Source: an optimization exercise on an open RTL-to-GDS flow (aim: small area and a short achievable clock period). Production flows keep margins and buffers that such runs may drop. At most, simulation tests tie the RTL to the original design; equivalence was not proved. Not every run is shown, and edits may drop behaviour that the tests do not exercise. No functional check of the RTL was part of runs 6 and 7. No activity file was given, so power comes from the tool's default toggle rates.

**Run 1: gate families picked out**

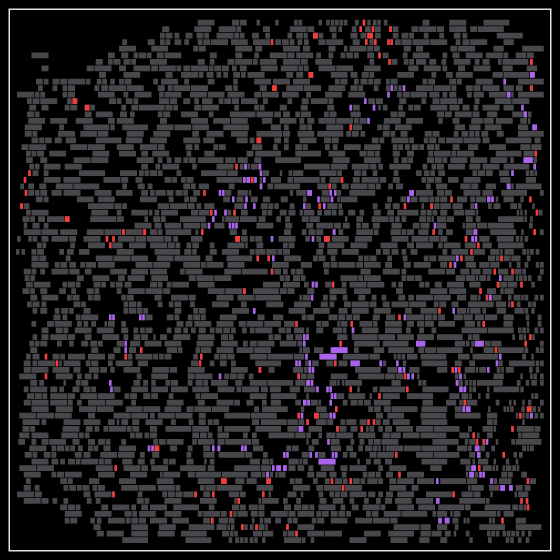
**Run 1: ports around the boundary**

Pins as bars across the die edge, other pins in grey.
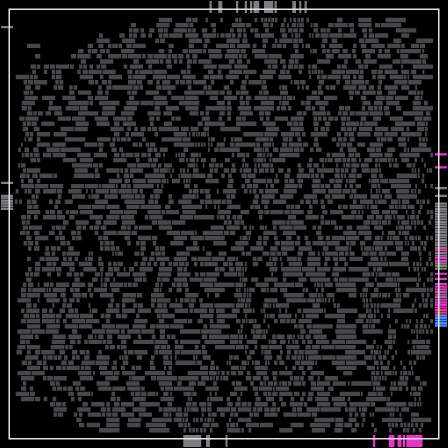
**Run 1: the clock network**

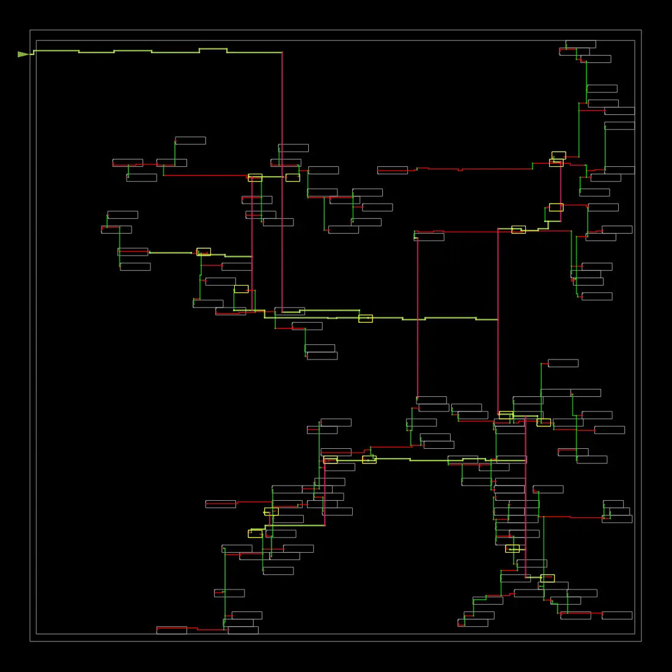
===== flow/standard.sh =====
#!/bin/bash
# synth_recipe.tcl (not shown) runs the flow's synth.tcl, then flattens the netlist and writes it again
# the make line also repeats each setting of config.mk as NAME=value (left out here)
make -C /OpenROAD-flow-scripts/flow DESIGN_CONFIG=/design/flow/config.mk WORK_HOME=/design/flow/orfs CLKGATE_MAP_FILE= SYNTH_SCRIPT=/design/flow/synth_recipe.tcl "${@:-finish}"

===== flow/constraint.sdc =====
create_clock -name core_clock -period 12.0 [get_ports {clk}]
set_input_delay 2.4000 -clock core_clock [delete_from_list [all_inputs] [get_ports {clk}]]
set_output_delay 2.4000 -clock core_clock [all_outputs]
set_load 0.01 [all_outputs]

===== flow/flow/run.sh =====
#!/bin/bash
# The standard ORFS layout (standard.sh) with three changes:
#  - every port still gets a buffer, but a buf_2 instead of the slow
#    clkdlybuf4s50_1 that buffer_ports picks by default;
#  - clock tree synthesis without dummy loads;
#  - timing repair aims for the setup slack in SETUP_SLACK_MARGIN below.
set -euo pipefail
export BUFFER_PORTS_ARGS="-buffer_cell sky130_fd_sc_hd__buf_2"
export CTS_ARGS="-sink_clustering_enable -repair_clock_nets -dont_use_dummy_load -buf_list {sky130_fd_sc_hd__clkbuf_4 sky130_fd_sc_hd__clkbuf_8}"
export SETUP_SLACK_MARGIN=5.6
bash standard.sh > standard_flow.log 2>&1

===== flow/config.mk =====
export PLATFORM = sky130hd
export DESIGN_NAME = muitiplier
export DESIGN_NICKNAME = muitiplier
export VERILOG_FILES = /design/flow/design.v
export SDC_FILE = /design/flow/constraint.sdc
export NUM_CORES = 4
export LEC_CHECK = 0
export ABC_AREA = 1
export CAP_MARGIN = 20
export CORE_MARGIN = 2
export CORE_UTILIZATION = 55
export SLEW_MARGIN = 45
export SYNTH_HIERARCHICAL = 1

===== flow/design.v =====
module muitiplier(
    input clk,rstn,
    input pipeline_muitiplier_flush,
    input pipeline_muitiplier_stall,
    input [4:0] pipeline_muitiplier_subtype,
    input [31:0] pipeline_muitiplier_din1,
    input [31:0] pipeline_muitiplier_din2,
    output [31:0] muitiplier_pipeline_dout
);
    wire stall = pipeline_muitiplier_stall;
    wire flush = pipeline_muitiplier_flush;
    wire [4:0] mode = pipeline_muitiplier_subtype;
    wire [31:0] a = pipeline_muitiplier_din1;
    wire [31:0] b = pipeline_muitiplier_din2;
    wire sgn = (mode == 5'd1);
    wire a32 = sgn & a[31];
    wire b32 = sgn & b[31];
    wire one0 = b[0] ^ 1'b0;
    wire two0 = (b[1] & ~b[0] & ~1'b0) | (~b[1] & b[0] & 1'b0);
    wire neg0 = b[1] & ~(b[0] & 1'b0);
    wire [33:0] pp0;
    assign pp0[0] = ((one0 & a[0]) | (two0 & 1'b0)) ^ neg0;
    assign pp0[1] = ((one0 & a[1]) | (two0 & a[0])) ^ neg0;
    assign pp0[2] = ((one0 & a[2]) | (two0 & a[1])) ^ neg0;
    assign pp0[3] = ((one0 & a[3]) | (two0 & a[2])) ^ neg0;
    assign pp0[4] = ((one0 & a[4]) | (two0 & a[3])) ^ neg0;
    assign pp0[5] = ((one0 & a[5]) | (two0 & a[4])) ^ neg0;
    assign pp0[6] = ((one0 & a[6]) | (two0 & a[5])) ^ neg0;
    assign pp0[7] = ((one0 & a[7]) | (two0 & a[6])) ^ neg0;
    assign pp0[8] = ((one0 & a[8]) | (two0 & a[7])) ^ neg0;
    assign pp0[9] = ((one0 & a[9]) | (two0 & a[8])) ^ neg0;
    assign pp0[10] = ((one0 & a[10]) | (two0 & a[9])) ^ neg0;
    assign pp0[11] = ((one0 & a[11]) | (two0 & a[10])) ^ neg0;
    assign pp0[12] = ((one0 & a[12]) | (two0 & a[11])) ^ neg0;
    assign pp0[13] = ((one0 & a[13]) | (two0 & a[12])) ^ neg0;
    assign pp0[14] = ((one0 & a[14]) | (two0 & a[13])) ^ neg0;
    assign pp0[15] = ((one0 & a[15]) | (two0 & a[14])) ^ neg0;
    assign pp0[16] = ((one0 & a[16]) | (two0 & a[15])) ^ neg0;
    assign pp0[17] = ((one0 & a[17]) | (two0 & a[16])) ^ neg0;
    assign pp0[18] = ((one0 & a[18]) | (two0 & a[17])) ^ neg0;
    assign pp0[19] = ((one0 & a[19]) | (two0 & a[18])) ^ neg0;
    assign pp0[20] = ((one0 & a[20]) | (two0 & a[19])) ^ neg0;
    assign pp0[21] = ((one0 & a[21]) | (two0 & a[20])) ^ neg0;
    assign pp0[22] = ((one0 & a[22]) | (two0 & a[21])) ^ neg0;
    assign pp0[23] = ((one0 & a[23]) | (two0 & a[22])) ^ neg0;
    assign pp0[24] = ((one0 & a[24]) | (two0 & a[23])) ^ neg0;
    assign pp0[25] = ((one0 & a[25]) | (two0 & a[24])) ^ neg0;
    assign pp0[26] = ((one0 & a[26]) | (two0 & a[25])) ^ neg0;
    assign pp0[27] = ((one0 & a[27]) | (two0 & a[26])) ^ neg0;
    assign pp0[28] = ((one0 & a[28]) | (two0 & a[27])) ^ neg0;
    assign pp0[29] = ((one0 & a[29]) | (two0 & a[28])) ^ neg0;
    assign pp0[30] = ((one0 & a[30]) | (two0 & a[29])) ^ neg0;
    assign pp0[31] = ((one0 & a[31]) | (two0 & a[30])) ^ neg0;
    assign pp0[32] = ((one0 & a32) | (two0 & a[31])) ^ neg0;
    assign pp0[33] = ((one0 & a32) | (two0 & a32)) ^ neg0;
    wire one1 = b[2] ^ b[1];
    wire two1 = (b[3] & ~b[2] & ~b[1]) | (~b[3] & b[2] & b[1]);
    wire neg1 = b[3] & ~(b[2] & b[1]);
    wire [33:0] pp1;
    assign pp1[0] = ((one1 & a[0]) | (two1 & 1'b0)) ^ neg1;
    assign pp1[1] = ((one1 & a[1]) | (two1 & a[0])) ^ neg1;
    assign pp1[2] = ((one1 & a[2]) | (two1 & a[1])) ^ neg1;
    assign pp1[3] = ((one1 & a[3]) | (two1 & a[2])) ^ neg1;
    assign pp1[4] = ((one1 & a[4]) | (two1 & a[3])) ^ neg1;
    assign pp1[5] = ((one1 & a[5]) | (two1 & a[4])) ^ neg1;
    assign pp1[6] = ((one1 & a[6]) | (two1 & a[5])) ^ neg1;
    assign pp1[7] = ((one1 & a[7]) | (two1 & a[6])) ^ neg1;
    assign pp1[8] = ((one1 & a[8]) | (two1 & a[7])) ^ neg1;
    assign pp1[9] = ((one1 & a[9]) | (two1 & a[8])) ^ neg1;
    assign pp1[10] = ((one1 & a[10]) | (two1 & a[9])) ^ neg1;
    assign pp1[11] = ((one1 & a[11]) | (two1 & a[10])) ^ neg1;
    assign pp1[12] = ((one1 & a[12]) | (two1 & a[11])) ^ neg1;
    assign pp1[13] = ((one1 & a[13]) | (two1 & a[12])) ^ neg1;
    assign pp1[14] = ((one1 & a[14]) | (two1 & a[13])) ^ neg1;
    assign pp1[15] = ((one1 & a[15]) | (two1 & a[14])) ^ neg1;
    assign pp1[16] = ((one1 & a[16]) | (two1 & a[15])) ^ neg1;
    assign pp1[17] = ((one1 & a[17]) | (two1 & a[16])) ^ neg1;
    assign pp1[18] = ((one1 & a[18]) | (two1 & a[17])) ^ neg1;
    assign pp1[19] = ((one1 & a[19]) | (two1 & a[18])) ^ neg1;
    assign pp1[20] = ((one1 & a[20]) | (two1 & a[19])) ^ neg1;
    assign pp1[21] = ((one1 & a[21]) | (two1 & a[20])) ^ neg1;
    assign pp1[22] = ((one1 & a[22]) | (two1 & a[21])) ^ neg1;
    assign pp1[23] = ((one1 & a[23]) | (two1 & a[22])) ^ neg1;
    assign pp1[24] = ((one1 & a[24]) | (two1 & a[23])) ^ neg1;
    assign pp1[25] = ((one1 & a[25]) | (two1 & a[24])) ^ neg1;
    assign pp1[26] = ((one1 & a[26]) | (two1 & a[25])) ^ neg1;
    assign pp1[27] = ((one1 & a[27]) | (two1 & a[26])) ^ neg1;
    assign pp1[28] = ((one1 & a[28]) | (two1 & a[27])) ^ neg1;
    assign pp1[29] = ((one1 & a[29]) | (two1 & a[28])) ^ neg1;
    assign pp1[30] = ((one1 & a[30]) | (two1 & a[29])) ^ neg1;
    assign pp1[31] = ((one1 & a[31]) | (two1 & a[30])) ^ neg1;
    assign pp1[32] = ((one1 & a32) | (two1 & a[31])) ^ neg1;
    assign pp1[33] = ((one1 & a32) | (two1 & a32)) ^ neg1;
    wire one2 = b[4] ^ b[3];
    wire two2 = (b[5] & ~b[4] & ~b[3]) | (~b[5] & b[4] & b[3]);
    wire neg2 = b[5] & ~(b[4] & b[3]);
    wire [33:0] pp2;
    assign pp2[0] = ((one2 & a[0]) | (two2 & 1'b0)) ^ neg2;
    assign pp2[1] = ((one2 & a[1]) | (two2 & a[0])) ^ neg2;
    assign pp2[2] = ((one2 & a[2]) | (two2 & a[1])) ^ neg2;
    assign pp2[3] = ((one2 & a[3]) | (two2 & a[2])) ^ neg2;
    assign pp2[4] = ((one2 & a[4]) | (two2 & a[3])) ^ neg2;
    assign pp2[5] = ((one2 & a[5]) | (two2 & a[4])) ^ neg2;
    assign pp2[6] = ((one2 & a[6]) | (two2 & a[5])) ^ neg2;
    assign pp2[7] = ((one2 & a[7]) | (two2 & a[6])) ^ neg2;
    assign pp2[8] = ((one2 & a[8]) | (two2 & a[7])) ^ neg2;
    assign pp2[9] = ((one2 & a[9]) | (two2 & a[8])) ^ neg2;
    assign pp2[10] = ((one2 & a[10]) | (two2 & a[9])) ^ neg2;
    assign pp2[11] = ((one2 & a[11]) | (two2 & a[10])) ^ neg2;
    assign pp2[12] = ((one2 & a[12]) | (two2 & a[11])) ^ neg2;
    assign pp2[13] = ((one2 & a[13]) | (two2 & a[12])) ^ neg2;
    assign pp2[14] = ((one2 & a[14]) | (two2 & a[13])) ^ neg2;
    assign pp2[15] = ((one2 & a[15]) | (two2 & a[14])) ^ neg2;
    assign pp2[16] = ((one2 & a[16]) | (two2 & a[15])) ^ neg2;
    assign pp2[17] = ((one2 & a[17]) | (two2 & a[16])) ^ neg2;
    assign pp2[18] = ((one2 & a[18]) | (two2 & a[17])) ^ neg2;
    assign pp2[19] = ((one2 & a[19]) | (two2 & a[18])) ^ neg2;
    assign pp2[20] = ((one2 & a[20]) | (two2 & a[19])) ^ neg2;
    assign pp2[21] = ((one2 & a[21]) | (two2 & a[20])) ^ neg2;
    assign pp2[22] = ((one2 & a[22]) | (two2 & a[21])) ^ neg2;
    assign pp2[23] = ((one2 & a[23]) | (two2 & a[22])) ^ neg2;
    assign pp2[24] = ((one2 & a[24]) | (two2 & a[23])) ^ neg2;
    assign pp2[25] = ((one2 & a[25]) | (two2 & a[24])) ^ neg2;
    assign pp2[26] = ((one2 & a[26]) | (two2 & a[25])) ^ neg2;
    assign pp2[27] = ((one2 & a[27]) | (two2 & a[26])) ^ neg2;
    assign pp2[28] = ((one2 & a[28]) | (two2 & a[27])) ^ neg2;
    assign pp2[29] = ((one2 & a[29]) | (two2 & a[28])) ^ neg2;
    assign pp2[30] = ((one2 & a[30]) | (two2 & a[29])) ^ neg2;
    assign pp2[31] = ((one2 & a[31]) | (two2 & a[30])) ^ neg2;
    assign pp2[32] = ((one2 & a32) | (two2 & a[31])) ^ neg2;
    assign pp2[33] = ((one2 & a32) | (two2 & a32)) ^ neg2;
    wire one3 = b[6] ^ b[5];
    wire two3 = (b[7] & ~b[6] & ~b[5]) | (~b[7] & b[6] & b[5]);
    wire neg3 = b[7] & ~(b[6] & b[5]);
    wire [33:0] pp3;
    assign pp3[0] = ((one3 & a[0]) | (two3 & 1'b0)) ^ neg3;
    assign pp3[1] = ((one3 & a[1]) | (two3 & a[0])) ^ neg3;
    assign pp3[2] = ((one3 & a[2]) | (two3 & a[1])) ^ neg3;
    assign pp3[3] = ((one3 & a[3]) | (two3 & a[2])) ^ neg3;
    assign pp3[4] = ((one3 & a[4]) | (two3 & a[3])) ^ neg3;
    assign pp3[5] = ((one3 & a[5]) | (two3 & a[4])) ^ neg3;
    assign pp3[6] = ((one3 & a[6]) | (two3 & a[5])) ^ neg3;
    assign pp3[7] = ((one3 & a[7]) | (two3 & a[6])) ^ neg3;
    assign pp3[8] = ((one3 & a[8]) | (two3 & a[7])) ^ neg3;
    assign pp3[9] = ((one3 & a[9]) | (two3 & a[8])) ^ neg3;
    assign pp3[10] = ((one3 & a[10]) | (two3 & a[9])) ^ neg3;
    assign pp3[11] = ((one3 & a[11]) | (two3 & a[10])) ^ neg3;
    assign pp3[12] = ((one3 & a[12]) | (two3 & a[11])) ^ neg3;
    assign pp3[13] = ((one3 & a[13]) | (two3 & a[12])) ^ neg3;
    assign pp3[14] = ((one3 & a[14]) | (two3 & a[13])) ^ neg3;
    assign pp3[15] = ((one3 & a[15]) | (two3 & a[14])) ^ neg3;
    assign pp3[16] = ((one3 & a[16]) | (two3 & a[15])) ^ neg3;
    assign pp3[17] = ((one3 & a[17]) | (two3 & a[16])) ^ neg3;
    assign pp3[18] = ((one3 & a[18]) | (two3 & a[17])) ^ neg3;
    assign pp3[19] = ((one3 & a[19]) | (two3 & a[18])) ^ neg3;
    assign pp3[20] = ((one3 & a[20]) | (two3 & a[19])) ^ neg3;
    assign pp3[21] = ((one3 & a[21]) | (two3 & a[20])) ^ neg3;
    assign pp3[22] = ((one3 & a[22]) | (two3 & a[21])) ^ neg3;
    assign pp3[23] = ((one3 & a[23]) | (two3 & a[22])) ^ neg3;
    assign pp3[24] = ((one3 & a[24]) | (two3 & a[23])) ^ neg3;
    assign pp3[25] = ((one3 & a[25]) | (two3 & a[24])) ^ neg3;
    assign pp3[26] = ((one3 & a[26]) | (two3 & a[25])) ^ neg3;
    assign pp3[27] = ((one3 & a[27]) | (two3 & a[26])) ^ neg3;
    assign pp3[28] = ((one3 & a[28]) | (two3 & a[27])) ^ neg3;
    assign pp3[29] = ((one3 & a[29]) | (two3 & a[28])) ^ neg3;
    assign pp3[30] = ((one3 & a[30]) | (two3 & a[29])) ^ neg3;
    assign pp3[31] = ((one3 & a[31]) | (two3 & a[30])) ^ neg3;
    assign pp3[32] = ((one3 & a32) | (two3 & a[31])) ^ neg3;
    assign pp3[33] = ((one3 & a32) | (two3 & a32)) ^ neg3;
    wire one4 = b[8] ^ b[7];
    wire two4 = (b[9] & ~b[8] & ~b[7]) | (~b[9] & b[8] & b[7]);
    wire neg4 = b[9] & ~(b[8] & b[7]);
    wire [33:0] pp4;
    assign pp4[0] = ((one4 & a[0]) | (two4 & 1'b0)) ^ neg4;
    assign pp4[1] = ((one4 & a[1]) | (two4 & a[0])) ^ neg4;
    assign pp4[2] = ((one4 & a[2]) | (two4 & a[1])) ^ neg4;
    assign pp4[3] = ((one4 & a[3]) | (two4 & a[2])) ^ neg4;
    assign pp4[4] = ((one4 & a[4]) | (two4 & a[3])) ^ neg4;
    assign pp4[5] = ((one4 & a[5]) | (two4 & a[4])) ^ neg4;
    assign pp4[6] = ((one4 & a[6]) | (two4 & a[5])) ^ neg4;
    assign pp4[7] = ((one4 & a[7]) | (two4 & a[6])) ^ neg4;
    assign pp4[8] = ((one4 & a[8]) | (two4 & a[7])) ^ neg4;
    assign pp4[9] = ((one4 & a[9]) | (two4 & a[8])) ^ neg4;
    assign pp4[10] = ((one4 & a[10]) | (two4 & a[9])) ^ neg4;
    assign pp4[11] = ((one4 & a[11]) | (two4 & a[10])) ^ neg4;
    assign pp4[12] = ((one4 & a[12]) | (two4 & a[11])) ^ neg4;
    assign pp4[13] = ((one4 & a[13]) | (two4 & a[12])) ^ neg4;
    assign pp4[14] = ((one4 & a[14]) | (two4 & a[13])) ^ neg4;
    assign pp4[15] = ((one4 & a[15]) | (two4 & a[14])) ^ neg4;
    assign pp4[16] = ((one4 & a[16]) | (two4 & a[15])) ^ neg4;
    assign pp4[17] = ((one4 & a[17]) | (two4 & a[16])) ^ neg4;
    assign pp4[18] = ((one4 & a[18]) | (two4 & a[17])) ^ neg4;
    assign pp4[19] = ((one4 & a[19]) | (two4 & a[18])) ^ neg4;
    assign pp4[20] = ((one4 & a[20]) | (two4 & a[19])) ^ neg4;
    assign pp4[21] = ((one4 & a[21]) | (two4 & a[20])) ^ neg4;
    assign pp4[22] = ((one4 & a[22]) | (two4 & a[21])) ^ neg4;
    assign pp4[23] = ((one4 & a[23]) | (two4 & a[22])) ^ neg4;
    assign pp4[24] = ((one4 & a[24]) | (two4 & a[23])) ^ neg4;
    assign pp4[25] = ((one4 & a[25]) | (two4 & a[24])) ^ neg4;
    assign pp4[26] = ((one4 & a[26]) | (two4 & a[25])) ^ neg4;
    assign pp4[27] = ((one4 & a[27]) | (two4 & a[26])) ^ neg4;
    assign pp4[28] = ((one4 & a[28]) | (two4 & a[27])) ^ neg4;
    assign pp4[29] = ((one4 & a[29]) | (two4 & a[28])) ^ neg4;
    assign pp4[30] = ((one4 & a[30]) | (two4 & a[29])) ^ neg4;
    assign pp4[31] = ((one4 & a[31]) | (two4 & a[30])) ^ neg4;
    assign pp4[32] = ((one4 & a32) | (two4 & a[31])) ^ neg4;
    assign pp4[33] = ((one4 & a32) | (two4 & a32)) ^ neg4;
    wire one5 = b[10] ^ b[9];
    wire two5 = (b[11] & ~b[10] & ~b[9]) | (~b[11] & b[10] & b[9]);
    wire neg5 = b[11] & ~(b[10] & b[9]);
    wire [33:0] pp5;
    assign pp5[0] = ((one5 & a[0]) | (two5 & 1'b0)) ^ neg5;
    assign pp5[1] = ((one5 & a[1]) | (two5 & a[0])) ^ neg5;
    assign pp5[2] = ((one5 & a[2]) | (two5 & a[1])) ^ neg5;
    assign pp5[3] = ((one5 & a[3]) | (two5 & a[2])) ^ neg5;
    assign pp5[4] = ((one5 & a[4]) | (two5 & a[3])) ^ neg5;
    assign pp5[5] = ((one5 & a[5]) | (two5 & a[4])) ^ neg5;
    assign pp5[6] = ((one5 & a[6]) | (two5 & a[5])) ^ neg5;
    assign pp5[7] = ((one5 & a[7]) | (two5 & a[6])) ^ neg5;
    assign pp5[8] = ((one5 & a[8]) | (two5 & a[7])) ^ neg5;
    assign pp5[9] = ((one5 & a[9]) | (two5 & a[8])) ^ neg5;
    assign pp5[10] = ((one5 & a[10]) | (two5 & a[9])) ^ neg5;
    assign pp5[11] = ((one5 & a[11]) | (two5 & a[10])) ^ neg5;
    assign pp5[12] = ((one5 & a[12]) | (two5 & a[11])) ^ neg5;
    assign pp5[13] = ((one5 & a[13]) | (two5 & a[12])) ^ neg5;
    assign pp5[14] = ((one5 & a[14]) | (two5 & a[13])) ^ neg5;
    assign pp5[15] = ((one5 & a[15]) | (two5 & a[14])) ^ neg5;
    assign pp5[16] = ((one5 & a[16]) | (two5 & a[15])) ^ neg5;
    assign pp5[17] = ((one5 & a[17]) | (two5 & a[16])) ^ neg5;
    assign pp5[18] = ((one5 & a[18]) | (two5 & a[17])) ^ neg5;
    assign pp5[19] = ((one5 & a[19]) | (two5 & a[18])) ^ neg5;
    assign pp5[20] = ((one5 & a[20]) | (two5 & a[19])) ^ neg5;
    assign pp5[21] = ((one5 & a[21]) | (two5 & a[20])) ^ neg5;
    assign pp5[22] = ((one5 & a[22]) | (two5 & a[21])) ^ neg5;
    assign pp5[23] = ((one5 & a[23]) | (two5 & a[22])) ^ neg5;
    assign pp5[24] = ((one5 & a[24]) | (two5 & a[23])) ^ neg5;
    assign pp5[25] = ((one5 & a[25]) | (two5 & a[24])) ^ neg5;
    assign pp5[26] = ((one5 & a[26]) | (two5 & a[25])) ^ neg5;
    assign pp5[27] = ((one5 & a[27]) | (two5 & a[26])) ^ neg5;
    assign pp5[28] = ((one5 & a[28]) | (two5 & a[27])) ^ neg5;
    assign pp5[29] = ((one5 & a[29]) | (two5 & a[28])) ^ neg5;
    assign pp5[30] = ((one5 & a[30]) | (two5 & a[29])) ^ neg5;
    assign pp5[31] = ((one5 & a[31]) | (two5 & a[30])) ^ neg5;
    assign pp5[32] = ((one5 & a32) | (two5 & a[31])) ^ neg5;
    assign pp5[33] = ((one5 & a32) | (two5 & a32)) ^ neg5;
    wire one6 = b[12] ^ b[11];
    wire two6 = (b[13] & ~b[12] & ~b[11]) | (~b[13] & b[12] & b[11]);
    wire neg6 = b[13] & ~(b[12] & b[11]);
    wire [33:0] pp6;
    assign pp6[0] = ((one6 & a[0]) | (two6 & 1'b0)) ^ neg6;
    assign pp6[1] = ((one6 & a[1]) | (two6 & a[0])) ^ neg6;
    assign pp6[2] = ((one6 & a[2]) | (two6 & a[1])) ^ neg6;
    assign pp6[3] = ((one6 & a[3]) | (two6 & a[2])) ^ neg6;
    assign pp6[4] = ((one6 & a[4]) | (two6 & a[3])) ^ neg6;
    assign pp6[5] = ((one6 & a[5]) | (two6 & a[4])) ^ neg6;
    assign pp6[6] = ((one6 & a[6]) | (two6 & a[5])) ^ neg6;
    assign pp6[7] = ((one6 & a[7]) | (two6 & a[6])) ^ neg6;
    assign pp6[8] = ((one6 & a[8]) | (two6 & a[7])) ^ neg6;
    assign pp6[9] = ((one6 & a[9]) | (two6 & a[8])) ^ neg6;
    assign pp6[10] = ((one6 & a[10]) | (two6 & a[9])) ^ neg6;
    assign pp6[11] = ((one6 & a[11]) | (two6 & a[10])) ^ neg6;
    assign pp6[12] = ((one6 & a[12]) | (two6 & a[11])) ^ neg6;
    assign pp6[13] = ((one6 & a[13]) | (two6 & a[12])) ^ neg6;
    assign pp6[14] = ((one6 & a[14]) | (two6 & a[13])) ^ neg6;
    assign pp6[15] = ((one6 & a[15]) | (two6 & a[14])) ^ neg6;
    assign pp6[16] = ((one6 & a[16]) | (two6 & a[15])) ^ neg6;
    assign pp6[17] = ((one6 & a[17]) | (two6 & a[16])) ^ neg6;
    assign pp6[18] = ((one6 & a[18]) | (two6 & a[17])) ^ neg6;
    assign pp6[19] = ((one6 & a[19]) | (two6 & a[18])) ^ neg6;
    assign pp6[20] = ((one6 & a[20]) | (two6 & a[19])) ^ neg6;
    assign pp6[21] = ((one6 & a[21]) | (two6 & a[20])) ^ neg6;
    assign pp6[22] = ((one6 & a[22]) | (two6 & a[21])) ^ neg6;
    assign pp6[23] = ((one6 & a[23]) | (two6 & a[22])) ^ neg6;
    assign pp6[24] = ((one6 & a[24]) | (two6 & a[23])) ^ neg6;
    assign pp6[25] = ((one6 & a[25]) | (two6 & a[24])) ^ neg6;
    assign pp6[26] = ((one6 & a[26]) | (two6 & a[25])) ^ neg6;
    assign pp6[27] = ((one6 & a[27]) | (two6 & a[26])) ^ neg6;
    assign pp6[28] = ((one6 & a[28]) | (two6 & a[27])) ^ neg6;
    assign pp6[29] = ((one6 & a[29]) | (two6 & a[28])) ^ neg6;
    assign pp6[30] = ((one6 & a[30]) | (two6 & a[29])) ^ neg6;
    assign pp6[31] = ((one6 & a[31]) | (two6 & a[30])) ^ neg6;
    assign pp6[32] = ((one6 & a32) | (two6 & a[31])) ^ neg6;
    assign pp6[33] = ((one6 & a32) | (two6 & a32)) ^ neg6;
    wire one7 = b[14] ^ b[13];
    wire two7 = (b[15] & ~b[14] & ~b[13]) | (~b[15] & b[14] & b[13]);
    wire neg7 = b[15] & ~(b[14] & b[13]);
    wire [33:0] pp7;
    assign pp7[0] = ((one7 & a[0]) | (two7 & 1'b0)) ^ neg7;
    assign pp7[1] = ((one7 & a[1]) | (two7 & a[0])) ^ neg7;
    assign pp7[2] = ((one7 & a[2]) | (two7 & a[1])) ^ neg7;
    assign pp7[3] = ((one7 & a[3]) | (two7 & a[2])) ^ neg7;
    assign pp7[4] = ((one7 & a[4]) | (two7 & a[3])) ^ neg7;
    assign pp7[5] = ((one7 & a[5]) | (two7 & a[4])) ^ neg7;
    assign pp7[6] = ((one7 & a[6]) | (two7 & a[5])) ^ neg7;
    assign pp7[7] = ((one7 & a[7]) | (two7 & a[6])) ^ neg7;
    assign pp7[8] = ((one7 & a[8]) | (two7 & a[7])) ^ neg7;
    assign pp7[9] = ((one7 & a[9]) | (two7 & a[8])) ^ neg7;
    assign pp7[10] = ((one7 & a[10]) | (two7 & a[9])) ^ neg7;
    assign pp7[11] = ((one7 & a[11]) | (two7 & a[10])) ^ neg7;
    assign pp7[12] = ((one7 & a[12]) | (two7 & a[11])) ^ neg7;
    assign pp7[13] = ((one7 & a[13]) | (two7 & a[12])) ^ neg7;
    assign pp7[14] = ((one7 & a[14]) | (two7 & a[13])) ^ neg7;
    assign pp7[15] = ((one7 & a[15]) | (two7 & a[14])) ^ neg7;
    assign pp7[16] = ((one7 & a[16]) | (two7 & a[15])) ^ neg7;
    assign pp7[17] = ((one7 & a[17]) | (two7 & a[16])) ^ neg7;
    assign pp7[18] = ((one7 & a[18]) | (two7 & a[17])) ^ neg7;
    assign pp7[19] = ((one7 & a[19]) | (two7 & a[18])) ^ neg7;
    assign pp7[20] = ((one7 & a[20]) | (two7 & a[19])) ^ neg7;
    assign pp7[21] = ((one7 & a[21]) | (two7 & a[20])) ^ neg7;
    assign pp7[22] = ((one7 & a[22]) | (two7 & a[21])) ^ neg7;
    assign pp7[23] = ((one7 & a[23]) | (two7 & a[22])) ^ neg7;
    assign pp7[24] = ((one7 & a[24]) | (two7 & a[23])) ^ neg7;
    assign pp7[25] = ((one7 & a[25]) | (two7 & a[24])) ^ neg7;
    assign pp7[26] = ((one7 & a[26]) | (two7 & a[25])) ^ neg7;
    assign pp7[27] = ((one7 & a[27]) | (two7 & a[26])) ^ neg7;
    assign pp7[28] = ((one7 & a[28]) | (two7 & a[27])) ^ neg7;
    assign pp7[29] = ((one7 & a[29]) | (two7 & a[28])) ^ neg7;
    assign pp7[30] = ((one7 & a[30]) | (two7 & a[29])) ^ neg7;
    assign pp7[31] = ((one7 & a[31]) | (two7 & a[30])) ^ neg7;
    assign pp7[32] = ((one7 & a32) | (two7 & a[31])) ^ neg7;
    assign pp7[33] = ((one7 & a32) | (two7 & a32)) ^ neg7;
    wire one8 = b[16] ^ b[15];
    wire two8 = (b[17] & ~b[16] & ~b[15]) | (~b[17] & b[16] & b[15]);
    wire neg8 = b[17] & ~(b[16] & b[15]);
    wire [33:0] pp8;
    assign pp8[0] = ((one8 & a[0]) | (two8 & 1'b0)) ^ neg8;
    assign pp8[1] = ((one8 & a[1]) | (two8 & a[0])) ^ neg8;
    assign pp8[2] = ((one8 & a[2]) | (two8 & a[1])) ^ neg8;
    assign pp8[3] = ((one8 & a[3]) | (two8 & a[2])) ^ neg8;
    assign pp8[4] = ((one8 & a[4]) | (two8 & a[3])) ^ neg8;
    assign pp8[5] = ((one8 & a[5]) | (two8 & a[4])) ^ neg8;
    assign pp8[6] = ((one8 & a[6]) | (two8 & a[5])) ^ neg8;
    assign pp8[7] = ((one8 & a[7]) | (two8 & a[6])) ^ neg8;
    assign pp8[8] = ((one8 & a[8]) | (two8 & a[7])) ^ neg8;
    assign pp8[9] = ((one8 & a[9]) | (two8 & a[8])) ^ neg8;
    assign pp8[10] = ((one8 & a[10]) | (two8 & a[9])) ^ neg8;
    assign pp8[11] = ((one8 & a[11]) | (two8 & a[10])) ^ neg8;
    assign pp8[12] = ((one8 & a[12]) | (two8 & a[11])) ^ neg8;
    assign pp8[13] = ((one8 & a[13]) | (two8 & a[12])) ^ neg8;
    assign pp8[14] = ((one8 & a[14]) | (two8 & a[13])) ^ neg8;
    assign pp8[15] = ((one8 & a[15]) | (two8 & a[14])) ^ neg8;
    assign pp8[16] = ((one8 & a[16]) | (two8 & a[15])) ^ neg8;
    assign pp8[17] = ((one8 & a[17]) | (two8 & a[16])) ^ neg8;
    assign pp8[18] = ((one8 & a[18]) | (two8 & a[17])) ^ neg8;
    assign pp8[19] = ((one8 & a[19]) | (two8 & a[18])) ^ neg8;
    assign pp8[20] = ((one8 & a[20]) | (two8 & a[19])) ^ neg8;
    assign pp8[21] = ((one8 & a[21]) | (two8 & a[20])) ^ neg8;
    assign pp8[22] = ((one8 & a[22]) | (two8 & a[21])) ^ neg8;
    assign pp8[23] = ((one8 & a[23]) | (two8 & a[22])) ^ neg8;
    assign pp8[24] = ((one8 & a[24]) | (two8 & a[23])) ^ neg8;
    assign pp8[25] = ((one8 & a[25]) | (two8 & a[24])) ^ neg8;
    assign pp8[26] = ((one8 & a[26]) | (two8 & a[25])) ^ neg8;
    assign pp8[27] = ((one8 & a[27]) | (two8 & a[26])) ^ neg8;
    assign pp8[28] = ((one8 & a[28]) | (two8 & a[27])) ^ neg8;
    assign pp8[29] = ((one8 & a[29]) | (two8 & a[28])) ^ neg8;
    assign pp8[30] = ((one8 & a[30]) | (two8 & a[29])) ^ neg8;
    assign pp8[31] = ((one8 & a[31]) | (two8 & a[30])) ^ neg8;
    assign pp8[32] = ((one8 & a32) | (two8 & a[31])) ^ neg8;
    assign pp8[33] = ((one8 & a32) | (two8 & a32)) ^ neg8;
    wire one9 = b[18] ^ b[17];
    wire two9 = (b[19] & ~b[18] & ~b[17]) | (~b[19] & b[18] & b[17]);
    wire neg9 = b[19] & ~(b[18] & b[17]);
    wire [33:0] pp9;
    assign pp9[0] = ((one9 & a[0]) | (two9 & 1'b0)) ^ neg9;
    assign pp9[1] = ((one9 & a[1]) | (two9 & a[0])) ^ neg9;
    assign pp9[2] = ((one9 & a[2]) | (two9 & a[1])) ^ neg9;
    assign pp9[3] = ((one9 & a[3]) | (two9 & a[2])) ^ neg9;
    assign pp9[4] = ((one9 & a[4]) | (two9 & a[3])) ^ neg9;
    assign pp9[5] = ((one9 & a[5]) | (two9 & a[4])) ^ neg9;
    assign pp9[6] = ((one9 & a[6]) | (two9 & a[5])) ^ neg9;
    assign pp9[7] = ((one9 & a[7]) | (two9 & a[6])) ^ neg9;
    assign pp9[8] = ((one9 & a[8]) | (two9 & a[7])) ^ neg9;
    assign pp9[9] = ((one9 & a[9]) | (two9 & a[8])) ^ neg9;
    assign pp9[10] = ((one9 & a[10]) | (two9 & a[9])) ^ neg9;
    assign pp9[11] = ((one9 & a[11]) | (two9 & a[10])) ^ neg9;
    assign pp9[12] = ((one9 & a[12]) | (two9 & a[11])) ^ neg9;
    assign pp9[13] = ((one9 & a[13]) | (two9 & a[12])) ^ neg9;
    assign pp9[14] = ((one9 & a[14]) | (two9 & a[13])) ^ neg9;
    assign pp9[15] = ((one9 & a[15]) | (two9 & a[14])) ^ neg9;
    assign pp9[16] = ((one9 & a[16]) | (two9 & a[15])) ^ neg9;
    assign pp9[17] = ((one9 & a[17]) | (two9 & a[16])) ^ neg9;
    assign pp9[18] = ((one9 & a[18]) | (two9 & a[17])) ^ neg9;
    assign pp9[19] = ((one9 & a[19]) | (two9 & a[18])) ^ neg9;
    assign pp9[20] = ((one9 & a[20]) | (two9 & a[19])) ^ neg9;
    assign pp9[21] = ((one9 & a[21]) | (two9 & a[20])) ^ neg9;
    assign pp9[22] = ((one9 & a[22]) | (two9 & a[21])) ^ neg9;
    assign pp9[23] = ((one9 & a[23]) | (two9 & a[22])) ^ neg9;
    assign pp9[24] = ((one9 & a[24]) | (two9 & a[23])) ^ neg9;
    assign pp9[25] = ((one9 & a[25]) | (two9 & a[24])) ^ neg9;
    assign pp9[26] = ((one9 & a[26]) | (two9 & a[25])) ^ neg9;
    assign pp9[27] = ((one9 & a[27]) | (two9 & a[26])) ^ neg9;
    assign pp9[28] = ((one9 & a[28]) | (two9 & a[27])) ^ neg9;
    assign pp9[29] = ((one9 & a[29]) | (two9 & a[28])) ^ neg9;
    assign pp9[30] = ((one9 & a[30]) | (two9 & a[29])) ^ neg9;
    assign pp9[31] = ((one9 & a[31]) | (two9 & a[30])) ^ neg9;
    assign pp9[32] = ((one9 & a32) | (two9 & a[31])) ^ neg9;
    assign pp9[33] = ((one9 & a32) | (two9 & a32)) ^ neg9;
    wire one10 = b[20] ^ b[19];
    wire two10 = (b[21] & ~b[20] & ~b[19]) | (~b[21] & b[20] & b[19]);
    wire neg10 = b[21] & ~(b[20] & b[19]);
    wire [33:0] pp10;
    assign pp10[0] = ((one10 & a[0]) | (two10 & 1'b0)) ^ neg10;
    assign pp10[1] = ((one10 & a[1]) | (two10 & a[0])) ^ neg10;
    assign pp10[2] = ((one10 & a[2]) | (two10 & a[1])) ^ neg10;
    assign pp10[3] = ((one10 & a[3]) | (two10 & a[2])) ^ neg10;
    assign pp10[4] = ((one10 & a[4]) | (two10 & a[3])) ^ neg10;
    assign pp10[5] = ((one10 & a[5]) | (two10 & a[4])) ^ neg10;
    assign pp10[6] = ((one10 & a[6]) | (two10 & a[5])) ^ neg10;
    assign pp10[7] = ((one10 & a[7]) | (two10 & a[6])) ^ neg10;
    assign pp10[8] = ((one10 & a[8]) | (two10 & a[7])) ^ neg10;
    assign pp10[9] = ((one10 & a[9]) | (two10 & a[8])) ^ neg10;
    assign pp10[10] = ((one10 & a[10]) | (two10 & a[9])) ^ neg10;
    assign pp10[11] = ((one10 & a[11]) | (two10 & a[10])) ^ neg10;
    assign pp10[12] = ((one10 & a[12]) | (two10 & a[11])) ^ neg10;
    assign pp10[13] = ((one10 & a[13]) | (two10 & a[12])) ^ neg10;
    assign pp10[14] = ((one10 & a[14]) | (two10 & a[13])) ^ neg10;
    assign pp10[15] = ((one10 & a[15]) | (two10 & a[14])) ^ neg10;
    assign pp10[16] = ((one10 & a[16]) | (two10 & a[15])) ^ neg10;
    assign pp10[17] = ((one10 & a[17]) | (two10 & a[16])) ^ neg10;
    assign pp10[18] = ((one10 & a[18]) | (two10 & a[17])) ^ neg10;
    assign pp10[19] = ((one10 & a[19]) | (two10 & a[18])) ^ neg10;
    assign pp10[20] = ((one10 & a[20]) | (two10 & a[19])) ^ neg10;
    assign pp10[21] = ((one10 & a[21]) | (two10 & a[20])) ^ neg10;
    assign pp10[22] = ((one10 & a[22]) | (two10 & a[21])) ^ neg10;
    assign pp10[23] = ((one10 & a[23]) | (two10 & a[22])) ^ neg10;
    assign pp10[24] = ((one10 & a[24]) | (two10 & a[23])) ^ neg10;
    assign pp10[25] = ((one10 & a[25]) | (two10 & a[24])) ^ neg10;
    assign pp10[26] = ((one10 & a[26]) | (two10 & a[25])) ^ neg10;
    assign pp10[27] = ((one10 & a[27]) | (two10 & a[26])) ^ neg10;
    assign pp10[28] = ((one10 & a[28]) | (two10 & a[27])) ^ neg10;
    assign pp10[29] = ((one10 & a[29]) | (two10 & a[28])) ^ neg10;
    assign pp10[30] = ((one10 & a[30]) | (two10 & a[29])) ^ neg10;
    assign pp10[31] = ((one10 & a[31]) | (two10 & a[30])) ^ neg10;
    assign pp10[32] = ((one10 & a32) | (two10 & a[31])) ^ neg10;
    assign pp10[33] = ((one10 & a32) | (two10 & a32)) ^ neg10;
    wire one11 = b[22] ^ b[21];
    wire two11 = (b[23] & ~b[22] & ~b[21]) | (~b[23] & b[22] & b[21]);
    wire neg11 = b[23] & ~(b[22] & b[21]);
    wire [33:0] pp11;
    assign pp11[0] = ((one11 & a[0]) | (two11 & 1'b0)) ^ neg11;
    assign pp11[1] = ((one11 & a[1]) | (two11 & a[0])) ^ neg11;
    assign pp11[2] = ((one11 & a[2]) | (two11 & a[1])) ^ neg11;
    assign pp11[3] = ((one11 & a[3]) | (two11 & a[2])) ^ neg11;
    assign pp11[4] = ((one11 & a[4]) | (two11 & a[3])) ^ neg11;
    assign pp11[5] = ((one11 & a[5]) | (two11 & a[4])) ^ neg11;
    assign pp11[6] = ((one11 & a[6]) | (two11 & a[5])) ^ neg11;
    assign pp11[7] = ((one11 & a[7]) | (two11 & a[6])) ^ neg11;
    assign pp11[8] = ((one11 & a[8]) | (two11 & a[7])) ^ neg11;
    assign pp11[9] = ((one11 & a[9]) | (two11 & a[8])) ^ neg11;
    assign pp11[10] = ((one11 & a[10]) | (two11 & a[9])) ^ neg11;
    assign pp11[11] = ((one11 & a[11]) | (two11 & a[10])) ^ neg11;
    assign pp11[12] = ((one11 & a[12]) | (two11 & a[11])) ^ neg11;
    assign pp11[13] = ((one11 & a[13]) | (two11 & a[12])) ^ neg11;
    assign pp11[14] = ((one11 & a[14]) | (two11 & a[13])) ^ neg11;
    assign pp11[15] = ((one11 & a[15]) | (two11 & a[14])) ^ neg11;
    assign pp11[16] = ((one11 & a[16]) | (two11 & a[15])) ^ neg11;
    assign pp11[17] = ((one11 & a[17]) | (two11 & a[16])) ^ neg11;
    assign pp11[18] = ((one11 & a[18]) | (two11 & a[17])) ^ neg11;
    assign pp11[19] = ((one11 & a[19]) | (two11 & a[18])) ^ neg11;
    assign pp11[20] = ((one11 & a[20]) | (two11 & a[19])) ^ neg11;
    assign pp11[21] = ((one11 & a[21]) | (two11 & a[20])) ^ neg11;
    assign pp11[22] = ((one11 & a[22]) | (two11 & a[21])) ^ neg11;
    assign pp11[23] = ((one11 & a[23]) | (two11 & a[22])) ^ neg11;
    assign pp11[24] = ((one11 & a[24]) | (two11 & a[23])) ^ neg11;
    assign pp11[25] = ((one11 & a[25]) | (two11 & a[24])) ^ neg11;
    assign pp11[26] = ((one11 & a[26]) | (two11 & a[25])) ^ neg11;
    assign pp11[27] = ((one11 & a[27]) | (two11 & a[26])) ^ neg11;
    assign pp11[28] = ((one11 & a[28]) | (two11 & a[27])) ^ neg11;
    assign pp11[29] = ((one11 & a[29]) | (two11 & a[28])) ^ neg11;
    assign pp11[30] = ((one11 & a[30]) | (two11 & a[29])) ^ neg11;
    assign pp11[31] = ((one11 & a[31]) | (two11 & a[30])) ^ neg11;
    assign pp11[32] = ((one11 & a32) | (two11 & a[31])) ^ neg11;
    assign pp11[33] = ((one11 & a32) | (two11 & a32)) ^ neg11;
    wire one12 = b[24] ^ b[23];
    wire two12 = (b[25] & ~b[24] & ~b[23]) | (~b[25] & b[24] & b[23]);
    wire neg12 = b[25] & ~(b[24] & b[23]);
    wire [33:0] pp12;
    assign pp12[0] = ((one12 & a[0]) | (two12 & 1'b0)) ^ neg12;
    assign pp12[1] = ((one12 & a[1]) | (two12 & a[0])) ^ neg12;
    assign pp12[2] = ((one12 & a[2]) | (two12 & a[1])) ^ neg12;
    assign pp12[3] = ((one12 & a[3]) | (two12 & a[2])) ^ neg12;
    assign pp12[4] = ((one12 & a[4]) | (two12 & a[3])) ^ neg12;
    assign pp12[5] = ((one12 & a[5]) | (two12 & a[4])) ^ neg12;
    assign pp12[6] = ((one12 & a[6]) | (two12 & a[5])) ^ neg12;
    assign pp12[7] = ((one12 & a[7]) | (two12 & a[6])) ^ neg12;
    assign pp12[8] = ((one12 & a[8]) | (two12 & a[7])) ^ neg12;
    assign pp12[9] = ((one12 & a[9]) | (two12 & a[8])) ^ neg12;
    assign pp12[10] = ((one12 & a[10]) | (two12 & a[9])) ^ neg12;
    assign pp12[11] = ((one12 & a[11]) | (two12 & a[10])) ^ neg12;
    assign pp12[12] = ((one12 & a[12]) | (two12 & a[11])) ^ neg12;
    assign pp12[13] = ((one12 & a[13]) | (two12 & a[12])) ^ neg12;
    assign pp12[14] = ((one12 & a[14]) | (two12 & a[13])) ^ neg12;
    assign pp12[15] = ((one12 & a[15]) | (two12 & a[14])) ^ neg12;
    assign pp12[16] = ((one12 & a[16]) | (two12 & a[15])) ^ neg12;
    assign pp12[17] = ((one12 & a[17]) | (two12 & a[16])) ^ neg12;
    assign pp12[18] = ((one12 & a[18]) | (two12 & a[17])) ^ neg12;
    assign pp12[19] = ((one12 & a[19]) | (two12 & a[18])) ^ neg12;
    assign pp12[20] = ((one12 & a[20]) | (two12 & a[19])) ^ neg12;
    assign pp12[21] = ((one12 & a[21]) | (two12 & a[20])) ^ neg12;
    assign pp12[22] = ((one12 & a[22]) | (two12 & a[21])) ^ neg12;
    assign pp12[23] = ((one12 & a[23]) | (two12 & a[22])) ^ neg12;
    assign pp12[24] = ((one12 & a[24]) | (two12 & a[23])) ^ neg12;
    assign pp12[25] = ((one12 & a[25]) | (two12 & a[24])) ^ neg12;
    assign pp12[26] = ((one12 & a[26]) | (two12 & a[25])) ^ neg12;
    assign pp12[27] = ((one12 & a[27]) | (two12 & a[26])) ^ neg12;
    assign pp12[28] = ((one12 & a[28]) | (two12 & a[27])) ^ neg12;
    assign pp12[29] = ((one12 & a[29]) | (two12 & a[28])) ^ neg12;
    assign pp12[30] = ((one12 & a[30]) | (two12 & a[29])) ^ neg12;
    assign pp12[31] = ((one12 & a[31]) | (two12 & a[30])) ^ neg12;
    assign pp12[32] = ((one12 & a32) | (two12 & a[31])) ^ neg12;
    assign pp12[33] = ((one12 & a32) | (two12 & a32)) ^ neg12;
    wire one13 = b[26] ^ b[25];
    wire two13 = (b[27] & ~b[26] & ~b[25]) | (~b[27] & b[26] & b[25]);
    wire neg13 = b[27] & ~(b[26] & b[25]);
    wire [33:0] pp13;
    assign pp13[0] = ((one13 & a[0]) | (two13 & 1'b0)) ^ neg13;
    assign pp13[1] = ((one13 & a[1]) | (two13 & a[0])) ^ neg13;
    assign pp13[2] = ((one13 & a[2]) | (two13 & a[1])) ^ neg13;
    assign pp13[3] = ((one13 & a[3]) | (two13 & a[2])) ^ neg13;
    assign pp13[4] = ((one13 & a[4]) | (two13 & a[3])) ^ neg13;
    assign pp13[5] = ((one13 & a[5]) | (two13 & a[4])) ^ neg13;
    assign pp13[6] = ((one13 & a[6]) | (two13 & a[5])) ^ neg13;
    assign pp13[7] = ((one13 & a[7]) | (two13 & a[6])) ^ neg13;
    assign pp13[8] = ((one13 & a[8]) | (two13 & a[7])) ^ neg13;
    assign pp13[9] = ((one13 & a[9]) | (two13 & a[8])) ^ neg13;
    assign pp13[10] = ((one13 & a[10]) | (two13 & a[9])) ^ neg13;
    assign pp13[11] = ((one13 & a[11]) | (two13 & a[10])) ^ neg13;
    assign pp13[12] = ((one13 & a[12]) | (two13 & a[11])) ^ neg13;
    assign pp13[13] = ((one13 & a[13]) | (two13 & a[12])) ^ neg13;
    assign pp13[14] = ((one13 & a[14]) | (two13 & a[13])) ^ neg13;
    assign pp13[15] = ((one13 & a[15]) | (two13 & a[14])) ^ neg13;
    assign pp13[16] = ((one13 & a[16]) | (two13 & a[15])) ^ neg13;
    assign pp13[17] = ((one13 & a[17]) | (two13 & a[16])) ^ neg13;
    assign pp13[18] = ((one13 & a[18]) | (two13 & a[17])) ^ neg13;
    assign pp13[19] = ((one13 & a[19]) | (two13 & a[18])) ^ neg13;
    assign pp13[20] = ((one13 & a[20]) | (two13 & a[19])) ^ neg13;
    assign pp13[21] = ((one13 & a[21]) | (two13 & a[20])) ^ neg13;
    assign pp13[22] = ((one13 & a[22]) | (two13 & a[21])) ^ neg13;
    assign pp13[23] = ((one13 & a[23]) | (two13 & a[22])) ^ neg13;
    assign pp13[24] = ((one13 & a[24]) | (two13 & a[23])) ^ neg13;
    assign pp13[25] = ((one13 & a[25]) | (two13 & a[24])) ^ neg13;
    assign pp13[26] = ((one13 & a[26]) | (two13 & a[25])) ^ neg13;
    assign pp13[27] = ((one13 & a[27]) | (two13 & a[26])) ^ neg13;
    assign pp13[28] = ((one13 & a[28]) | (two13 & a[27])) ^ neg13;
    assign pp13[29] = ((one13 & a[29]) | (two13 & a[28])) ^ neg13;
    assign pp13[30] = ((one13 & a[30]) | (two13 & a[29])) ^ neg13;
    assign pp13[31] = ((one13 & a[31]) | (two13 & a[30])) ^ neg13;
    assign pp13[32] = ((one13 & a32) | (two13 & a[31])) ^ neg13;
    assign pp13[33] = ((one13 & a32) | (two13 & a32)) ^ neg13;
    wire one14 = b[28] ^ b[27];
    wire two14 = (b[29] & ~b[28] & ~b[27]) | (~b[29] & b[28] & b[27]);
    wire neg14 = b[29] & ~(b[28] & b[27]);
    wire [33:0] pp14;
    assign pp14[0] = ((one14 & a[0]) | (two14 & 1'b0)) ^ neg14;
    assign pp14[1] = ((one14 & a[1]) | (two14 & a[0])) ^ neg14;
    assign pp14[2] = ((one14 & a[2]) | (two14 & a[1])) ^ neg14;
    assign pp14[3] = ((one14 & a[3]) | (two14 & a[2])) ^ neg14;
    assign pp14[4] = ((one14 & a[4]) | (two14 & a[3])) ^ neg14;
    assign pp14[5] = ((one14 & a[5]) | (two14 & a[4])) ^ neg14;
    assign pp14[6] = ((one14 & a[6]) | (two14 & a[5])) ^ neg14;
    assign pp14[7] = ((one14 & a[7]) | (two14 & a[6])) ^ neg14;
    assign pp14[8] = ((one14 & a[8]) | (two14 & a[7])) ^ neg14;
    assign pp14[9] = ((one14 & a[9]) | (two14 & a[8])) ^ neg14;
    assign pp14[10] = ((one14 & a[10]) | (two14 & a[9])) ^ neg14;
    assign pp14[11] = ((one14 & a[11]) | (two14 & a[10])) ^ neg14;
    assign pp14[12] = ((one14 & a[12]) | (two14 & a[11])) ^ neg14;
    assign pp14[13] = ((one14 & a[13]) | (two14 & a[12])) ^ neg14;
    assign pp14[14] = ((one14 & a[14]) | (two14 & a[13])) ^ neg14;
    assign pp14[15] = ((one14 & a[15]) | (two14 & a[14])) ^ neg14;
    assign pp14[16] = ((one14 & a[16]) | (two14 & a[15])) ^ neg14;
    assign pp14[17] = ((one14 & a[17]) | (two14 & a[16])) ^ neg14;
    assign pp14[18] = ((one14 & a[18]) | (two14 & a[17])) ^ neg14;
    assign pp14[19] = ((one14 & a[19]) | (two14 & a[18])) ^ neg14;
    assign pp14[20] = ((one14 & a[20]) | (two14 & a[19])) ^ neg14;
    assign pp14[21] = ((one14 & a[21]) | (two14 & a[20])) ^ neg14;
    assign pp14[22] = ((one14 & a[22]) | (two14 & a[21])) ^ neg14;
    assign pp14[23] = ((one14 & a[23]) | (two14 & a[22])) ^ neg14;
    assign pp14[24] = ((one14 & a[24]) | (two14 & a[23])) ^ neg14;
    assign pp14[25] = ((one14 & a[25]) | (two14 & a[24])) ^ neg14;
    assign pp14[26] = ((one14 & a[26]) | (two14 & a[25])) ^ neg14;
    assign pp14[27] = ((one14 & a[27]) | (two14 & a[26])) ^ neg14;
    assign pp14[28] = ((one14 & a[28]) | (two14 & a[27])) ^ neg14;
    assign pp14[29] = ((one14 & a[29]) | (two14 & a[28])) ^ neg14;
    assign pp14[30] = ((one14 & a[30]) | (two14 & a[29])) ^ neg14;
    assign pp14[31] = ((one14 & a[31]) | (two14 & a[30])) ^ neg14;
    assign pp14[32] = ((one14 & a32) | (two14 & a[31])) ^ neg14;
    assign pp14[33] = ((one14 & a32) | (two14 & a32)) ^ neg14;
    wire one15 = b[30] ^ b[29];
    wire two15 = (b[31] & ~b[30] & ~b[29]) | (~b[31] & b[30] & b[29]);
    wire neg15 = b[31] & ~(b[30] & b[29]);
    wire [33:0] pp15;
    assign pp15[0] = ((one15 & a[0]) | (two15 & 1'b0)) ^ neg15;
    assign pp15[1] = ((one15 & a[1]) | (two15 & a[0])) ^ neg15;
    assign pp15[2] = ((one15 & a[2]) | (two15 & a[1])) ^ neg15;
    assign pp15[3] = ((one15 & a[3]) | (two15 & a[2])) ^ neg15;
    assign pp15[4] = ((one15 & a[4]) | (two15 & a[3])) ^ neg15;
    assign pp15[5] = ((one15 & a[5]) | (two15 & a[4])) ^ neg15;
    assign pp15[6] = ((one15 & a[6]) | (two15 & a[5])) ^ neg15;
    assign pp15[7] = ((one15 & a[7]) | (two15 & a[6])) ^ neg15;
    assign pp15[8] = ((one15 & a[8]) | (two15 & a[7])) ^ neg15;
    assign pp15[9] = ((one15 & a[9]) | (two15 & a[8])) ^ neg15;
    assign pp15[10] = ((one15 & a[10]) | (two15 & a[9])) ^ neg15;
    assign pp15[11] = ((one15 & a[11]) | (two15 & a[10])) ^ neg15;
    assign pp15[12] = ((one15 & a[12]) | (two15 & a[11])) ^ neg15;
    assign pp15[13] = ((one15 & a[13]) | (two15 & a[12])) ^ neg15;
    assign pp15[14] = ((one15 & a[14]) | (two15 & a[13])) ^ neg15;
    assign pp15[15] = ((one15 & a[15]) | (two15 & a[14])) ^ neg15;
    assign pp15[16] = ((one15 & a[16]) | (two15 & a[15])) ^ neg15;
    assign pp15[17] = ((one15 & a[17]) | (two15 & a[16])) ^ neg15;
    assign pp15[18] = ((one15 & a[18]) | (two15 & a[17])) ^ neg15;
    assign pp15[19] = ((one15 & a[19]) | (two15 & a[18])) ^ neg15;
    assign pp15[20] = ((one15 & a[20]) | (two15 & a[19])) ^ neg15;
    assign pp15[21] = ((one15 & a[21]) | (two15 & a[20])) ^ neg15;
    assign pp15[22] = ((one15 & a[22]) | (two15 & a[21])) ^ neg15;
    assign pp15[23] = ((one15 & a[23]) | (two15 & a[22])) ^ neg15;
    assign pp15[24] = ((one15 & a[24]) | (two15 & a[23])) ^ neg15;
    assign pp15[25] = ((one15 & a[25]) | (two15 & a[24])) ^ neg15;
    assign pp15[26] = ((one15 & a[26]) | (two15 & a[25])) ^ neg15;
    assign pp15[27] = ((one15 & a[27]) | (two15 & a[26])) ^ neg15;
    assign pp15[28] = ((one15 & a[28]) | (two15 & a[27])) ^ neg15;
    assign pp15[29] = ((one15 & a[29]) | (two15 & a[28])) ^ neg15;
    assign pp15[30] = ((one15 & a[30]) | (two15 & a[29])) ^ neg15;
    assign pp15[31] = ((one15 & a[31]) | (two15 & a[30])) ^ neg15;
    assign pp15[32] = ((one15 & a32) | (two15 & a[31])) ^ neg15;
    assign pp15[33] = ((one15 & a32) | (two15 & a32)) ^ neg15;
    wire u31 = b[31] & ~sgn;
    wire s1, c2;
    mul_ha us1 (.a(neg12), .b(pp0[24]), .s(s1), .co(c2));
    wire s3, c4;
    mul_ha us3 (.a(pp0[25]), .b(pp1[23]), .s(s3), .co(c4));
    wire s5, c6;
    mul_fa us5 (.a(neg13), .b(pp0[26]), .c(pp1[24]), .s(s5), .co(c6));
    wire s7, c8;
    mul_ha us7 (.a(pp2[22]), .b(pp3[20]), .s(s7), .co(c8));
    wire s9, c10;
    mul_fa us9 (.a(pp0[27]), .b(pp1[25]), .c(pp2[23]), .s(s9), .co(c10));
    wire s11, c12;
    mul_ha us11 (.a(pp3[21]), .b(pp4[19]), .s(s11), .co(c12));
    wire s13, c14;
    mul_fa us13 (.a(neg14), .b(pp0[28]), .c(pp1[26]), .s(s13), .co(c14));
    wire s15, c16;
    mul_fa us15 (.a(pp2[24]), .b(pp3[22]), .c(pp4[20]), .s(s15), .co(c16));
    wire s17, c18;
    mul_ha us17 (.a(pp5[18]), .b(pp6[16]), .s(s17), .co(c18));
    wire s19, c20;
    mul_fa us19 (.a(pp0[29]), .b(pp1[27]), .c(pp2[25]), .s(s19), .co(c20));
    wire s21, c22;
    mul_fa us21 (.a(pp3[23]), .b(pp4[21]), .c(pp5[19]), .s(s21), .co(c22));
    wire s23, c24;
    mul_ha us23 (.a(pp6[17]), .b(pp7[15]), .s(s23), .co(c24));
    wire s25, c26;
    mul_fa us25 (.a(neg15), .b(pp0[30]), .c(pp1[28]), .s(s25), .co(c26));
    wire s27, c28;
    mul_fa us27 (.a(pp2[26]), .b(pp3[24]), .c(pp4[22]), .s(s27), .co(c28));
    wire s29, c30;
    mul_fa us29 (.a(pp5[20]), .b(pp6[18]), .c(pp7[16]), .s(s29), .co(c30));
    wire s31, c32;
    mul_ha us31 (.a(pp8[14]), .b(pp9[12]), .s(s31), .co(c32));
    wire s33, c34;
    mul_fa us33 (.a(pp0[31]), .b(pp1[29]), .c(pp2[27]), .s(s33), .co(c34));
    wire s35, c36;
    mul_fa us35 (.a(pp3[25]), .b(pp4[23]), .c(pp5[21]), .s(s35), .co(c36));
    wire s37, c38;
    mul_fa us37 (.a(pp6[19]), .b(pp7[17]), .c(pp8[15]), .s(s37), .co(c38));
    wire s39, c40;
    mul_ha us39 (.a(pp9[13]), .b(pp10[11]), .s(s39), .co(c40));
    wire s41, c42;
    mul_fa us41 (.a((a[0] & u31)), .b(pp0[32]), .c(pp1[30]), .s(s41), .co(c42));
    wire s43, c44;
    mul_fa us43 (.a(pp2[28]), .b(pp3[26]), .c(pp4[24]), .s(s43), .co(c44));
    wire s45, c46;
    mul_fa us45 (.a(pp5[22]), .b(pp6[20]), .c(pp7[18]), .s(s45), .co(c46));
    wire s47, c48;
    mul_fa us47 (.a(pp8[16]), .b(pp9[14]), .c(pp10[12]), .s(s47), .co(c48));
    wire s49 = ~((a[1] & u31) ^ ~pp0[33]);
    wire c50 = (a[1] & u31) | ~pp0[33];
    wire s51, c52;
    mul_fa us51 (.a(pp1[31]), .b(pp2[29]), .c(pp3[27]), .s(s51), .co(c52));
    wire s53, c54;
    mul_fa us53 (.a(pp4[25]), .b(pp5[23]), .c(pp6[21]), .s(s53), .co(c54));
    wire s55, c56;
    mul_fa us55 (.a(pp7[19]), .b(pp8[17]), .c(pp9[15]), .s(s55), .co(c56));
    wire s57, c58;
    mul_ha us57 (.a(pp10[13]), .b(pp11[11]), .s(s57), .co(c58));
    wire s59 = ~((a[2] & u31) ^ pp1[32]);
    wire c60 = (a[2] & u31) | pp1[32];
    wire s61, c62;
    mul_fa us61 (.a(pp2[30]), .b(pp3[28]), .c(pp4[26]), .s(s61), .co(c62));
    wire s63, c64;
    mul_fa us63 (.a(pp5[24]), .b(pp6[22]), .c(pp7[20]), .s(s63), .co(c64));
    wire s65, c66;
    mul_fa us65 (.a(pp8[18]), .b(pp9[16]), .c(pp10[14]), .s(s65), .co(c66));
    wire s67, c68;
    mul_ha us67 (.a(pp11[12]), .b(pp12[10]), .s(s67), .co(c68));
    wire s69, c70;
    mul_fa us69 (.a((a[3] & u31)), .b(~pp1[33]), .c(pp2[31]), .s(s69), .co(c70));
    wire s71, c72;
    mul_fa us71 (.a(pp3[29]), .b(pp4[27]), .c(pp5[25]), .s(s71), .co(c72));
    wire s73, c74;
    mul_fa us73 (.a(pp6[23]), .b(pp7[21]), .c(pp8[19]), .s(s73), .co(c74));
    wire s75, c76;
    mul_fa us75 (.a(pp9[17]), .b(pp10[15]), .c(pp11[13]), .s(s75), .co(c76));
    wire s77 = ~((a[4] & u31) ^ pp2[32]);
    wire c78 = (a[4] & u31) | pp2[32];
    wire s79, c80;
    mul_fa us79 (.a(pp3[30]), .b(pp4[28]), .c(pp5[26]), .s(s79), .co(c80));
    wire s81, c82;
    mul_fa us81 (.a(pp6[24]), .b(pp7[22]), .c(pp8[20]), .s(s81), .co(c82));
    wire s83, c84;
    mul_ha us83 (.a(pp9[18]), .b(pp10[16]), .s(s83), .co(c84));
    wire s85, c86;
    mul_fa us85 (.a((a[5] & u31)), .b(~pp2[33]), .c(pp3[31]), .s(s85), .co(c86));
    wire s87, c88;
    mul_fa us87 (.a(pp4[29]), .b(pp5[27]), .c(pp6[25]), .s(s87), .co(c88));
    wire s89, c90;
    mul_fa us89 (.a(pp7[23]), .b(pp8[21]), .c(pp9[19]), .s(s89), .co(c90));
    wire s91 = ~((a[6] & u31) ^ pp3[32]);
    wire c92 = (a[6] & u31) | pp3[32];
    wire s93, c94;
    mul_fa us93 (.a(pp4[30]), .b(pp5[28]), .c(pp6[26]), .s(s93), .co(c94));
    wire s95, c96;
    mul_ha us95 (.a(pp7[24]), .b(pp8[22]), .s(s95), .co(c96));
    wire s97, c98;
    mul_fa us97 (.a((a[7] & u31)), .b(~pp3[33]), .c(pp4[31]), .s(s97), .co(c98));
    wire s99, c100;
    mul_fa us99 (.a(pp5[29]), .b(pp6[27]), .c(pp7[25]), .s(s99), .co(c100));
    wire s101 = ~((a[8] & u31) ^ pp4[32]);
    wire c102 = (a[8] & u31) | pp4[32];
    wire s103, c104;
    mul_ha us103 (.a(pp5[30]), .b(pp6[28]), .s(s103), .co(c104));
    wire s105, c106;
    mul_fa us105 (.a((a[9] & u31)), .b(~pp4[33]), .c(pp5[31]), .s(s105), .co(c106));
    wire s107 = ~(a[10] & u31);
    wire c108 = (a[10] & u31);
    wire s109, c110;
    mul_ha us109 (.a(neg8), .b(pp0[16]), .s(s109), .co(c110));
    wire s111, c112;
    mul_ha us111 (.a(pp0[17]), .b(pp1[15]), .s(s111), .co(c112));
    wire s113, c114;
    mul_fa us113 (.a(neg9), .b(pp0[18]), .c(pp1[16]), .s(s113), .co(c114));
    wire s115, c116;
    mul_ha us115 (.a(pp2[14]), .b(pp3[12]), .s(s115), .co(c116));
    wire s117, c118;
    mul_fa us117 (.a(pp0[19]), .b(pp1[17]), .c(pp2[15]), .s(s117), .co(c118));
    wire s119, c120;
    mul_ha us119 (.a(pp3[13]), .b(pp4[11]), .s(s119), .co(c120));
    wire s121, c122;
    mul_fa us121 (.a(neg10), .b(pp0[20]), .c(pp1[18]), .s(s121), .co(c122));
    wire s123, c124;
    mul_fa us123 (.a(pp2[16]), .b(pp3[14]), .c(pp4[12]), .s(s123), .co(c124));
    wire s125, c126;
    mul_ha us125 (.a(pp5[10]), .b(pp6[8]), .s(s125), .co(c126));
    wire s127, c128;
    mul_fa us127 (.a(pp0[21]), .b(pp1[19]), .c(pp2[17]), .s(s127), .co(c128));
    wire s129, c130;
    mul_fa us129 (.a(pp3[15]), .b(pp4[13]), .c(pp5[11]), .s(s129), .co(c130));
    wire s131, c132;
    mul_ha us131 (.a(pp6[9]), .b(pp7[7]), .s(s131), .co(c132));
    wire s133, c134;
    mul_fa us133 (.a(neg11), .b(pp0[22]), .c(pp1[20]), .s(s133), .co(c134));
    wire s135, c136;
    mul_fa us135 (.a(pp2[18]), .b(pp3[16]), .c(pp4[14]), .s(s135), .co(c136));
    wire s137, c138;
    mul_fa us137 (.a(pp5[12]), .b(pp6[10]), .c(pp7[8]), .s(s137), .co(c138));
    wire s139, c140;
    mul_ha us139 (.a(pp8[6]), .b(pp9[4]), .s(s139), .co(c140));
    wire s141, c142;
    mul_fa us141 (.a(pp0[23]), .b(pp1[21]), .c(pp2[19]), .s(s141), .co(c142));
    wire s143, c144;
    mul_fa us143 (.a(pp3[17]), .b(pp4[15]), .c(pp5[13]), .s(s143), .co(c144));
    wire s145, c146;
    mul_fa us145 (.a(pp6[11]), .b(pp7[9]), .c(pp8[7]), .s(s145), .co(c146));
    wire s147, c148;
    mul_ha us147 (.a(pp9[5]), .b(pp10[3]), .s(s147), .co(c148));
    wire s149, c150;
    mul_fa us149 (.a(pp1[22]), .b(pp2[20]), .c(pp3[18]), .s(s149), .co(c150));
    wire s151, c152;
    mul_fa us151 (.a(pp4[16]), .b(pp5[14]), .c(pp6[12]), .s(s151), .co(c152));
    wire s153, c154;
    mul_fa us153 (.a(pp7[10]), .b(pp8[8]), .c(pp9[6]), .s(s153), .co(c154));
    wire s155, c156;
    mul_fa us155 (.a(pp10[4]), .b(pp11[2]), .c(pp12[0]), .s(s155), .co(c156));
    wire s157, c158;
    mul_fa us157 (.a(pp2[21]), .b(pp3[19]), .c(pp4[17]), .s(s157), .co(c158));
    wire s159, c160;
    mul_fa us159 (.a(pp5[15]), .b(pp6[13]), .c(pp7[11]), .s(s159), .co(c160));
    wire s161, c162;
    mul_fa us161 (.a(pp8[9]), .b(pp9[7]), .c(pp10[5]), .s(s161), .co(c162));
    wire s163, c164;
    mul_fa us163 (.a(pp11[3]), .b(pp12[1]), .c(c2), .s(s163), .co(c164));
    wire s165, c166;
    mul_fa us165 (.a(pp4[18]), .b(pp5[16]), .c(pp6[14]), .s(s165), .co(c166));
    wire s167, c168;
    mul_fa us167 (.a(pp7[12]), .b(pp8[10]), .c(pp9[8]), .s(s167), .co(c168));
    wire s169, c170;
    mul_fa us169 (.a(pp10[6]), .b(pp11[4]), .c(pp12[2]), .s(s169), .co(c170));
    wire s171, c172;
    mul_fa us171 (.a(pp13[0]), .b(c4), .c(s7), .s(s171), .co(c172));
    wire s173, c174;
    mul_fa us173 (.a(pp5[17]), .b(pp6[15]), .c(pp7[13]), .s(s173), .co(c174));
    wire s175, c176;
    mul_fa us175 (.a(pp8[11]), .b(pp9[9]), .c(pp10[7]), .s(s175), .co(c176));
    wire s177, c178;
    mul_fa us177 (.a(pp11[5]), .b(pp12[3]), .c(pp13[1]), .s(s177), .co(c178));
    wire s179, c180;
    mul_fa us179 (.a(c8), .b(s11), .c(c6), .s(s179), .co(c180));
    wire s181, c182;
    mul_fa us181 (.a(pp7[14]), .b(pp8[12]), .c(pp9[10]), .s(s181), .co(c182));
    wire s183, c184;
    mul_fa us183 (.a(pp10[8]), .b(pp11[6]), .c(pp12[4]), .s(s183), .co(c184));
    wire s185, c186;
    mul_fa us185 (.a(pp13[2]), .b(pp14[0]), .c(c12), .s(s185), .co(c186));
    wire s187, c188;
    mul_fa us187 (.a(s17), .b(c10), .c(s13), .s(s187), .co(c188));
    wire s189, c190;
    mul_fa us189 (.a(pp8[13]), .b(pp9[11]), .c(pp10[9]), .s(s189), .co(c190));
    wire s191, c192;
    mul_fa us191 (.a(pp11[7]), .b(pp12[5]), .c(pp13[3]), .s(s191), .co(c192));
    wire s193, c194;
    mul_fa us193 (.a(pp14[1]), .b(c18), .c(s23), .s(s193), .co(c194));
    wire s195, c196;
    mul_fa us195 (.a(c14), .b(c16), .c(s19), .s(s195), .co(c196));
    wire s197, c198;
    mul_fa us197 (.a(pp10[10]), .b(pp11[8]), .c(pp12[6]), .s(s197), .co(c198));
    wire s199, c200;
    mul_fa us199 (.a(pp13[4]), .b(pp14[2]), .c(pp15[0]), .s(s199), .co(c200));
    wire s201, c202;
    mul_fa us201 (.a(c24), .b(s31), .c(c20), .s(s201), .co(c202));
    wire s203, c204;
    mul_fa us203 (.a(c22), .b(s25), .c(s27), .s(s203), .co(c204));
    wire s205, c206;
    mul_fa us205 (.a(pp11[9]), .b(pp12[7]), .c(pp13[5]), .s(s205), .co(c206));
    wire s207, c208;
    mul_fa us207 (.a(pp14[3]), .b(pp15[1]), .c(c32), .s(s207), .co(c208));
    wire s209, c210;
    mul_fa us209 (.a(s39), .b(c26), .c(c28), .s(s209), .co(c210));
    wire s211, c212;
    mul_fa us211 (.a(c30), .b(s33), .c(s35), .s(s211), .co(c212));
    wire s213, c214;
    mul_fa us213 (.a(pp11[10]), .b(pp12[8]), .c(pp13[6]), .s(s213), .co(c214));
    wire s215, c216;
    mul_fa us215 (.a(pp14[4]), .b(pp15[2]), .c(c40), .s(s215), .co(c216));
    wire s217, c218;
    mul_fa us217 (.a(c34), .b(c36), .c(c38), .s(s217), .co(c218));
    wire s219, c220;
    mul_fa us219 (.a(s41), .b(s43), .c(s45), .s(s219), .co(c220));
    wire s221, c222;
    mul_fa us221 (.a(pp12[9]), .b(pp13[7]), .c(pp14[5]), .s(s221), .co(c222));
    wire s223, c224;
    mul_fa us223 (.a(pp15[3]), .b(s49), .c(s57), .s(s223), .co(c224));
    wire s225, c226;
    mul_fa us225 (.a(c42), .b(c44), .c(c46), .s(s225), .co(c226));
    wire s227, c228;
    mul_fa us227 (.a(c48), .b(s51), .c(s53), .s(s227), .co(c228));
    wire s229, c230;
    mul_fa us229 (.a(pp13[8]), .b(pp14[6]), .c(pp15[4]), .s(s229), .co(c230));
    wire s231, c232;
    mul_fa us231 (.a(c50), .b(c58), .c(s59), .s(s231), .co(c232));
    wire s233, c234;
    mul_fa us233 (.a(s67), .b(c52), .c(c54), .s(s233), .co(c234));
    wire s235, c236;
    mul_fa us235 (.a(c56), .b(s61), .c(s63), .s(s235), .co(c236));
    wire s237, c238;
    mul_fa us237 (.a(pp12[11]), .b(pp13[9]), .c(pp14[7]), .s(s237), .co(c238));
    wire s239, c240;
    mul_fa us239 (.a(pp15[5]), .b(c60), .c(c68), .s(s239), .co(c240));
    wire s241, c242;
    mul_fa us241 (.a(c62), .b(c64), .c(c66), .s(s241), .co(c242));
    wire s243, c244;
    mul_fa us243 (.a(s69), .b(s71), .c(s73), .s(s243), .co(c244));
    wire s245, c246;
    mul_fa us245 (.a(pp11[14]), .b(pp12[12]), .c(pp13[10]), .s(s245), .co(c246));
    wire s247, c248;
    mul_fa us247 (.a(pp14[8]), .b(pp15[6]), .c(s77), .s(s247), .co(c248));
    wire s249, c250;
    mul_fa us249 (.a(s83), .b(c70), .c(c72), .s(s249), .co(c250));
    wire s251, c252;
    mul_fa us251 (.a(c74), .b(c76), .c(s79), .s(s251), .co(c252));
    wire s253, c254;
    mul_fa us253 (.a(pp10[17]), .b(pp11[15]), .c(pp12[13]), .s(s253), .co(c254));
    wire s255, c256;
    mul_fa us255 (.a(pp13[11]), .b(pp14[9]), .c(pp15[7]), .s(s255), .co(c256));
    wire s257, c258;
    mul_fa us257 (.a(c78), .b(c84), .c(c80), .s(s257), .co(c258));
    wire s259, c260;
    mul_fa us259 (.a(c82), .b(s85), .c(s87), .s(s259), .co(c260));
    wire s261, c262;
    mul_fa us261 (.a(pp9[20]), .b(pp10[18]), .c(pp11[16]), .s(s261), .co(c262));
    wire s263, c264;
    mul_fa us263 (.a(pp12[14]), .b(pp13[12]), .c(pp14[10]), .s(s263), .co(c264));
    wire s265, c266;
    mul_fa us265 (.a(pp15[8]), .b(s91), .c(s95), .s(s265), .co(c266));
    wire s267, c268;
    mul_fa us267 (.a(c86), .b(c88), .c(c90), .s(s267), .co(c268));
    wire s269, c270;
    mul_fa us269 (.a(pp8[23]), .b(pp9[21]), .c(pp10[19]), .s(s269), .co(c270));
    wire s271, c272;
    mul_fa us271 (.a(pp11[17]), .b(pp12[15]), .c(pp13[13]), .s(s271), .co(c272));
    wire s273, c274;
    mul_fa us273 (.a(pp14[11]), .b(pp15[9]), .c(c92), .s(s273), .co(c274));
    wire s275, c276;
    mul_fa us275 (.a(c96), .b(c94), .c(s97), .s(s275), .co(c276));
    wire s277, c278;
    mul_fa us277 (.a(pp7[26]), .b(pp8[24]), .c(pp9[22]), .s(s277), .co(c278));
    wire s279, c280;
    mul_fa us279 (.a(pp10[20]), .b(pp11[18]), .c(pp12[16]), .s(s279), .co(c280));
    wire s281, c282;
    mul_fa us281 (.a(pp13[14]), .b(pp14[12]), .c(pp15[10]), .s(s281), .co(c282));
    wire s283, c284;
    mul_fa us283 (.a(s101), .b(s103), .c(c98), .s(s283), .co(c284));
    wire s285, c286;
    mul_fa us285 (.a(pp6[29]), .b(pp7[27]), .c(pp8[25]), .s(s285), .co(c286));
    wire s287, c288;
    mul_fa us287 (.a(pp9[23]), .b(pp10[21]), .c(pp11[19]), .s(s287), .co(c288));
    wire s289, c290;
    mul_fa us289 (.a(pp12[17]), .b(pp13[15]), .c(pp14[13]), .s(s289), .co(c290));
    wire s291, c292;
    mul_fa us291 (.a(pp15[11]), .b(c102), .c(c104), .s(s291), .co(c292));
    wire s293, c294;
    mul_fa us293 (.a(s107), .b(pp5[32]), .c(pp6[30]), .s(s293), .co(c294));
    wire s295, c296;
    mul_fa us295 (.a(pp7[28]), .b(pp8[26]), .c(pp9[24]), .s(s295), .co(c296));
    wire s297, c298;
    mul_fa us297 (.a(pp10[22]), .b(pp11[20]), .c(pp12[18]), .s(s297), .co(c298));
    wire s299, c300;
    mul_fa us299 (.a(pp13[16]), .b(pp14[14]), .c(pp15[12]), .s(s299), .co(c300));
    wire s301, c302;
    mul_fa us301 (.a((a[11] & u31)), .b(c108), .c(~pp5[33]), .s(s301), .co(c302));
    wire s303, c304;
    mul_fa us303 (.a(pp6[31]), .b(pp7[29]), .c(pp8[27]), .s(s303), .co(c304));
    wire s305, c306;
    mul_fa us305 (.a(pp9[25]), .b(pp10[23]), .c(pp11[21]), .s(s305), .co(c306));
    wire s307, c308;
    mul_fa us307 (.a(pp12[19]), .b(pp13[17]), .c(pp14[15]), .s(s307), .co(c308));
    wire s309 = ~((a[12] & u31) ^ pp6[32]);
    wire c310 = (a[12] & u31) | pp6[32];
    wire s311, c312;
    mul_fa us311 (.a(pp7[30]), .b(pp8[28]), .c(pp9[26]), .s(s311), .co(c312));
    wire s313, c314;
    mul_fa us313 (.a(pp10[24]), .b(pp11[22]), .c(pp12[20]), .s(s313), .co(c314));
    wire s315, c316;
    mul_ha us315 (.a(pp13[18]), .b(pp14[16]), .s(s315), .co(c316));
    wire s317, c318;
    mul_fa us317 (.a((a[13] & u31)), .b(~pp6[33]), .c(pp7[31]), .s(s317), .co(c318));
    wire s319, c320;
    mul_fa us319 (.a(pp8[29]), .b(pp9[27]), .c(pp10[25]), .s(s319), .co(c320));
    wire s321, c322;
    mul_fa us321 (.a(pp11[23]), .b(pp12[21]), .c(pp13[19]), .s(s321), .co(c322));
    wire s323 = ~((a[14] & u31) ^ pp7[32]);
    wire c324 = (a[14] & u31) | pp7[32];
    wire s325, c326;
    mul_fa us325 (.a(pp8[30]), .b(pp9[28]), .c(pp10[26]), .s(s325), .co(c326));
    wire s327, c328;
    mul_ha us327 (.a(pp11[24]), .b(pp12[22]), .s(s327), .co(c328));
    wire s329, c330;
    mul_fa us329 (.a((a[15] & u31)), .b(~pp7[33]), .c(pp8[31]), .s(s329), .co(c330));
    wire s331, c332;
    mul_fa us331 (.a(pp9[29]), .b(pp10[27]), .c(pp11[25]), .s(s331), .co(c332));
    wire s333 = ~((a[16] & u31) ^ pp8[32]);
    wire c334 = (a[16] & u31) | pp8[32];
    wire s335, c336;
    mul_ha us335 (.a(pp9[30]), .b(pp10[28]), .s(s335), .co(c336));
    wire s337, c338;
    mul_fa us337 (.a((a[17] & u31)), .b(~pp8[33]), .c(pp9[31]), .s(s337), .co(c338));
    wire s339 = ~(a[18] & u31);
    wire c340 = (a[18] & u31);
    wire s341, c342;
    mul_ha us341 (.a(neg5), .b(pp0[10]), .s(s341), .co(c342));
    wire s343, c344;
    mul_ha us343 (.a(pp0[11]), .b(pp1[9]), .s(s343), .co(c344));
    wire s345, c346;
    mul_fa us345 (.a(neg6), .b(pp0[12]), .c(pp1[10]), .s(s345), .co(c346));
    wire s347, c348;
    mul_ha us347 (.a(pp2[8]), .b(pp3[6]), .s(s347), .co(c348));
    wire s349, c350;
    mul_fa us349 (.a(pp0[13]), .b(pp1[11]), .c(pp2[9]), .s(s349), .co(c350));
    wire s351, c352;
    mul_ha us351 (.a(pp3[7]), .b(pp4[5]), .s(s351), .co(c352));
    wire s353, c354;
    mul_fa us353 (.a(neg7), .b(pp0[14]), .c(pp1[12]), .s(s353), .co(c354));
    wire s355, c356;
    mul_fa us355 (.a(pp2[10]), .b(pp3[8]), .c(pp4[6]), .s(s355), .co(c356));
    wire s357, c358;
    mul_ha us357 (.a(pp5[4]), .b(pp6[2]), .s(s357), .co(c358));
    wire s359, c360;
    mul_fa us359 (.a(pp0[15]), .b(pp1[13]), .c(pp2[11]), .s(s359), .co(c360));
    wire s361, c362;
    mul_fa us361 (.a(pp3[9]), .b(pp4[7]), .c(pp5[5]), .s(s361), .co(c362));
    wire s363, c364;
    mul_ha us363 (.a(pp6[3]), .b(pp7[1]), .s(s363), .co(c364));
    wire s365, c366;
    mul_fa us365 (.a(pp1[14]), .b(pp2[12]), .c(pp3[10]), .s(s365), .co(c366));
    wire s367, c368;
    mul_fa us367 (.a(pp4[8]), .b(pp5[6]), .c(pp6[4]), .s(s367), .co(c368));
    wire s369, c370;
    mul_fa us369 (.a(pp7[2]), .b(pp8[0]), .c(s109), .s(s369), .co(c370));
    wire s371, c372;
    mul_fa us371 (.a(pp2[13]), .b(pp3[11]), .c(pp4[9]), .s(s371), .co(c372));
    wire s373, c374;
    mul_fa us373 (.a(pp5[7]), .b(pp6[5]), .c(pp7[3]), .s(s373), .co(c374));
    wire s375, c376;
    mul_fa us375 (.a(pp8[1]), .b(c110), .c(s111), .s(s375), .co(c376));
    wire s377, c378;
    mul_fa us377 (.a(pp4[10]), .b(pp5[8]), .c(pp6[6]), .s(s377), .co(c378));
    wire s379, c380;
    mul_fa us379 (.a(pp7[4]), .b(pp8[2]), .c(pp9[0]), .s(s379), .co(c380));
    wire s381, c382;
    mul_fa us381 (.a(c112), .b(s115), .c(s113), .s(s381), .co(c382));
    wire s383, c384;
    mul_fa us383 (.a(pp5[9]), .b(pp6[7]), .c(pp7[5]), .s(s383), .co(c384));
    wire s385, c386;
    mul_fa us385 (.a(pp8[3]), .b(pp9[1]), .c(c116), .s(s385), .co(c386));
    wire s387, c388;
    mul_fa us387 (.a(s119), .b(c114), .c(s117), .s(s387), .co(c388));
    wire s389, c390;
    mul_fa us389 (.a(pp7[6]), .b(pp8[4]), .c(pp9[2]), .s(s389), .co(c390));
    wire s391, c392;
    mul_fa us391 (.a(pp10[0]), .b(c120), .c(s125), .s(s391), .co(c392));
    wire s393, c394;
    mul_fa us393 (.a(c118), .b(s121), .c(s123), .s(s393), .co(c394));
    wire s395, c396;
    mul_fa us395 (.a(pp8[5]), .b(pp9[3]), .c(pp10[1]), .s(s395), .co(c396));
    wire s397, c398;
    mul_fa us397 (.a(c126), .b(s131), .c(c122), .s(s397), .co(c398));
    wire s399, c400;
    mul_fa us399 (.a(c124), .b(s127), .c(s129), .s(s399), .co(c400));
    wire s401, c402;
    mul_fa us401 (.a(pp10[2]), .b(pp11[0]), .c(c132), .s(s401), .co(c402));
    wire s403, c404;
    mul_fa us403 (.a(s139), .b(c128), .c(c130), .s(s403), .co(c404));
    wire s405, c406;
    mul_fa us405 (.a(s133), .b(s135), .c(s137), .s(s405), .co(c406));
    wire s407, c408;
    mul_fa us407 (.a(pp11[1]), .b(c140), .c(s147), .s(s407), .co(c408));
    wire s409, c410;
    mul_fa us409 (.a(c134), .b(c136), .c(c138), .s(s409), .co(c410));
    wire s411, c412;
    mul_fa us411 (.a(s141), .b(s143), .c(s145), .s(s411), .co(c412));
    wire s413, c414;
    mul_fa us413 (.a(c148), .b(s1), .c(c142), .s(s413), .co(c414));
    wire s415, c416;
    mul_fa us415 (.a(c144), .b(c146), .c(s149), .s(s415), .co(c416));
    wire s417, c418;
    mul_fa us417 (.a(s151), .b(s153), .c(s155), .s(s417), .co(c418));
    wire s419, c420;
    mul_fa us419 (.a(s3), .b(c150), .c(c152), .s(s419), .co(c420));
    wire s421, c422;
    mul_fa us421 (.a(c154), .b(c156), .c(s157), .s(s421), .co(c422));
    wire s423, c424;
    mul_fa us423 (.a(s159), .b(s161), .c(s163), .s(s423), .co(c424));
    wire s425, c426;
    mul_fa us425 (.a(c158), .b(c160), .c(c162), .s(s425), .co(c426));
    wire s427, c428;
    mul_fa us427 (.a(s5), .b(s165), .c(s167), .s(s427), .co(c428));
    wire s429, c430;
    mul_fa us429 (.a(s169), .b(c164), .c(s171), .s(s429), .co(c430));
    wire s431, c432;
    mul_fa us431 (.a(c166), .b(c168), .c(c170), .s(s431), .co(c432));
    wire s433, c434;
    mul_fa us433 (.a(s9), .b(s173), .c(s175), .s(s433), .co(c434));
    wire s435, c436;
    mul_fa us435 (.a(s177), .b(c172), .c(s179), .s(s435), .co(c436));
    wire s437, c438;
    mul_fa us437 (.a(c174), .b(c176), .c(c178), .s(s437), .co(c438));
    wire s439, c440;
    mul_fa us439 (.a(s15), .b(s181), .c(s183), .s(s439), .co(c440));
    wire s441, c442;
    mul_fa us441 (.a(s185), .b(c180), .c(s187), .s(s441), .co(c442));
    wire s443, c444;
    mul_fa us443 (.a(c182), .b(c184), .c(s21), .s(s443), .co(c444));
    wire s445, c446;
    mul_fa us445 (.a(s189), .b(s191), .c(c186), .s(s445), .co(c446));
    wire s447, c448;
    mul_fa us447 (.a(s193), .b(c188), .c(s195), .s(s447), .co(c448));
    wire s449, c450;
    mul_fa us449 (.a(c190), .b(c192), .c(s29), .s(s449), .co(c450));
    wire s451, c452;
    mul_fa us451 (.a(s197), .b(s199), .c(c194), .s(s451), .co(c452));
    wire s453, c454;
    mul_fa us453 (.a(s201), .b(c196), .c(s203), .s(s453), .co(c454));
    wire s455, c456;
    mul_fa us455 (.a(c198), .b(c200), .c(s37), .s(s455), .co(c456));
    wire s457, c458;
    mul_fa us457 (.a(s205), .b(s207), .c(c202), .s(s457), .co(c458));
    wire s459, c460;
    mul_fa us459 (.a(s209), .b(c204), .c(s211), .s(s459), .co(c460));
    wire s461, c462;
    mul_fa us461 (.a(c206), .b(s47), .c(s213), .s(s461), .co(c462));
    wire s463, c464;
    mul_fa us463 (.a(c208), .b(s215), .c(c210), .s(s463), .co(c464));
    wire s465, c466;
    mul_fa us465 (.a(s217), .b(c212), .c(s219), .s(s465), .co(c466));
    wire s467, c468;
    mul_fa us467 (.a(c214), .b(s55), .c(s221), .s(s467), .co(c468));
    wire s469, c470;
    mul_fa us469 (.a(c216), .b(s223), .c(c218), .s(s469), .co(c470));
    wire s471, c472;
    mul_fa us471 (.a(s225), .b(c220), .c(s227), .s(s471), .co(c472));
    wire s473, c474;
    mul_fa us473 (.a(c222), .b(s65), .c(s229), .s(s473), .co(c474));
    wire s475, c476;
    mul_fa us475 (.a(c224), .b(s231), .c(c226), .s(s475), .co(c476));
    wire s477, c478;
    mul_fa us477 (.a(s233), .b(c228), .c(s235), .s(s477), .co(c478));
    wire s479, c480;
    mul_fa us479 (.a(c230), .b(s75), .c(s237), .s(s479), .co(c480));
    wire s481, c482;
    mul_fa us481 (.a(c232), .b(s239), .c(c234), .s(s481), .co(c482));
    wire s483, c484;
    mul_fa us483 (.a(s241), .b(c236), .c(s243), .s(s483), .co(c484));
    wire s485, c486;
    mul_fa us485 (.a(c238), .b(s81), .c(s245), .s(s485), .co(c486));
    wire s487, c488;
    mul_fa us487 (.a(c240), .b(s247), .c(c242), .s(s487), .co(c488));
    wire s489, c490;
    mul_fa us489 (.a(s249), .b(c244), .c(s251), .s(s489), .co(c490));
    wire s491, c492;
    mul_fa us491 (.a(c246), .b(s89), .c(s253), .s(s491), .co(c492));
    wire s493, c494;
    mul_fa us493 (.a(s255), .b(c248), .c(c250), .s(s493), .co(c494));
    wire s495, c496;
    mul_fa us495 (.a(s257), .b(c252), .c(s259), .s(s495), .co(c496));
    wire s497, c498;
    mul_fa us497 (.a(c254), .b(c256), .c(s93), .s(s497), .co(c498));
    wire s499, c500;
    mul_fa us499 (.a(s261), .b(s263), .c(s265), .s(s499), .co(c500));
    wire s501, c502;
    mul_fa us501 (.a(c258), .b(s267), .c(c260), .s(s501), .co(c502));
    wire s503, c504;
    mul_fa us503 (.a(c262), .b(c264), .c(s99), .s(s503), .co(c504));
    wire s505, c506;
    mul_fa us505 (.a(s269), .b(s271), .c(s273), .s(s505), .co(c506));
    wire s507, c508;
    mul_fa us507 (.a(c266), .b(c268), .c(s275), .s(s507), .co(c508));
    wire s509, c510;
    mul_fa us509 (.a(c100), .b(c270), .c(c272), .s(s509), .co(c510));
    wire s511, c512;
    mul_fa us511 (.a(s277), .b(s279), .c(s281), .s(s511), .co(c512));
    wire s513, c514;
    mul_fa us513 (.a(c274), .b(s283), .c(c276), .s(s513), .co(c514));
    wire s515, c516;
    mul_fa us515 (.a(c278), .b(c280), .c(c282), .s(s515), .co(c516));
    wire s517, c518;
    mul_fa us517 (.a(s105), .b(s285), .c(s287), .s(s517), .co(c518));
    wire s519, c520;
    mul_fa us519 (.a(s289), .b(s291), .c(c284), .s(s519), .co(c520));
    wire s521, c522;
    mul_fa us521 (.a(c106), .b(c286), .c(c288), .s(s521), .co(c522));
    wire s523, c524;
    mul_fa us523 (.a(c290), .b(s293), .c(s295), .s(s523), .co(c524));
    wire s525, c526;
    mul_fa us525 (.a(s297), .b(s299), .c(c292), .s(s525), .co(c526));
    wire s527, c528;
    mul_fa us527 (.a(pp15[13]), .b(c294), .c(c296), .s(s527), .co(c528));
    wire s529, c530;
    mul_fa us529 (.a(c298), .b(c300), .c(s301), .s(s529), .co(c530));
    wire s531, c532;
    mul_fa us531 (.a(s303), .b(s305), .c(s307), .s(s531), .co(c532));
    wire s533, c534;
    mul_fa us533 (.a(pp15[14]), .b(s309), .c(s315), .s(s533), .co(c534));
    wire s535, c536;
    mul_fa us535 (.a(c302), .b(c304), .c(c306), .s(s535), .co(c536));
    wire s537, c538;
    mul_fa us537 (.a(c308), .b(s311), .c(s313), .s(s537), .co(c538));
    wire s539, c540;
    mul_fa us539 (.a(pp14[17]), .b(pp15[15]), .c(c310), .s(s539), .co(c540));
    wire s541, c542;
    mul_fa us541 (.a(c316), .b(c312), .c(c314), .s(s541), .co(c542));
    wire s543, c544;
    mul_fa us543 (.a(s317), .b(s319), .c(s321), .s(s543), .co(c544));
    wire s545, c546;
    mul_fa us545 (.a(pp13[20]), .b(pp14[18]), .c(pp15[16]), .s(s545), .co(c546));
    wire s547, c548;
    mul_fa us547 (.a(s323), .b(s327), .c(c318), .s(s547), .co(c548));
    wire s549, c550;
    mul_fa us549 (.a(c320), .b(c322), .c(s325), .s(s549), .co(c550));
    wire s551, c552;
    mul_fa us551 (.a(pp12[23]), .b(pp13[21]), .c(pp14[19]), .s(s551), .co(c552));
    wire s553, c554;
    mul_fa us553 (.a(pp15[17]), .b(c324), .c(c328), .s(s553), .co(c554));
    wire s555, c556;
    mul_fa us555 (.a(c326), .b(s329), .c(s331), .s(s555), .co(c556));
    wire s557, c558;
    mul_fa us557 (.a(pp11[26]), .b(pp12[24]), .c(pp13[22]), .s(s557), .co(c558));
    wire s559, c560;
    mul_fa us559 (.a(pp14[20]), .b(pp15[18]), .c(s333), .s(s559), .co(c560));
    wire s561, c562;
    mul_fa us561 (.a(s335), .b(c330), .c(c332), .s(s561), .co(c562));
    wire s563, c564;
    mul_fa us563 (.a(pp10[29]), .b(pp11[27]), .c(pp12[25]), .s(s563), .co(c564));
    wire s565, c566;
    mul_fa us565 (.a(pp13[23]), .b(pp14[21]), .c(pp15[19]), .s(s565), .co(c566));
    wire s567, c568;
    mul_fa us567 (.a(c334), .b(c336), .c(s337), .s(s567), .co(c568));
    wire s569, c570;
    mul_fa us569 (.a(s339), .b(pp9[32]), .c(pp10[30]), .s(s569), .co(c570));
    wire s571, c572;
    mul_fa us571 (.a(pp11[28]), .b(pp12[26]), .c(pp13[24]), .s(s571), .co(c572));
    wire s573, c574;
    mul_fa us573 (.a(pp14[22]), .b(pp15[20]), .c(c338), .s(s573), .co(c574));
    wire s575, c576;
    mul_fa us575 (.a((a[19] & u31)), .b(c340), .c(~pp9[33]), .s(s575), .co(c576));
    wire s577, c578;
    mul_fa us577 (.a(pp10[31]), .b(pp11[29]), .c(pp12[27]), .s(s577), .co(c578));
    wire s579, c580;
    mul_fa us579 (.a(pp13[25]), .b(pp14[23]), .c(pp15[21]), .s(s579), .co(c580));
    wire s581 = ~((a[20] & u31) ^ pp10[32]);
    wire c582 = (a[20] & u31) | pp10[32];
    wire s583, c584;
    mul_fa us583 (.a(pp11[30]), .b(pp12[28]), .c(pp13[26]), .s(s583), .co(c584));
    wire s585, c586;
    mul_ha us585 (.a(pp14[24]), .b(pp15[22]), .s(s585), .co(c586));
    wire s587, c588;
    mul_fa us587 (.a((a[21] & u31)), .b(~pp10[33]), .c(pp11[31]), .s(s587), .co(c588));
    wire s589, c590;
    mul_fa us589 (.a(pp12[29]), .b(pp13[27]), .c(pp14[25]), .s(s589), .co(c590));
    wire s591 = ~((a[22] & u31) ^ pp11[32]);
    wire c592 = (a[22] & u31) | pp11[32];
    wire s593, c594;
    mul_ha us593 (.a(pp12[30]), .b(pp13[28]), .s(s593), .co(c594));
    wire s595, c596;
    mul_fa us595 (.a((a[23] & u31)), .b(~pp11[33]), .c(pp12[31]), .s(s595), .co(c596));
    wire s597 = ~(a[24] & u31);
    wire c598 = (a[24] & u31);
    wire s599, c600;
    mul_ha us599 (.a(neg3), .b(pp0[6]), .s(s599), .co(c600));
    wire s601, c602;
    mul_ha us601 (.a(pp0[7]), .b(pp1[5]), .s(s601), .co(c602));
    wire s603, c604;
    mul_fa us603 (.a(neg4), .b(pp0[8]), .c(pp1[6]), .s(s603), .co(c604));
    wire s605, c606;
    mul_ha us605 (.a(pp2[4]), .b(pp3[2]), .s(s605), .co(c606));
    wire s607, c608;
    mul_fa us607 (.a(pp0[9]), .b(pp1[7]), .c(pp2[5]), .s(s607), .co(c608));
    wire s609, c610;
    mul_ha us609 (.a(pp3[3]), .b(pp4[1]), .s(s609), .co(c610));
    wire s611, c612;
    mul_fa us611 (.a(pp1[8]), .b(pp2[6]), .c(pp3[4]), .s(s611), .co(c612));
    wire s613, c614;
    mul_fa us613 (.a(pp4[2]), .b(pp5[0]), .c(s341), .s(s613), .co(c614));
    wire s615, c616;
    mul_fa us615 (.a(pp2[7]), .b(pp3[5]), .c(pp4[3]), .s(s615), .co(c616));
    wire s617, c618;
    mul_fa us617 (.a(pp5[1]), .b(c342), .c(s343), .s(s617), .co(c618));
    wire s619, c620;
    mul_fa us619 (.a(pp4[4]), .b(pp5[2]), .c(pp6[0]), .s(s619), .co(c620));
    wire s621, c622;
    mul_fa us621 (.a(c344), .b(s347), .c(s345), .s(s621), .co(c622));
    wire s623, c624;
    mul_fa us623 (.a(pp5[3]), .b(pp6[1]), .c(c348), .s(s623), .co(c624));
    wire s625, c626;
    mul_fa us625 (.a(s351), .b(c346), .c(s349), .s(s625), .co(c626));
    wire s627, c628;
    mul_fa us627 (.a(pp7[0]), .b(c352), .c(s357), .s(s627), .co(c628));
    wire s629, c630;
    mul_fa us629 (.a(c350), .b(s353), .c(s355), .s(s629), .co(c630));
    wire s631, c632;
    mul_fa us631 (.a(c358), .b(s363), .c(c354), .s(s631), .co(c632));
    wire s633, c634;
    mul_fa us633 (.a(c356), .b(s359), .c(s361), .s(s633), .co(c634));
    wire s635, c636;
    mul_fa us635 (.a(c364), .b(c360), .c(c362), .s(s635), .co(c636));
    wire s637, c638;
    mul_fa us637 (.a(s365), .b(s367), .c(s369), .s(s637), .co(c638));
    wire s639, c640;
    mul_fa us639 (.a(c366), .b(c368), .c(s371), .s(s639), .co(c640));
    wire s641, c642;
    mul_fa us641 (.a(s373), .b(c370), .c(s375), .s(s641), .co(c642));
    wire s643, c644;
    mul_fa us643 (.a(c372), .b(c374), .c(s377), .s(s643), .co(c644));
    wire s645, c646;
    mul_fa us645 (.a(s379), .b(c376), .c(s381), .s(s645), .co(c646));
    wire s647, c648;
    mul_fa us647 (.a(c378), .b(c380), .c(s383), .s(s647), .co(c648));
    wire s649, c650;
    mul_fa us649 (.a(s385), .b(c382), .c(s387), .s(s649), .co(c650));
    wire s651, c652;
    mul_fa us651 (.a(c384), .b(s389), .c(c386), .s(s651), .co(c652));
    wire s653, c654;
    mul_fa us653 (.a(s391), .b(c388), .c(s393), .s(s653), .co(c654));
    wire s655, c656;
    mul_fa us655 (.a(c390), .b(s395), .c(c392), .s(s655), .co(c656));
    wire s657, c658;
    mul_fa us657 (.a(s397), .b(c394), .c(s399), .s(s657), .co(c658));
    wire s659, c660;
    mul_fa us659 (.a(c396), .b(s401), .c(c398), .s(s659), .co(c660));
    wire s661, c662;
    mul_fa us661 (.a(s403), .b(c400), .c(s405), .s(s661), .co(c662));
    wire s663, c664;
    mul_fa us663 (.a(c402), .b(s407), .c(c404), .s(s663), .co(c664));
    wire s665, c666;
    mul_fa us665 (.a(s409), .b(c406), .c(s411), .s(s665), .co(c666));
    wire s667, c668;
    mul_fa us667 (.a(c408), .b(c410), .c(s413), .s(s667), .co(c668));
    wire s669, c670;
    mul_fa us669 (.a(c412), .b(s415), .c(s417), .s(s669), .co(c670));
    wire s671, c672;
    mul_fa us671 (.a(c414), .b(s419), .c(c416), .s(s671), .co(c672));
    wire s673, c674;
    mul_fa us673 (.a(c418), .b(s421), .c(s423), .s(s673), .co(c674));
    wire s675, c676;
    mul_fa us675 (.a(c420), .b(s425), .c(c422), .s(s675), .co(c676));
    wire s677, c678;
    mul_fa us677 (.a(s427), .b(c424), .c(s429), .s(s677), .co(c678));
    wire s679, c680;
    mul_fa us679 (.a(c426), .b(s431), .c(c428), .s(s679), .co(c680));
    wire s681, c682;
    mul_fa us681 (.a(s433), .b(c430), .c(s435), .s(s681), .co(c682));
    wire s683, c684;
    mul_fa us683 (.a(c432), .b(s437), .c(c434), .s(s683), .co(c684));
    wire s685, c686;
    mul_fa us685 (.a(s439), .b(c436), .c(s441), .s(s685), .co(c686));
    wire s687, c688;
    mul_fa us687 (.a(c438), .b(c440), .c(s443), .s(s687), .co(c688));
    wire s689, c690;
    mul_fa us689 (.a(s445), .b(c442), .c(s447), .s(s689), .co(c690));
    wire s691, c692;
    mul_fa us691 (.a(c444), .b(c446), .c(s449), .s(s691), .co(c692));
    wire s693, c694;
    mul_fa us693 (.a(s451), .b(c448), .c(s453), .s(s693), .co(c694));
    wire s695, c696;
    mul_fa us695 (.a(c450), .b(s455), .c(c452), .s(s695), .co(c696));
    wire s697, c698;
    mul_fa us697 (.a(s457), .b(c454), .c(s459), .s(s697), .co(c698));
    wire s699, c700;
    mul_fa us699 (.a(c456), .b(s461), .c(c458), .s(s699), .co(c700));
    wire s701, c702;
    mul_fa us701 (.a(s463), .b(c460), .c(s465), .s(s701), .co(c702));
    wire s703, c704;
    mul_fa us703 (.a(c462), .b(s467), .c(c464), .s(s703), .co(c704));
    wire s705, c706;
    mul_fa us705 (.a(s469), .b(c466), .c(s471), .s(s705), .co(c706));
    wire s707, c708;
    mul_fa us707 (.a(c468), .b(s473), .c(c470), .s(s707), .co(c708));
    wire s709, c710;
    mul_fa us709 (.a(s475), .b(c472), .c(s477), .s(s709), .co(c710));
    wire s711, c712;
    mul_fa us711 (.a(c474), .b(s479), .c(c476), .s(s711), .co(c712));
    wire s713, c714;
    mul_fa us713 (.a(s481), .b(c478), .c(s483), .s(s713), .co(c714));
    wire s715, c716;
    mul_fa us715 (.a(c480), .b(s485), .c(c482), .s(s715), .co(c716));
    wire s717, c718;
    mul_fa us717 (.a(s487), .b(c484), .c(s489), .s(s717), .co(c718));
    wire s719, c720;
    mul_fa us719 (.a(c486), .b(s491), .c(c488), .s(s719), .co(c720));
    wire s721, c722;
    mul_fa us721 (.a(s493), .b(c490), .c(s495), .s(s721), .co(c722));
    wire s723, c724;
    mul_fa us723 (.a(c492), .b(s497), .c(c494), .s(s723), .co(c724));
    wire s725, c726;
    mul_fa us725 (.a(s499), .b(s501), .c(c496), .s(s725), .co(c726));
    wire s727, c728;
    mul_fa us727 (.a(c498), .b(s503), .c(s505), .s(s727), .co(c728));
    wire s729, c730;
    mul_fa us729 (.a(c500), .b(c502), .c(s507), .s(s729), .co(c730));
    wire s731, c732;
    mul_fa us731 (.a(s509), .b(c504), .c(s511), .s(s731), .co(c732));
    wire s733, c734;
    mul_fa us733 (.a(c506), .b(s513), .c(c508), .s(s733), .co(c734));
    wire s735, c736;
    mul_fa us735 (.a(c510), .b(s515), .c(c512), .s(s735), .co(c736));
    wire s737, c738;
    mul_fa us737 (.a(s517), .b(s519), .c(c514), .s(s737), .co(c738));
    wire s739, c740;
    mul_fa us739 (.a(c516), .b(s521), .c(c518), .s(s739), .co(c740));
    wire s741, c742;
    mul_fa us741 (.a(s523), .b(s525), .c(c520), .s(s741), .co(c742));
    wire s743, c744;
    mul_fa us743 (.a(c522), .b(s527), .c(c524), .s(s743), .co(c744));
    wire s745, c746;
    mul_fa us745 (.a(c526), .b(s529), .c(s531), .s(s745), .co(c746));
    wire s747, c748;
    mul_fa us747 (.a(s533), .b(c528), .c(s535), .s(s747), .co(c748));
    wire s749, c750;
    mul_fa us749 (.a(c530), .b(c532), .c(s537), .s(s749), .co(c750));
    wire s751, c752;
    mul_fa us751 (.a(s539), .b(c534), .c(c536), .s(s751), .co(c752));
    wire s753, c754;
    mul_fa us753 (.a(s541), .b(c538), .c(s543), .s(s753), .co(c754));
    wire s755, c756;
    mul_fa us755 (.a(s545), .b(c540), .c(c542), .s(s755), .co(c756));
    wire s757, c758;
    mul_fa us757 (.a(s547), .b(c544), .c(s549), .s(s757), .co(c758));
    wire s759, c760;
    mul_fa us759 (.a(c546), .b(s551), .c(s553), .s(s759), .co(c760));
    wire s761, c762;
    mul_fa us761 (.a(c548), .b(c550), .c(s555), .s(s761), .co(c762));
    wire s763, c764;
    mul_fa us763 (.a(c552), .b(s557), .c(c554), .s(s763), .co(c764));
    wire s765, c766;
    mul_fa us765 (.a(s559), .b(s561), .c(c556), .s(s765), .co(c766));
    wire s767, c768;
    mul_fa us767 (.a(c558), .b(s563), .c(s565), .s(s767), .co(c768));
    wire s769, c770;
    mul_fa us769 (.a(c560), .b(c562), .c(s567), .s(s769), .co(c770));
    wire s771, c772;
    mul_fa us771 (.a(c564), .b(c566), .c(s569), .s(s771), .co(c772));
    wire s773, c774;
    mul_fa us773 (.a(s571), .b(s573), .c(c568), .s(s773), .co(c774));
    wire s775, c776;
    mul_fa us775 (.a(c570), .b(c572), .c(s575), .s(s775), .co(c776));
    wire s777, c778;
    mul_fa us777 (.a(s577), .b(s579), .c(c574), .s(s777), .co(c778));
    wire s779, c780;
    mul_fa us779 (.a(s581), .b(s585), .c(c576), .s(s779), .co(c780));
    wire s781, c782;
    mul_fa us781 (.a(c578), .b(c580), .c(s583), .s(s781), .co(c782));
    wire s783, c784;
    mul_fa us783 (.a(pp15[23]), .b(c582), .c(c586), .s(s783), .co(c784));
    wire s785, c786;
    mul_fa us785 (.a(c584), .b(s587), .c(s589), .s(s785), .co(c786));
    wire s787, c788;
    mul_fa us787 (.a(pp14[26]), .b(pp15[24]), .c(s591), .s(s787), .co(c788));
    wire s789, c790;
    mul_fa us789 (.a(s593), .b(c588), .c(c590), .s(s789), .co(c790));
    wire s791, c792;
    mul_fa us791 (.a(pp13[29]), .b(pp14[27]), .c(pp15[25]), .s(s791), .co(c792));
    wire s793, c794;
    mul_fa us793 (.a(c592), .b(c594), .c(s595), .s(s793), .co(c794));
    wire s795, c796;
    mul_fa us795 (.a(s597), .b(pp12[32]), .c(pp13[30]), .s(s795), .co(c796));
    wire s797, c798;
    mul_fa us797 (.a(pp14[28]), .b(pp15[26]), .c(c596), .s(s797), .co(c798));
    wire s799, c800;
    mul_fa us799 (.a((a[25] & u31)), .b(c598), .c(~pp12[33]), .s(s799), .co(c800));
    wire s801, c802;
    mul_fa us801 (.a(pp13[31]), .b(pp14[29]), .c(pp15[27]), .s(s801), .co(c802));
    wire s803 = ~((a[26] & u31) ^ pp13[32]);
    wire c804 = (a[26] & u31) | pp13[32];
    wire s805, c806;
    mul_ha us805 (.a(pp14[30]), .b(pp15[28]), .s(s805), .co(c806));
    wire s807, c808;
    mul_fa us807 (.a((a[27] & u31)), .b(~pp13[33]), .c(pp14[31]), .s(s807), .co(c808));
    wire s809 = ~(a[28] & u31);
    wire c810 = (a[28] & u31);
    wire s811, c812;
    mul_ha us811 (.a(neg2), .b(pp0[4]), .s(s811), .co(c812));
    wire s813, c814;
    mul_ha us813 (.a(pp0[5]), .b(pp1[3]), .s(s813), .co(c814));
    wire s815, c816;
    mul_fa us815 (.a(pp1[4]), .b(pp2[2]), .c(pp3[0]), .s(s815), .co(c816));
    wire s817, c818;
    mul_fa us817 (.a(pp2[3]), .b(pp3[1]), .c(c600), .s(s817), .co(c818));
    wire s819, c820;
    mul_fa us819 (.a(pp4[0]), .b(c602), .c(s605), .s(s819), .co(c820));
    wire s821, c822;
    mul_fa us821 (.a(c606), .b(s609), .c(c604), .s(s821), .co(c822));
    wire s823, c824;
    mul_fa us823 (.a(c610), .b(c608), .c(s611), .s(s823), .co(c824));
    wire s825, c826;
    mul_fa us825 (.a(c612), .b(s615), .c(c614), .s(s825), .co(c826));
    wire s827, c828;
    mul_fa us827 (.a(c616), .b(s619), .c(c618), .s(s827), .co(c828));
    wire s829, c830;
    mul_fa us829 (.a(c620), .b(s623), .c(c622), .s(s829), .co(c830));
    wire s831, c832;
    mul_fa us831 (.a(c624), .b(s627), .c(c626), .s(s831), .co(c832));
    wire s833, c834;
    mul_fa us833 (.a(c628), .b(s631), .c(c630), .s(s833), .co(c834));
    wire s835, c836;
    mul_fa us835 (.a(c632), .b(s635), .c(c634), .s(s835), .co(c836));
    wire s837, c838;
    mul_fa us837 (.a(c636), .b(s639), .c(c638), .s(s837), .co(c838));
    wire s839, c840;
    mul_fa us839 (.a(c640), .b(s643), .c(c642), .s(s839), .co(c840));
    wire s841, c842;
    mul_fa us841 (.a(c644), .b(s647), .c(c646), .s(s841), .co(c842));
    wire s843, c844;
    mul_fa us843 (.a(c648), .b(s651), .c(c650), .s(s843), .co(c844));
    wire s845, c846;
    mul_fa us845 (.a(c652), .b(s655), .c(c654), .s(s845), .co(c846));
    wire s847, c848;
    mul_fa us847 (.a(c656), .b(s659), .c(c658), .s(s847), .co(c848));
    wire s849, c850;
    mul_fa us849 (.a(c660), .b(s663), .c(c662), .s(s849), .co(c850));
    wire s851, c852;
    mul_fa us851 (.a(c664), .b(s667), .c(c666), .s(s851), .co(c852));
    wire s853, c854;
    mul_fa us853 (.a(c668), .b(s671), .c(c670), .s(s853), .co(c854));
    wire s855, c856;
    mul_fa us855 (.a(c672), .b(s675), .c(c674), .s(s855), .co(c856));
    wire s857, c858;
    mul_fa us857 (.a(c676), .b(s679), .c(c678), .s(s857), .co(c858));
    wire s859, c860;
    mul_fa us859 (.a(c680), .b(s683), .c(c682), .s(s859), .co(c860));
    wire s861, c862;
    mul_fa us861 (.a(c684), .b(s687), .c(c686), .s(s861), .co(c862));
    wire s863, c864;
    mul_fa us863 (.a(c688), .b(s691), .c(c690), .s(s863), .co(c864));
    wire s865, c866;
    mul_fa us865 (.a(c692), .b(s695), .c(c694), .s(s865), .co(c866));
    wire s867, c868;
    mul_fa us867 (.a(c696), .b(s699), .c(c698), .s(s867), .co(c868));
    wire s869, c870;
    mul_fa us869 (.a(c700), .b(s703), .c(c702), .s(s869), .co(c870));
    wire s871, c872;
    mul_fa us871 (.a(c704), .b(s707), .c(c706), .s(s871), .co(c872));
    wire s873, c874;
    mul_fa us873 (.a(c708), .b(s711), .c(c710), .s(s873), .co(c874));
    wire s875, c876;
    mul_fa us875 (.a(c712), .b(s715), .c(c714), .s(s875), .co(c876));
    wire s877, c878;
    mul_fa us877 (.a(c716), .b(s719), .c(c718), .s(s877), .co(c878));
    wire s879, c880;
    mul_fa us879 (.a(c720), .b(s723), .c(s725), .s(s879), .co(c880));
    wire s881, c882;
    mul_fa us881 (.a(c724), .b(s727), .c(c726), .s(s881), .co(c882));
    wire s883, c884;
    mul_fa us883 (.a(s731), .b(c728), .c(s733), .s(s883), .co(c884));
    wire s885, c886;
    mul_fa us885 (.a(s735), .b(c732), .c(s737), .s(s885), .co(c886));
    wire s887, c888;
    mul_fa us887 (.a(c736), .b(s739), .c(s741), .s(s887), .co(c888));
    wire s889, c890;
    mul_fa us889 (.a(c740), .b(s743), .c(s745), .s(s889), .co(c890));
    wire s891, c892;
    mul_fa us891 (.a(c744), .b(s747), .c(c746), .s(s891), .co(c892));
    wire s893, c894;
    mul_fa us893 (.a(s751), .b(c748), .c(c750), .s(s893), .co(c894));
    wire s895, c896;
    mul_fa us895 (.a(c752), .b(s755), .c(c754), .s(s895), .co(c896));
    wire s897, c898;
    mul_fa us897 (.a(s759), .b(c756), .c(c758), .s(s897), .co(c898));
    wire s899, c900;
    mul_fa us899 (.a(s763), .b(c760), .c(s765), .s(s899), .co(c900));
    wire s901, c902;
    mul_fa us901 (.a(c764), .b(s767), .c(c766), .s(s901), .co(c902));
    wire s903, c904;
    mul_fa us903 (.a(c768), .b(s771), .c(s773), .s(s903), .co(c904));
    wire s905, c906;
    mul_fa us905 (.a(c772), .b(s775), .c(s777), .s(s905), .co(c906));
    wire s907, c908;
    mul_fa us907 (.a(s779), .b(c776), .c(s781), .s(s907), .co(c908));
    wire s909, c910;
    mul_fa us909 (.a(s783), .b(c780), .c(c782), .s(s909), .co(c910));
    wire s911, c912;
    mul_fa us911 (.a(c784), .b(s787), .c(s789), .s(s911), .co(c912));
    wire s913, c914;
    mul_fa us913 (.a(s791), .b(c788), .c(c790), .s(s913), .co(c914));
    wire s915, c916;
    mul_fa us915 (.a(c792), .b(s795), .c(s797), .s(s915), .co(c916));
    wire s917, c918;
    mul_fa us917 (.a(c796), .b(s799), .c(s801), .s(s917), .co(c918));
    wire s919, c920;
    mul_fa us919 (.a(s803), .b(s805), .c(c800), .s(s919), .co(c920));
    wire s921, c922;
    mul_fa us921 (.a(pp15[29]), .b(c804), .c(c806), .s(s921), .co(c922));
    wire s923, c924;
    mul_fa us923 (.a(s809), .b(pp14[32]), .c(pp15[30]), .s(s923), .co(c924));
    wire s925, c926;
    mul_fa us925 (.a((a[29] & u31)), .b(c810), .c(~pp14[33]), .s(s925), .co(c926));
    wire s927 = ~(a[30] & u31);
    wire c928 = (a[30] & u31);
    wire s929, c930;
    mul_ha us929 (.a(neg1), .b(pp0[2]), .s(s929), .co(c930));
    wire s931, c932;
    mul_ha us931 (.a(pp0[3]), .b(pp1[1]), .s(s931), .co(c932));
    wire s933, c934;
    mul_fa us933 (.a(pp1[2]), .b(pp2[0]), .c(s811), .s(s933), .co(c934));
    wire s935, c936;
    mul_fa us935 (.a(pp2[1]), .b(c812), .c(s813), .s(s935), .co(c936));
    wire s937, c938;
    mul_fa us937 (.a(c814), .b(s599), .c(s815), .s(s937), .co(c938));
    wire s939, c940;
    mul_fa us939 (.a(s601), .b(c816), .c(s817), .s(s939), .co(c940));
    wire s941, c942;
    mul_fa us941 (.a(s603), .b(c818), .c(s819), .s(s941), .co(c942));
    wire s943, c944;
    mul_fa us943 (.a(s607), .b(c820), .c(s821), .s(s943), .co(c944));
    wire s945, c946;
    mul_fa us945 (.a(s613), .b(c822), .c(s823), .s(s945), .co(c946));
    wire s947, c948;
    mul_fa us947 (.a(s617), .b(c824), .c(s825), .s(s947), .co(c948));
    wire s949, c950;
    mul_fa us949 (.a(s621), .b(c826), .c(s827), .s(s949), .co(c950));
    wire s951, c952;
    mul_fa us951 (.a(s625), .b(c828), .c(s829), .s(s951), .co(c952));
    wire s953, c954;
    mul_fa us953 (.a(s629), .b(c830), .c(s831), .s(s953), .co(c954));
    wire s955, c956;
    mul_fa us955 (.a(s633), .b(c832), .c(s833), .s(s955), .co(c956));
    wire s957, c958;
    mul_fa us957 (.a(s637), .b(c834), .c(s835), .s(s957), .co(c958));
    wire s959, c960;
    mul_fa us959 (.a(s641), .b(c836), .c(s837), .s(s959), .co(c960));
    wire s961, c962;
    mul_fa us961 (.a(s645), .b(c838), .c(s839), .s(s961), .co(c962));
    wire s963, c964;
    mul_fa us963 (.a(s649), .b(c840), .c(s841), .s(s963), .co(c964));
    wire s965, c966;
    mul_fa us965 (.a(s653), .b(c842), .c(s843), .s(s965), .co(c966));
    wire s967, c968;
    mul_fa us967 (.a(s657), .b(c844), .c(s845), .s(s967), .co(c968));
    wire s969, c970;
    mul_fa us969 (.a(s661), .b(c846), .c(s847), .s(s969), .co(c970));
    wire s971, c972;
    mul_fa us971 (.a(s665), .b(c848), .c(s849), .s(s971), .co(c972));
    wire s973, c974;
    mul_fa us973 (.a(s669), .b(c850), .c(s851), .s(s973), .co(c974));
    wire s975, c976;
    mul_fa us975 (.a(s673), .b(c852), .c(s853), .s(s975), .co(c976));
    wire s977, c978;
    mul_fa us977 (.a(s677), .b(c854), .c(s855), .s(s977), .co(c978));
    wire s979, c980;
    mul_fa us979 (.a(s681), .b(c856), .c(s857), .s(s979), .co(c980));
    wire s981, c982;
    mul_fa us981 (.a(s685), .b(c858), .c(s859), .s(s981), .co(c982));
    wire s983, c984;
    mul_fa us983 (.a(s689), .b(c860), .c(s861), .s(s983), .co(c984));
    wire s985, c986;
    mul_fa us985 (.a(s693), .b(c862), .c(s863), .s(s985), .co(c986));
    wire s987, c988;
    mul_fa us987 (.a(s697), .b(c864), .c(s865), .s(s987), .co(c988));
    wire s989, c990;
    mul_fa us989 (.a(s701), .b(c866), .c(s867), .s(s989), .co(c990));
    wire s991, c992;
    mul_fa us991 (.a(s705), .b(c868), .c(s869), .s(s991), .co(c992));
    wire s993, c994;
    mul_fa us993 (.a(s709), .b(c870), .c(s871), .s(s993), .co(c994));
    wire s995, c996;
    mul_fa us995 (.a(s713), .b(c872), .c(s873), .s(s995), .co(c996));
    wire s997, c998;
    mul_fa us997 (.a(s717), .b(c874), .c(s875), .s(s997), .co(c998));
    wire s999, c1000;
    mul_fa us999 (.a(s721), .b(c876), .c(s877), .s(s999), .co(c1000));
    wire s1001, c1002;
    mul_fa us1001 (.a(c722), .b(c878), .c(s879), .s(s1001), .co(c1002));
    wire s1003, c1004;
    mul_fa us1003 (.a(s729), .b(s881), .c(c880), .s(s1003), .co(c1004));
    wire s1005, c1006;
    mul_fa us1005 (.a(c730), .b(c882), .c(s883), .s(s1005), .co(c1006));
    wire s1007, c1008;
    mul_fa us1007 (.a(c734), .b(s885), .c(c884), .s(s1007), .co(c1008));
    wire s1009, c1010;
    mul_fa us1009 (.a(c738), .b(s887), .c(c886), .s(s1009), .co(c1010));
    wire s1011, c1012;
    mul_fa us1011 (.a(c742), .b(s889), .c(c888), .s(s1011), .co(c1012));
    wire s1013, c1014;
    mul_fa us1013 (.a(s749), .b(s891), .c(c890), .s(s1013), .co(c1014));
    wire s1015, c1016;
    mul_fa us1015 (.a(s753), .b(c892), .c(s893), .s(s1015), .co(c1016));
    wire s1017, c1018;
    mul_fa us1017 (.a(s757), .b(c894), .c(s895), .s(s1017), .co(c1018));
    wire s1019, c1020;
    mul_fa us1019 (.a(s761), .b(c896), .c(s897), .s(s1019), .co(c1020));
    wire s1021, c1022;
    mul_fa us1021 (.a(c762), .b(c898), .c(s899), .s(s1021), .co(c1022));
    wire s1023, c1024;
    mul_fa us1023 (.a(s769), .b(s901), .c(c900), .s(s1023), .co(c1024));
    wire s1025, c1026;
    mul_fa us1025 (.a(c770), .b(c902), .c(s903), .s(s1025), .co(c1026));
    wire s1027, c1028;
    mul_fa us1027 (.a(c774), .b(s905), .c(c904), .s(s1027), .co(c1028));
    wire s1029, c1030;
    mul_fa us1029 (.a(c778), .b(s907), .c(c906), .s(s1029), .co(c1030));
    wire s1031, c1032;
    mul_fa us1031 (.a(s785), .b(s909), .c(c908), .s(s1031), .co(c1032));
    wire s1033, c1034;
    mul_fa us1033 (.a(c786), .b(c910), .c(s911), .s(s1033), .co(c1034));
    wire s1035, c1036;
    mul_fa us1035 (.a(s793), .b(s913), .c(c912), .s(s1035), .co(c1036));
    wire s1037, c1038;
    mul_fa us1037 (.a(c794), .b(c914), .c(s915), .s(s1037), .co(c1038));
    wire s1039, c1040;
    mul_fa us1039 (.a(c798), .b(s917), .c(c916), .s(s1039), .co(c1040));
    wire s1041, c1042;
    mul_fa us1041 (.a(c802), .b(s919), .c(c918), .s(s1041), .co(c1042));
    wire s1043, c1044;
    mul_fa us1043 (.a(s807), .b(s921), .c(c920), .s(s1043), .co(c1044));
    wire s1045, c1046;
    mul_fa us1045 (.a(c808), .b(s923), .c(c922), .s(s1045), .co(c1046));
    wire s1047, c1048;
    mul_fa us1047 (.a(pp15[31]), .b(c924), .c(s925), .s(s1047), .co(c1048));
    wire s1049, c1050;
    mul_fa us1049 (.a(s927), .b(pp15[32]), .c(c926), .s(s1049), .co(c1050));
    wire s1051, c1052;
    mul_fa us1051 (.a((a[31] & u31)), .b(c928), .c(~pp15[33]), .s(s1051), .co(c1052));
    wire [63:13] row0;
    assign row0[13] = s951;
    assign row0[14] = s953;
    assign row0[15] = s955;
    assign row0[16] = s957;
    assign row0[17] = s959;
    assign row0[18] = s961;
    assign row0[19] = s963;
    assign row0[20] = s965;
    assign row0[21] = s967;
    assign row0[22] = s969;
    assign row0[23] = s971;
    assign row0[24] = s973;
    assign row0[25] = s975;
    assign row0[26] = s977;
    assign row0[27] = s979;
    assign row0[28] = s981;
    assign row0[29] = s983;
    assign row0[30] = s985;
    assign row0[31] = s987;
    assign row0[32] = s989;
    assign row0[33] = s991;
    assign row0[34] = s993;
    assign row0[35] = s995;
    assign row0[36] = s997;
    assign row0[37] = s999;
    assign row0[38] = s1001;
    assign row0[39] = s1003;
    assign row0[40] = s1005;
    assign row0[41] = s1007;
    assign row0[42] = s1009;
    assign row0[43] = s1011;
    assign row0[44] = s1013;
    assign row0[45] = s1015;
    assign row0[46] = s1017;
    assign row0[47] = s1019;
    assign row0[48] = s1021;
    assign row0[49] = s1023;
    assign row0[50] = s1025;
    assign row0[51] = s1027;
    assign row0[52] = s1029;
    assign row0[53] = s1031;
    assign row0[54] = s1033;
    assign row0[55] = s1035;
    assign row0[56] = s1037;
    assign row0[57] = s1039;
    assign row0[58] = s1041;
    assign row0[59] = s1043;
    assign row0[60] = s1045;
    assign row0[61] = s1047;
    assign row0[62] = s1049;
    assign row0[63] = s1051;
    wire [63:13] row1;
    assign row1[13] = c950;
    assign row1[14] = c952;
    assign row1[15] = c954;
    assign row1[16] = c956;
    assign row1[17] = c958;
    assign row1[18] = c960;
    assign row1[19] = c962;
    assign row1[20] = c964;
    assign row1[21] = c966;
    assign row1[22] = c968;
    assign row1[23] = c970;
    assign row1[24] = c972;
    assign row1[25] = c974;
    assign row1[26] = c976;
    assign row1[27] = c978;
    assign row1[28] = c980;
    assign row1[29] = c982;
    assign row1[30] = c984;
    assign row1[31] = c986;
    assign row1[32] = c988;
    assign row1[33] = c990;
    assign row1[34] = c992;
    assign row1[35] = c994;
    assign row1[36] = c996;
    assign row1[37] = c998;
    assign row1[38] = c1000;
    assign row1[39] = c1002;
    assign row1[40] = c1004;
    assign row1[41] = c1006;
    assign row1[42] = c1008;
    assign row1[43] = c1010;
    assign row1[44] = c1012;
    assign row1[45] = c1014;
    assign row1[46] = c1016;
    assign row1[47] = c1018;
    assign row1[48] = c1020;
    assign row1[49] = c1022;
    assign row1[50] = c1024;
    assign row1[51] = c1026;
    assign row1[52] = c1028;
    assign row1[53] = c1030;
    assign row1[54] = c1032;
    assign row1[55] = c1034;
    assign row1[56] = c1036;
    assign row1[57] = c1038;
    assign row1[58] = c1040;
    assign row1[59] = c1042;
    assign row1[60] = c1044;
    assign row1[61] = c1046;
    assign row1[62] = c1048;
    assign row1[63] = c1050;
    wire [13:0] lowsum;
    wire lag0, lap0;
    mul_ha ulah0 (.a(neg0), .b(pp0[0]), .s(lap0), .co(lag0));
    wire lag1, lap1;
    mul_ha ulah1 (.a(pp0[1]), .b(1'b0), .s(lap1), .co(lag1));
    wire lag2, lap2;
    mul_ha ulah2 (.a(pp1[0]), .b(s929), .s(lap2), .co(lag2));
    wire lag3, lap3;
    mul_ha ulah3 (.a(s931), .b(c930), .s(lap3), .co(lag3));
    wire lag4, lap4;
    mul_ha ulah4 (.a(s933), .b(c932), .s(lap4), .co(lag4));
    wire lag5, lap5;
    mul_ha ulah5 (.a(s935), .b(c934), .s(lap5), .co(lag5));
    wire lag6, lap6;
    mul_ha ulah6 (.a(s937), .b(c936), .s(lap6), .co(lag6));
    wire lag7, lap7;
    mul_ha ulah7 (.a(s939), .b(c938), .s(lap7), .co(lag7));
    wire lag8, lap8;
    mul_ha ulah8 (.a(s941), .b(c940), .s(lap8), .co(lag8));
    wire lag9, lap9;
    mul_ha ulah9 (.a(s943), .b(c942), .s(lap9), .co(lag9));
    wire lag10, lap10;
    mul_ha ulah10 (.a(s945), .b(c944), .s(lap10), .co(lag10));
    wire lag11, lap11;
    mul_ha ulah11 (.a(s947), .b(c946), .s(lap11), .co(lag11));
    wire lag12, lap12;
    mul_ha ulah12 (.a(s949), .b(c948), .s(lap12), .co(lag12));
    wire laG1_0 = lag1 | (lap1 & lag0);
    wire laP1_0 = lap1 & lap0;
    wire laG3_2 = lag3 | (lap3 & lag2);
    wire laP3_2 = lap3 & lap2;
    wire laG5_4 = lag5 | (lap5 & lag4);
    wire laP5_4 = lap5 & lap4;
    wire laG7_6 = lag7 | (lap7 & lag6);
    wire laP7_6 = lap7 & lap6;
    wire laG9_8 = lag9 | (lap9 & lag8);
    wire laP9_8 = lap9 & lap8;
    wire laG11_10 = lag11 | (lap11 & lag10);
    wire laP11_10 = lap11 & lap10;
    wire laG3_1 = laG3_2 | (laP3_2 & laG1_0);
    wire laP3_1 = laP3_2 & laP1_0;
    wire laG7_5 = laG7_6 | (laP7_6 & laG5_4);
    wire laP7_5 = laP7_6 & laP5_4;
    wire laG11_9 = laG11_10 | (laP11_10 & laG9_8);
    wire laP11_9 = laP11_10 & laP9_8;
    wire laG7_3 = laG7_5 | (laP7_5 & laG3_1);
    wire laP7_3 = laP7_5 & laP3_1;
    wire laG11_7 = laG11_9 | (laP11_9 & laG7_3);
    wire laP11_7 = laP11_9 & laP7_3;
    wire laG5_3 = laG5_4 | (laP5_4 & laG3_1);
    wire laP5_3 = laP5_4 & laP3_1;
    wire laG9_7 = laG9_8 | (laP9_8 & laG7_3);
    wire laP9_7 = laP9_8 & laP7_3;
    wire laG2_1 = lag2 | (lap2 & laG1_0);
    wire laP2_1 = lap2 & laP1_0;
    wire laG4_3 = lag4 | (lap4 & laG3_1);
    wire laP4_3 = lap4 & laP3_1;
    wire laG6_5 = lag6 | (lap6 & laG5_3);
    wire laP6_5 = lap6 & laP5_3;
    wire laG8_7 = lag8 | (lap8 & laG7_3);
    wire laP8_7 = lap8 & laP7_3;
    wire laG10_9 = lag10 | (lap10 & laG9_7);
    wire laP10_9 = lap10 & laP9_7;
    wire laG12_11 = lag12 | (lap12 & laG11_7);
    wire laP12_11 = lap12 & laP11_7;
    assign lowsum[0] = lap0;
    assign lowsum[1] = lap1 ^ lag0;
    assign lowsum[2] = lap2 ^ laG1_0;
    assign lowsum[3] = lap3 ^ laG2_1;
    assign lowsum[4] = lap4 ^ laG3_1;
    assign lowsum[5] = lap5 ^ laG4_3;
    assign lowsum[6] = lap6 ^ laG5_3;
    assign lowsum[7] = lap7 ^ laG6_5;
    assign lowsum[8] = lap8 ^ laG7_3;
    assign lowsum[9] = lap9 ^ laG8_7;
    assign lowsum[10] = lap10 ^ laG9_7;
    assign lowsum[11] = lap11 ^ laG10_9;
    assign lowsum[12] = lap12 ^ laG11_7;
    assign lowsum[13] = laG12_11;
    reg [63:13] r0;
    reg [63:13] r1;
    reg [13:0] rl;
    reg hi;     
    reg zero;   
    always @(posedge clk) begin
        if (!rstn || (flush && !stall)) begin
            zero <= 1'b1;
            hi <= 1'b0;
        end else if (!stall) begin
            zero <= 1'b0;
            hi <= (mode != 5'd0);
        end
    end
    always @(posedge clk) begin
        if (!stall) begin
            r0 <= row0;
            r1 <= row1;
            rl <= lowsum;
        end
    end
    wire [63:0] prod;
    assign prod[12:0] = rl[12:0];
    wire fag0, fap0;
    mul_ha ufah0 (.a(r0[13]), .b(r1[13]), .s(fap0), .co(fag0));
    wire fag1, fap1;
    mul_ha ufah1 (.a(r0[14]), .b(r1[14]), .s(fap1), .co(fag1));
    wire fag2, fap2;
    mul_ha ufah2 (.a(r0[15]), .b(r1[15]), .s(fap2), .co(fag2));
    wire fag3, fap3;
    mul_ha ufah3 (.a(r0[16]), .b(r1[16]), .s(fap3), .co(fag3));
    wire fag4, fap4;
    mul_ha ufah4 (.a(r0[17]), .b(r1[17]), .s(fap4), .co(fag4));
    wire fag5, fap5;
    mul_ha ufah5 (.a(r0[18]), .b(r1[18]), .s(fap5), .co(fag5));
    wire fag6, fap6;
    mul_ha ufah6 (.a(r0[19]), .b(r1[19]), .s(fap6), .co(fag6));
    wire fag7, fap7;
    mul_ha ufah7 (.a(r0[20]), .b(r1[20]), .s(fap7), .co(fag7));
    wire fag8, fap8;
    mul_ha ufah8 (.a(r0[21]), .b(r1[21]), .s(fap8), .co(fag8));
    wire fag9, fap9;
    mul_ha ufah9 (.a(r0[22]), .b(r1[22]), .s(fap9), .co(fag9));
    wire fag10, fap10;
    mul_ha ufah10 (.a(r0[23]), .b(r1[23]), .s(fap10), .co(fag10));
    wire fag11, fap11;
    mul_ha ufah11 (.a(r0[24]), .b(r1[24]), .s(fap11), .co(fag11));
    wire fag12, fap12;
    mul_ha ufah12 (.a(r0[25]), .b(r1[25]), .s(fap12), .co(fag12));
    wire fag13, fap13;
    mul_ha ufah13 (.a(r0[26]), .b(r1[26]), .s(fap13), .co(fag13));
    wire fag14, fap14;
    mul_ha ufah14 (.a(r0[27]), .b(r1[27]), .s(fap14), .co(fag14));
    wire fag15, fap15;
    mul_ha ufah15 (.a(r0[28]), .b(r1[28]), .s(fap15), .co(fag15));
    wire fag16, fap16;
    mul_ha ufah16 (.a(r0[29]), .b(r1[29]), .s(fap16), .co(fag16));
    wire fag17, fap17;
    mul_ha ufah17 (.a(r0[30]), .b(r1[30]), .s(fap17), .co(fag17));
    wire fag18, fap18;
    mul_ha ufah18 (.a(r0[31]), .b(r1[31]), .s(fap18), .co(fag18));
    wire fag19, fap19;
    mul_ha ufah19 (.a(r0[32]), .b(r1[32]), .s(fap19), .co(fag19));
    wire fag20, fap20;
    mul_ha ufah20 (.a(r0[33]), .b(r1[33]), .s(fap20), .co(fag20));
    wire fag21, fap21;
    mul_ha ufah21 (.a(r0[34]), .b(r1[34]), .s(fap21), .co(fag21));
    wire fag22, fap22;
    mul_ha ufah22 (.a(r0[35]), .b(r1[35]), .s(fap22), .co(fag22));
    wire fag23, fap23;
    mul_ha ufah23 (.a(r0[36]), .b(r1[36]), .s(fap23), .co(fag23));
    wire fag24, fap24;
    mul_ha ufah24 (.a(r0[37]), .b(r1[37]), .s(fap24), .co(fag24));
    wire fag25, fap25;
    mul_ha ufah25 (.a(r0[38]), .b(r1[38]), .s(fap25), .co(fag25));
    wire fag26, fap26;
    mul_ha ufah26 (.a(r0[39]), .b(r1[39]), .s(fap26), .co(fag26));
    wire fag27, fap27;
    mul_ha ufah27 (.a(r0[40]), .b(r1[40]), .s(fap27), .co(fag27));
    wire fag28, fap28;
    mul_ha ufah28 (.a(r0[41]), .b(r1[41]), .s(fap28), .co(fag28));
    wire fag29, fap29;
    mul_ha ufah29 (.a(r0[42]), .b(r1[42]), .s(fap29), .co(fag29));
    wire fag30, fap30;
    mul_ha ufah30 (.a(r0[43]), .b(r1[43]), .s(fap30), .co(fag30));
    wire fag31, fap31;
    mul_ha ufah31 (.a(r0[44]), .b(r1[44]), .s(fap31), .co(fag31));
    wire fag32, fap32;
    mul_ha ufah32 (.a(r0[45]), .b(r1[45]), .s(fap32), .co(fag32));
    wire fag33, fap33;
    mul_ha ufah33 (.a(r0[46]), .b(r1[46]), .s(fap33), .co(fag33));
    wire fag34, fap34;
    mul_ha ufah34 (.a(r0[47]), .b(r1[47]), .s(fap34), .co(fag34));
    wire fag35, fap35;
    mul_ha ufah35 (.a(r0[48]), .b(r1[48]), .s(fap35), .co(fag35));
    wire fag36, fap36;
    mul_ha ufah36 (.a(r0[49]), .b(r1[49]), .s(fap36), .co(fag36));
    wire fag37, fap37;
    mul_ha ufah37 (.a(r0[50]), .b(r1[50]), .s(fap37), .co(fag37));
    wire fag38, fap38;
    mul_ha ufah38 (.a(r0[51]), .b(r1[51]), .s(fap38), .co(fag38));
    wire fag39, fap39;
    mul_ha ufah39 (.a(r0[52]), .b(r1[52]), .s(fap39), .co(fag39));
    wire fag40, fap40;
    mul_ha ufah40 (.a(r0[53]), .b(r1[53]), .s(fap40), .co(fag40));
    wire fag41, fap41;
    mul_ha ufah41 (.a(r0[54]), .b(r1[54]), .s(fap41), .co(fag41));
    wire fag42, fap42;
    mul_ha ufah42 (.a(r0[55]), .b(r1[55]), .s(fap42), .co(fag42));
    wire fag43, fap43;
    mul_ha ufah43 (.a(r0[56]), .b(r1[56]), .s(fap43), .co(fag43));
    wire fag44, fap44;
    mul_ha ufah44 (.a(r0[57]), .b(r1[57]), .s(fap44), .co(fag44));
    wire fag45, fap45;
    mul_ha ufah45 (.a(r0[58]), .b(r1[58]), .s(fap45), .co(fag45));
    wire fag46, fap46;
    mul_ha ufah46 (.a(r0[59]), .b(r1[59]), .s(fap46), .co(fag46));
    wire fag47, fap47;
    mul_ha ufah47 (.a(r0[60]), .b(r1[60]), .s(fap47), .co(fag47));
    wire fag48, fap48;
    mul_ha ufah48 (.a(r0[61]), .b(r1[61]), .s(fap48), .co(fag48));
    wire fag49, fap49;
    mul_ha ufah49 (.a(r0[62]), .b(r1[62]), .s(fap49), .co(fag49));
    wire fag50, fap50;
    mul_ha ufah50 (.a(r0[63]), .b(r1[63]), .s(fap50), .co(fag50));
    wire fagc = fag0 | (fap0 & rl[13]);
    wire faG1_0 = fag1 | (fap1 & fagc);
    wire faP1_0 = fap1 & fap0;
    wire faG3_2 = fag3 | (fap3 & fag2);
    wire faP3_2 = fap3 & fap2;
    wire faG5_4 = fag5 | (fap5 & fag4);
    wire faP5_4 = fap5 & fap4;
    wire faG7_6 = fag7 | (fap7 & fag6);
    wire faP7_6 = fap7 & fap6;
    wire faG9_8 = fag9 | (fap9 & fag8);
    wire faP9_8 = fap9 & fap8;
    wire faG11_10 = fag11 | (fap11 & fag10);
    wire faP11_10 = fap11 & fap10;
    wire faG13_12 = fag13 | (fap13 & fag12);
    wire faP13_12 = fap13 & fap12;
    wire faG15_14 = fag15 | (fap15 & fag14);
    wire faP15_14 = fap15 & fap14;
    wire faG17_16 = fag17 | (fap17 & fag16);
    wire faP17_16 = fap17 & fap16;
    wire faG19_18 = fag19 | (fap19 & fag18);
    wire faP19_18 = fap19 & fap18;
    wire faG21_20 = fag21 | (fap21 & fag20);
    wire faP21_20 = fap21 & fap20;
    wire faG23_22 = fag23 | (fap23 & fag22);
    wire faP23_22 = fap23 & fap22;
    wire faG25_24 = fag25 | (fap25 & fag24);
    wire faP25_24 = fap25 & fap24;
    wire faG27_26 = fag27 | (fap27 & fag26);
    wire faP27_26 = fap27 & fap26;
    wire faG29_28 = fag29 | (fap29 & fag28);
    wire faP29_28 = fap29 & fap28;
    wire faG31_30 = fag31 | (fap31 & fag30);
    wire faP31_30 = fap31 & fap30;
    wire faG33_32 = fag33 | (fap33 & fag32);
    wire faP33_32 = fap33 & fap32;
    wire faG35_34 = fag35 | (fap35 & fag34);
    wire faP35_34 = fap35 & fap34;
    wire faG37_36 = fag37 | (fap37 & fag36);
    wire faP37_36 = fap37 & fap36;
    wire faG39_38 = fag39 | (fap39 & fag38);
    wire faP39_38 = fap39 & fap38;
    wire faG41_40 = fag41 | (fap41 & fag40);
    wire faP41_40 = fap41 & fap40;
    wire faG43_42 = fag43 | (fap43 & fag42);
    wire faP43_42 = fap43 & fap42;
    wire faG45_44 = fag45 | (fap45 & fag44);
    wire faP45_44 = fap45 & fap44;
    wire faG47_46 = fag47 | (fap47 & fag46);
    wire faP47_46 = fap47 & fap46;
    wire faG49_48 = fag49 | (fap49 & fag48);
    wire faP49_48 = fap49 & fap48;
    wire faG3_1 = faG3_2 | (faP3_2 & faG1_0);
    wire faP3_1 = faP3_2 & faP1_0;
    wire faG7_5 = faG7_6 | (faP7_6 & faG5_4);
    wire faP7_5 = faP7_6 & faP5_4;
    wire faG11_9 = faG11_10 | (faP11_10 & faG9_8);
    wire faP11_9 = faP11_10 & faP9_8;
    wire faG15_13 = faG15_14 | (faP15_14 & faG13_12);
    wire faP15_13 = faP15_14 & faP13_12;
    wire faG19_17 = faG19_18 | (faP19_18 & faG17_16);
    wire faP19_17 = faP19_18 & faP17_16;
    wire faG23_21 = faG23_22 | (faP23_22 & faG21_20);
    wire faP23_21 = faP23_22 & faP21_20;
    wire faG27_25 = faG27_26 | (faP27_26 & faG25_24);
    wire faP27_25 = faP27_26 & faP25_24;
    wire faG31_29 = faG31_30 | (faP31_30 & faG29_28);
    wire faP31_29 = faP31_30 & faP29_28;
    wire faG35_33 = faG35_34 | (faP35_34 & faG33_32);
    wire faP35_33 = faP35_34 & faP33_32;
    wire faG39_37 = faG39_38 | (faP39_38 & faG37_36);
    wire faP39_37 = faP39_38 & faP37_36;
    wire faG43_41 = faG43_42 | (faP43_42 & faG41_40);
    wire faP43_41 = faP43_42 & faP41_40;
    wire faG47_45 = faG47_46 | (faP47_46 & faG45_44);
    wire faP47_45 = faP47_46 & faP45_44;
    wire faG7_3 = faG7_5 | (faP7_5 & faG3_1);
    wire faP7_3 = faP7_5 & faP3_1;
    wire faG15_11 = faG15_13 | (faP15_13 & faG11_9);
    wire faP15_11 = faP15_13 & faP11_9;
    wire faG23_19 = faG23_21 | (faP23_21 & faG19_17);
    wire faP23_19 = faP23_21 & faP19_17;
    wire faG31_27 = faG31_29 | (faP31_29 & faG27_25);
    wire faP31_27 = faP31_29 & faP27_25;
    wire faG39_35 = faG39_37 | (faP39_37 & faG35_33);
    wire faP39_35 = faP39_37 & faP35_33;
    wire faG47_43 = faG47_45 | (faP47_45 & faG43_41);
    wire faP47_43 = faP47_45 & faP43_41;
    wire faG15_7 = faG15_11 | (faP15_11 & faG7_3);
    wire faP15_7 = faP15_11 & faP7_3;
    wire faG31_23 = faG31_27 | (faP31_27 & faG23_19);
    wire faP31_23 = faP31_27 & faP23_19;
    wire faG47_39 = faG47_43 | (faP47_43 & faG39_35);
    wire faP47_39 = faP47_43 & faP39_35;
    wire faG31_15 = faG31_23 | (faP31_23 & faG15_7);
    wire faP31_15 = faP31_23 & faP15_7;
    wire faG47_31 = faG47_39 | (faP47_39 & faG31_15);
    wire faP47_31 = faP47_39 & faP31_15;
    wire faG23_15 = faG23_19 | (faP23_19 & faG15_7);
    wire faP23_15 = faP23_19 & faP15_7;
    wire faG39_31 = faG39_35 | (faP39_35 & faG31_15);
    wire faP39_31 = faP39_35 & faP31_15;
    wire faG11_7 = faG11_9 | (faP11_9 & faG7_3);
    wire faP11_7 = faP11_9 & faP7_3;
    wire faG19_15 = faG19_17 | (faP19_17 & faG15_7);
    wire faP19_15 = faP19_17 & faP15_7;
    wire faG27_23 = faG27_25 | (faP27_25 & faG23_15);
    wire faP27_23 = faP27_25 & faP23_15;
    wire faG35_31 = faG35_33 | (faP35_33 & faG31_15);
    wire faP35_31 = faP35_33 & faP31_15;
    wire faG43_39 = faG43_41 | (faP43_41 & faG39_31);
    wire faP43_39 = faP43_41 & faP39_31;
    wire faG5_3 = faG5_4 | (faP5_4 & faG3_1);
    wire faP5_3 = faP5_4 & faP3_1;
    wire faG9_7 = faG9_8 | (faP9_8 & faG7_3);
    wire faP9_7 = faP9_8 & faP7_3;
    wire faG13_11 = faG13_12 | (faP13_12 & faG11_7);
    wire faP13_11 = faP13_12 & faP11_7;
    wire faG17_15 = faG17_16 | (faP17_16 & faG15_7);
    wire faP17_15 = faP17_16 & faP15_7;
    wire faG21_19 = faG21_20 | (faP21_20 & faG19_15);
    wire faP21_19 = faP21_20 & faP19_15;
    wire faG25_23 = faG25_24 | (faP25_24 & faG23_15);
    wire faP25_23 = faP25_24 & faP23_15;
    wire faG29_27 = faG29_28 | (faP29_28 & faG27_23);
    wire faP29_27 = faP29_28 & faP27_23;
    wire faG33_31 = faG33_32 | (faP33_32 & faG31_15);
    wire faP33_31 = faP33_32 & faP31_15;
    wire faG37_35 = faG37_36 | (faP37_36 & faG35_31);
    wire faP37_35 = faP37_36 & faP35_31;
    wire faG41_39 = faG41_40 | (faP41_40 & faG39_31);
    wire faP41_39 = faP41_40 & faP39_31;
    wire faG45_43 = faG45_44 | (faP45_44 & faG43_39);
    wire faP45_43 = faP45_44 & faP43_39;
    wire faG49_47 = faG49_48 | (faP49_48 & faG47_31);
    wire faP49_47 = faP49_48 & faP47_31;
    wire faG2_1 = fag2 | (fap2 & faG1_0);
    wire faP2_1 = fap2 & faP1_0;
    wire faG4_3 = fag4 | (fap4 & faG3_1);
    wire faP4_3 = fap4 & faP3_1;
    wire faG6_5 = fag6 | (fap6 & faG5_3);
    wire faP6_5 = fap6 & faP5_3;
    wire faG8_7 = fag8 | (fap8 & faG7_3);
    wire faP8_7 = fap8 & faP7_3;
    wire faG10_9 = fag10 | (fap10 & faG9_7);
    wire faP10_9 = fap10 & faP9_7;
    wire faG12_11 = fag12 | (fap12 & faG11_7);
    wire faP12_11 = fap12 & faP11_7;
    wire faG14_13 = fag14 | (fap14 & faG13_11);
    wire faP14_13 = fap14 & faP13_11;
    wire faG16_15 = fag16 | (fap16 & faG15_7);
    wire faP16_15 = fap16 & faP15_7;
    wire faG18_17 = fag18 | (fap18 & faG17_15);
    wire faP18_17 = fap18 & faP17_15;
    wire faG20_19 = fag20 | (fap20 & faG19_15);
    wire faP20_19 = fap20 & faP19_15;
    wire faG22_21 = fag22 | (fap22 & faG21_19);
    wire faP22_21 = fap22 & faP21_19;
    wire faG24_23 = fag24 | (fap24 & faG23_15);
    wire faP24_23 = fap24 & faP23_15;
    wire faG26_25 = fag26 | (fap26 & faG25_23);
    wire faP26_25 = fap26 & faP25_23;
    wire faG28_27 = fag28 | (fap28 & faG27_23);
    wire faP28_27 = fap28 & faP27_23;
    wire faG30_29 = fag30 | (fap30 & faG29_27);
    wire faP30_29 = fap30 & faP29_27;
    wire faG32_31 = fag32 | (fap32 & faG31_15);
    wire faP32_31 = fap32 & faP31_15;
    wire faG34_33 = fag34 | (fap34 & faG33_31);
    wire faP34_33 = fap34 & faP33_31;
    wire faG36_35 = fag36 | (fap36 & faG35_31);
    wire faP36_35 = fap36 & faP35_31;
    wire faG38_37 = fag38 | (fap38 & faG37_35);
    wire faP38_37 = fap38 & faP37_35;
    wire faG40_39 = fag40 | (fap40 & faG39_31);
    wire faP40_39 = fap40 & faP39_31;
    wire faG42_41 = fag42 | (fap42 & faG41_39);
    wire faP42_41 = fap42 & faP41_39;
    wire faG44_43 = fag44 | (fap44 & faG43_39);
    wire faP44_43 = fap44 & faP43_39;
    wire faG46_45 = fag46 | (fap46 & faG45_43);
    wire faP46_45 = fap46 & faP45_43;
    wire faG48_47 = fag48 | (fap48 & faG47_31);
    wire faP48_47 = fap48 & faP47_31;
    wire faG50_49 = fag50 | (fap50 & faG49_47);
    wire faP50_49 = fap50 & faP49_47;
    assign prod[13] = fap0 ^ rl[13];
    assign prod[14] = fap1 ^ fagc;
    assign prod[15] = fap2 ^ faG1_0;
    assign prod[16] = fap3 ^ faG2_1;
    assign prod[17] = fap4 ^ faG3_1;
    assign prod[18] = fap5 ^ faG4_3;
    assign prod[19] = fap6 ^ faG5_3;
    assign prod[20] = fap7 ^ faG6_5;
    assign prod[21] = fap8 ^ faG7_3;
    assign prod[22] = fap9 ^ faG8_7;
    assign prod[23] = fap10 ^ faG9_7;
    assign prod[24] = fap11 ^ faG10_9;
    assign prod[25] = fap12 ^ faG11_7;
    assign prod[26] = fap13 ^ faG12_11;
    assign prod[27] = fap14 ^ faG13_11;
    assign prod[28] = fap15 ^ faG14_13;
    assign prod[29] = fap16 ^ faG15_7;
    assign prod[30] = fap17 ^ faG16_15;
    assign prod[31] = fap18 ^ faG17_15;
    assign prod[32] = fap19 ^ faG18_17;
    assign prod[33] = fap20 ^ faG19_15;
    assign prod[34] = fap21 ^ faG20_19;
    assign prod[35] = fap22 ^ faG21_19;
    assign prod[36] = fap23 ^ faG22_21;
    assign prod[37] = fap24 ^ faG23_15;
    assign prod[38] = fap25 ^ faG24_23;
    assign prod[39] = fap26 ^ faG25_23;
    assign prod[40] = fap27 ^ faG26_25;
    assign prod[41] = fap28 ^ faG27_23;
    assign prod[42] = fap29 ^ faG28_27;
    assign prod[43] = fap30 ^ faG29_27;
    assign prod[44] = fap31 ^ faG30_29;
    assign prod[45] = fap32 ^ faG31_15;
    assign prod[46] = fap33 ^ faG32_31;
    assign prod[47] = fap34 ^ faG33_31;
    assign prod[48] = fap35 ^ faG34_33;
    assign prod[49] = fap36 ^ faG35_31;
    assign prod[50] = fap37 ^ faG36_35;
    assign prod[51] = fap38 ^ faG37_35;
    assign prod[52] = fap39 ^ faG38_37;
    assign prod[53] = fap40 ^ faG39_31;
    assign prod[54] = fap41 ^ faG40_39;
    assign prod[55] = fap42 ^ faG41_39;
    assign prod[56] = fap43 ^ faG42_41;
    assign prod[57] = fap44 ^ faG43_39;
    assign prod[58] = fap45 ^ faG44_43;
    assign prod[59] = fap46 ^ faG45_43;
    assign prod[60] = fap47 ^ faG46_45;
    assign prod[61] = fap48 ^ faG47_31;
    assign prod[62] = fap49 ^ faG48_47;
    assign prod[63] = fap50 ^ faG49_47;
    assign muitiplier_pipeline_dout = zero ? 32'd0 : (hi ? prod[63:32] : prod[31:0]);
endmodule
module mul_fa(input a, input b, input c, output s, output co);
    assign s = a ^ b ^ c;
    assign co = (a & b) | (a & c) | (b & c);
endmodule
module mul_ha(input a, input b, output s, output co);
    assign s = a ^ b;
    assign co = a & b;
endmodule

==> out/qor.yml, run 1 <==
cp-end-kind: "flip-flop"
dp_hpwl_um: 70900
dieArea_mm2: 0.0502
min_from: "hi"
wl_per_cell_um: 34.2
path_common_cell: "fa_1"
seq_area_frac_synth: 0.132
synth_adder_area_share: 0.429
yosys_warnings: 7
slew_viol_final: 0
worst_pin_slew_ps: 805
power.density_mw_per_mm2: 344
ctsHtreeMaxLevel: 4
p_seq_mw: 1.40
fp.dieW_um: 224
fin_ws_ps: 5620
pg_comb_mw: 8.06
nets: 3320
ys_top_cells_by_area: "fa_1 35%, xor2_1 17%, edfxtp_1 13%"
grt_max_degree: 64
setup_viol: 0
endpoint: "r0[34]"
dr.pass1.iters: 9
r2r_slack_ps: 10340
cp_slowest_stage_delay_ps: 600
status: "complete, no violations"
finalCritPeriodShare: 0.532
worstPathRequired_ps: 12250
cts_sinks: 118
multi_input_area_mm2: 0.0219
yosys-top-cells-count: "506 x xor2_1, 505 x o22ai_1, 469 x fa_1"
synth_nets: 3359
power_leader: "combinational cells"
buffers_excl_clock: 196
io_pins: 105
clk_share: 0.00825
p_sw_mw: 4.94
rows: 80
antennaDiodeCount: 1
fin_util: 0.594
placed_area_mm2: 0.0277
final_cell_mix: "506 x xor2_1, 505 x o22ai_1, 469 x fa_1"
max_slew_margin: 0.463
About 'gate families picked out':
| colour | family | cells |
|---|---|---|
| purple | nand cells | 155 |
| red | inv cells | 136 |

About 'ports around the boundary':
| colour | port | pins | direction | edge |
|---|---|---|---|---|
| red | pipeline_muitiplier_stall | 1 | input | east |
| blue | pipeline_muitiplier_subtype | 5 | input | east |
| magenta | muitiplier_pipeline_dout | 32 | output | 16 east, 16 south |

About 'the clock network':
Num CTS Buffers: 17
Seq cells: 118
clock buffers: 17
clk pwr: 0.291 mW

[run 1: modules after synthesis (local to each module, per instance)]
module      cells inside  times used  flip-flops and latches  area [um^2]
mul_fa                 1         469                       0         20.0
muitiplier          2079           1                     118        16000
mul_ha                 1         105                       0         12.5
[run 1: what timing repair did]
action	4_1_cts	5_1_grt
pin swaps	5	12
resized for setup	20	55
cloned	0	2
buffers inserted	2	11
endpoints found under the setup margin	35	40
[run 1: routing by layer]
metal | vias to the layer above | wire (um) | track usage
li1 | 9040 | - | -
met1 | 11477 | 40400 | 0.571
met2 | 2126 | 46200 | 0.638
met3 | 547 | 15900 | 0.160
met4 | 4 | 7730 | 0.258
met5 | - | 30 | 0
[run 1: flip-flops by register name, summed over array words and instances (netlist names)]
| signal | flops |
|---|---|
| r1 | 51 |
| r0 | 51 |
| zero | 1 |
| rl | 14 |
| hi | 1 |
[run 1: per-stage QoR]
step                      total power, mW  hold WS [ps]
after floorplan                      6.22           711
after global placement               8.82           781
after detailed placement             9.05           807
after CTS                            9.41           817
after global routing                 10.5           871
final                                9.75           809
**Run 1: M1 wires**

Cells faint in the background.
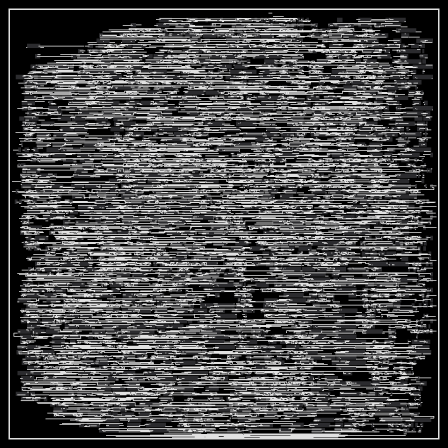

==> run 1 -> run 2 <==
--- a/flow/config.mk
+++ b/flow/config.mk
@@ -5,7 +5,7 @@
 export SDC_FILE = /design/flow/constraint.sdc
 export NUM_CORES = 4
 export LEC_CHECK = 0
-export ABC_AREA = 1
+export ABC_AREA = 0
 export CAP_MARGIN = 20
 export CORE_MARGIN = 2
 export CORE_UTILIZATION = 55
**Run 2: M1 wires**

Cells faint in the background.
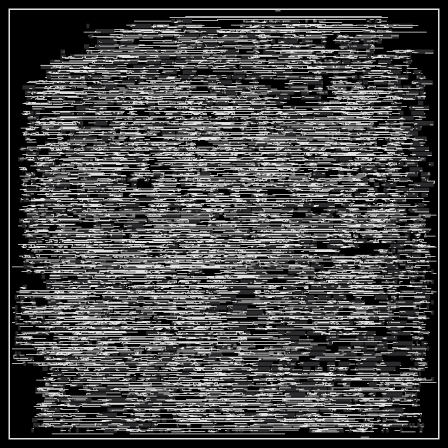
longest straight run: 137 um
share of all routed wire: 37%
nets with wire on the layer: 2906

==> run 2 against run 1 <==
  * Clock skew unchanged
  * Sequential share of layout area decreased by 0.65 points
  * First-iteration DRC count decreased by 6.3%
  * Fmax decreased by 4.4%
  * Total power increased by 0.68%
  * Hold slack improved by 35 ps
  * Still clean
  * Combinational power increased by 1%
  * Global-route usage decreased by 3.9 points
  * Flip-flop and latch count unchanged
  * Synthesized cell count decreased by 0.98%
  * Highest routed layer is now met4
==> out/qor.yml, run 2 <==
route.met2.wl_um: 46100
grt_busiest_layer: "met2"
dieArea_mm2: 0.0517
status: "complete, no violations"
seq_area_frac_synth: 0.128
pg_comb_mw: 8.17
min_from: "zero"
cts_resized: 95
worstPathRequired_ps: 9600
placed_area_mm2: 0.0283
use_met3: 0.116
reg_top3: "r0: 51 flops, r1: 51 flops, rl: 14 flops"
setup_viol: 0
wl_per_cell_um: 32.2
worst_pin_slew_ps: 707
max_slew_margin: 0.525
ys_top_cells_by_area: "fa_1 34%, xnor2_1 16%, a22oi_1 13%"
p_clk_mw: 0.298
synth_nets: 3333
grt_util_met1: 0.519
fp.dieW_um: 227
nets: 3254
wl_met1_um: 38400
r2r_slack_ps: 10800
dp_hpwl_um: 65900
yosys_warnings: 7
cp-end-kind: "output pin"
power.density_mw_per_mm2: 328
grt_max_degree: 61
slew_viol_final: 0
p_sw_mw: 4.73
wl_met3_um: 12700
finalCritPeriodShare: 0.556
grt_use_met2: 0.612
**Run 2: ports around the boundary**

Pins as bars across the die edge, other pins in grey.
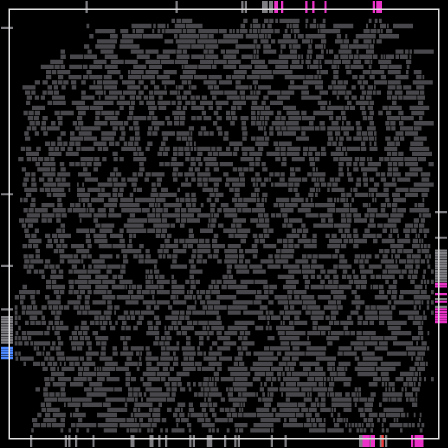
| colour | port | pins | direction | edge |
|---|---|---|---|---|
| magenta | muitiplier_pipeline_dout | 32 | output | 12 south, 10 north, 10 east |
| blue | pipeline_muitiplier_subtype | 5 | input | west |
| red | pipeline_muitiplier_stall | 1 | input | south |
all pins by edge: 39 south, 27 east, 20 west, 19 north

==> run 2: cell type report <==
type | instances | area, um^2 | share of cell area
Clock buffer | 17 | 234 | 0.00782
Inverter | 51 | 246 | 0.00823
Sequential cell | 118 | 3520 | 0.118
Timing Repair inverter | 1 | 8.76 | 0.000293
Tap cell | 664 | 831 | 0.0278
Antenna cell | 3 | 7.51 | 0.000251
Timing Repair Buffer | 220 | 1760 | 0.0588
Multi-Input combinational cell | 2139 | 23300 | 0.779
==> run 2: per-module statistics from Yosys (local to each module, per instance) <==
| module | cells inside | flops+latches | area, um^2 | copies in the design |
|---|---|---|---|---|
| mul_ha | 1 | 0 | 12.5 | 105 |
| mul_fa | 1 | 0 | 20.0 | 469 |
| muitiplier | 2053 | 118 | 16800 | 1 |
==> run 2: logic make-up (layout without fill, tap and decap cells) <==
kind of cell | Yosys count | in the layout | share of synthesized area
fa+ha+maj | 633 | 633 | 0.417
compound gates | 633 | 633 | 0.165
xor+xnor | 572 | 572 | 0.182
buf+inv | 370 | 289 | 0.0508
simple gates | 276 | 276 | 0.0482
flops | 118 | 118 | 0.128
mux | 24 | 24 | 0.00875
other cells | 1 | 4 | 0.000137
**Run 2: a small window of the routed layout**

Window x 101 to 126, y 56 to 81 um. Cells in grey, sequential cells in the stronger grey; small squares are vias.
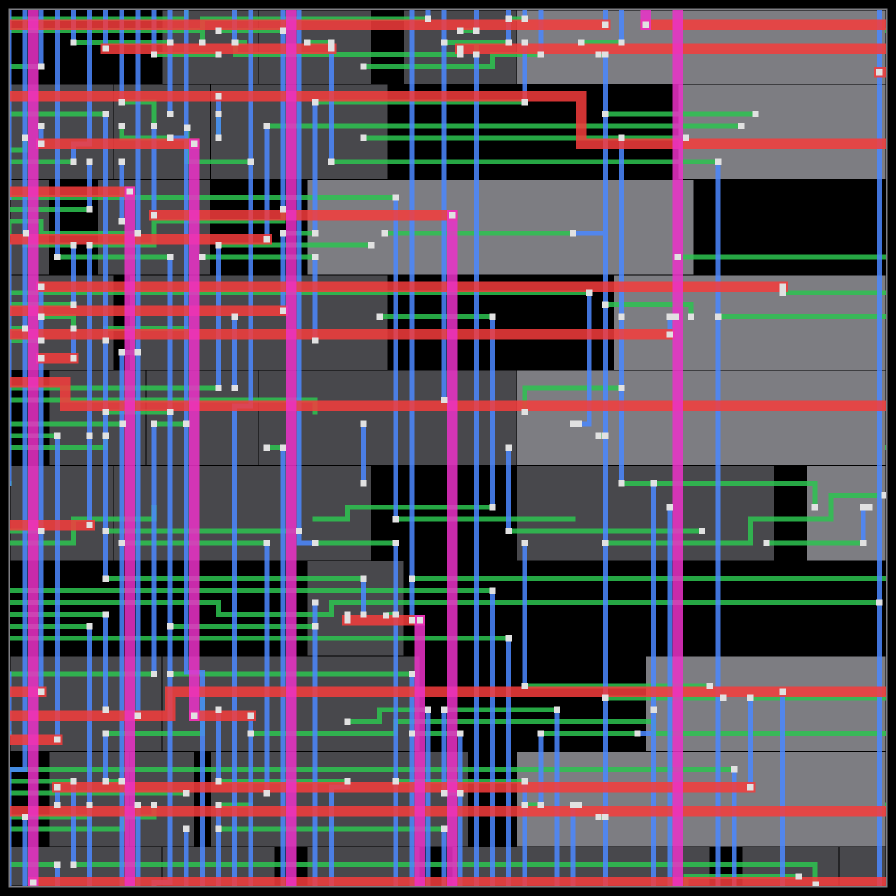

==> run 2 -> run 3 <==
--- a/flow/config.mk
+++ b/flow/config.mk
@@ -5,9 +5,9 @@
 export SDC_FILE = /design/flow/constraint.sdc
 export NUM_CORES = 4
 export LEC_CHECK = 0
-export ABC_AREA = 0
+export ABC_AREA = 1
 export CAP_MARGIN = 20
 export CORE_MARGIN = 2
 export CORE_UTILIZATION = 55
-export SLEW_MARGIN = 45
+export SLEW_MARGIN = 20
 export SYNTH_HIERARCHICAL = 1
**Run 3: a small window of the routed layout**

Window x 100 to 125, y 55 to 80 um. Cells in grey, sequential cells in the stronger grey; small squares are vias.
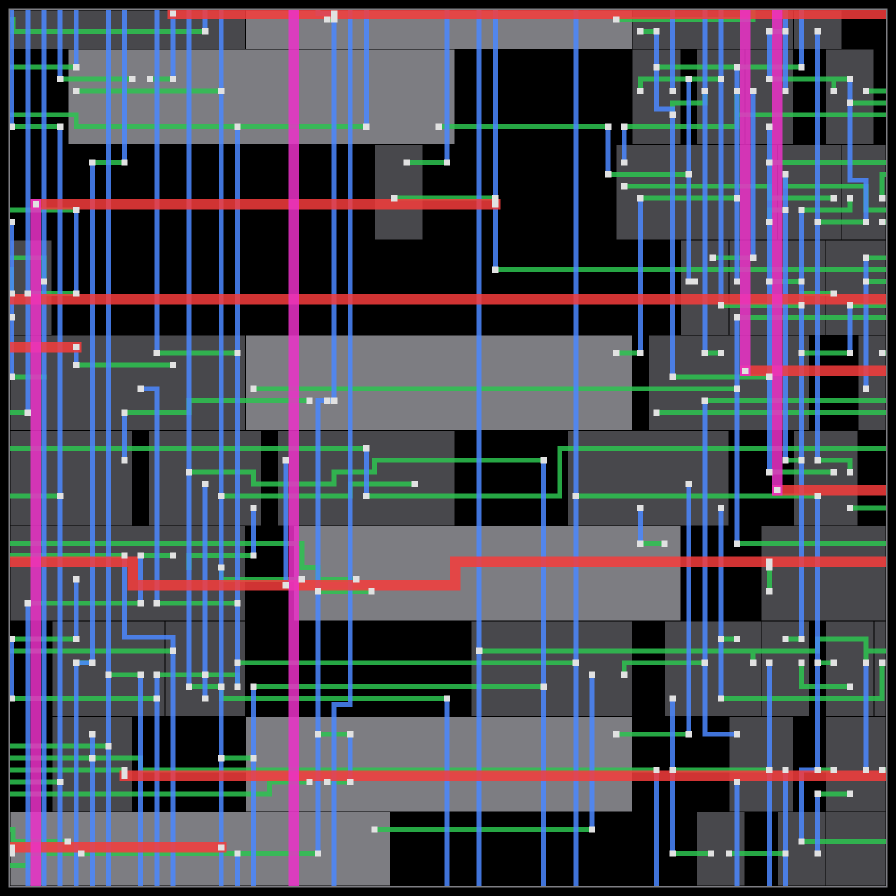
| colour | layer |
|---|---|
| magenta | metal 4 |
| red | metal 3 |
| green | metal 1 |
| blue | metal 2 |
sequential cells in the window: 5
netlist names of flops here include: r0 (3), r1 (2)
cells with their middle in the window: 37
most frequent: nand2_1 (6), edfxtp_1 (5), ha_1 (4)

**Run 3: M1 wires**

Cells faint in the background.
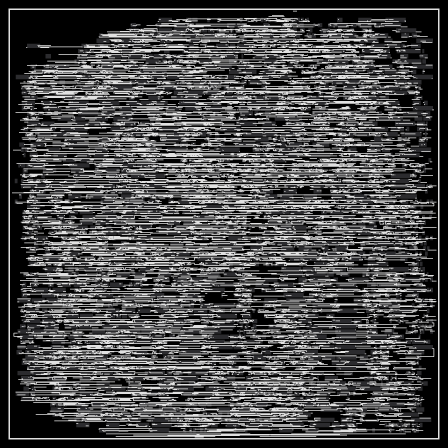
nets with wire on the layer: 3037
share of all routed wire: 36%

==> run 3 against run 2 <==
  * Via count up 3.5%
  * Flip-flop and latch count did not move
  * Register-to-register slack worse by 490 ps
  * Non-clock buffer count down 23
==> out/qor.yml, run 3 <==
fin_ws_ps: 5600
ctsHtreeMaxLevel: 4
rows: 80
fin_util: 0.595
route.met2.wl_um: 45800
synth-xor-area-share: 0.181
synth_nets: 3359
synthSimpleGateAreaFrac: 0.0505
nets: 3321
cp_slowest_stage_delay_ps: 800
num-multi-input-gates: 2145
final_cell_mix: "505 x xor2_1, 505 x o22ai_1, 469 x fa_1"
worst_pin_slew_ps: 1110
buffers_excl_clock: 197
synth_adder_area_share: 0.429
power_mw: 9.83
dp_hpwl_um: 70800
power.density_mw_per_mm2: 346
path_common_cell: "fa_1"
wl_met3_um: 16400
fp.dieW_um: 224
dieArea_mm2: 0.0502
cp-end-kind: "flip-flop"
seq_area_frac_synth: 0.132
whs_ps: 807
regArea_mm2: 0.00352
dr.pass1.iters: 6
nClkBuffers: 17
wl_per_cell_um: 34.1
setup_viol: 0
status: "complete, no violations"
endpoint: "r0[33]"
wl_met1_um: 40100
synth_compound_area_frac: 0.150
slew_viol_final: 0
multi_input_area_share: 0.772
yosys-top-cells-count: "506 x xor2_1, 505 x o22ai_1, 469 x fa_1"
synth.mux.area_fraction: 0
post_cts_buffers: 5
reg_top3: "r0: 51 flops, r1: 51 flops, rl: 14 flops"
multi_input_area_mm2: 0.0219
cts_resized: 25
==> run 3: changes by cell type in the layout (fill, tap and decap cells not counted), sizes merged, moves of 13 or more <==
cell	before	now
nand2	92	136
xnor2	517	44
nand2b	33	0
a22oi	465	1
nor2	77	142
a21o	23	5
o21ai	84	71
xor2	55	506
buf	212	193
o22ai	0	505
inv	48	118
mux2i	24	0
and3	14	1
and2	18	1
==> run 3: power by group through the flow <==
stage	Combinational, mW	Sequential [mW]	Clock, mW
finish	8.13	1.40	0.294
detailed placement	7.67	1.41	0
CTS	7.75	1.40	0.295
floorplan	4.88	1.35	0
global placement	7.42	1.40	0
global route	8.83	1.41	0.307
==> run 3: modules after synthesis (local to each module, per instance) <==
module | cell area (um^2) | times used | flip-flops and latches
muitiplier | 16000 | 1 | 118
mul_fa | 20.0 | 469 | 0
mul_ha | 12.5 | 105 | 0
==> run 3: worst register-to-register path, delay by kind of cell, from the launching register on <==
family | cells | cell delay [ps]
compound gates | 1 | 260
buf+inv | 1 | 510
flops | 1 | 860
==> run 3: routing by layer <==
layer  vias up  global-route usage
met2      2171               0.632
met3       533               0.172
met4         0               0.267
li1       9031                   -
met5         -                   0
met1     11487               0.567
**Run 3: ports around the boundary**

Pins as bars across the die edge, other pins in grey.
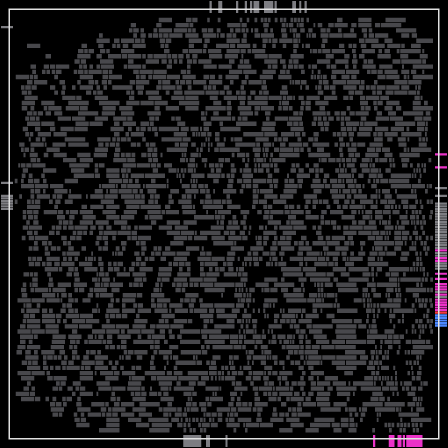

==> run 3 -> run 4 <==
==> flow/flow/run.sh (replaced) <==
#!/bin/bash
# The standard ORFS layout (standard.sh) with three changes:
#  - every port still gets a buffer, but a buf_4 instead of the slow
#    clkdlybuf4s50_1 that buffer_ports picks by default;
#  - clock tree synthesis without dummy loads;
#  - timing repair aims for the setup slack in SETUP_SLACK_MARGIN below.
set -euo pipefail
export BUFFER_PORTS_ARGS="-buffer_cell sky130_fd_sc_hd__buf_4"
export CTS_ARGS="-sink_clustering_enable -repair_clock_nets -dont_use_dummy_load -buf_list {sky130_fd_sc_hd__clkbuf_4 sky130_fd_sc_hd__clkbuf_8}"
export SETUP_SLACK_MARGIN=5.6
bash standard.sh > standard_flow.log 2>&1
**Run 4: ports around the boundary**

Pins as bars across the die edge, other pins in grey.
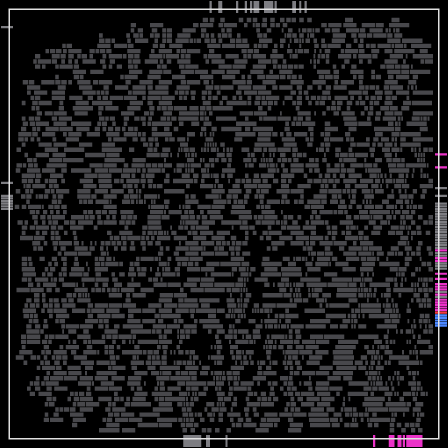
| colour | port | pins | direction | edge |
|---|---|---|---|---|
| magenta | muitiplier_pipeline_dout | 32 | output | 16 east, 16 south |
| red | pipeline_muitiplier_stall | 1 | input | east |
| blue | pipeline_muitiplier_subtype | 5 | input | east |

**Run 4: M1 wires**

Cells faint in the background.
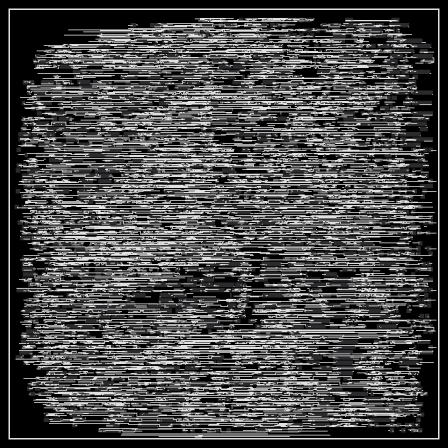
longest straight run: 110 um
share of all routed wire: 36%
wire length on this layer: 39.4 mm
nets with wire on the layer: 2985

==> run 4 against run 3 <==
  * Core utilization rose by 0.17 points
  * Highest routed layer is now met5
  * First-iteration DRC count rose by 5.7%
  * Largest power group unchanged
  * Clock power barely moved
  * Setup slack got worse by 37 ps
==> out/qor.yml, run 4 <==
synth_compound_area_frac: 0.150
worst_pin_slew_ps: 1100
status: "complete, no violations"
synthSimpleGateAreaFrac: 0.0505
nets: 3306
fin_ws_ps: 5560
ys_top_cells_by_area: "fa_1 35%, xor2_1 17%, edfxtp_1 13%"
finalCritPeriodShare: 0.537
placed_area_mm2: 0.0279
worstPathRequired_ps: 12250
dr.pass1.iters: 11
fin_util: 0.597
fp.dieW_um: 224
highest_layer: "met5"
grt_use_met2: 0.620
reg_top3: "r0: 51 flops, r1: 51 flops, rl: 14 flops"
cp-end-kind: "flip-flop"
synth-xor-area-share: 0.181
power.density_mw_per_mm2: 337
rows: 80
grt_util_met1: 0.568
dp_hpwl_um: 70700
cts_sinks: 118
endpoint: "r0[37]"
synth_nets: 3359
io_pins: 105
slew_viol_final: 0
use_met3: 0.176
final_cell_mix: "505 x xor2_1, 504 x o22ai_1, 468 x fa_1"
yosys-top-cells-count: "506 x xor2_1, 505 x o22ai_1, 469 x fa_1"
synth_adder_area_share: 0.429
grt_busiest_layer: "met2"
wl_met1_um: 39400
route.met2.wl_um: 45400
ctsHtreeMaxLevel: 4
max_slew_margin: 0.268
r2r_slack_ps: 10260
wl_met3_um: 16600
synth.mux.area_fraction: 0
seq_area_frac_synth: 0.132
dieArea_mm2: 0.0502
power_mw: 9.59
yosys_warnings: 7
synth_top_family_by_area: "adder cells"
==> run 4: cell counts after synthesis <==
No cell type changed its count.
==> run 4: power breakdown <==
part	internal, mW	leakage (nW)	switching, mW
clock	0.124	0.122	0.168
sequential	1.30	1.15	0.112
combinational	3.33	10.8	4.55
==> run 4: layout make-up <==
class,count,area (um^2)
Multi-Input combinational cell,2146,21900
Fill cell,4081,19300
Sequential cell,118,3520
Timing Repair Buffer,181,1530
Tap cell,615,769
Inverter,136,544
Clock buffer,17,234
Antenna cell,2,5.00
==> run 4: how the worst min path moves through the flow <==
stage / from / endpoint / slack, ps / cells after the start
floorplan: zero / zero / 710 / 3
global placement: hi / hi / 1050 / 2
detailed placement: hi / hi / 1080 / 2
CTS: hi / hi / 1090 / 2
global route: hi / hi / 1170 / 2
finish: hi / hi / 1090 / 2
==> run 4: what timing repair did <==
item                       in CTS  in global routing
pin swaps                       2                  7
setup buffers                   3                  1
setup endpoints to repair      49                 35
gates resized for setup        26                 73
gates cloned                    1                  0
==> run 4: critical path, stage by stage <==
cell,delay [ps]
buf_4,120
clkinv_1,200
buf_4,510
o22ai_1,190
xor2_1,190
fa_1,570
fa_1,520
fa_1,570
fa_1,420
fa_1,470
fa_1,490
**Run 4: a small window of the routed layout**

Window x 100 to 125, y 55 to 80 um. Cells in grey, sequential cells in the stronger grey; small squares are vias.
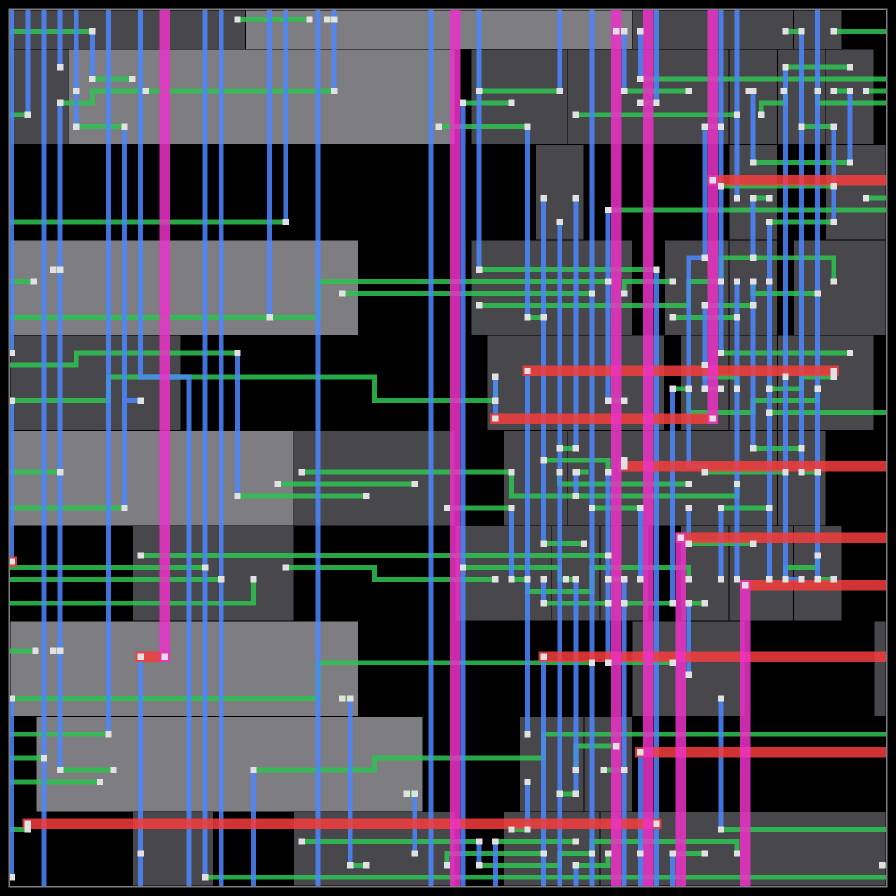

==> run 4 -> run 5 <==
==> flow/flow/run.sh (replaced) <==
#!/bin/bash
# The standard ORFS layout (standard.sh) with three changes:
#  - every port still gets a buffer, but a buf_2 instead of the slow
#    clkdlybuf4s50_1 that buffer_ports picks by default;
#  - clock tree synthesis without dummy loads;
#  - timing repair aims for the setup slack in SETUP_SLACK_MARGIN below.
set -euo pipefail
export BUFFER_PORTS_ARGS="-buffer_cell sky130_fd_sc_hd__buf_2"
export CTS_ARGS="-sink_clustering_enable -repair_clock_nets -dont_use_dummy_load -sink_clustering_size 30 -sink_clustering_max_diameter 120 -buf_list {sky130_fd_sc_hd__clkbuf_4 sky130_fd_sc_hd__clkbuf_8}"
export SETUP_SLACK_MARGIN=5.6
bash standard.sh > standard_flow.log 2>&1
--- a/flow/config.mk
+++ b/flow/config.mk
@@ -9,5 +9,5 @@
 export CAP_MARGIN = 20
 export CORE_MARGIN = 2
 export CORE_UTILIZATION = 55
-export SLEW_MARGIN = 20
+export SLEW_MARGIN = 45
 export SYNTH_HIERARCHICAL = 1
**Run 5: a small window of the routed layout**

Window x 100 to 125, y 55 to 80 um. Cells in grey, sequential cells in the stronger grey; small squares are vias.
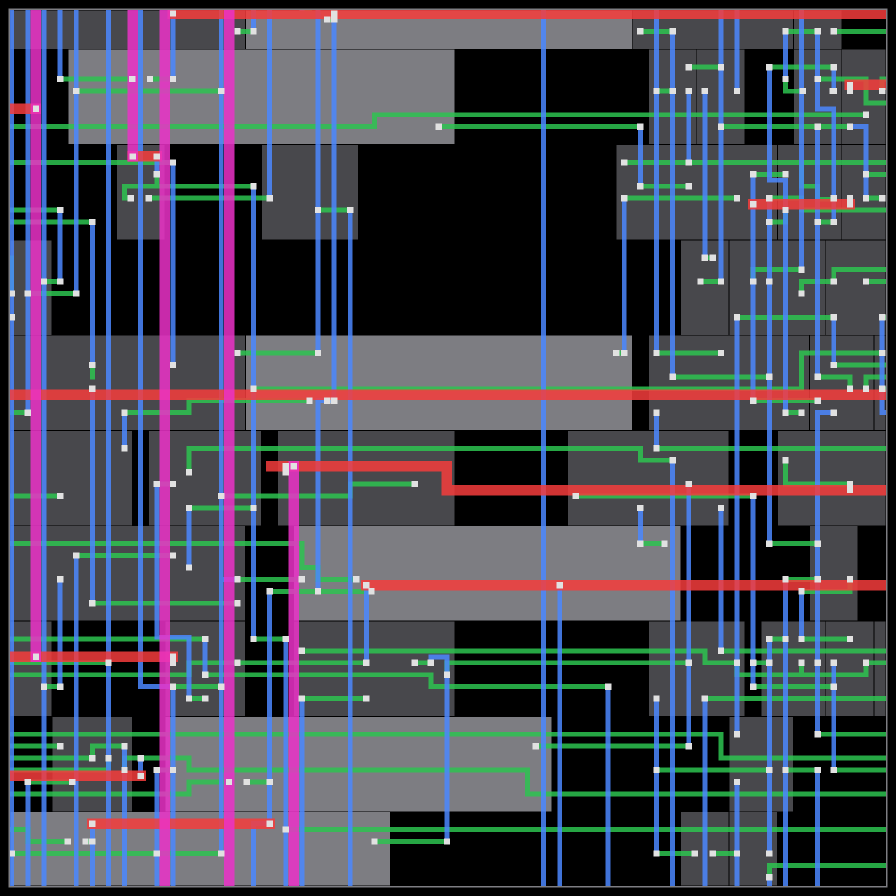
| colour | layer |
|---|---|
| red | metal 3 |
| blue | metal 2 |
| magenta | metal 4 |
| green | metal 1 |
most frequent: nand2_1 (6), edfxtp_1 (5), ha_1 (4)
netlist names of flops here include: r0 (3), r1 (2)
cells with their middle in the window: 36
sequential cells in the window: 5

==> run 5 against run 4 <==
  * Sequential power is essentially flat
  * Setup slack better by 59 ps
  * Total power increased by 1.7%
  * Die area is the same
  * Critical path type unchanged
==> out/qor.yml, run 5 <==
status: "complete, no violations"
fin_util: 0.594
grt_util_met1: 0.571
setup_viol: 0
power_leader: "combinational cells"
ctsHtreeMaxLevel: 4
seq_power_share: 0.144
finalCritPeriodShare: 0.532
placed_area_mm2: 0.0277
yosys-top-cells-count: "506 x xor2_1, 505 x o22ai_1, 469 x fa_1"
grt_use_met2: 0.638
wl_met3_um: 15900
dr.pass1.iters: 9
cts-buffers-inserted: 17
rows: 80
worstPathRequired_ps: 12250
slowest_stage: "fa_1"
cts_sinks: 118
p_clk_mw: 0.291
reg_top3: "r0: 51 flops, r1: 51 flops, rl: 14 flops"
power_frac_comb: 0.826
wl_per_cell_um: 34.2
crit_buf_inv: 3
wl_met1_um: 40400
path_common_cell: "fa_1"
ys_top_cells_by_area: "fa_1 35%, xor2_1 17%, edfxtp_1 13%"
power.density_mw_per_mm2: 344
seq_area_frac_synth: 0.132
pg_comb_mw: 8.06
p_seq_mw: 1.40
max_slew_margin: 0.463
crit_chain: "buf_2, ha_1, inv_1, buf_6, o22ai_1, xor2_1, fa_1, fa_1, fa_1, fa_1, fa_1, fa_1"
slew_viol_final: 0
whs_ps: 809
[run 5: worst paths after layout]
path                           startpoint  slack (ps)  cells after the start  endpoint
min                                    hi         810                      3        hi
max reg2reg                          zero       10340                      2      zero
max          pipeline_muitiplier_din2[15]        5620                     12    r0[34]
min reg2reg                            hi         810                      3        hi
[run 5: area by class of cell]
class	instances	area (um^2)
Multi-Input combinational cell	2145	21900
Tap cell	615	769
Sequential cell	118	3520
Inverter	136	552
Fill cell	4101	19400
Timing Repair Buffer	196	1420
Clock buffer	17	234
Antenna cell	1	2.50
[run 5: logic make-up (layout without fill, tap and decap cells)]
kind of cell | count (synthesis) | in the layout | share of synthesized area
adders and majority gates | 633 | 633 | 0.429
DFF | 118 | 118 | 0.132
xor gates and xnor gates | 550 | 550 | 0.181
and+or+nand+nor | 311 | 311 | 0.0505
other | 1 | 2 | 0.000141
AOI/OAI and AO/OA | 650 | 650 | 0.150
buffers and inverters | 390 | 349 | 0.0572
[run 5: repair_timing]
| item | in CTS | in global routing |
|---|---|---|
| endpoints found under the hold margin | 0 | 0 |
| endpoints found under the setup margin | 35 | 40 |
| buffers inserted | 2 | 11 |
| pin swaps | 5 | 12 |
| cloned | 0 | 2 |
| gates resized for setup | 20 | 55 |
==> run 5 -> run 6 <==
--- a/flow/design.v
+++ b/flow/design.v
@@ -1676,10 +1676,7 @@
     mul_fa us1049 (.a(s927), .b(pp15[32]), .c(c926), .s(s1049), .co(c1050));
     wire s1051, c1052;
     mul_fa us1051 (.a((a[31] & u31)), .b(c928), .c(~pp15[33]), .s(s1051), .co(c1052));
-    wire [63:13] row0;
-    assign row0[13] = s951;
-    assign row0[14] = s953;
-    assign row0[15] = s955;
+    wire [63:16] row0;
     assign row0[16] = s957;
     assign row0[17] = s959;
     assign row0[18] = s961;
@@ -1728,10 +1725,7 @@
     assign row0[61] = s1047;
     assign row0[62] = s1049;
     assign row0[63] = s1051;
-    wire [63:13] row1;
-    assign row1[13] = c950;
-    assign row1[14] = c952;
-    assign row1[15] = c954;
+    wire [63:16] row1;
     assign row1[16] = c956;
     assign row1[17] = c958;
     assign row1[18] = c960;
@@ -1780,7 +1774,7 @@
     assign row1[61] = c1046;
     assign row1[62] = c1048;
     assign row1[63] = c1050;
-    wire [13:0] lowsum;
+    wire [16:0] lowsum;
     wire lag0, lap0;
     mul_ha ulah0 (.a(neg0), .b(pp0[0]), .s(lap0), .co(lag0));
     wire lag1, lap1;
@@ -1807,6 +1801,12 @@
     mul_ha ulah11 (.a(s947), .b(c946), .s(lap11), .co(lag11));
     wire lag12, lap12;
     mul_ha ulah12 (.a(s949), .b(c948), .s(lap12), .co(lag12));
+    wire lag13, lap13;
+    mul_ha ulah13 (.a(s951), .b(c950), .s(lap13), .co(lag13));
+    wire lag14, lap14;
+    mul_ha ulah14 (.a(s953), .b(c952), .s(lap14), .co(lag14));
+    wire lag15, lap15;
+    mul_ha ulah15 (.a(s955), .b(c954), .s(lap15), .co(lag15));
     wire laG1_0 = lag1 | (lap1 & lag0);
     wire laP1_0 = lap1 & lap0;
     wire laG3_2 = lag3 | (lap3 & lag2);
@@ -1819,20 +1819,32 @@
     wire laP9_8 = lap9 & lap8;
     wire laG11_10 = lag11 | (lap11 & lag10);
     wire laP11_10 = lap11 & lap10;
+    wire laG13_12 = lag13 | (lap13 & lag12);
+    wire laP13_12 = lap13 & lap12;
+    wire laG15_14 = lag15 | (lap15 & lag14);
+    wire laP15_14 = lap15 & lap14;
     wire laG3_1 = laG3_2 | (laP3_2 & laG1_0);
     wire laP3_1 = laP3_2 & laP1_0;
     wire laG7_5 = laG7_6 | (laP7_6 & laG5_4);
     wire laP7_5 = laP7_6 & laP5_4;
     wire laG11_9 = laG11_10 | (laP11_10 & laG9_8);
     wire laP11_9 = laP11_10 & laP9_8;
+    wire laG15_13 = laG15_14 | (laP15_14 & laG13_12);
+    wire laP15_13 = laP15_14 & laP13_12;
     wire laG7_3 = laG7_5 | (laP7_5 & laG3_1);
     wire laP7_3 = laP7_5 & laP3_1;
+    wire laG15_11 = laG15_13 | (laP15_13 & laG11_9);
+    wire laP15_11 = laP15_13 & laP11_9;
+    wire laG15_7 = laG15_11 | (laP15_11 & laG7_3);
+    wire laP15_7 = laP15_11 & laP7_3;
     wire laG11_7 = laG11_9 | (laP11_9 & laG7_3);
     wire laP11_7 = laP11_9 & laP7_3;
     wire laG5_3 = laG5_4 | (laP5_4 & laG3_1);
     wire laP5_3 = laP5_4 & laP3_1;
     wire laG9_7 = laG9_8 | (laP9_8 & laG7_3);
     wire laP9_7 = laP9_8 & laP7_3;
+    wire laG13_11 = laG13_12 | (laP13_12 & laG11_7);
+    wire laP13_11 = laP13_12 & laP11_7;
     wire laG2_1 = lag2 | (lap2 & laG1_0);
     wire laP2_1 = lap2 & laP1_0;
     wire laG4_3 = lag4 | (lap4 & laG3_1);
@@ -1845,6 +1857,8 @@
     wire laP10_9 = lap10 & laP9_7;
     wire laG12_11 = lag12 | (lap12 & laG11_7);
     wire laP12_11 = lap12 & laP11_7;
+    wire laG14_13 = lag14 | (lap14 & laG13_11);
+    wire laP14_13 = lap14 & laP13_11;
     assign lowsum[0] = lap0;
     assign lowsum[1] = lap1 ^ lag0;
     assign lowsum[2] = lap2 ^ laG1_0;
@@ -1858,10 +1872,13 @@
     assign lowsum[10] = lap10 ^ laG9_7;
     assign lowsum[11] = lap11 ^ laG10_9;
     assign lowsum[12] = lap12 ^ laG11_7;
-    assign lowsum[13] = laG12_11;
-    reg [63:13] r0;
-    reg [63:13] r1;
-    reg [13:0] rl;
+    assign lowsum[13] = lap13 ^ laG12_11;
+    assign lowsum[14] = lap14 ^ laG13_11;
+    assign lowsum[15] = lap15 ^ laG14_13;
+    assign lowsum[16] = laG15_7;
+    reg [63:16] r0;
+    reg [63:16] r1;
+    reg [16:0] rl;
     reg hi;     
     reg zero;   
     always @(posedge clk) begin
@@ -1881,110 +1898,104 @@
         end
     end
     wire [63:0] prod;
-    assign prod[12:0] = rl[12:0];
+    assign prod[15:0] = rl[15:0];
     wire fag0, fap0;
-    mul_ha ufah0 (.a(r0[13]), .b(r1[13]), .s(fap0), .co(fag0));
+    mul_ha ufah0 (.a(r0[16]), .b(r1[16]), .s(fap0), .co(fag0));
     wire fag1, fap1;
-    mul_ha ufah1 (.a(r0[14]), .b(r1[14]), .s(fap1), .co(fag1));
+    mul_ha ufah1 (.a(r0[17]), .b(r1[17]), .s(fap1), .co(fag1));
     wire fag2, fap2;
-    mul_ha ufah2 (.a(r0[15]), .b(r1[15]), .s(fap2), .co(fag2));
+    mul_ha ufah2 (.a(r0[18]), .b(r1[18]), .s(fap2), .co(fag2));
     wire fag3, fap3;
-    mul_ha ufah3 (.a(r0[16]), .b(r1[16]), .s(fap3), .co(fag3));
+    mul_ha ufah3 (.a(r0[19]), .b(r1[19]), .s(fap3), .co(fag3));
     wire fag4, fap4;
-    mul_ha ufah4 (.a(r0[17]), .b(r1[17]), .s(fap4), .co(fag4));
+    mul_ha ufah4 (.a(r0[20]), .b(r1[20]), .s(fap4), .co(fag4));
     wire fag5, fap5;
-    mul_ha ufah5 (.a(r0[18]), .b(r1[18]), .s(fap5), .co(fag5));
+    mul_ha ufah5 (.a(r0[21]), .b(r1[21]), .s(fap5), .co(fag5));
     wire fag6, fap6;
-    mul_ha ufah6 (.a(r0[19]), .b(r1[19]), .s(fap6), .co(fag6));
+    mul_ha ufah6 (.a(r0[22]), .b(r1[22]), .s(fap6), .co(fag6));
     wire fag7, fap7;
-    mul_ha ufah7 (.a(r0[20]), .b(r1[20]), .s(fap7), .co(fag7));
+    mul_ha ufah7 (.a(r0[23]), .b(r1[23]), .s(fap7), .co(fag7));
     wire fag8, fap8;
-    mul_ha ufah8 (.a(r0[21]), .b(r1[21]), .s(fap8), .co(fag8));
+    mul_ha ufah8 (.a(r0[24]), .b(r1[24]), .s(fap8), .co(fag8));
     wire fag9, fap9;
-    mul_ha ufah9 (.a(r0[22]), .b(r1[22]), .s(fap9), .co(fag9));
+    mul_ha ufah9 (.a(r0[25]), .b(r1[25]), .s(fap9), .co(fag9));
     wire fag10, fap10;
-    mul_ha ufah10 (.a(r0[23]), .b(r1[23]), .s(fap10), .co(fag10));
+    mul_ha ufah10 (.a(r0[26]), .b(r1[26]), .s(fap10), .co(fag10));
     wire fag11, fap11;
-    mul_ha ufah11 (.a(r0[24]), .b(r1[24]), .s(fap11), .co(fag11));
+    mul_ha ufah11 (.a(r0[27]), .b(r1[27]), .s(fap11), .co(fag11));
     wire fag12, fap12;
-    mul_ha ufah12 (.a(r0[25]), .b(r1[25]), .s(fap12), .co(fag12));
+    mul_ha ufah12 (.a(r0[28]), .b(r1[28]), .s(fap12), .co(fag12));
     wire fag13, fap13;
-    mul_ha ufah13 (.a(r0[26]), .b(r1[26]), .s(fap13), .co(fag13));
+    mul_ha ufah13 (.a(r0[29]), .b(r1[29]), .s(fap13), .co(fag13));
     wire fag14, fap14;
-    mul_ha ufah14 (.a(r0[27]), .b(r1[27]), .s(fap14), .co(fag14));
+    mul_ha ufah14 (.a(r0[30]), .b(r1[30]), .s(fap14), .co(fag14));
     wire fag15, fap15;
-    mul_ha ufah15 (.a(r0[28]), .b(r1[28]), .s(fap15), .co(fag15));
+    mul_ha ufah15 (.a(r0[31]), .b(r1[31]), .s(fap15), .co(fag15));
     wire fag16, fap16;
-    mul_ha ufah16 (.a(r0[29]), .b(r1[29]), .s(fap16), .co(fag16));
+    mul_ha ufah16 (.a(r0[32]), .b(r1[32]), .s(fap16), .co(fag16));
     wire fag17, fap17;
-    mul_ha ufah17 (.a(r0[30]), .b(r1[30]), .s(fap17), .co(fag17));
+    mul_ha ufah17 (.a(r0[33]), .b(r1[33]), .s(fap17), .co(fag17));
     wire fag18, fap18;
-    mul_ha ufah18 (.a(r0[31]), .b(r1[31]), .s(fap18), .co(fag18));
+    mul_ha ufah18 (.a(r0[34]), .b(r1[34]), .s(fap18), .co(fag18));
     wire fag19, fap19;
-    mul_ha ufah19 (.a(r0[32]), .b(r1[32]), .s(fap19), .co(fag19));
+    mul_ha ufah19 (.a(r0[35]), .b(r1[35]), .s(fap19), .co(fag19));
     wire fag20, fap20;
-    mul_ha ufah20 (.a(r0[33]), .b(r1[33]), .s(fap20), .co(fag20));
+    mul_ha ufah20 (.a(r0[36]), .b(r1[36]), .s(fap20), .co(fag20));
     wire fag21, fap21;
-    mul_ha ufah21 (.a(r0[34]), .b(r1[34]), .s(fap21), .co(fag21));
+    mul_ha ufah21 (.a(r0[37]), .b(r1[37]), .s(fap21), .co(fag21));
     wire fag22, fap22;
-    mul_ha ufah22 (.a(r0[35]), .b(r1[35]), .s(fap22), .co(fag22));
+    mul_ha ufah22 (.a(r0[38]), .b(r1[38]), .s(fap22), .co(fag22));
     wire fag23, fap23;
-    mul_ha ufah23 (.a(r0[36]), .b(r1[36]), .s(fap23), .co(fag23));
+    mul_ha ufah23 (.a(r0[39]), .b(r1[39]), .s(fap23), .co(fag23));
     wire fag24, fap24;
-    mul_ha ufah24 (.a(r0[37]), .b(r1[37]), .s(fap24), .co(fag24));
+    mul_ha ufah24 (.a(r0[40]), .b(r1[40]), .s(fap24), .co(fag24));
     wire fag25, fap25;
-    mul_ha ufah25 (.a(r0[38]), .b(r1[38]), .s(fap25), .co(fag25));
+    mul_ha ufah25 (.a(r0[41]), .b(r1[41]), .s(fap25), .co(fag25));
     wire fag26, fap26;
-    mul_ha ufah26 (.a(r0[39]), .b(r1[39]), .s(fap26), .co(fag26));
+    mul_ha ufah26 (.a(r0[42]), .b(r1[42]), .s(fap26), .co(fag26));
     wire fag27, fap27;
-    mul_ha ufah27 (.a(r0[40]), .b(r1[40]), .s(fap27), .co(fag27));
+    mul_ha ufah27 (.a(r0[43]), .b(r1[43]), .s(fap27), .co(fag27));
     wire fag28, fap28;
-    mul_ha ufah28 (.a(r0[41]), .b(r1[41]), .s(fap28), .co(fag28));
+    mul_ha ufah28 (.a(r0[44]), .b(r1[44]), .s(fap28), .co(fag28));
     wire fag29, fap29;
-    mul_ha ufah29 (.a(r0[42]), .b(r1[42]), .s(fap29), .co(fag29));
+    mul_ha ufah29 (.a(r0[45]), .b(r1[45]), .s(fap29), .co(fag29));
     wire fag30, fap30;
-    mul_ha ufah30 (.a(r0[43]), .b(r1[43]), .s(fap30), .co(fag30));
+    mul_ha ufah30 (.a(r0[46]), .b(r1[46]), .s(fap30), .co(fag30));
     wire fag31, fap31;
-    mul_ha ufah31 (.a(r0[44]), .b(r1[44]), .s(fap31), .co(fag31));
+    mul_ha ufah31 (.a(r0[47]), .b(r1[47]), .s(fap31), .co(fag31));
     wire fag32, fap32;
-    mul_ha ufah32 (.a(r0[45]), .b(r1[45]), .s(fap32), .co(fag32));
+    mul_ha ufah32 (.a(r0[48]), .b(r1[48]), .s(fap32), .co(fag32));
     wire fag33, fap33;
-    mul_ha ufah33 (.a(r0[46]), .b(r1[46]), .s(fap33), .co(fag33));
+    mul_ha ufah33 (.a(r0[49]), .b(r1[49]), .s(fap33), .co(fag33));
     wire fag34, fap34;
-    mul_ha ufah34 (.a(r0[47]), .b(r1[47]), .s(fap34), .co(fag34));
+    mul_ha ufah34 (.a(r0[50]), .b(r1[50]), .s(fap34), .co(fag34));
     wire fag35, fap35;
-    mul_ha ufah35 (.a(r0[48]), .b(r1[48]), .s(fap35), .co(fag35));
+    mul_ha ufah35 (.a(r0[51]), .b(r1[51]), .s(fap35), .co(fag35));
     wire fag36, fap36;
-    mul_ha ufah36 (.a(r0[49]), .b(r1[49]), .s(fap36), .co(fag36));
+    mul_ha ufah36 (.a(r0[52]), .b(r1[52]), .s(fap36), .co(fag36));
     wire fag37, fap37;
-    mul_ha ufah37 (.a(r0[50]), .b(r1[50]), .s(fap37), .co(fag37));
+    mul_ha ufah37 (.a(r0[53]), .b(r1[53]), .s(fap37), .co(fag37));
     wire fag38, fap38;
-    mul_ha ufah38 (.a(r0[51]), .b(r1[51]), .s(fap38), .co(fag38));
+    mul_ha ufah38 (.a(r0[54]), .b(r1[54]), .s(fap38), .co(fag38));
     wire fag39, fap39;
-    mul_ha ufah39 (.a(r0[52]), .b(r1[52]), .s(fap39), .co(fag39));
+    mul_ha ufah39 (.a(r0[55]), .b(r1[55]), .s(fap39), .co(fag39));
     wire fag40, fap40;
-    mul_ha ufah40 (.a(r0[53]), .b(r1[53]), .s(fap40), .co(fag40));
+    mul_ha ufah40 (.a(r0[56]), .b(r1[56]), .s(fap40), .co(fag40));
     wire fag41, fap41;
-    mul_ha ufah41 (.a(r0[54]), .b(r1[54]), .s(fap41), .co(fag41));
+    mul_ha ufah41 (.a(r0[57]), .b(r1[57]), .s(fap41), .co(fag41));
     wire fag42, fap42;
-    mul_ha ufah42 (.a(r0[55]), .b(r1[55]), .s(fap42), .co(fag42));
+    mul_ha ufah42 (.a(r0[58]), .b(r1[58]), .s(fap42), .co(fag42));
     wire fag43, fap43;
-    mul_ha ufah43 (.a(r0[56]), .b(r1[56]), .s(fap43), .co(fag43));
+    mul_ha ufah43 (.a(r0[59]), .b(r1[59]), .s(fap43), .co(fag43));
     wire fag44, fap44;
-    mul_ha ufah44 (.a(r0[57]), .b(r1[57]), .s(fap44), .co(fag44));
+    mul_ha ufah44 (.a(r0[60]), .b(r1[60]), .s(fap44), .co(fag44));
     wire fag45, fap45;
-    mul_ha ufah45 (.a(r0[58]), .b(r1[58]), .s(fap45), .co(fag45));
+    mul_ha ufah45 (.a(r0[61]), .b(r1[61]), .s(fap45), .co(fag45));
     wire fag46, fap46;
-    mul_ha ufah46 (.a(r0[59]), .b(r1[59]), .s(fap46), .co(fag46));
+    mul_ha ufah46 (.a(r0[62]), .b(r1[62]), .s(fap46), .co(fag46));
     wire fag47, fap47;
-    mul_ha ufah47 (.a(r0[60]), .b(r1[60]), .s(fap47), .co(fag47));
-    wire fag48, fap48;
-    mul_ha ufah48 (.a(r0[61]), .b(r1[61]), .s(fap48), .co(fag48));
-    wire fag49, fap49;
-    mul_ha ufah49 (.a(r0[62]), .b(r1[62]), .s(fap49), .co(fag49));
-    wire fag50, fap50;
-    mul_ha ufah50 (.a(r0[63]), .b(r1[63]), .s(fap50), .co(fag50));
-    wire fagc = fag0 | (fap0 & rl[13]);
+    mul_ha ufah47 (.a(r0[63]), .b(r1[63]), .s(fap47), .co(fag47));
+    wire fagc = fag0 | (fap0 & rl[16]);
     wire faG1_0 = fag1 | (fap1 & fagc);
     wire faP1_0 = fap1 & fap0;
     wire faG3_2 = fag3 | (fap3 & fag2);
@@ -2033,8 +2044,6 @@
     wire faP45_44 = fap45 & fap44;
     wire faG47_46 = fag47 | (fap47 & fag46);
     wire faP47_46 = fap47 & fap46;
-    wire faG49_48 = fag49 | (fap49 & fag48);
-    wire faP49_48 = fap49 & fap48;
     wire faG3_1 = faG3_2 | (faP3_2 & faG1_0);
     wire faP3_1 = faP3_2 & faP1_0;
     wire faG7_5 = faG7_6 | (faP7_6 & faG5_4);
@@ -2117,8 +2126,6 @@
     wire faP41_39 = faP41_40 & faP39_31;
     wire faG45_43 = faG45_44 | (faP45_44 & faG43_39);
     wire faP45_43 = faP45_44 & faP43_39;
-    wire faG49_47 = faG49_48 | (faP49_48 & faG47_31);
-    wire faP49_47 = faP49_48 & faP47_31;
     wire faG2_1 = fag2 | (fap2 & faG1_0);
     wire faP2_1 = fap2 & faP1_0;
     wire faG4_3 = fag4 | (fap4 & faG3_1);
@@ -2165,61 +2172,54 @@
     wire faP44_43 = fap44 & faP43_39;
     wire faG46_45 = fag46 | (fap46 & faG45_43);
     wire faP46_45 = fap46 & faP45_43;
-    wire faG48_47 = fag48 | (fap48 & faG47_31);
-    wire faP48_47 = fap48 & faP47_31;
-    wire faG50_49 = fag50 | (fap50 & faG49_47);
-    wire faP50_49 = fap50 & faP49_47;
-    assign prod[13] = fap0 ^ rl[13];
-    assign prod[14] = fap1 ^ fagc;
-    assign prod[15] = fap2 ^ faG1_0;
-    assign prod[16] = fap3 ^ faG2_1;
-    assign prod[17] = fap4 ^ faG3_1;
-    assign prod[18] = fap5 ^ faG4_3;
-    assign prod[19] = fap6 ^ faG5_3;
-    assign prod[20] = fap7 ^ faG6_5;
-    assign prod[21] = fap8 ^ faG7_3;
-    assign prod[22] = fap9 ^ faG8_7;
-    assign prod[23] = fap10 ^ faG9_7;
-    assign prod[24] = fap11 ^ faG10_9;
-    assign prod[25] = fap12 ^ faG11_7;
-    assign prod[26] = fap13 ^ faG12_11;
-    assign prod[27] = fap14 ^ faG13_11;
-    assign prod[28] = fap15 ^ faG14_13;
-    assign prod[29] = fap16 ^ faG15_7;
-    assign prod[30] = fap17 ^ faG16_15;
-    assign prod[31] = fap18 ^ faG17_15;
-    assign prod[32] = fap19 ^ faG18_17;
-    assign prod[33] = fap20 ^ faG19_15;
-    assign prod[34] = fap21 ^ faG20_19;
-    assign prod[35] = fap22 ^ faG21_19;
-    assign prod[36] = fap23 ^ faG22_21;
-    assign prod[37] = fap24 ^ faG23_15;
-    assign prod[38] = fap25 ^ faG24_23;
-    assign prod[39] = fap26 ^ faG25_23;
-    assign prod[40] = fap27 ^ faG26_25;
-    assign prod[41] = fap28 ^ faG27_23;
-    assign prod[42] = fap29 ^ faG28_27;
-    assign prod[43] = fap30 ^ faG29_27;
-    assign prod[44] = fap31 ^ faG30_29;
-    assign prod[45] = fap32 ^ faG31_15;
-    assign prod[46] = fap33 ^ faG32_31;
-    assign prod[47] = fap34 ^ faG33_31;
-    assign prod[48] = fap35 ^ faG34_33;
-    assign prod[49] = fap36 ^ faG35_31;
-    assign prod[50] = fap37 ^ faG36_35;
-    assign prod[51] = fap38 ^ faG37_35;
-    assign prod[52] = fap39 ^ faG38_37;
-    assign prod[53] = fap40 ^ faG39_31;
-    assign prod[54] = fap41 ^ faG40_39;
-    assign prod[55] = fap42 ^ faG41_39;
-    assign prod[56] = fap43 ^ faG42_41;
-    assign prod[57] = fap44 ^ faG43_39;
-    assign prod[58] = fap45 ^ faG44_43;
-    assign prod[59] = fap46 ^ faG45_43;
-    assign prod[60] = fap47 ^ faG46_45;
-    assign prod[61] = fap48 ^ faG47_31;
-    assign prod[62] = fap49 ^ faG48_47;
-    assign prod[63] = fap50 ^ faG49_47;
+    assign prod[16] = fap0 ^ rl[16];
+    assign prod[17] = fap1 ^ fagc;
+    assign prod[18] = fap2 ^ faG1_0;
+    assign prod[19] = fap3 ^ faG2_1;
+    assign prod[20] = fap4 ^ faG3_1;
+    assign prod[21] = fap5 ^ faG4_3;
+    assign prod[22] = fap6 ^ faG5_3;
+    assign prod[23] = fap7 ^ faG6_5;
+    assign prod[24] = fap8 ^ faG7_3;
+    assign prod[25] = fap9 ^ faG8_7;
+    assign prod[26] = fap10 ^ faG9_7;
+    assign prod[27] = fap11 ^ faG10_9;
+    assign prod[28] = fap12 ^ faG11_7;
+    assign prod[29] = fap13 ^ faG12_11;
+    assign prod[30] = fap14 ^ faG13_11;
+    assign prod[31] = fap15 ^ faG14_13;
+    assign prod[32] = fap16 ^ faG15_7;
+    assign prod[33] = fap17 ^ faG16_15;
+    assign prod[34] = fap18 ^ faG17_15;
+    assign prod[35] = fap19 ^ faG18_17;
+    assign prod[36] = fap20 ^ faG19_15;
+    assign prod[37] = fap21 ^ faG20_19;
+    assign prod[38] = fap22 ^ faG21_19;
+    assign prod[39] = fap23 ^ faG22_21;
+    assign prod[40] = fap24 ^ faG23_15;
+    assign prod[41] = fap25 ^ faG24_23;
+    assign prod[42] = fap26 ^ faG25_23;
+    assign prod[43] = fap27 ^ faG26_25;
+    assign prod[44] = fap28 ^ faG27_23;
+    assign prod[45] = fap29 ^ faG28_27;
+    assign prod[46] = fap30 ^ faG29_27;
+    assign prod[47] = fap31 ^ faG30_29;
+    assign prod[48] = fap32 ^ faG31_15;
+    assign prod[49] = fap33 ^ faG32_31;
+    assign prod[50] = fap34 ^ faG33_31;
+    assign prod[51] = fap35 ^ faG34_33;
+    assign prod[52] = fap36 ^ faG35_31;
+    assign prod[53] = fap37 ^ faG36_35;
+    assign prod[54] = fap38 ^ faG37_35;
+    assign prod[55] = fap39 ^ faG38_37;
+    assign prod[56] = fap40 ^ faG39_31;
+    assign prod[57] = fap41 ^ faG40_39;
+    assign prod[58] = fap42 ^ faG41_39;
+    assign prod[59] = fap43 ^ faG42_41;
+    assign prod[60] = fap44 ^ faG43_39;
+    assign prod[61] = fap45 ^ faG44_43;
+    assign prod[62] = fap46 ^ faG45_43;
+    assign prod[63] = fap47 ^ faG46_45;
     assign muitiplier_pipeline_dout = zero ? 32'd0 : (hi ? prod[63:32] : prod[31:0]);
 endmodule
 module mul_fa(input a, input b, input c, output s, output co);
==> flow/flow/run.sh (replaced) <==
#!/bin/bash
# The standard ORFS layout (standard.sh) with three changes:
#  - every port still gets a buffer, but a buf_2 instead of the slow
#    clkdlybuf4s50_1 that buffer_ports picks by default;
#  - clock tree synthesis without dummy loads;
#  - timing repair aims for the setup slack in SETUP_SLACK_MARGIN below.
set -euo pipefail
export BUFFER_PORTS_ARGS="-buffer_cell sky130_fd_sc_hd__buf_2"
export CTS_ARGS="-sink_clustering_enable -repair_clock_nets -dont_use_dummy_load -buf_list {sky130_fd_sc_hd__clkbuf_4 sky130_fd_sc_hd__clkbuf_8}"
export SETUP_SLACK_MARGIN=5.6
bash standard.sh > standard_flow.log 2>&1
**Run 6: ports around the boundary**

Pins as bars across the die edge, other pins in grey.
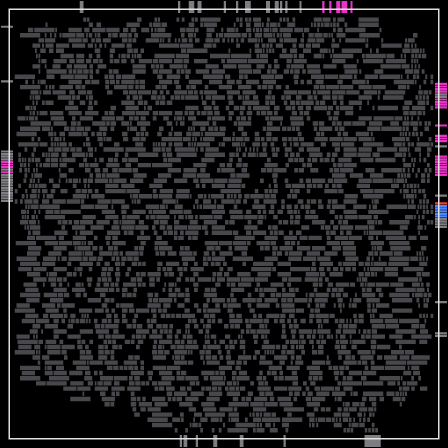
| colour | port | pins | direction | edge |
|---|---|---|---|---|
| red | pipeline_muitiplier_stall | 1 | input | east |
| magenta | muitiplier_pipeline_dout | 32 | output | 20 east, 8 north, 4 west |
| blue | pipeline_muitiplier_subtype | 5 | input | east |
all pins by edge: 37 east, 28 north, 22 west, 18 south

==> run 6 against run 5 <==
  * Wire length shrank 8.1%
  * Die area shrank 0.16%
  * Combinational power shrank 3.5%
  * Hold slack gained 160 ps
  * Final area grew 0.59%
  * Global-route usage shrank 3.2 points
  * Total power shrank 3.1%
  * Largest cell class unchanged
  * Highest routed layer unchanged
==> out/qor.yml, run 6 <==
p_sw_mw: 4.66
power_leader: "combinational cells"
seq_power_share: 0.145
largest_class: "multi-input gates"
clockPowerShare: 0.031
cp-end-kind: "flip-flop"
crit_chain: "buf_2, inv_1, nor2_4, buf_4, xor2_1, fa_1, fa_1, fa_1, fa_1, fa_1, fa_1"
multi_input_area_share: 0.771
final_cell_mix: "506 x xor2_1, 504 x o22ai_1, 469 x fa_1"
slew_viol_final: 0
cts_sinks: 115
crit_buf_inv: 3
dp_hpwl_um: 66100
placed_area_mm2: 0.0276
seq-cell-share: 0.120
die_h_um: 224
power_mw: 9.45
taps: 615
ctsHtreeMaxLevel: 4
grt_busiest_layer: "met2"
status: "complete, no violations"
power.density_mw_per_mm2: 331
dr.pass1.iters: 6
max_slew_margin: 0.450
setup_viol: 0
regArea_mm2: 0.00343
path_delay_family: "adder cells"
switching_share: 0.494
finalCritPeriodShare: 0.534
rows: 80
fin_util: 0.598
nFillCells: 4070
synth_nets: 3363
p_clk_mw: 0.294
clk_share: 0.00820
grt_max_degree: 72
dieArea_mm2: 0.0502
wl_met1_um: 37200
worst_pin_slew_ps: 825
inv_count: 141
worstPathRequired_ps: 12310
multi_input_area_mm2: 0.0220
ys_top_cells_by_area: "fa_1 35%, xor2_1 17%, edfxtp_1 13%"
antenna_found_initial: 3
seq_cell_count: 115
cts-buffers-inserted: 17
power_frac_comb: 0.824
wl_per_cell_um: 31.3
buffers_excl_clock: 208
slowest_stage: "buf_4"
cp_slowest_stage_delay_ps: 650
reg_top3: "r0: 48 flops, r1: 48 flops, rl: 17 flops"
nClkBuffers: 17
io_pins: 105
grt_util_met1: 0.528
path_common_cell: "fa_1"
bufAreaShareNonClock: 0.0527
fp.dieW_um: 224
seq_area_frac_synth: 0.129
num-multi-input-gates: 2144
**Run 6: gate families picked out**

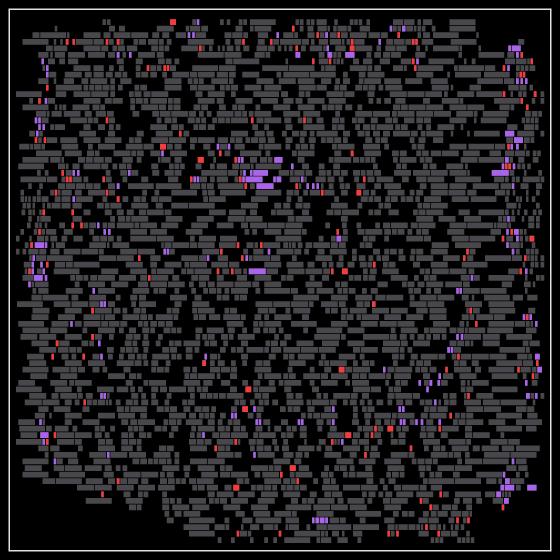
| colour | family | cells | where |
|---|---|---|---|
| purple | nand cells | 160 | spread over the die |
| red | inv cells | 141 | spread over the die |

run 6: worst paths after layout:
path | to | start | slack [ps] | cells after the start
max | r0[38] | pipeline_muitiplier_din2[15] | 5600 | 11
min | hi | hi | 970 | 3
max reg2reg | zero | zero | 10250 | 3
min reg2reg | hi | hi | 970 | 3
run 6: what timing repair did:
item / CTS / global route
pin swaps: 8 / 17
cloned: 0 / 4
gates resized for setup: 36 / 86
endpoints found under the setup margin: 48 / 49
setup buffers: 4 / 11
run 6: per-stage QoR:
step                hold WS, ps  setup WS (ps)  cells
detailed placement          954           4570   3204
global placement            930           4670   3204
global route                997           5570   3240
floorplan                   711           5600   2657
finish                      970           5600   3240
CTS                         964           5520   3225
run 6: cells by family after synthesis:
logic type	Yosys count	share of synthesized area
buf+inv	398	0.0608
flops	115	0.129
fa+ha+maj	633	0.430
compound gates	636	0.147
simple gates	316	0.0498
xor+xnor	558	0.184
other cells	1	0.000141
run 6: modules after synthesis, one instance, submodules excluded:
module | flip-flops and latches | times used | cell area (um^2)
muitiplier | 115 | 1 | 15900
mul_fa | 0 | 469 | 20.0
mul_ha | 0 | 105 | 12.5
**Run 6: a small window of the routed layout**

Window x 99 to 124, y 55 to 80 um. Cells in grey, sequential cells in the stronger grey; small squares are vias.
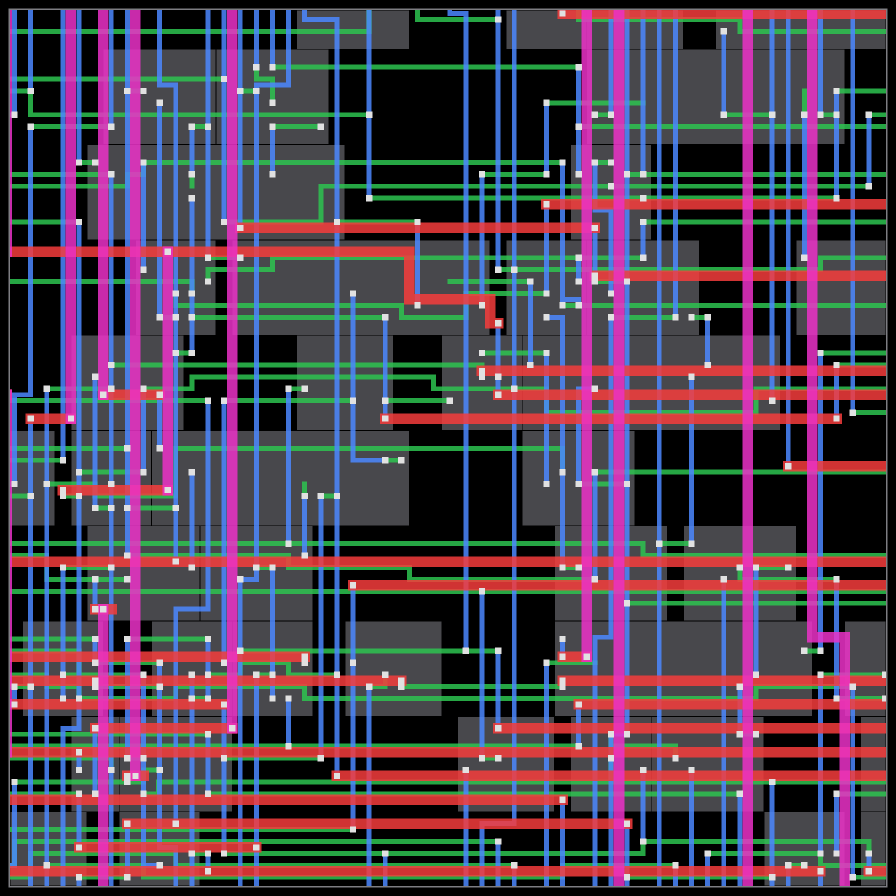

--- run 7: outline of the changes from run 6 ---
flow/design.v: 2232 -> 2808 lines; modules unchanged: 2
  muitiplier: edited, 2224 -> 2800 lines
--- a/flow/config.mk
+++ b/flow/config.mk
@@ -10,4 +10,4 @@
 export CORE_MARGIN = 2
 export CORE_UTILIZATION = 55
-export SLEW_MARGIN = 45
+export SLEW_MARGIN = 20
 export SYNTH_HIERARCHICAL = 1
**Run 7: a small window of the routed layout**

Window x 104 to 129, y 57 to 82 um. Cells in grey, sequential cells in the stronger grey; small squares are vias.
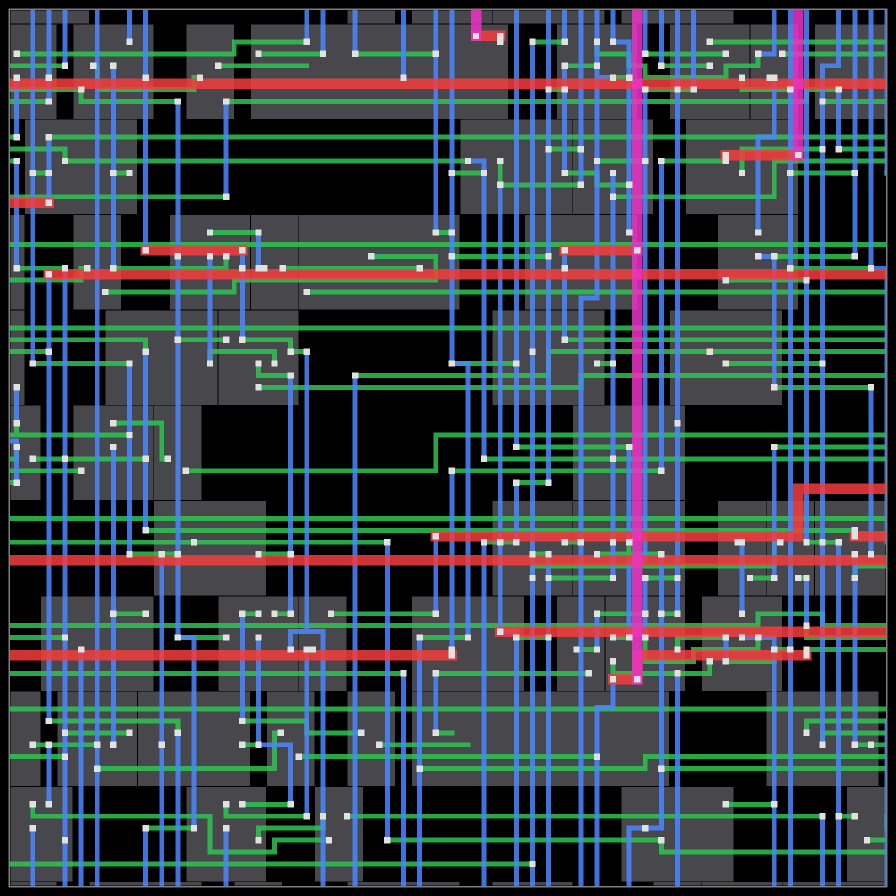
| colour | layer |
|---|---|
| blue | metal 2 |
| magenta | metal 4 |
| green | metal 1 |
| red | metal 3 |
sequential cells in the window: 0
most frequent: o22ai_1 (16), xor2_1 (15), inv_1 (12)
cells with their middle in the window: 47

**Run 7: M1 wires**

Cells faint in the background.
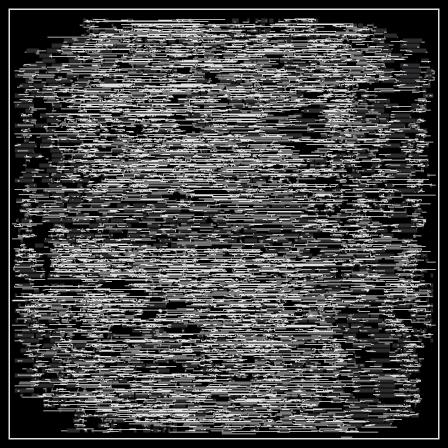
wire length on this layer: 38.5 mm
longest straight run: 153 um
share of all routed wire: 40%
main direction: horizontal
nets with wire on the layer: 3597

==> run 7 against run 6 <==
  * Hold slack got worse by 140 ps
  * Area after synthesis grew 8.2%
  * Register-to-register slack got worse by 210 ps
  * Count of clock-buffer cells in the layout unchanged
  * Still clean
  * Critical path depth rose by 2
  * Die area increased by 8.1%
  * Synthesized cell count rose by 19%
  * Core utilization shrank 1.2 points
  * Critical endpoint is now r0[34]
  * Wire length decreased by 4.2%
  * Critical path type unchanged
==> out/qor.yml, run 7 <==
setup_viol: 0
fin_util: 0.586
ys_top_cells_by_area: "fa_1 33%, xor2_1 15%, edfxtp_1 12%"
status: "complete, no violations"
regArea_mm2: 0.00352
crit_start: "pipeline_muitiplier_din2[17]"
cp_slowest_stage_delay_ps: 590
seq_area_frac_synth: 0.122
io_pins: 105
antenna_found_initial: 3
reg2reg_depth: 2
worst_pin_slew_ps: 1080
wl_per_cell_um: 25.6
power_mw: 8.53
nets: 3831
die_h_um: 233
grt_use_met2: 0.558
multi_input_area_mm2: 0.0221
largest_class: "multi-input gates"
buffers_excl_clock: 166
ctsHtreeMaxLevel: 4
worstPathRequired_ps: 12270
seq_cell_count: 118
dieArea_mm2: 0.0542
dpl.cell_count: 3765
yosys_warnings: 7
nFillCells: 4737
fin_cells: 3790
fp.dieW_um: 233
hold_depth: 3
cp-end-kind: "flip-flop"
min_from: "hi"
dr.pass1.iters: 7
multi_input_area_share: 0.731
wl_met3_um: 10700
synth_nets: 3870
cts_resized: 26
seq-cell-share: 0.117
whs_ps: 830
run 7: changes by cell type in the layout (fill, tap and decap cells not counted), sizes merged, moves of 18 or more:
cell   previous run  this run
a21oi            32        63
a32oi             0        21
buf             202       164
inv             122       605
nor2            148       130
or2               2        22
xnor2            48        12
run 7: Yosys stat by module, one instance, submodules excluded:
module      copies in the design  flip-flops and latches
muitiplier                     1                     118
mul_fa                       469                       0
mul_ha                       105                       0
run 7: power by group:
| part | switching [mW] | leakage (nW) | internal [mW] |
|---|---|---|---|
| combinational | 3.92 | 12.3 | 2.99 |
| clock | 0.164 | 0.122 | 0.124 |
| sequential | 0.0874 | 1.15 | 1.24 |
| total | 4.17 | 13.6 | 4.35 |
run 7: cell families after synthesis:
| kind of cell | synth area share |
|---|---|
| and+or+nand+nor | 0.0515 |
| buffers and inverters | 0.119 |
| adders and majority gates | 0.404 |
| DFF | 0.122 |
| xor gates and xnor gates | 0.156 |
| other | 0.000130 |
| AOI/OAI and AO/OA | 0.147 |
run 7: final timing paths:
check / end / slack (ps)
max: r0[34] / 5610
min: hi / 830
max reg2reg: zero / 10040
min reg2reg: hi / 830

==> gallery <==
Gate families picked out.
(a)
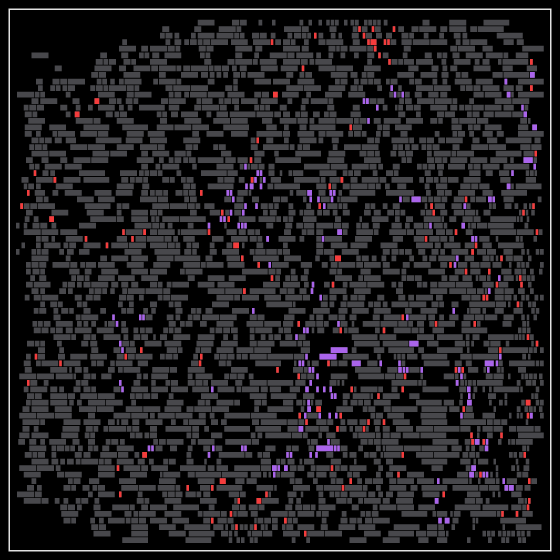
(b)
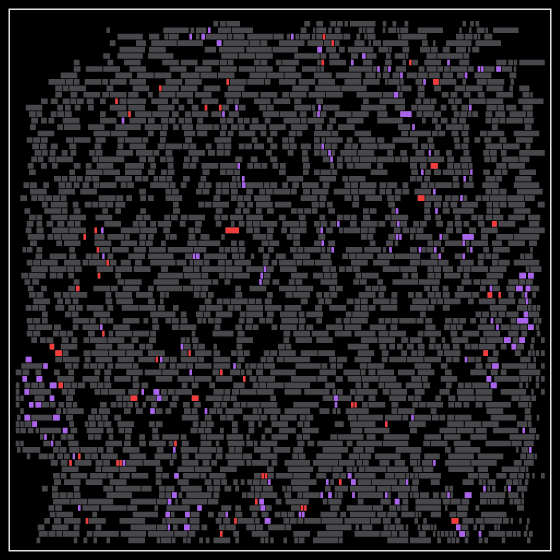
(c)
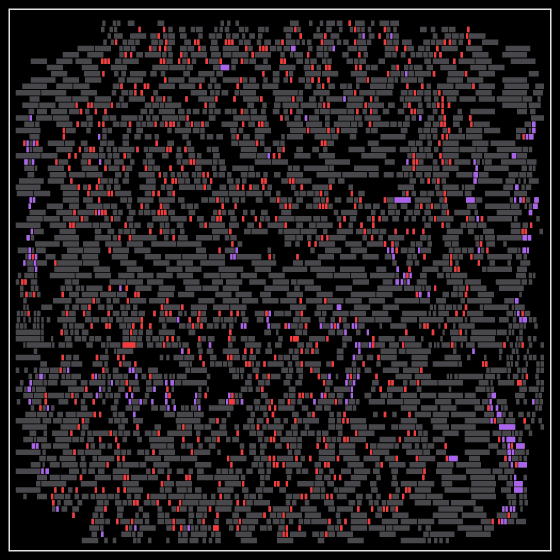
For run 7, see (c).
For run 3, see (a).
For run 2, see (b).
Of these, most cells: (c)


==> gallery <==
The clock network.
image #1
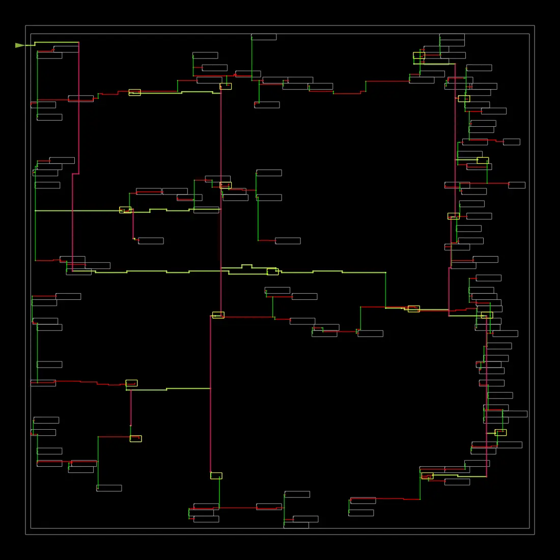
image #2
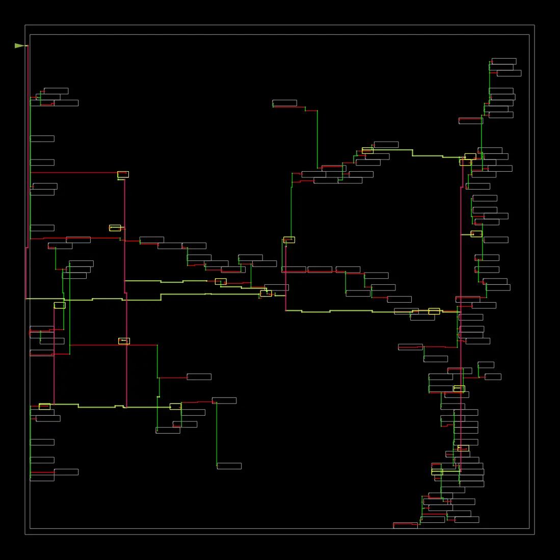
image #3
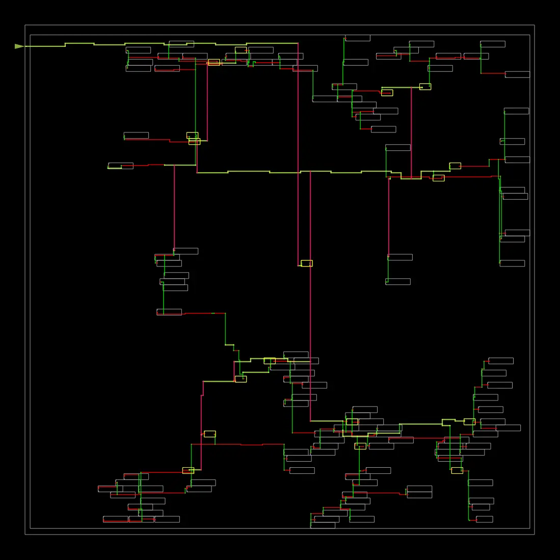
image #4
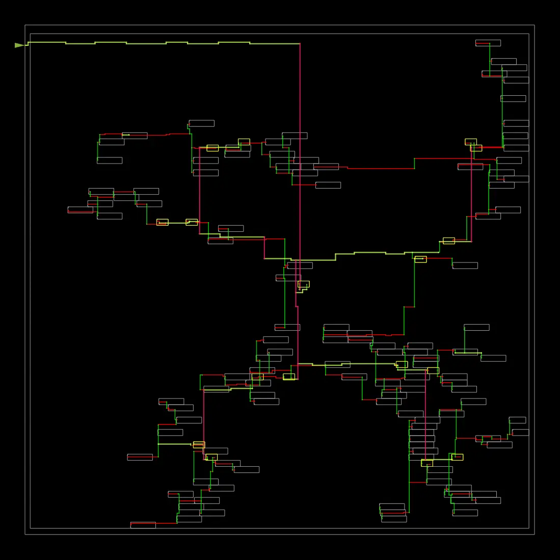
image #1 -> run 6
image #4 -> run 4
image #2 -> run 7
image #3 -> run 2

==> separate check: timing with driven ports <==
No port has a modelled driver above. Below, the same layouts with a new extraction and two added sets of constraints.
Step 1 sets driving cells, clkbuf_16 on the clock port and buf_2 on the other inputs (assumed; they add their load-dependent delay and slew).
Step 2 times the ports against the registers' clock, not the clock port: input delays grow and output delays shrink by t, the midpoint of the rising clock arrivals with the driver on.
Three values: ideal ports, drivers, drivers and shift; two values: the first two.
| run | shift t [ns] | setup slack, ns | cell pins on the clock port's net |
|---|---|---|---|
| run 1 | 0.568 | 5.620 / 5.647 / 5.079 | 1 |
| run 2 | 0.575 | 5.329 / 5.273 / 5.099 | 1 |
| run 3 | 0.557 | 5.598 / 5.628 / 5.071 | 1 |
| run 4 | 0.567 | 5.561 / 5.598 / 5.032 | 1 |
| run 5 | 0.568 | 5.620 / 5.647 / 5.079 | 1 |
| run 6 | 0.604 | 5.598 / 5.632 / 5.028 | 1 |
| run 7 | 0.583 | 5.605 / 5.638 / 5.056 | 1 |
After both steps setup and hold are still met in every run listed. The setup slack of run 6, which loses most, moves by +0.034 ns with the drivers and by -0.570 ns with both steps.
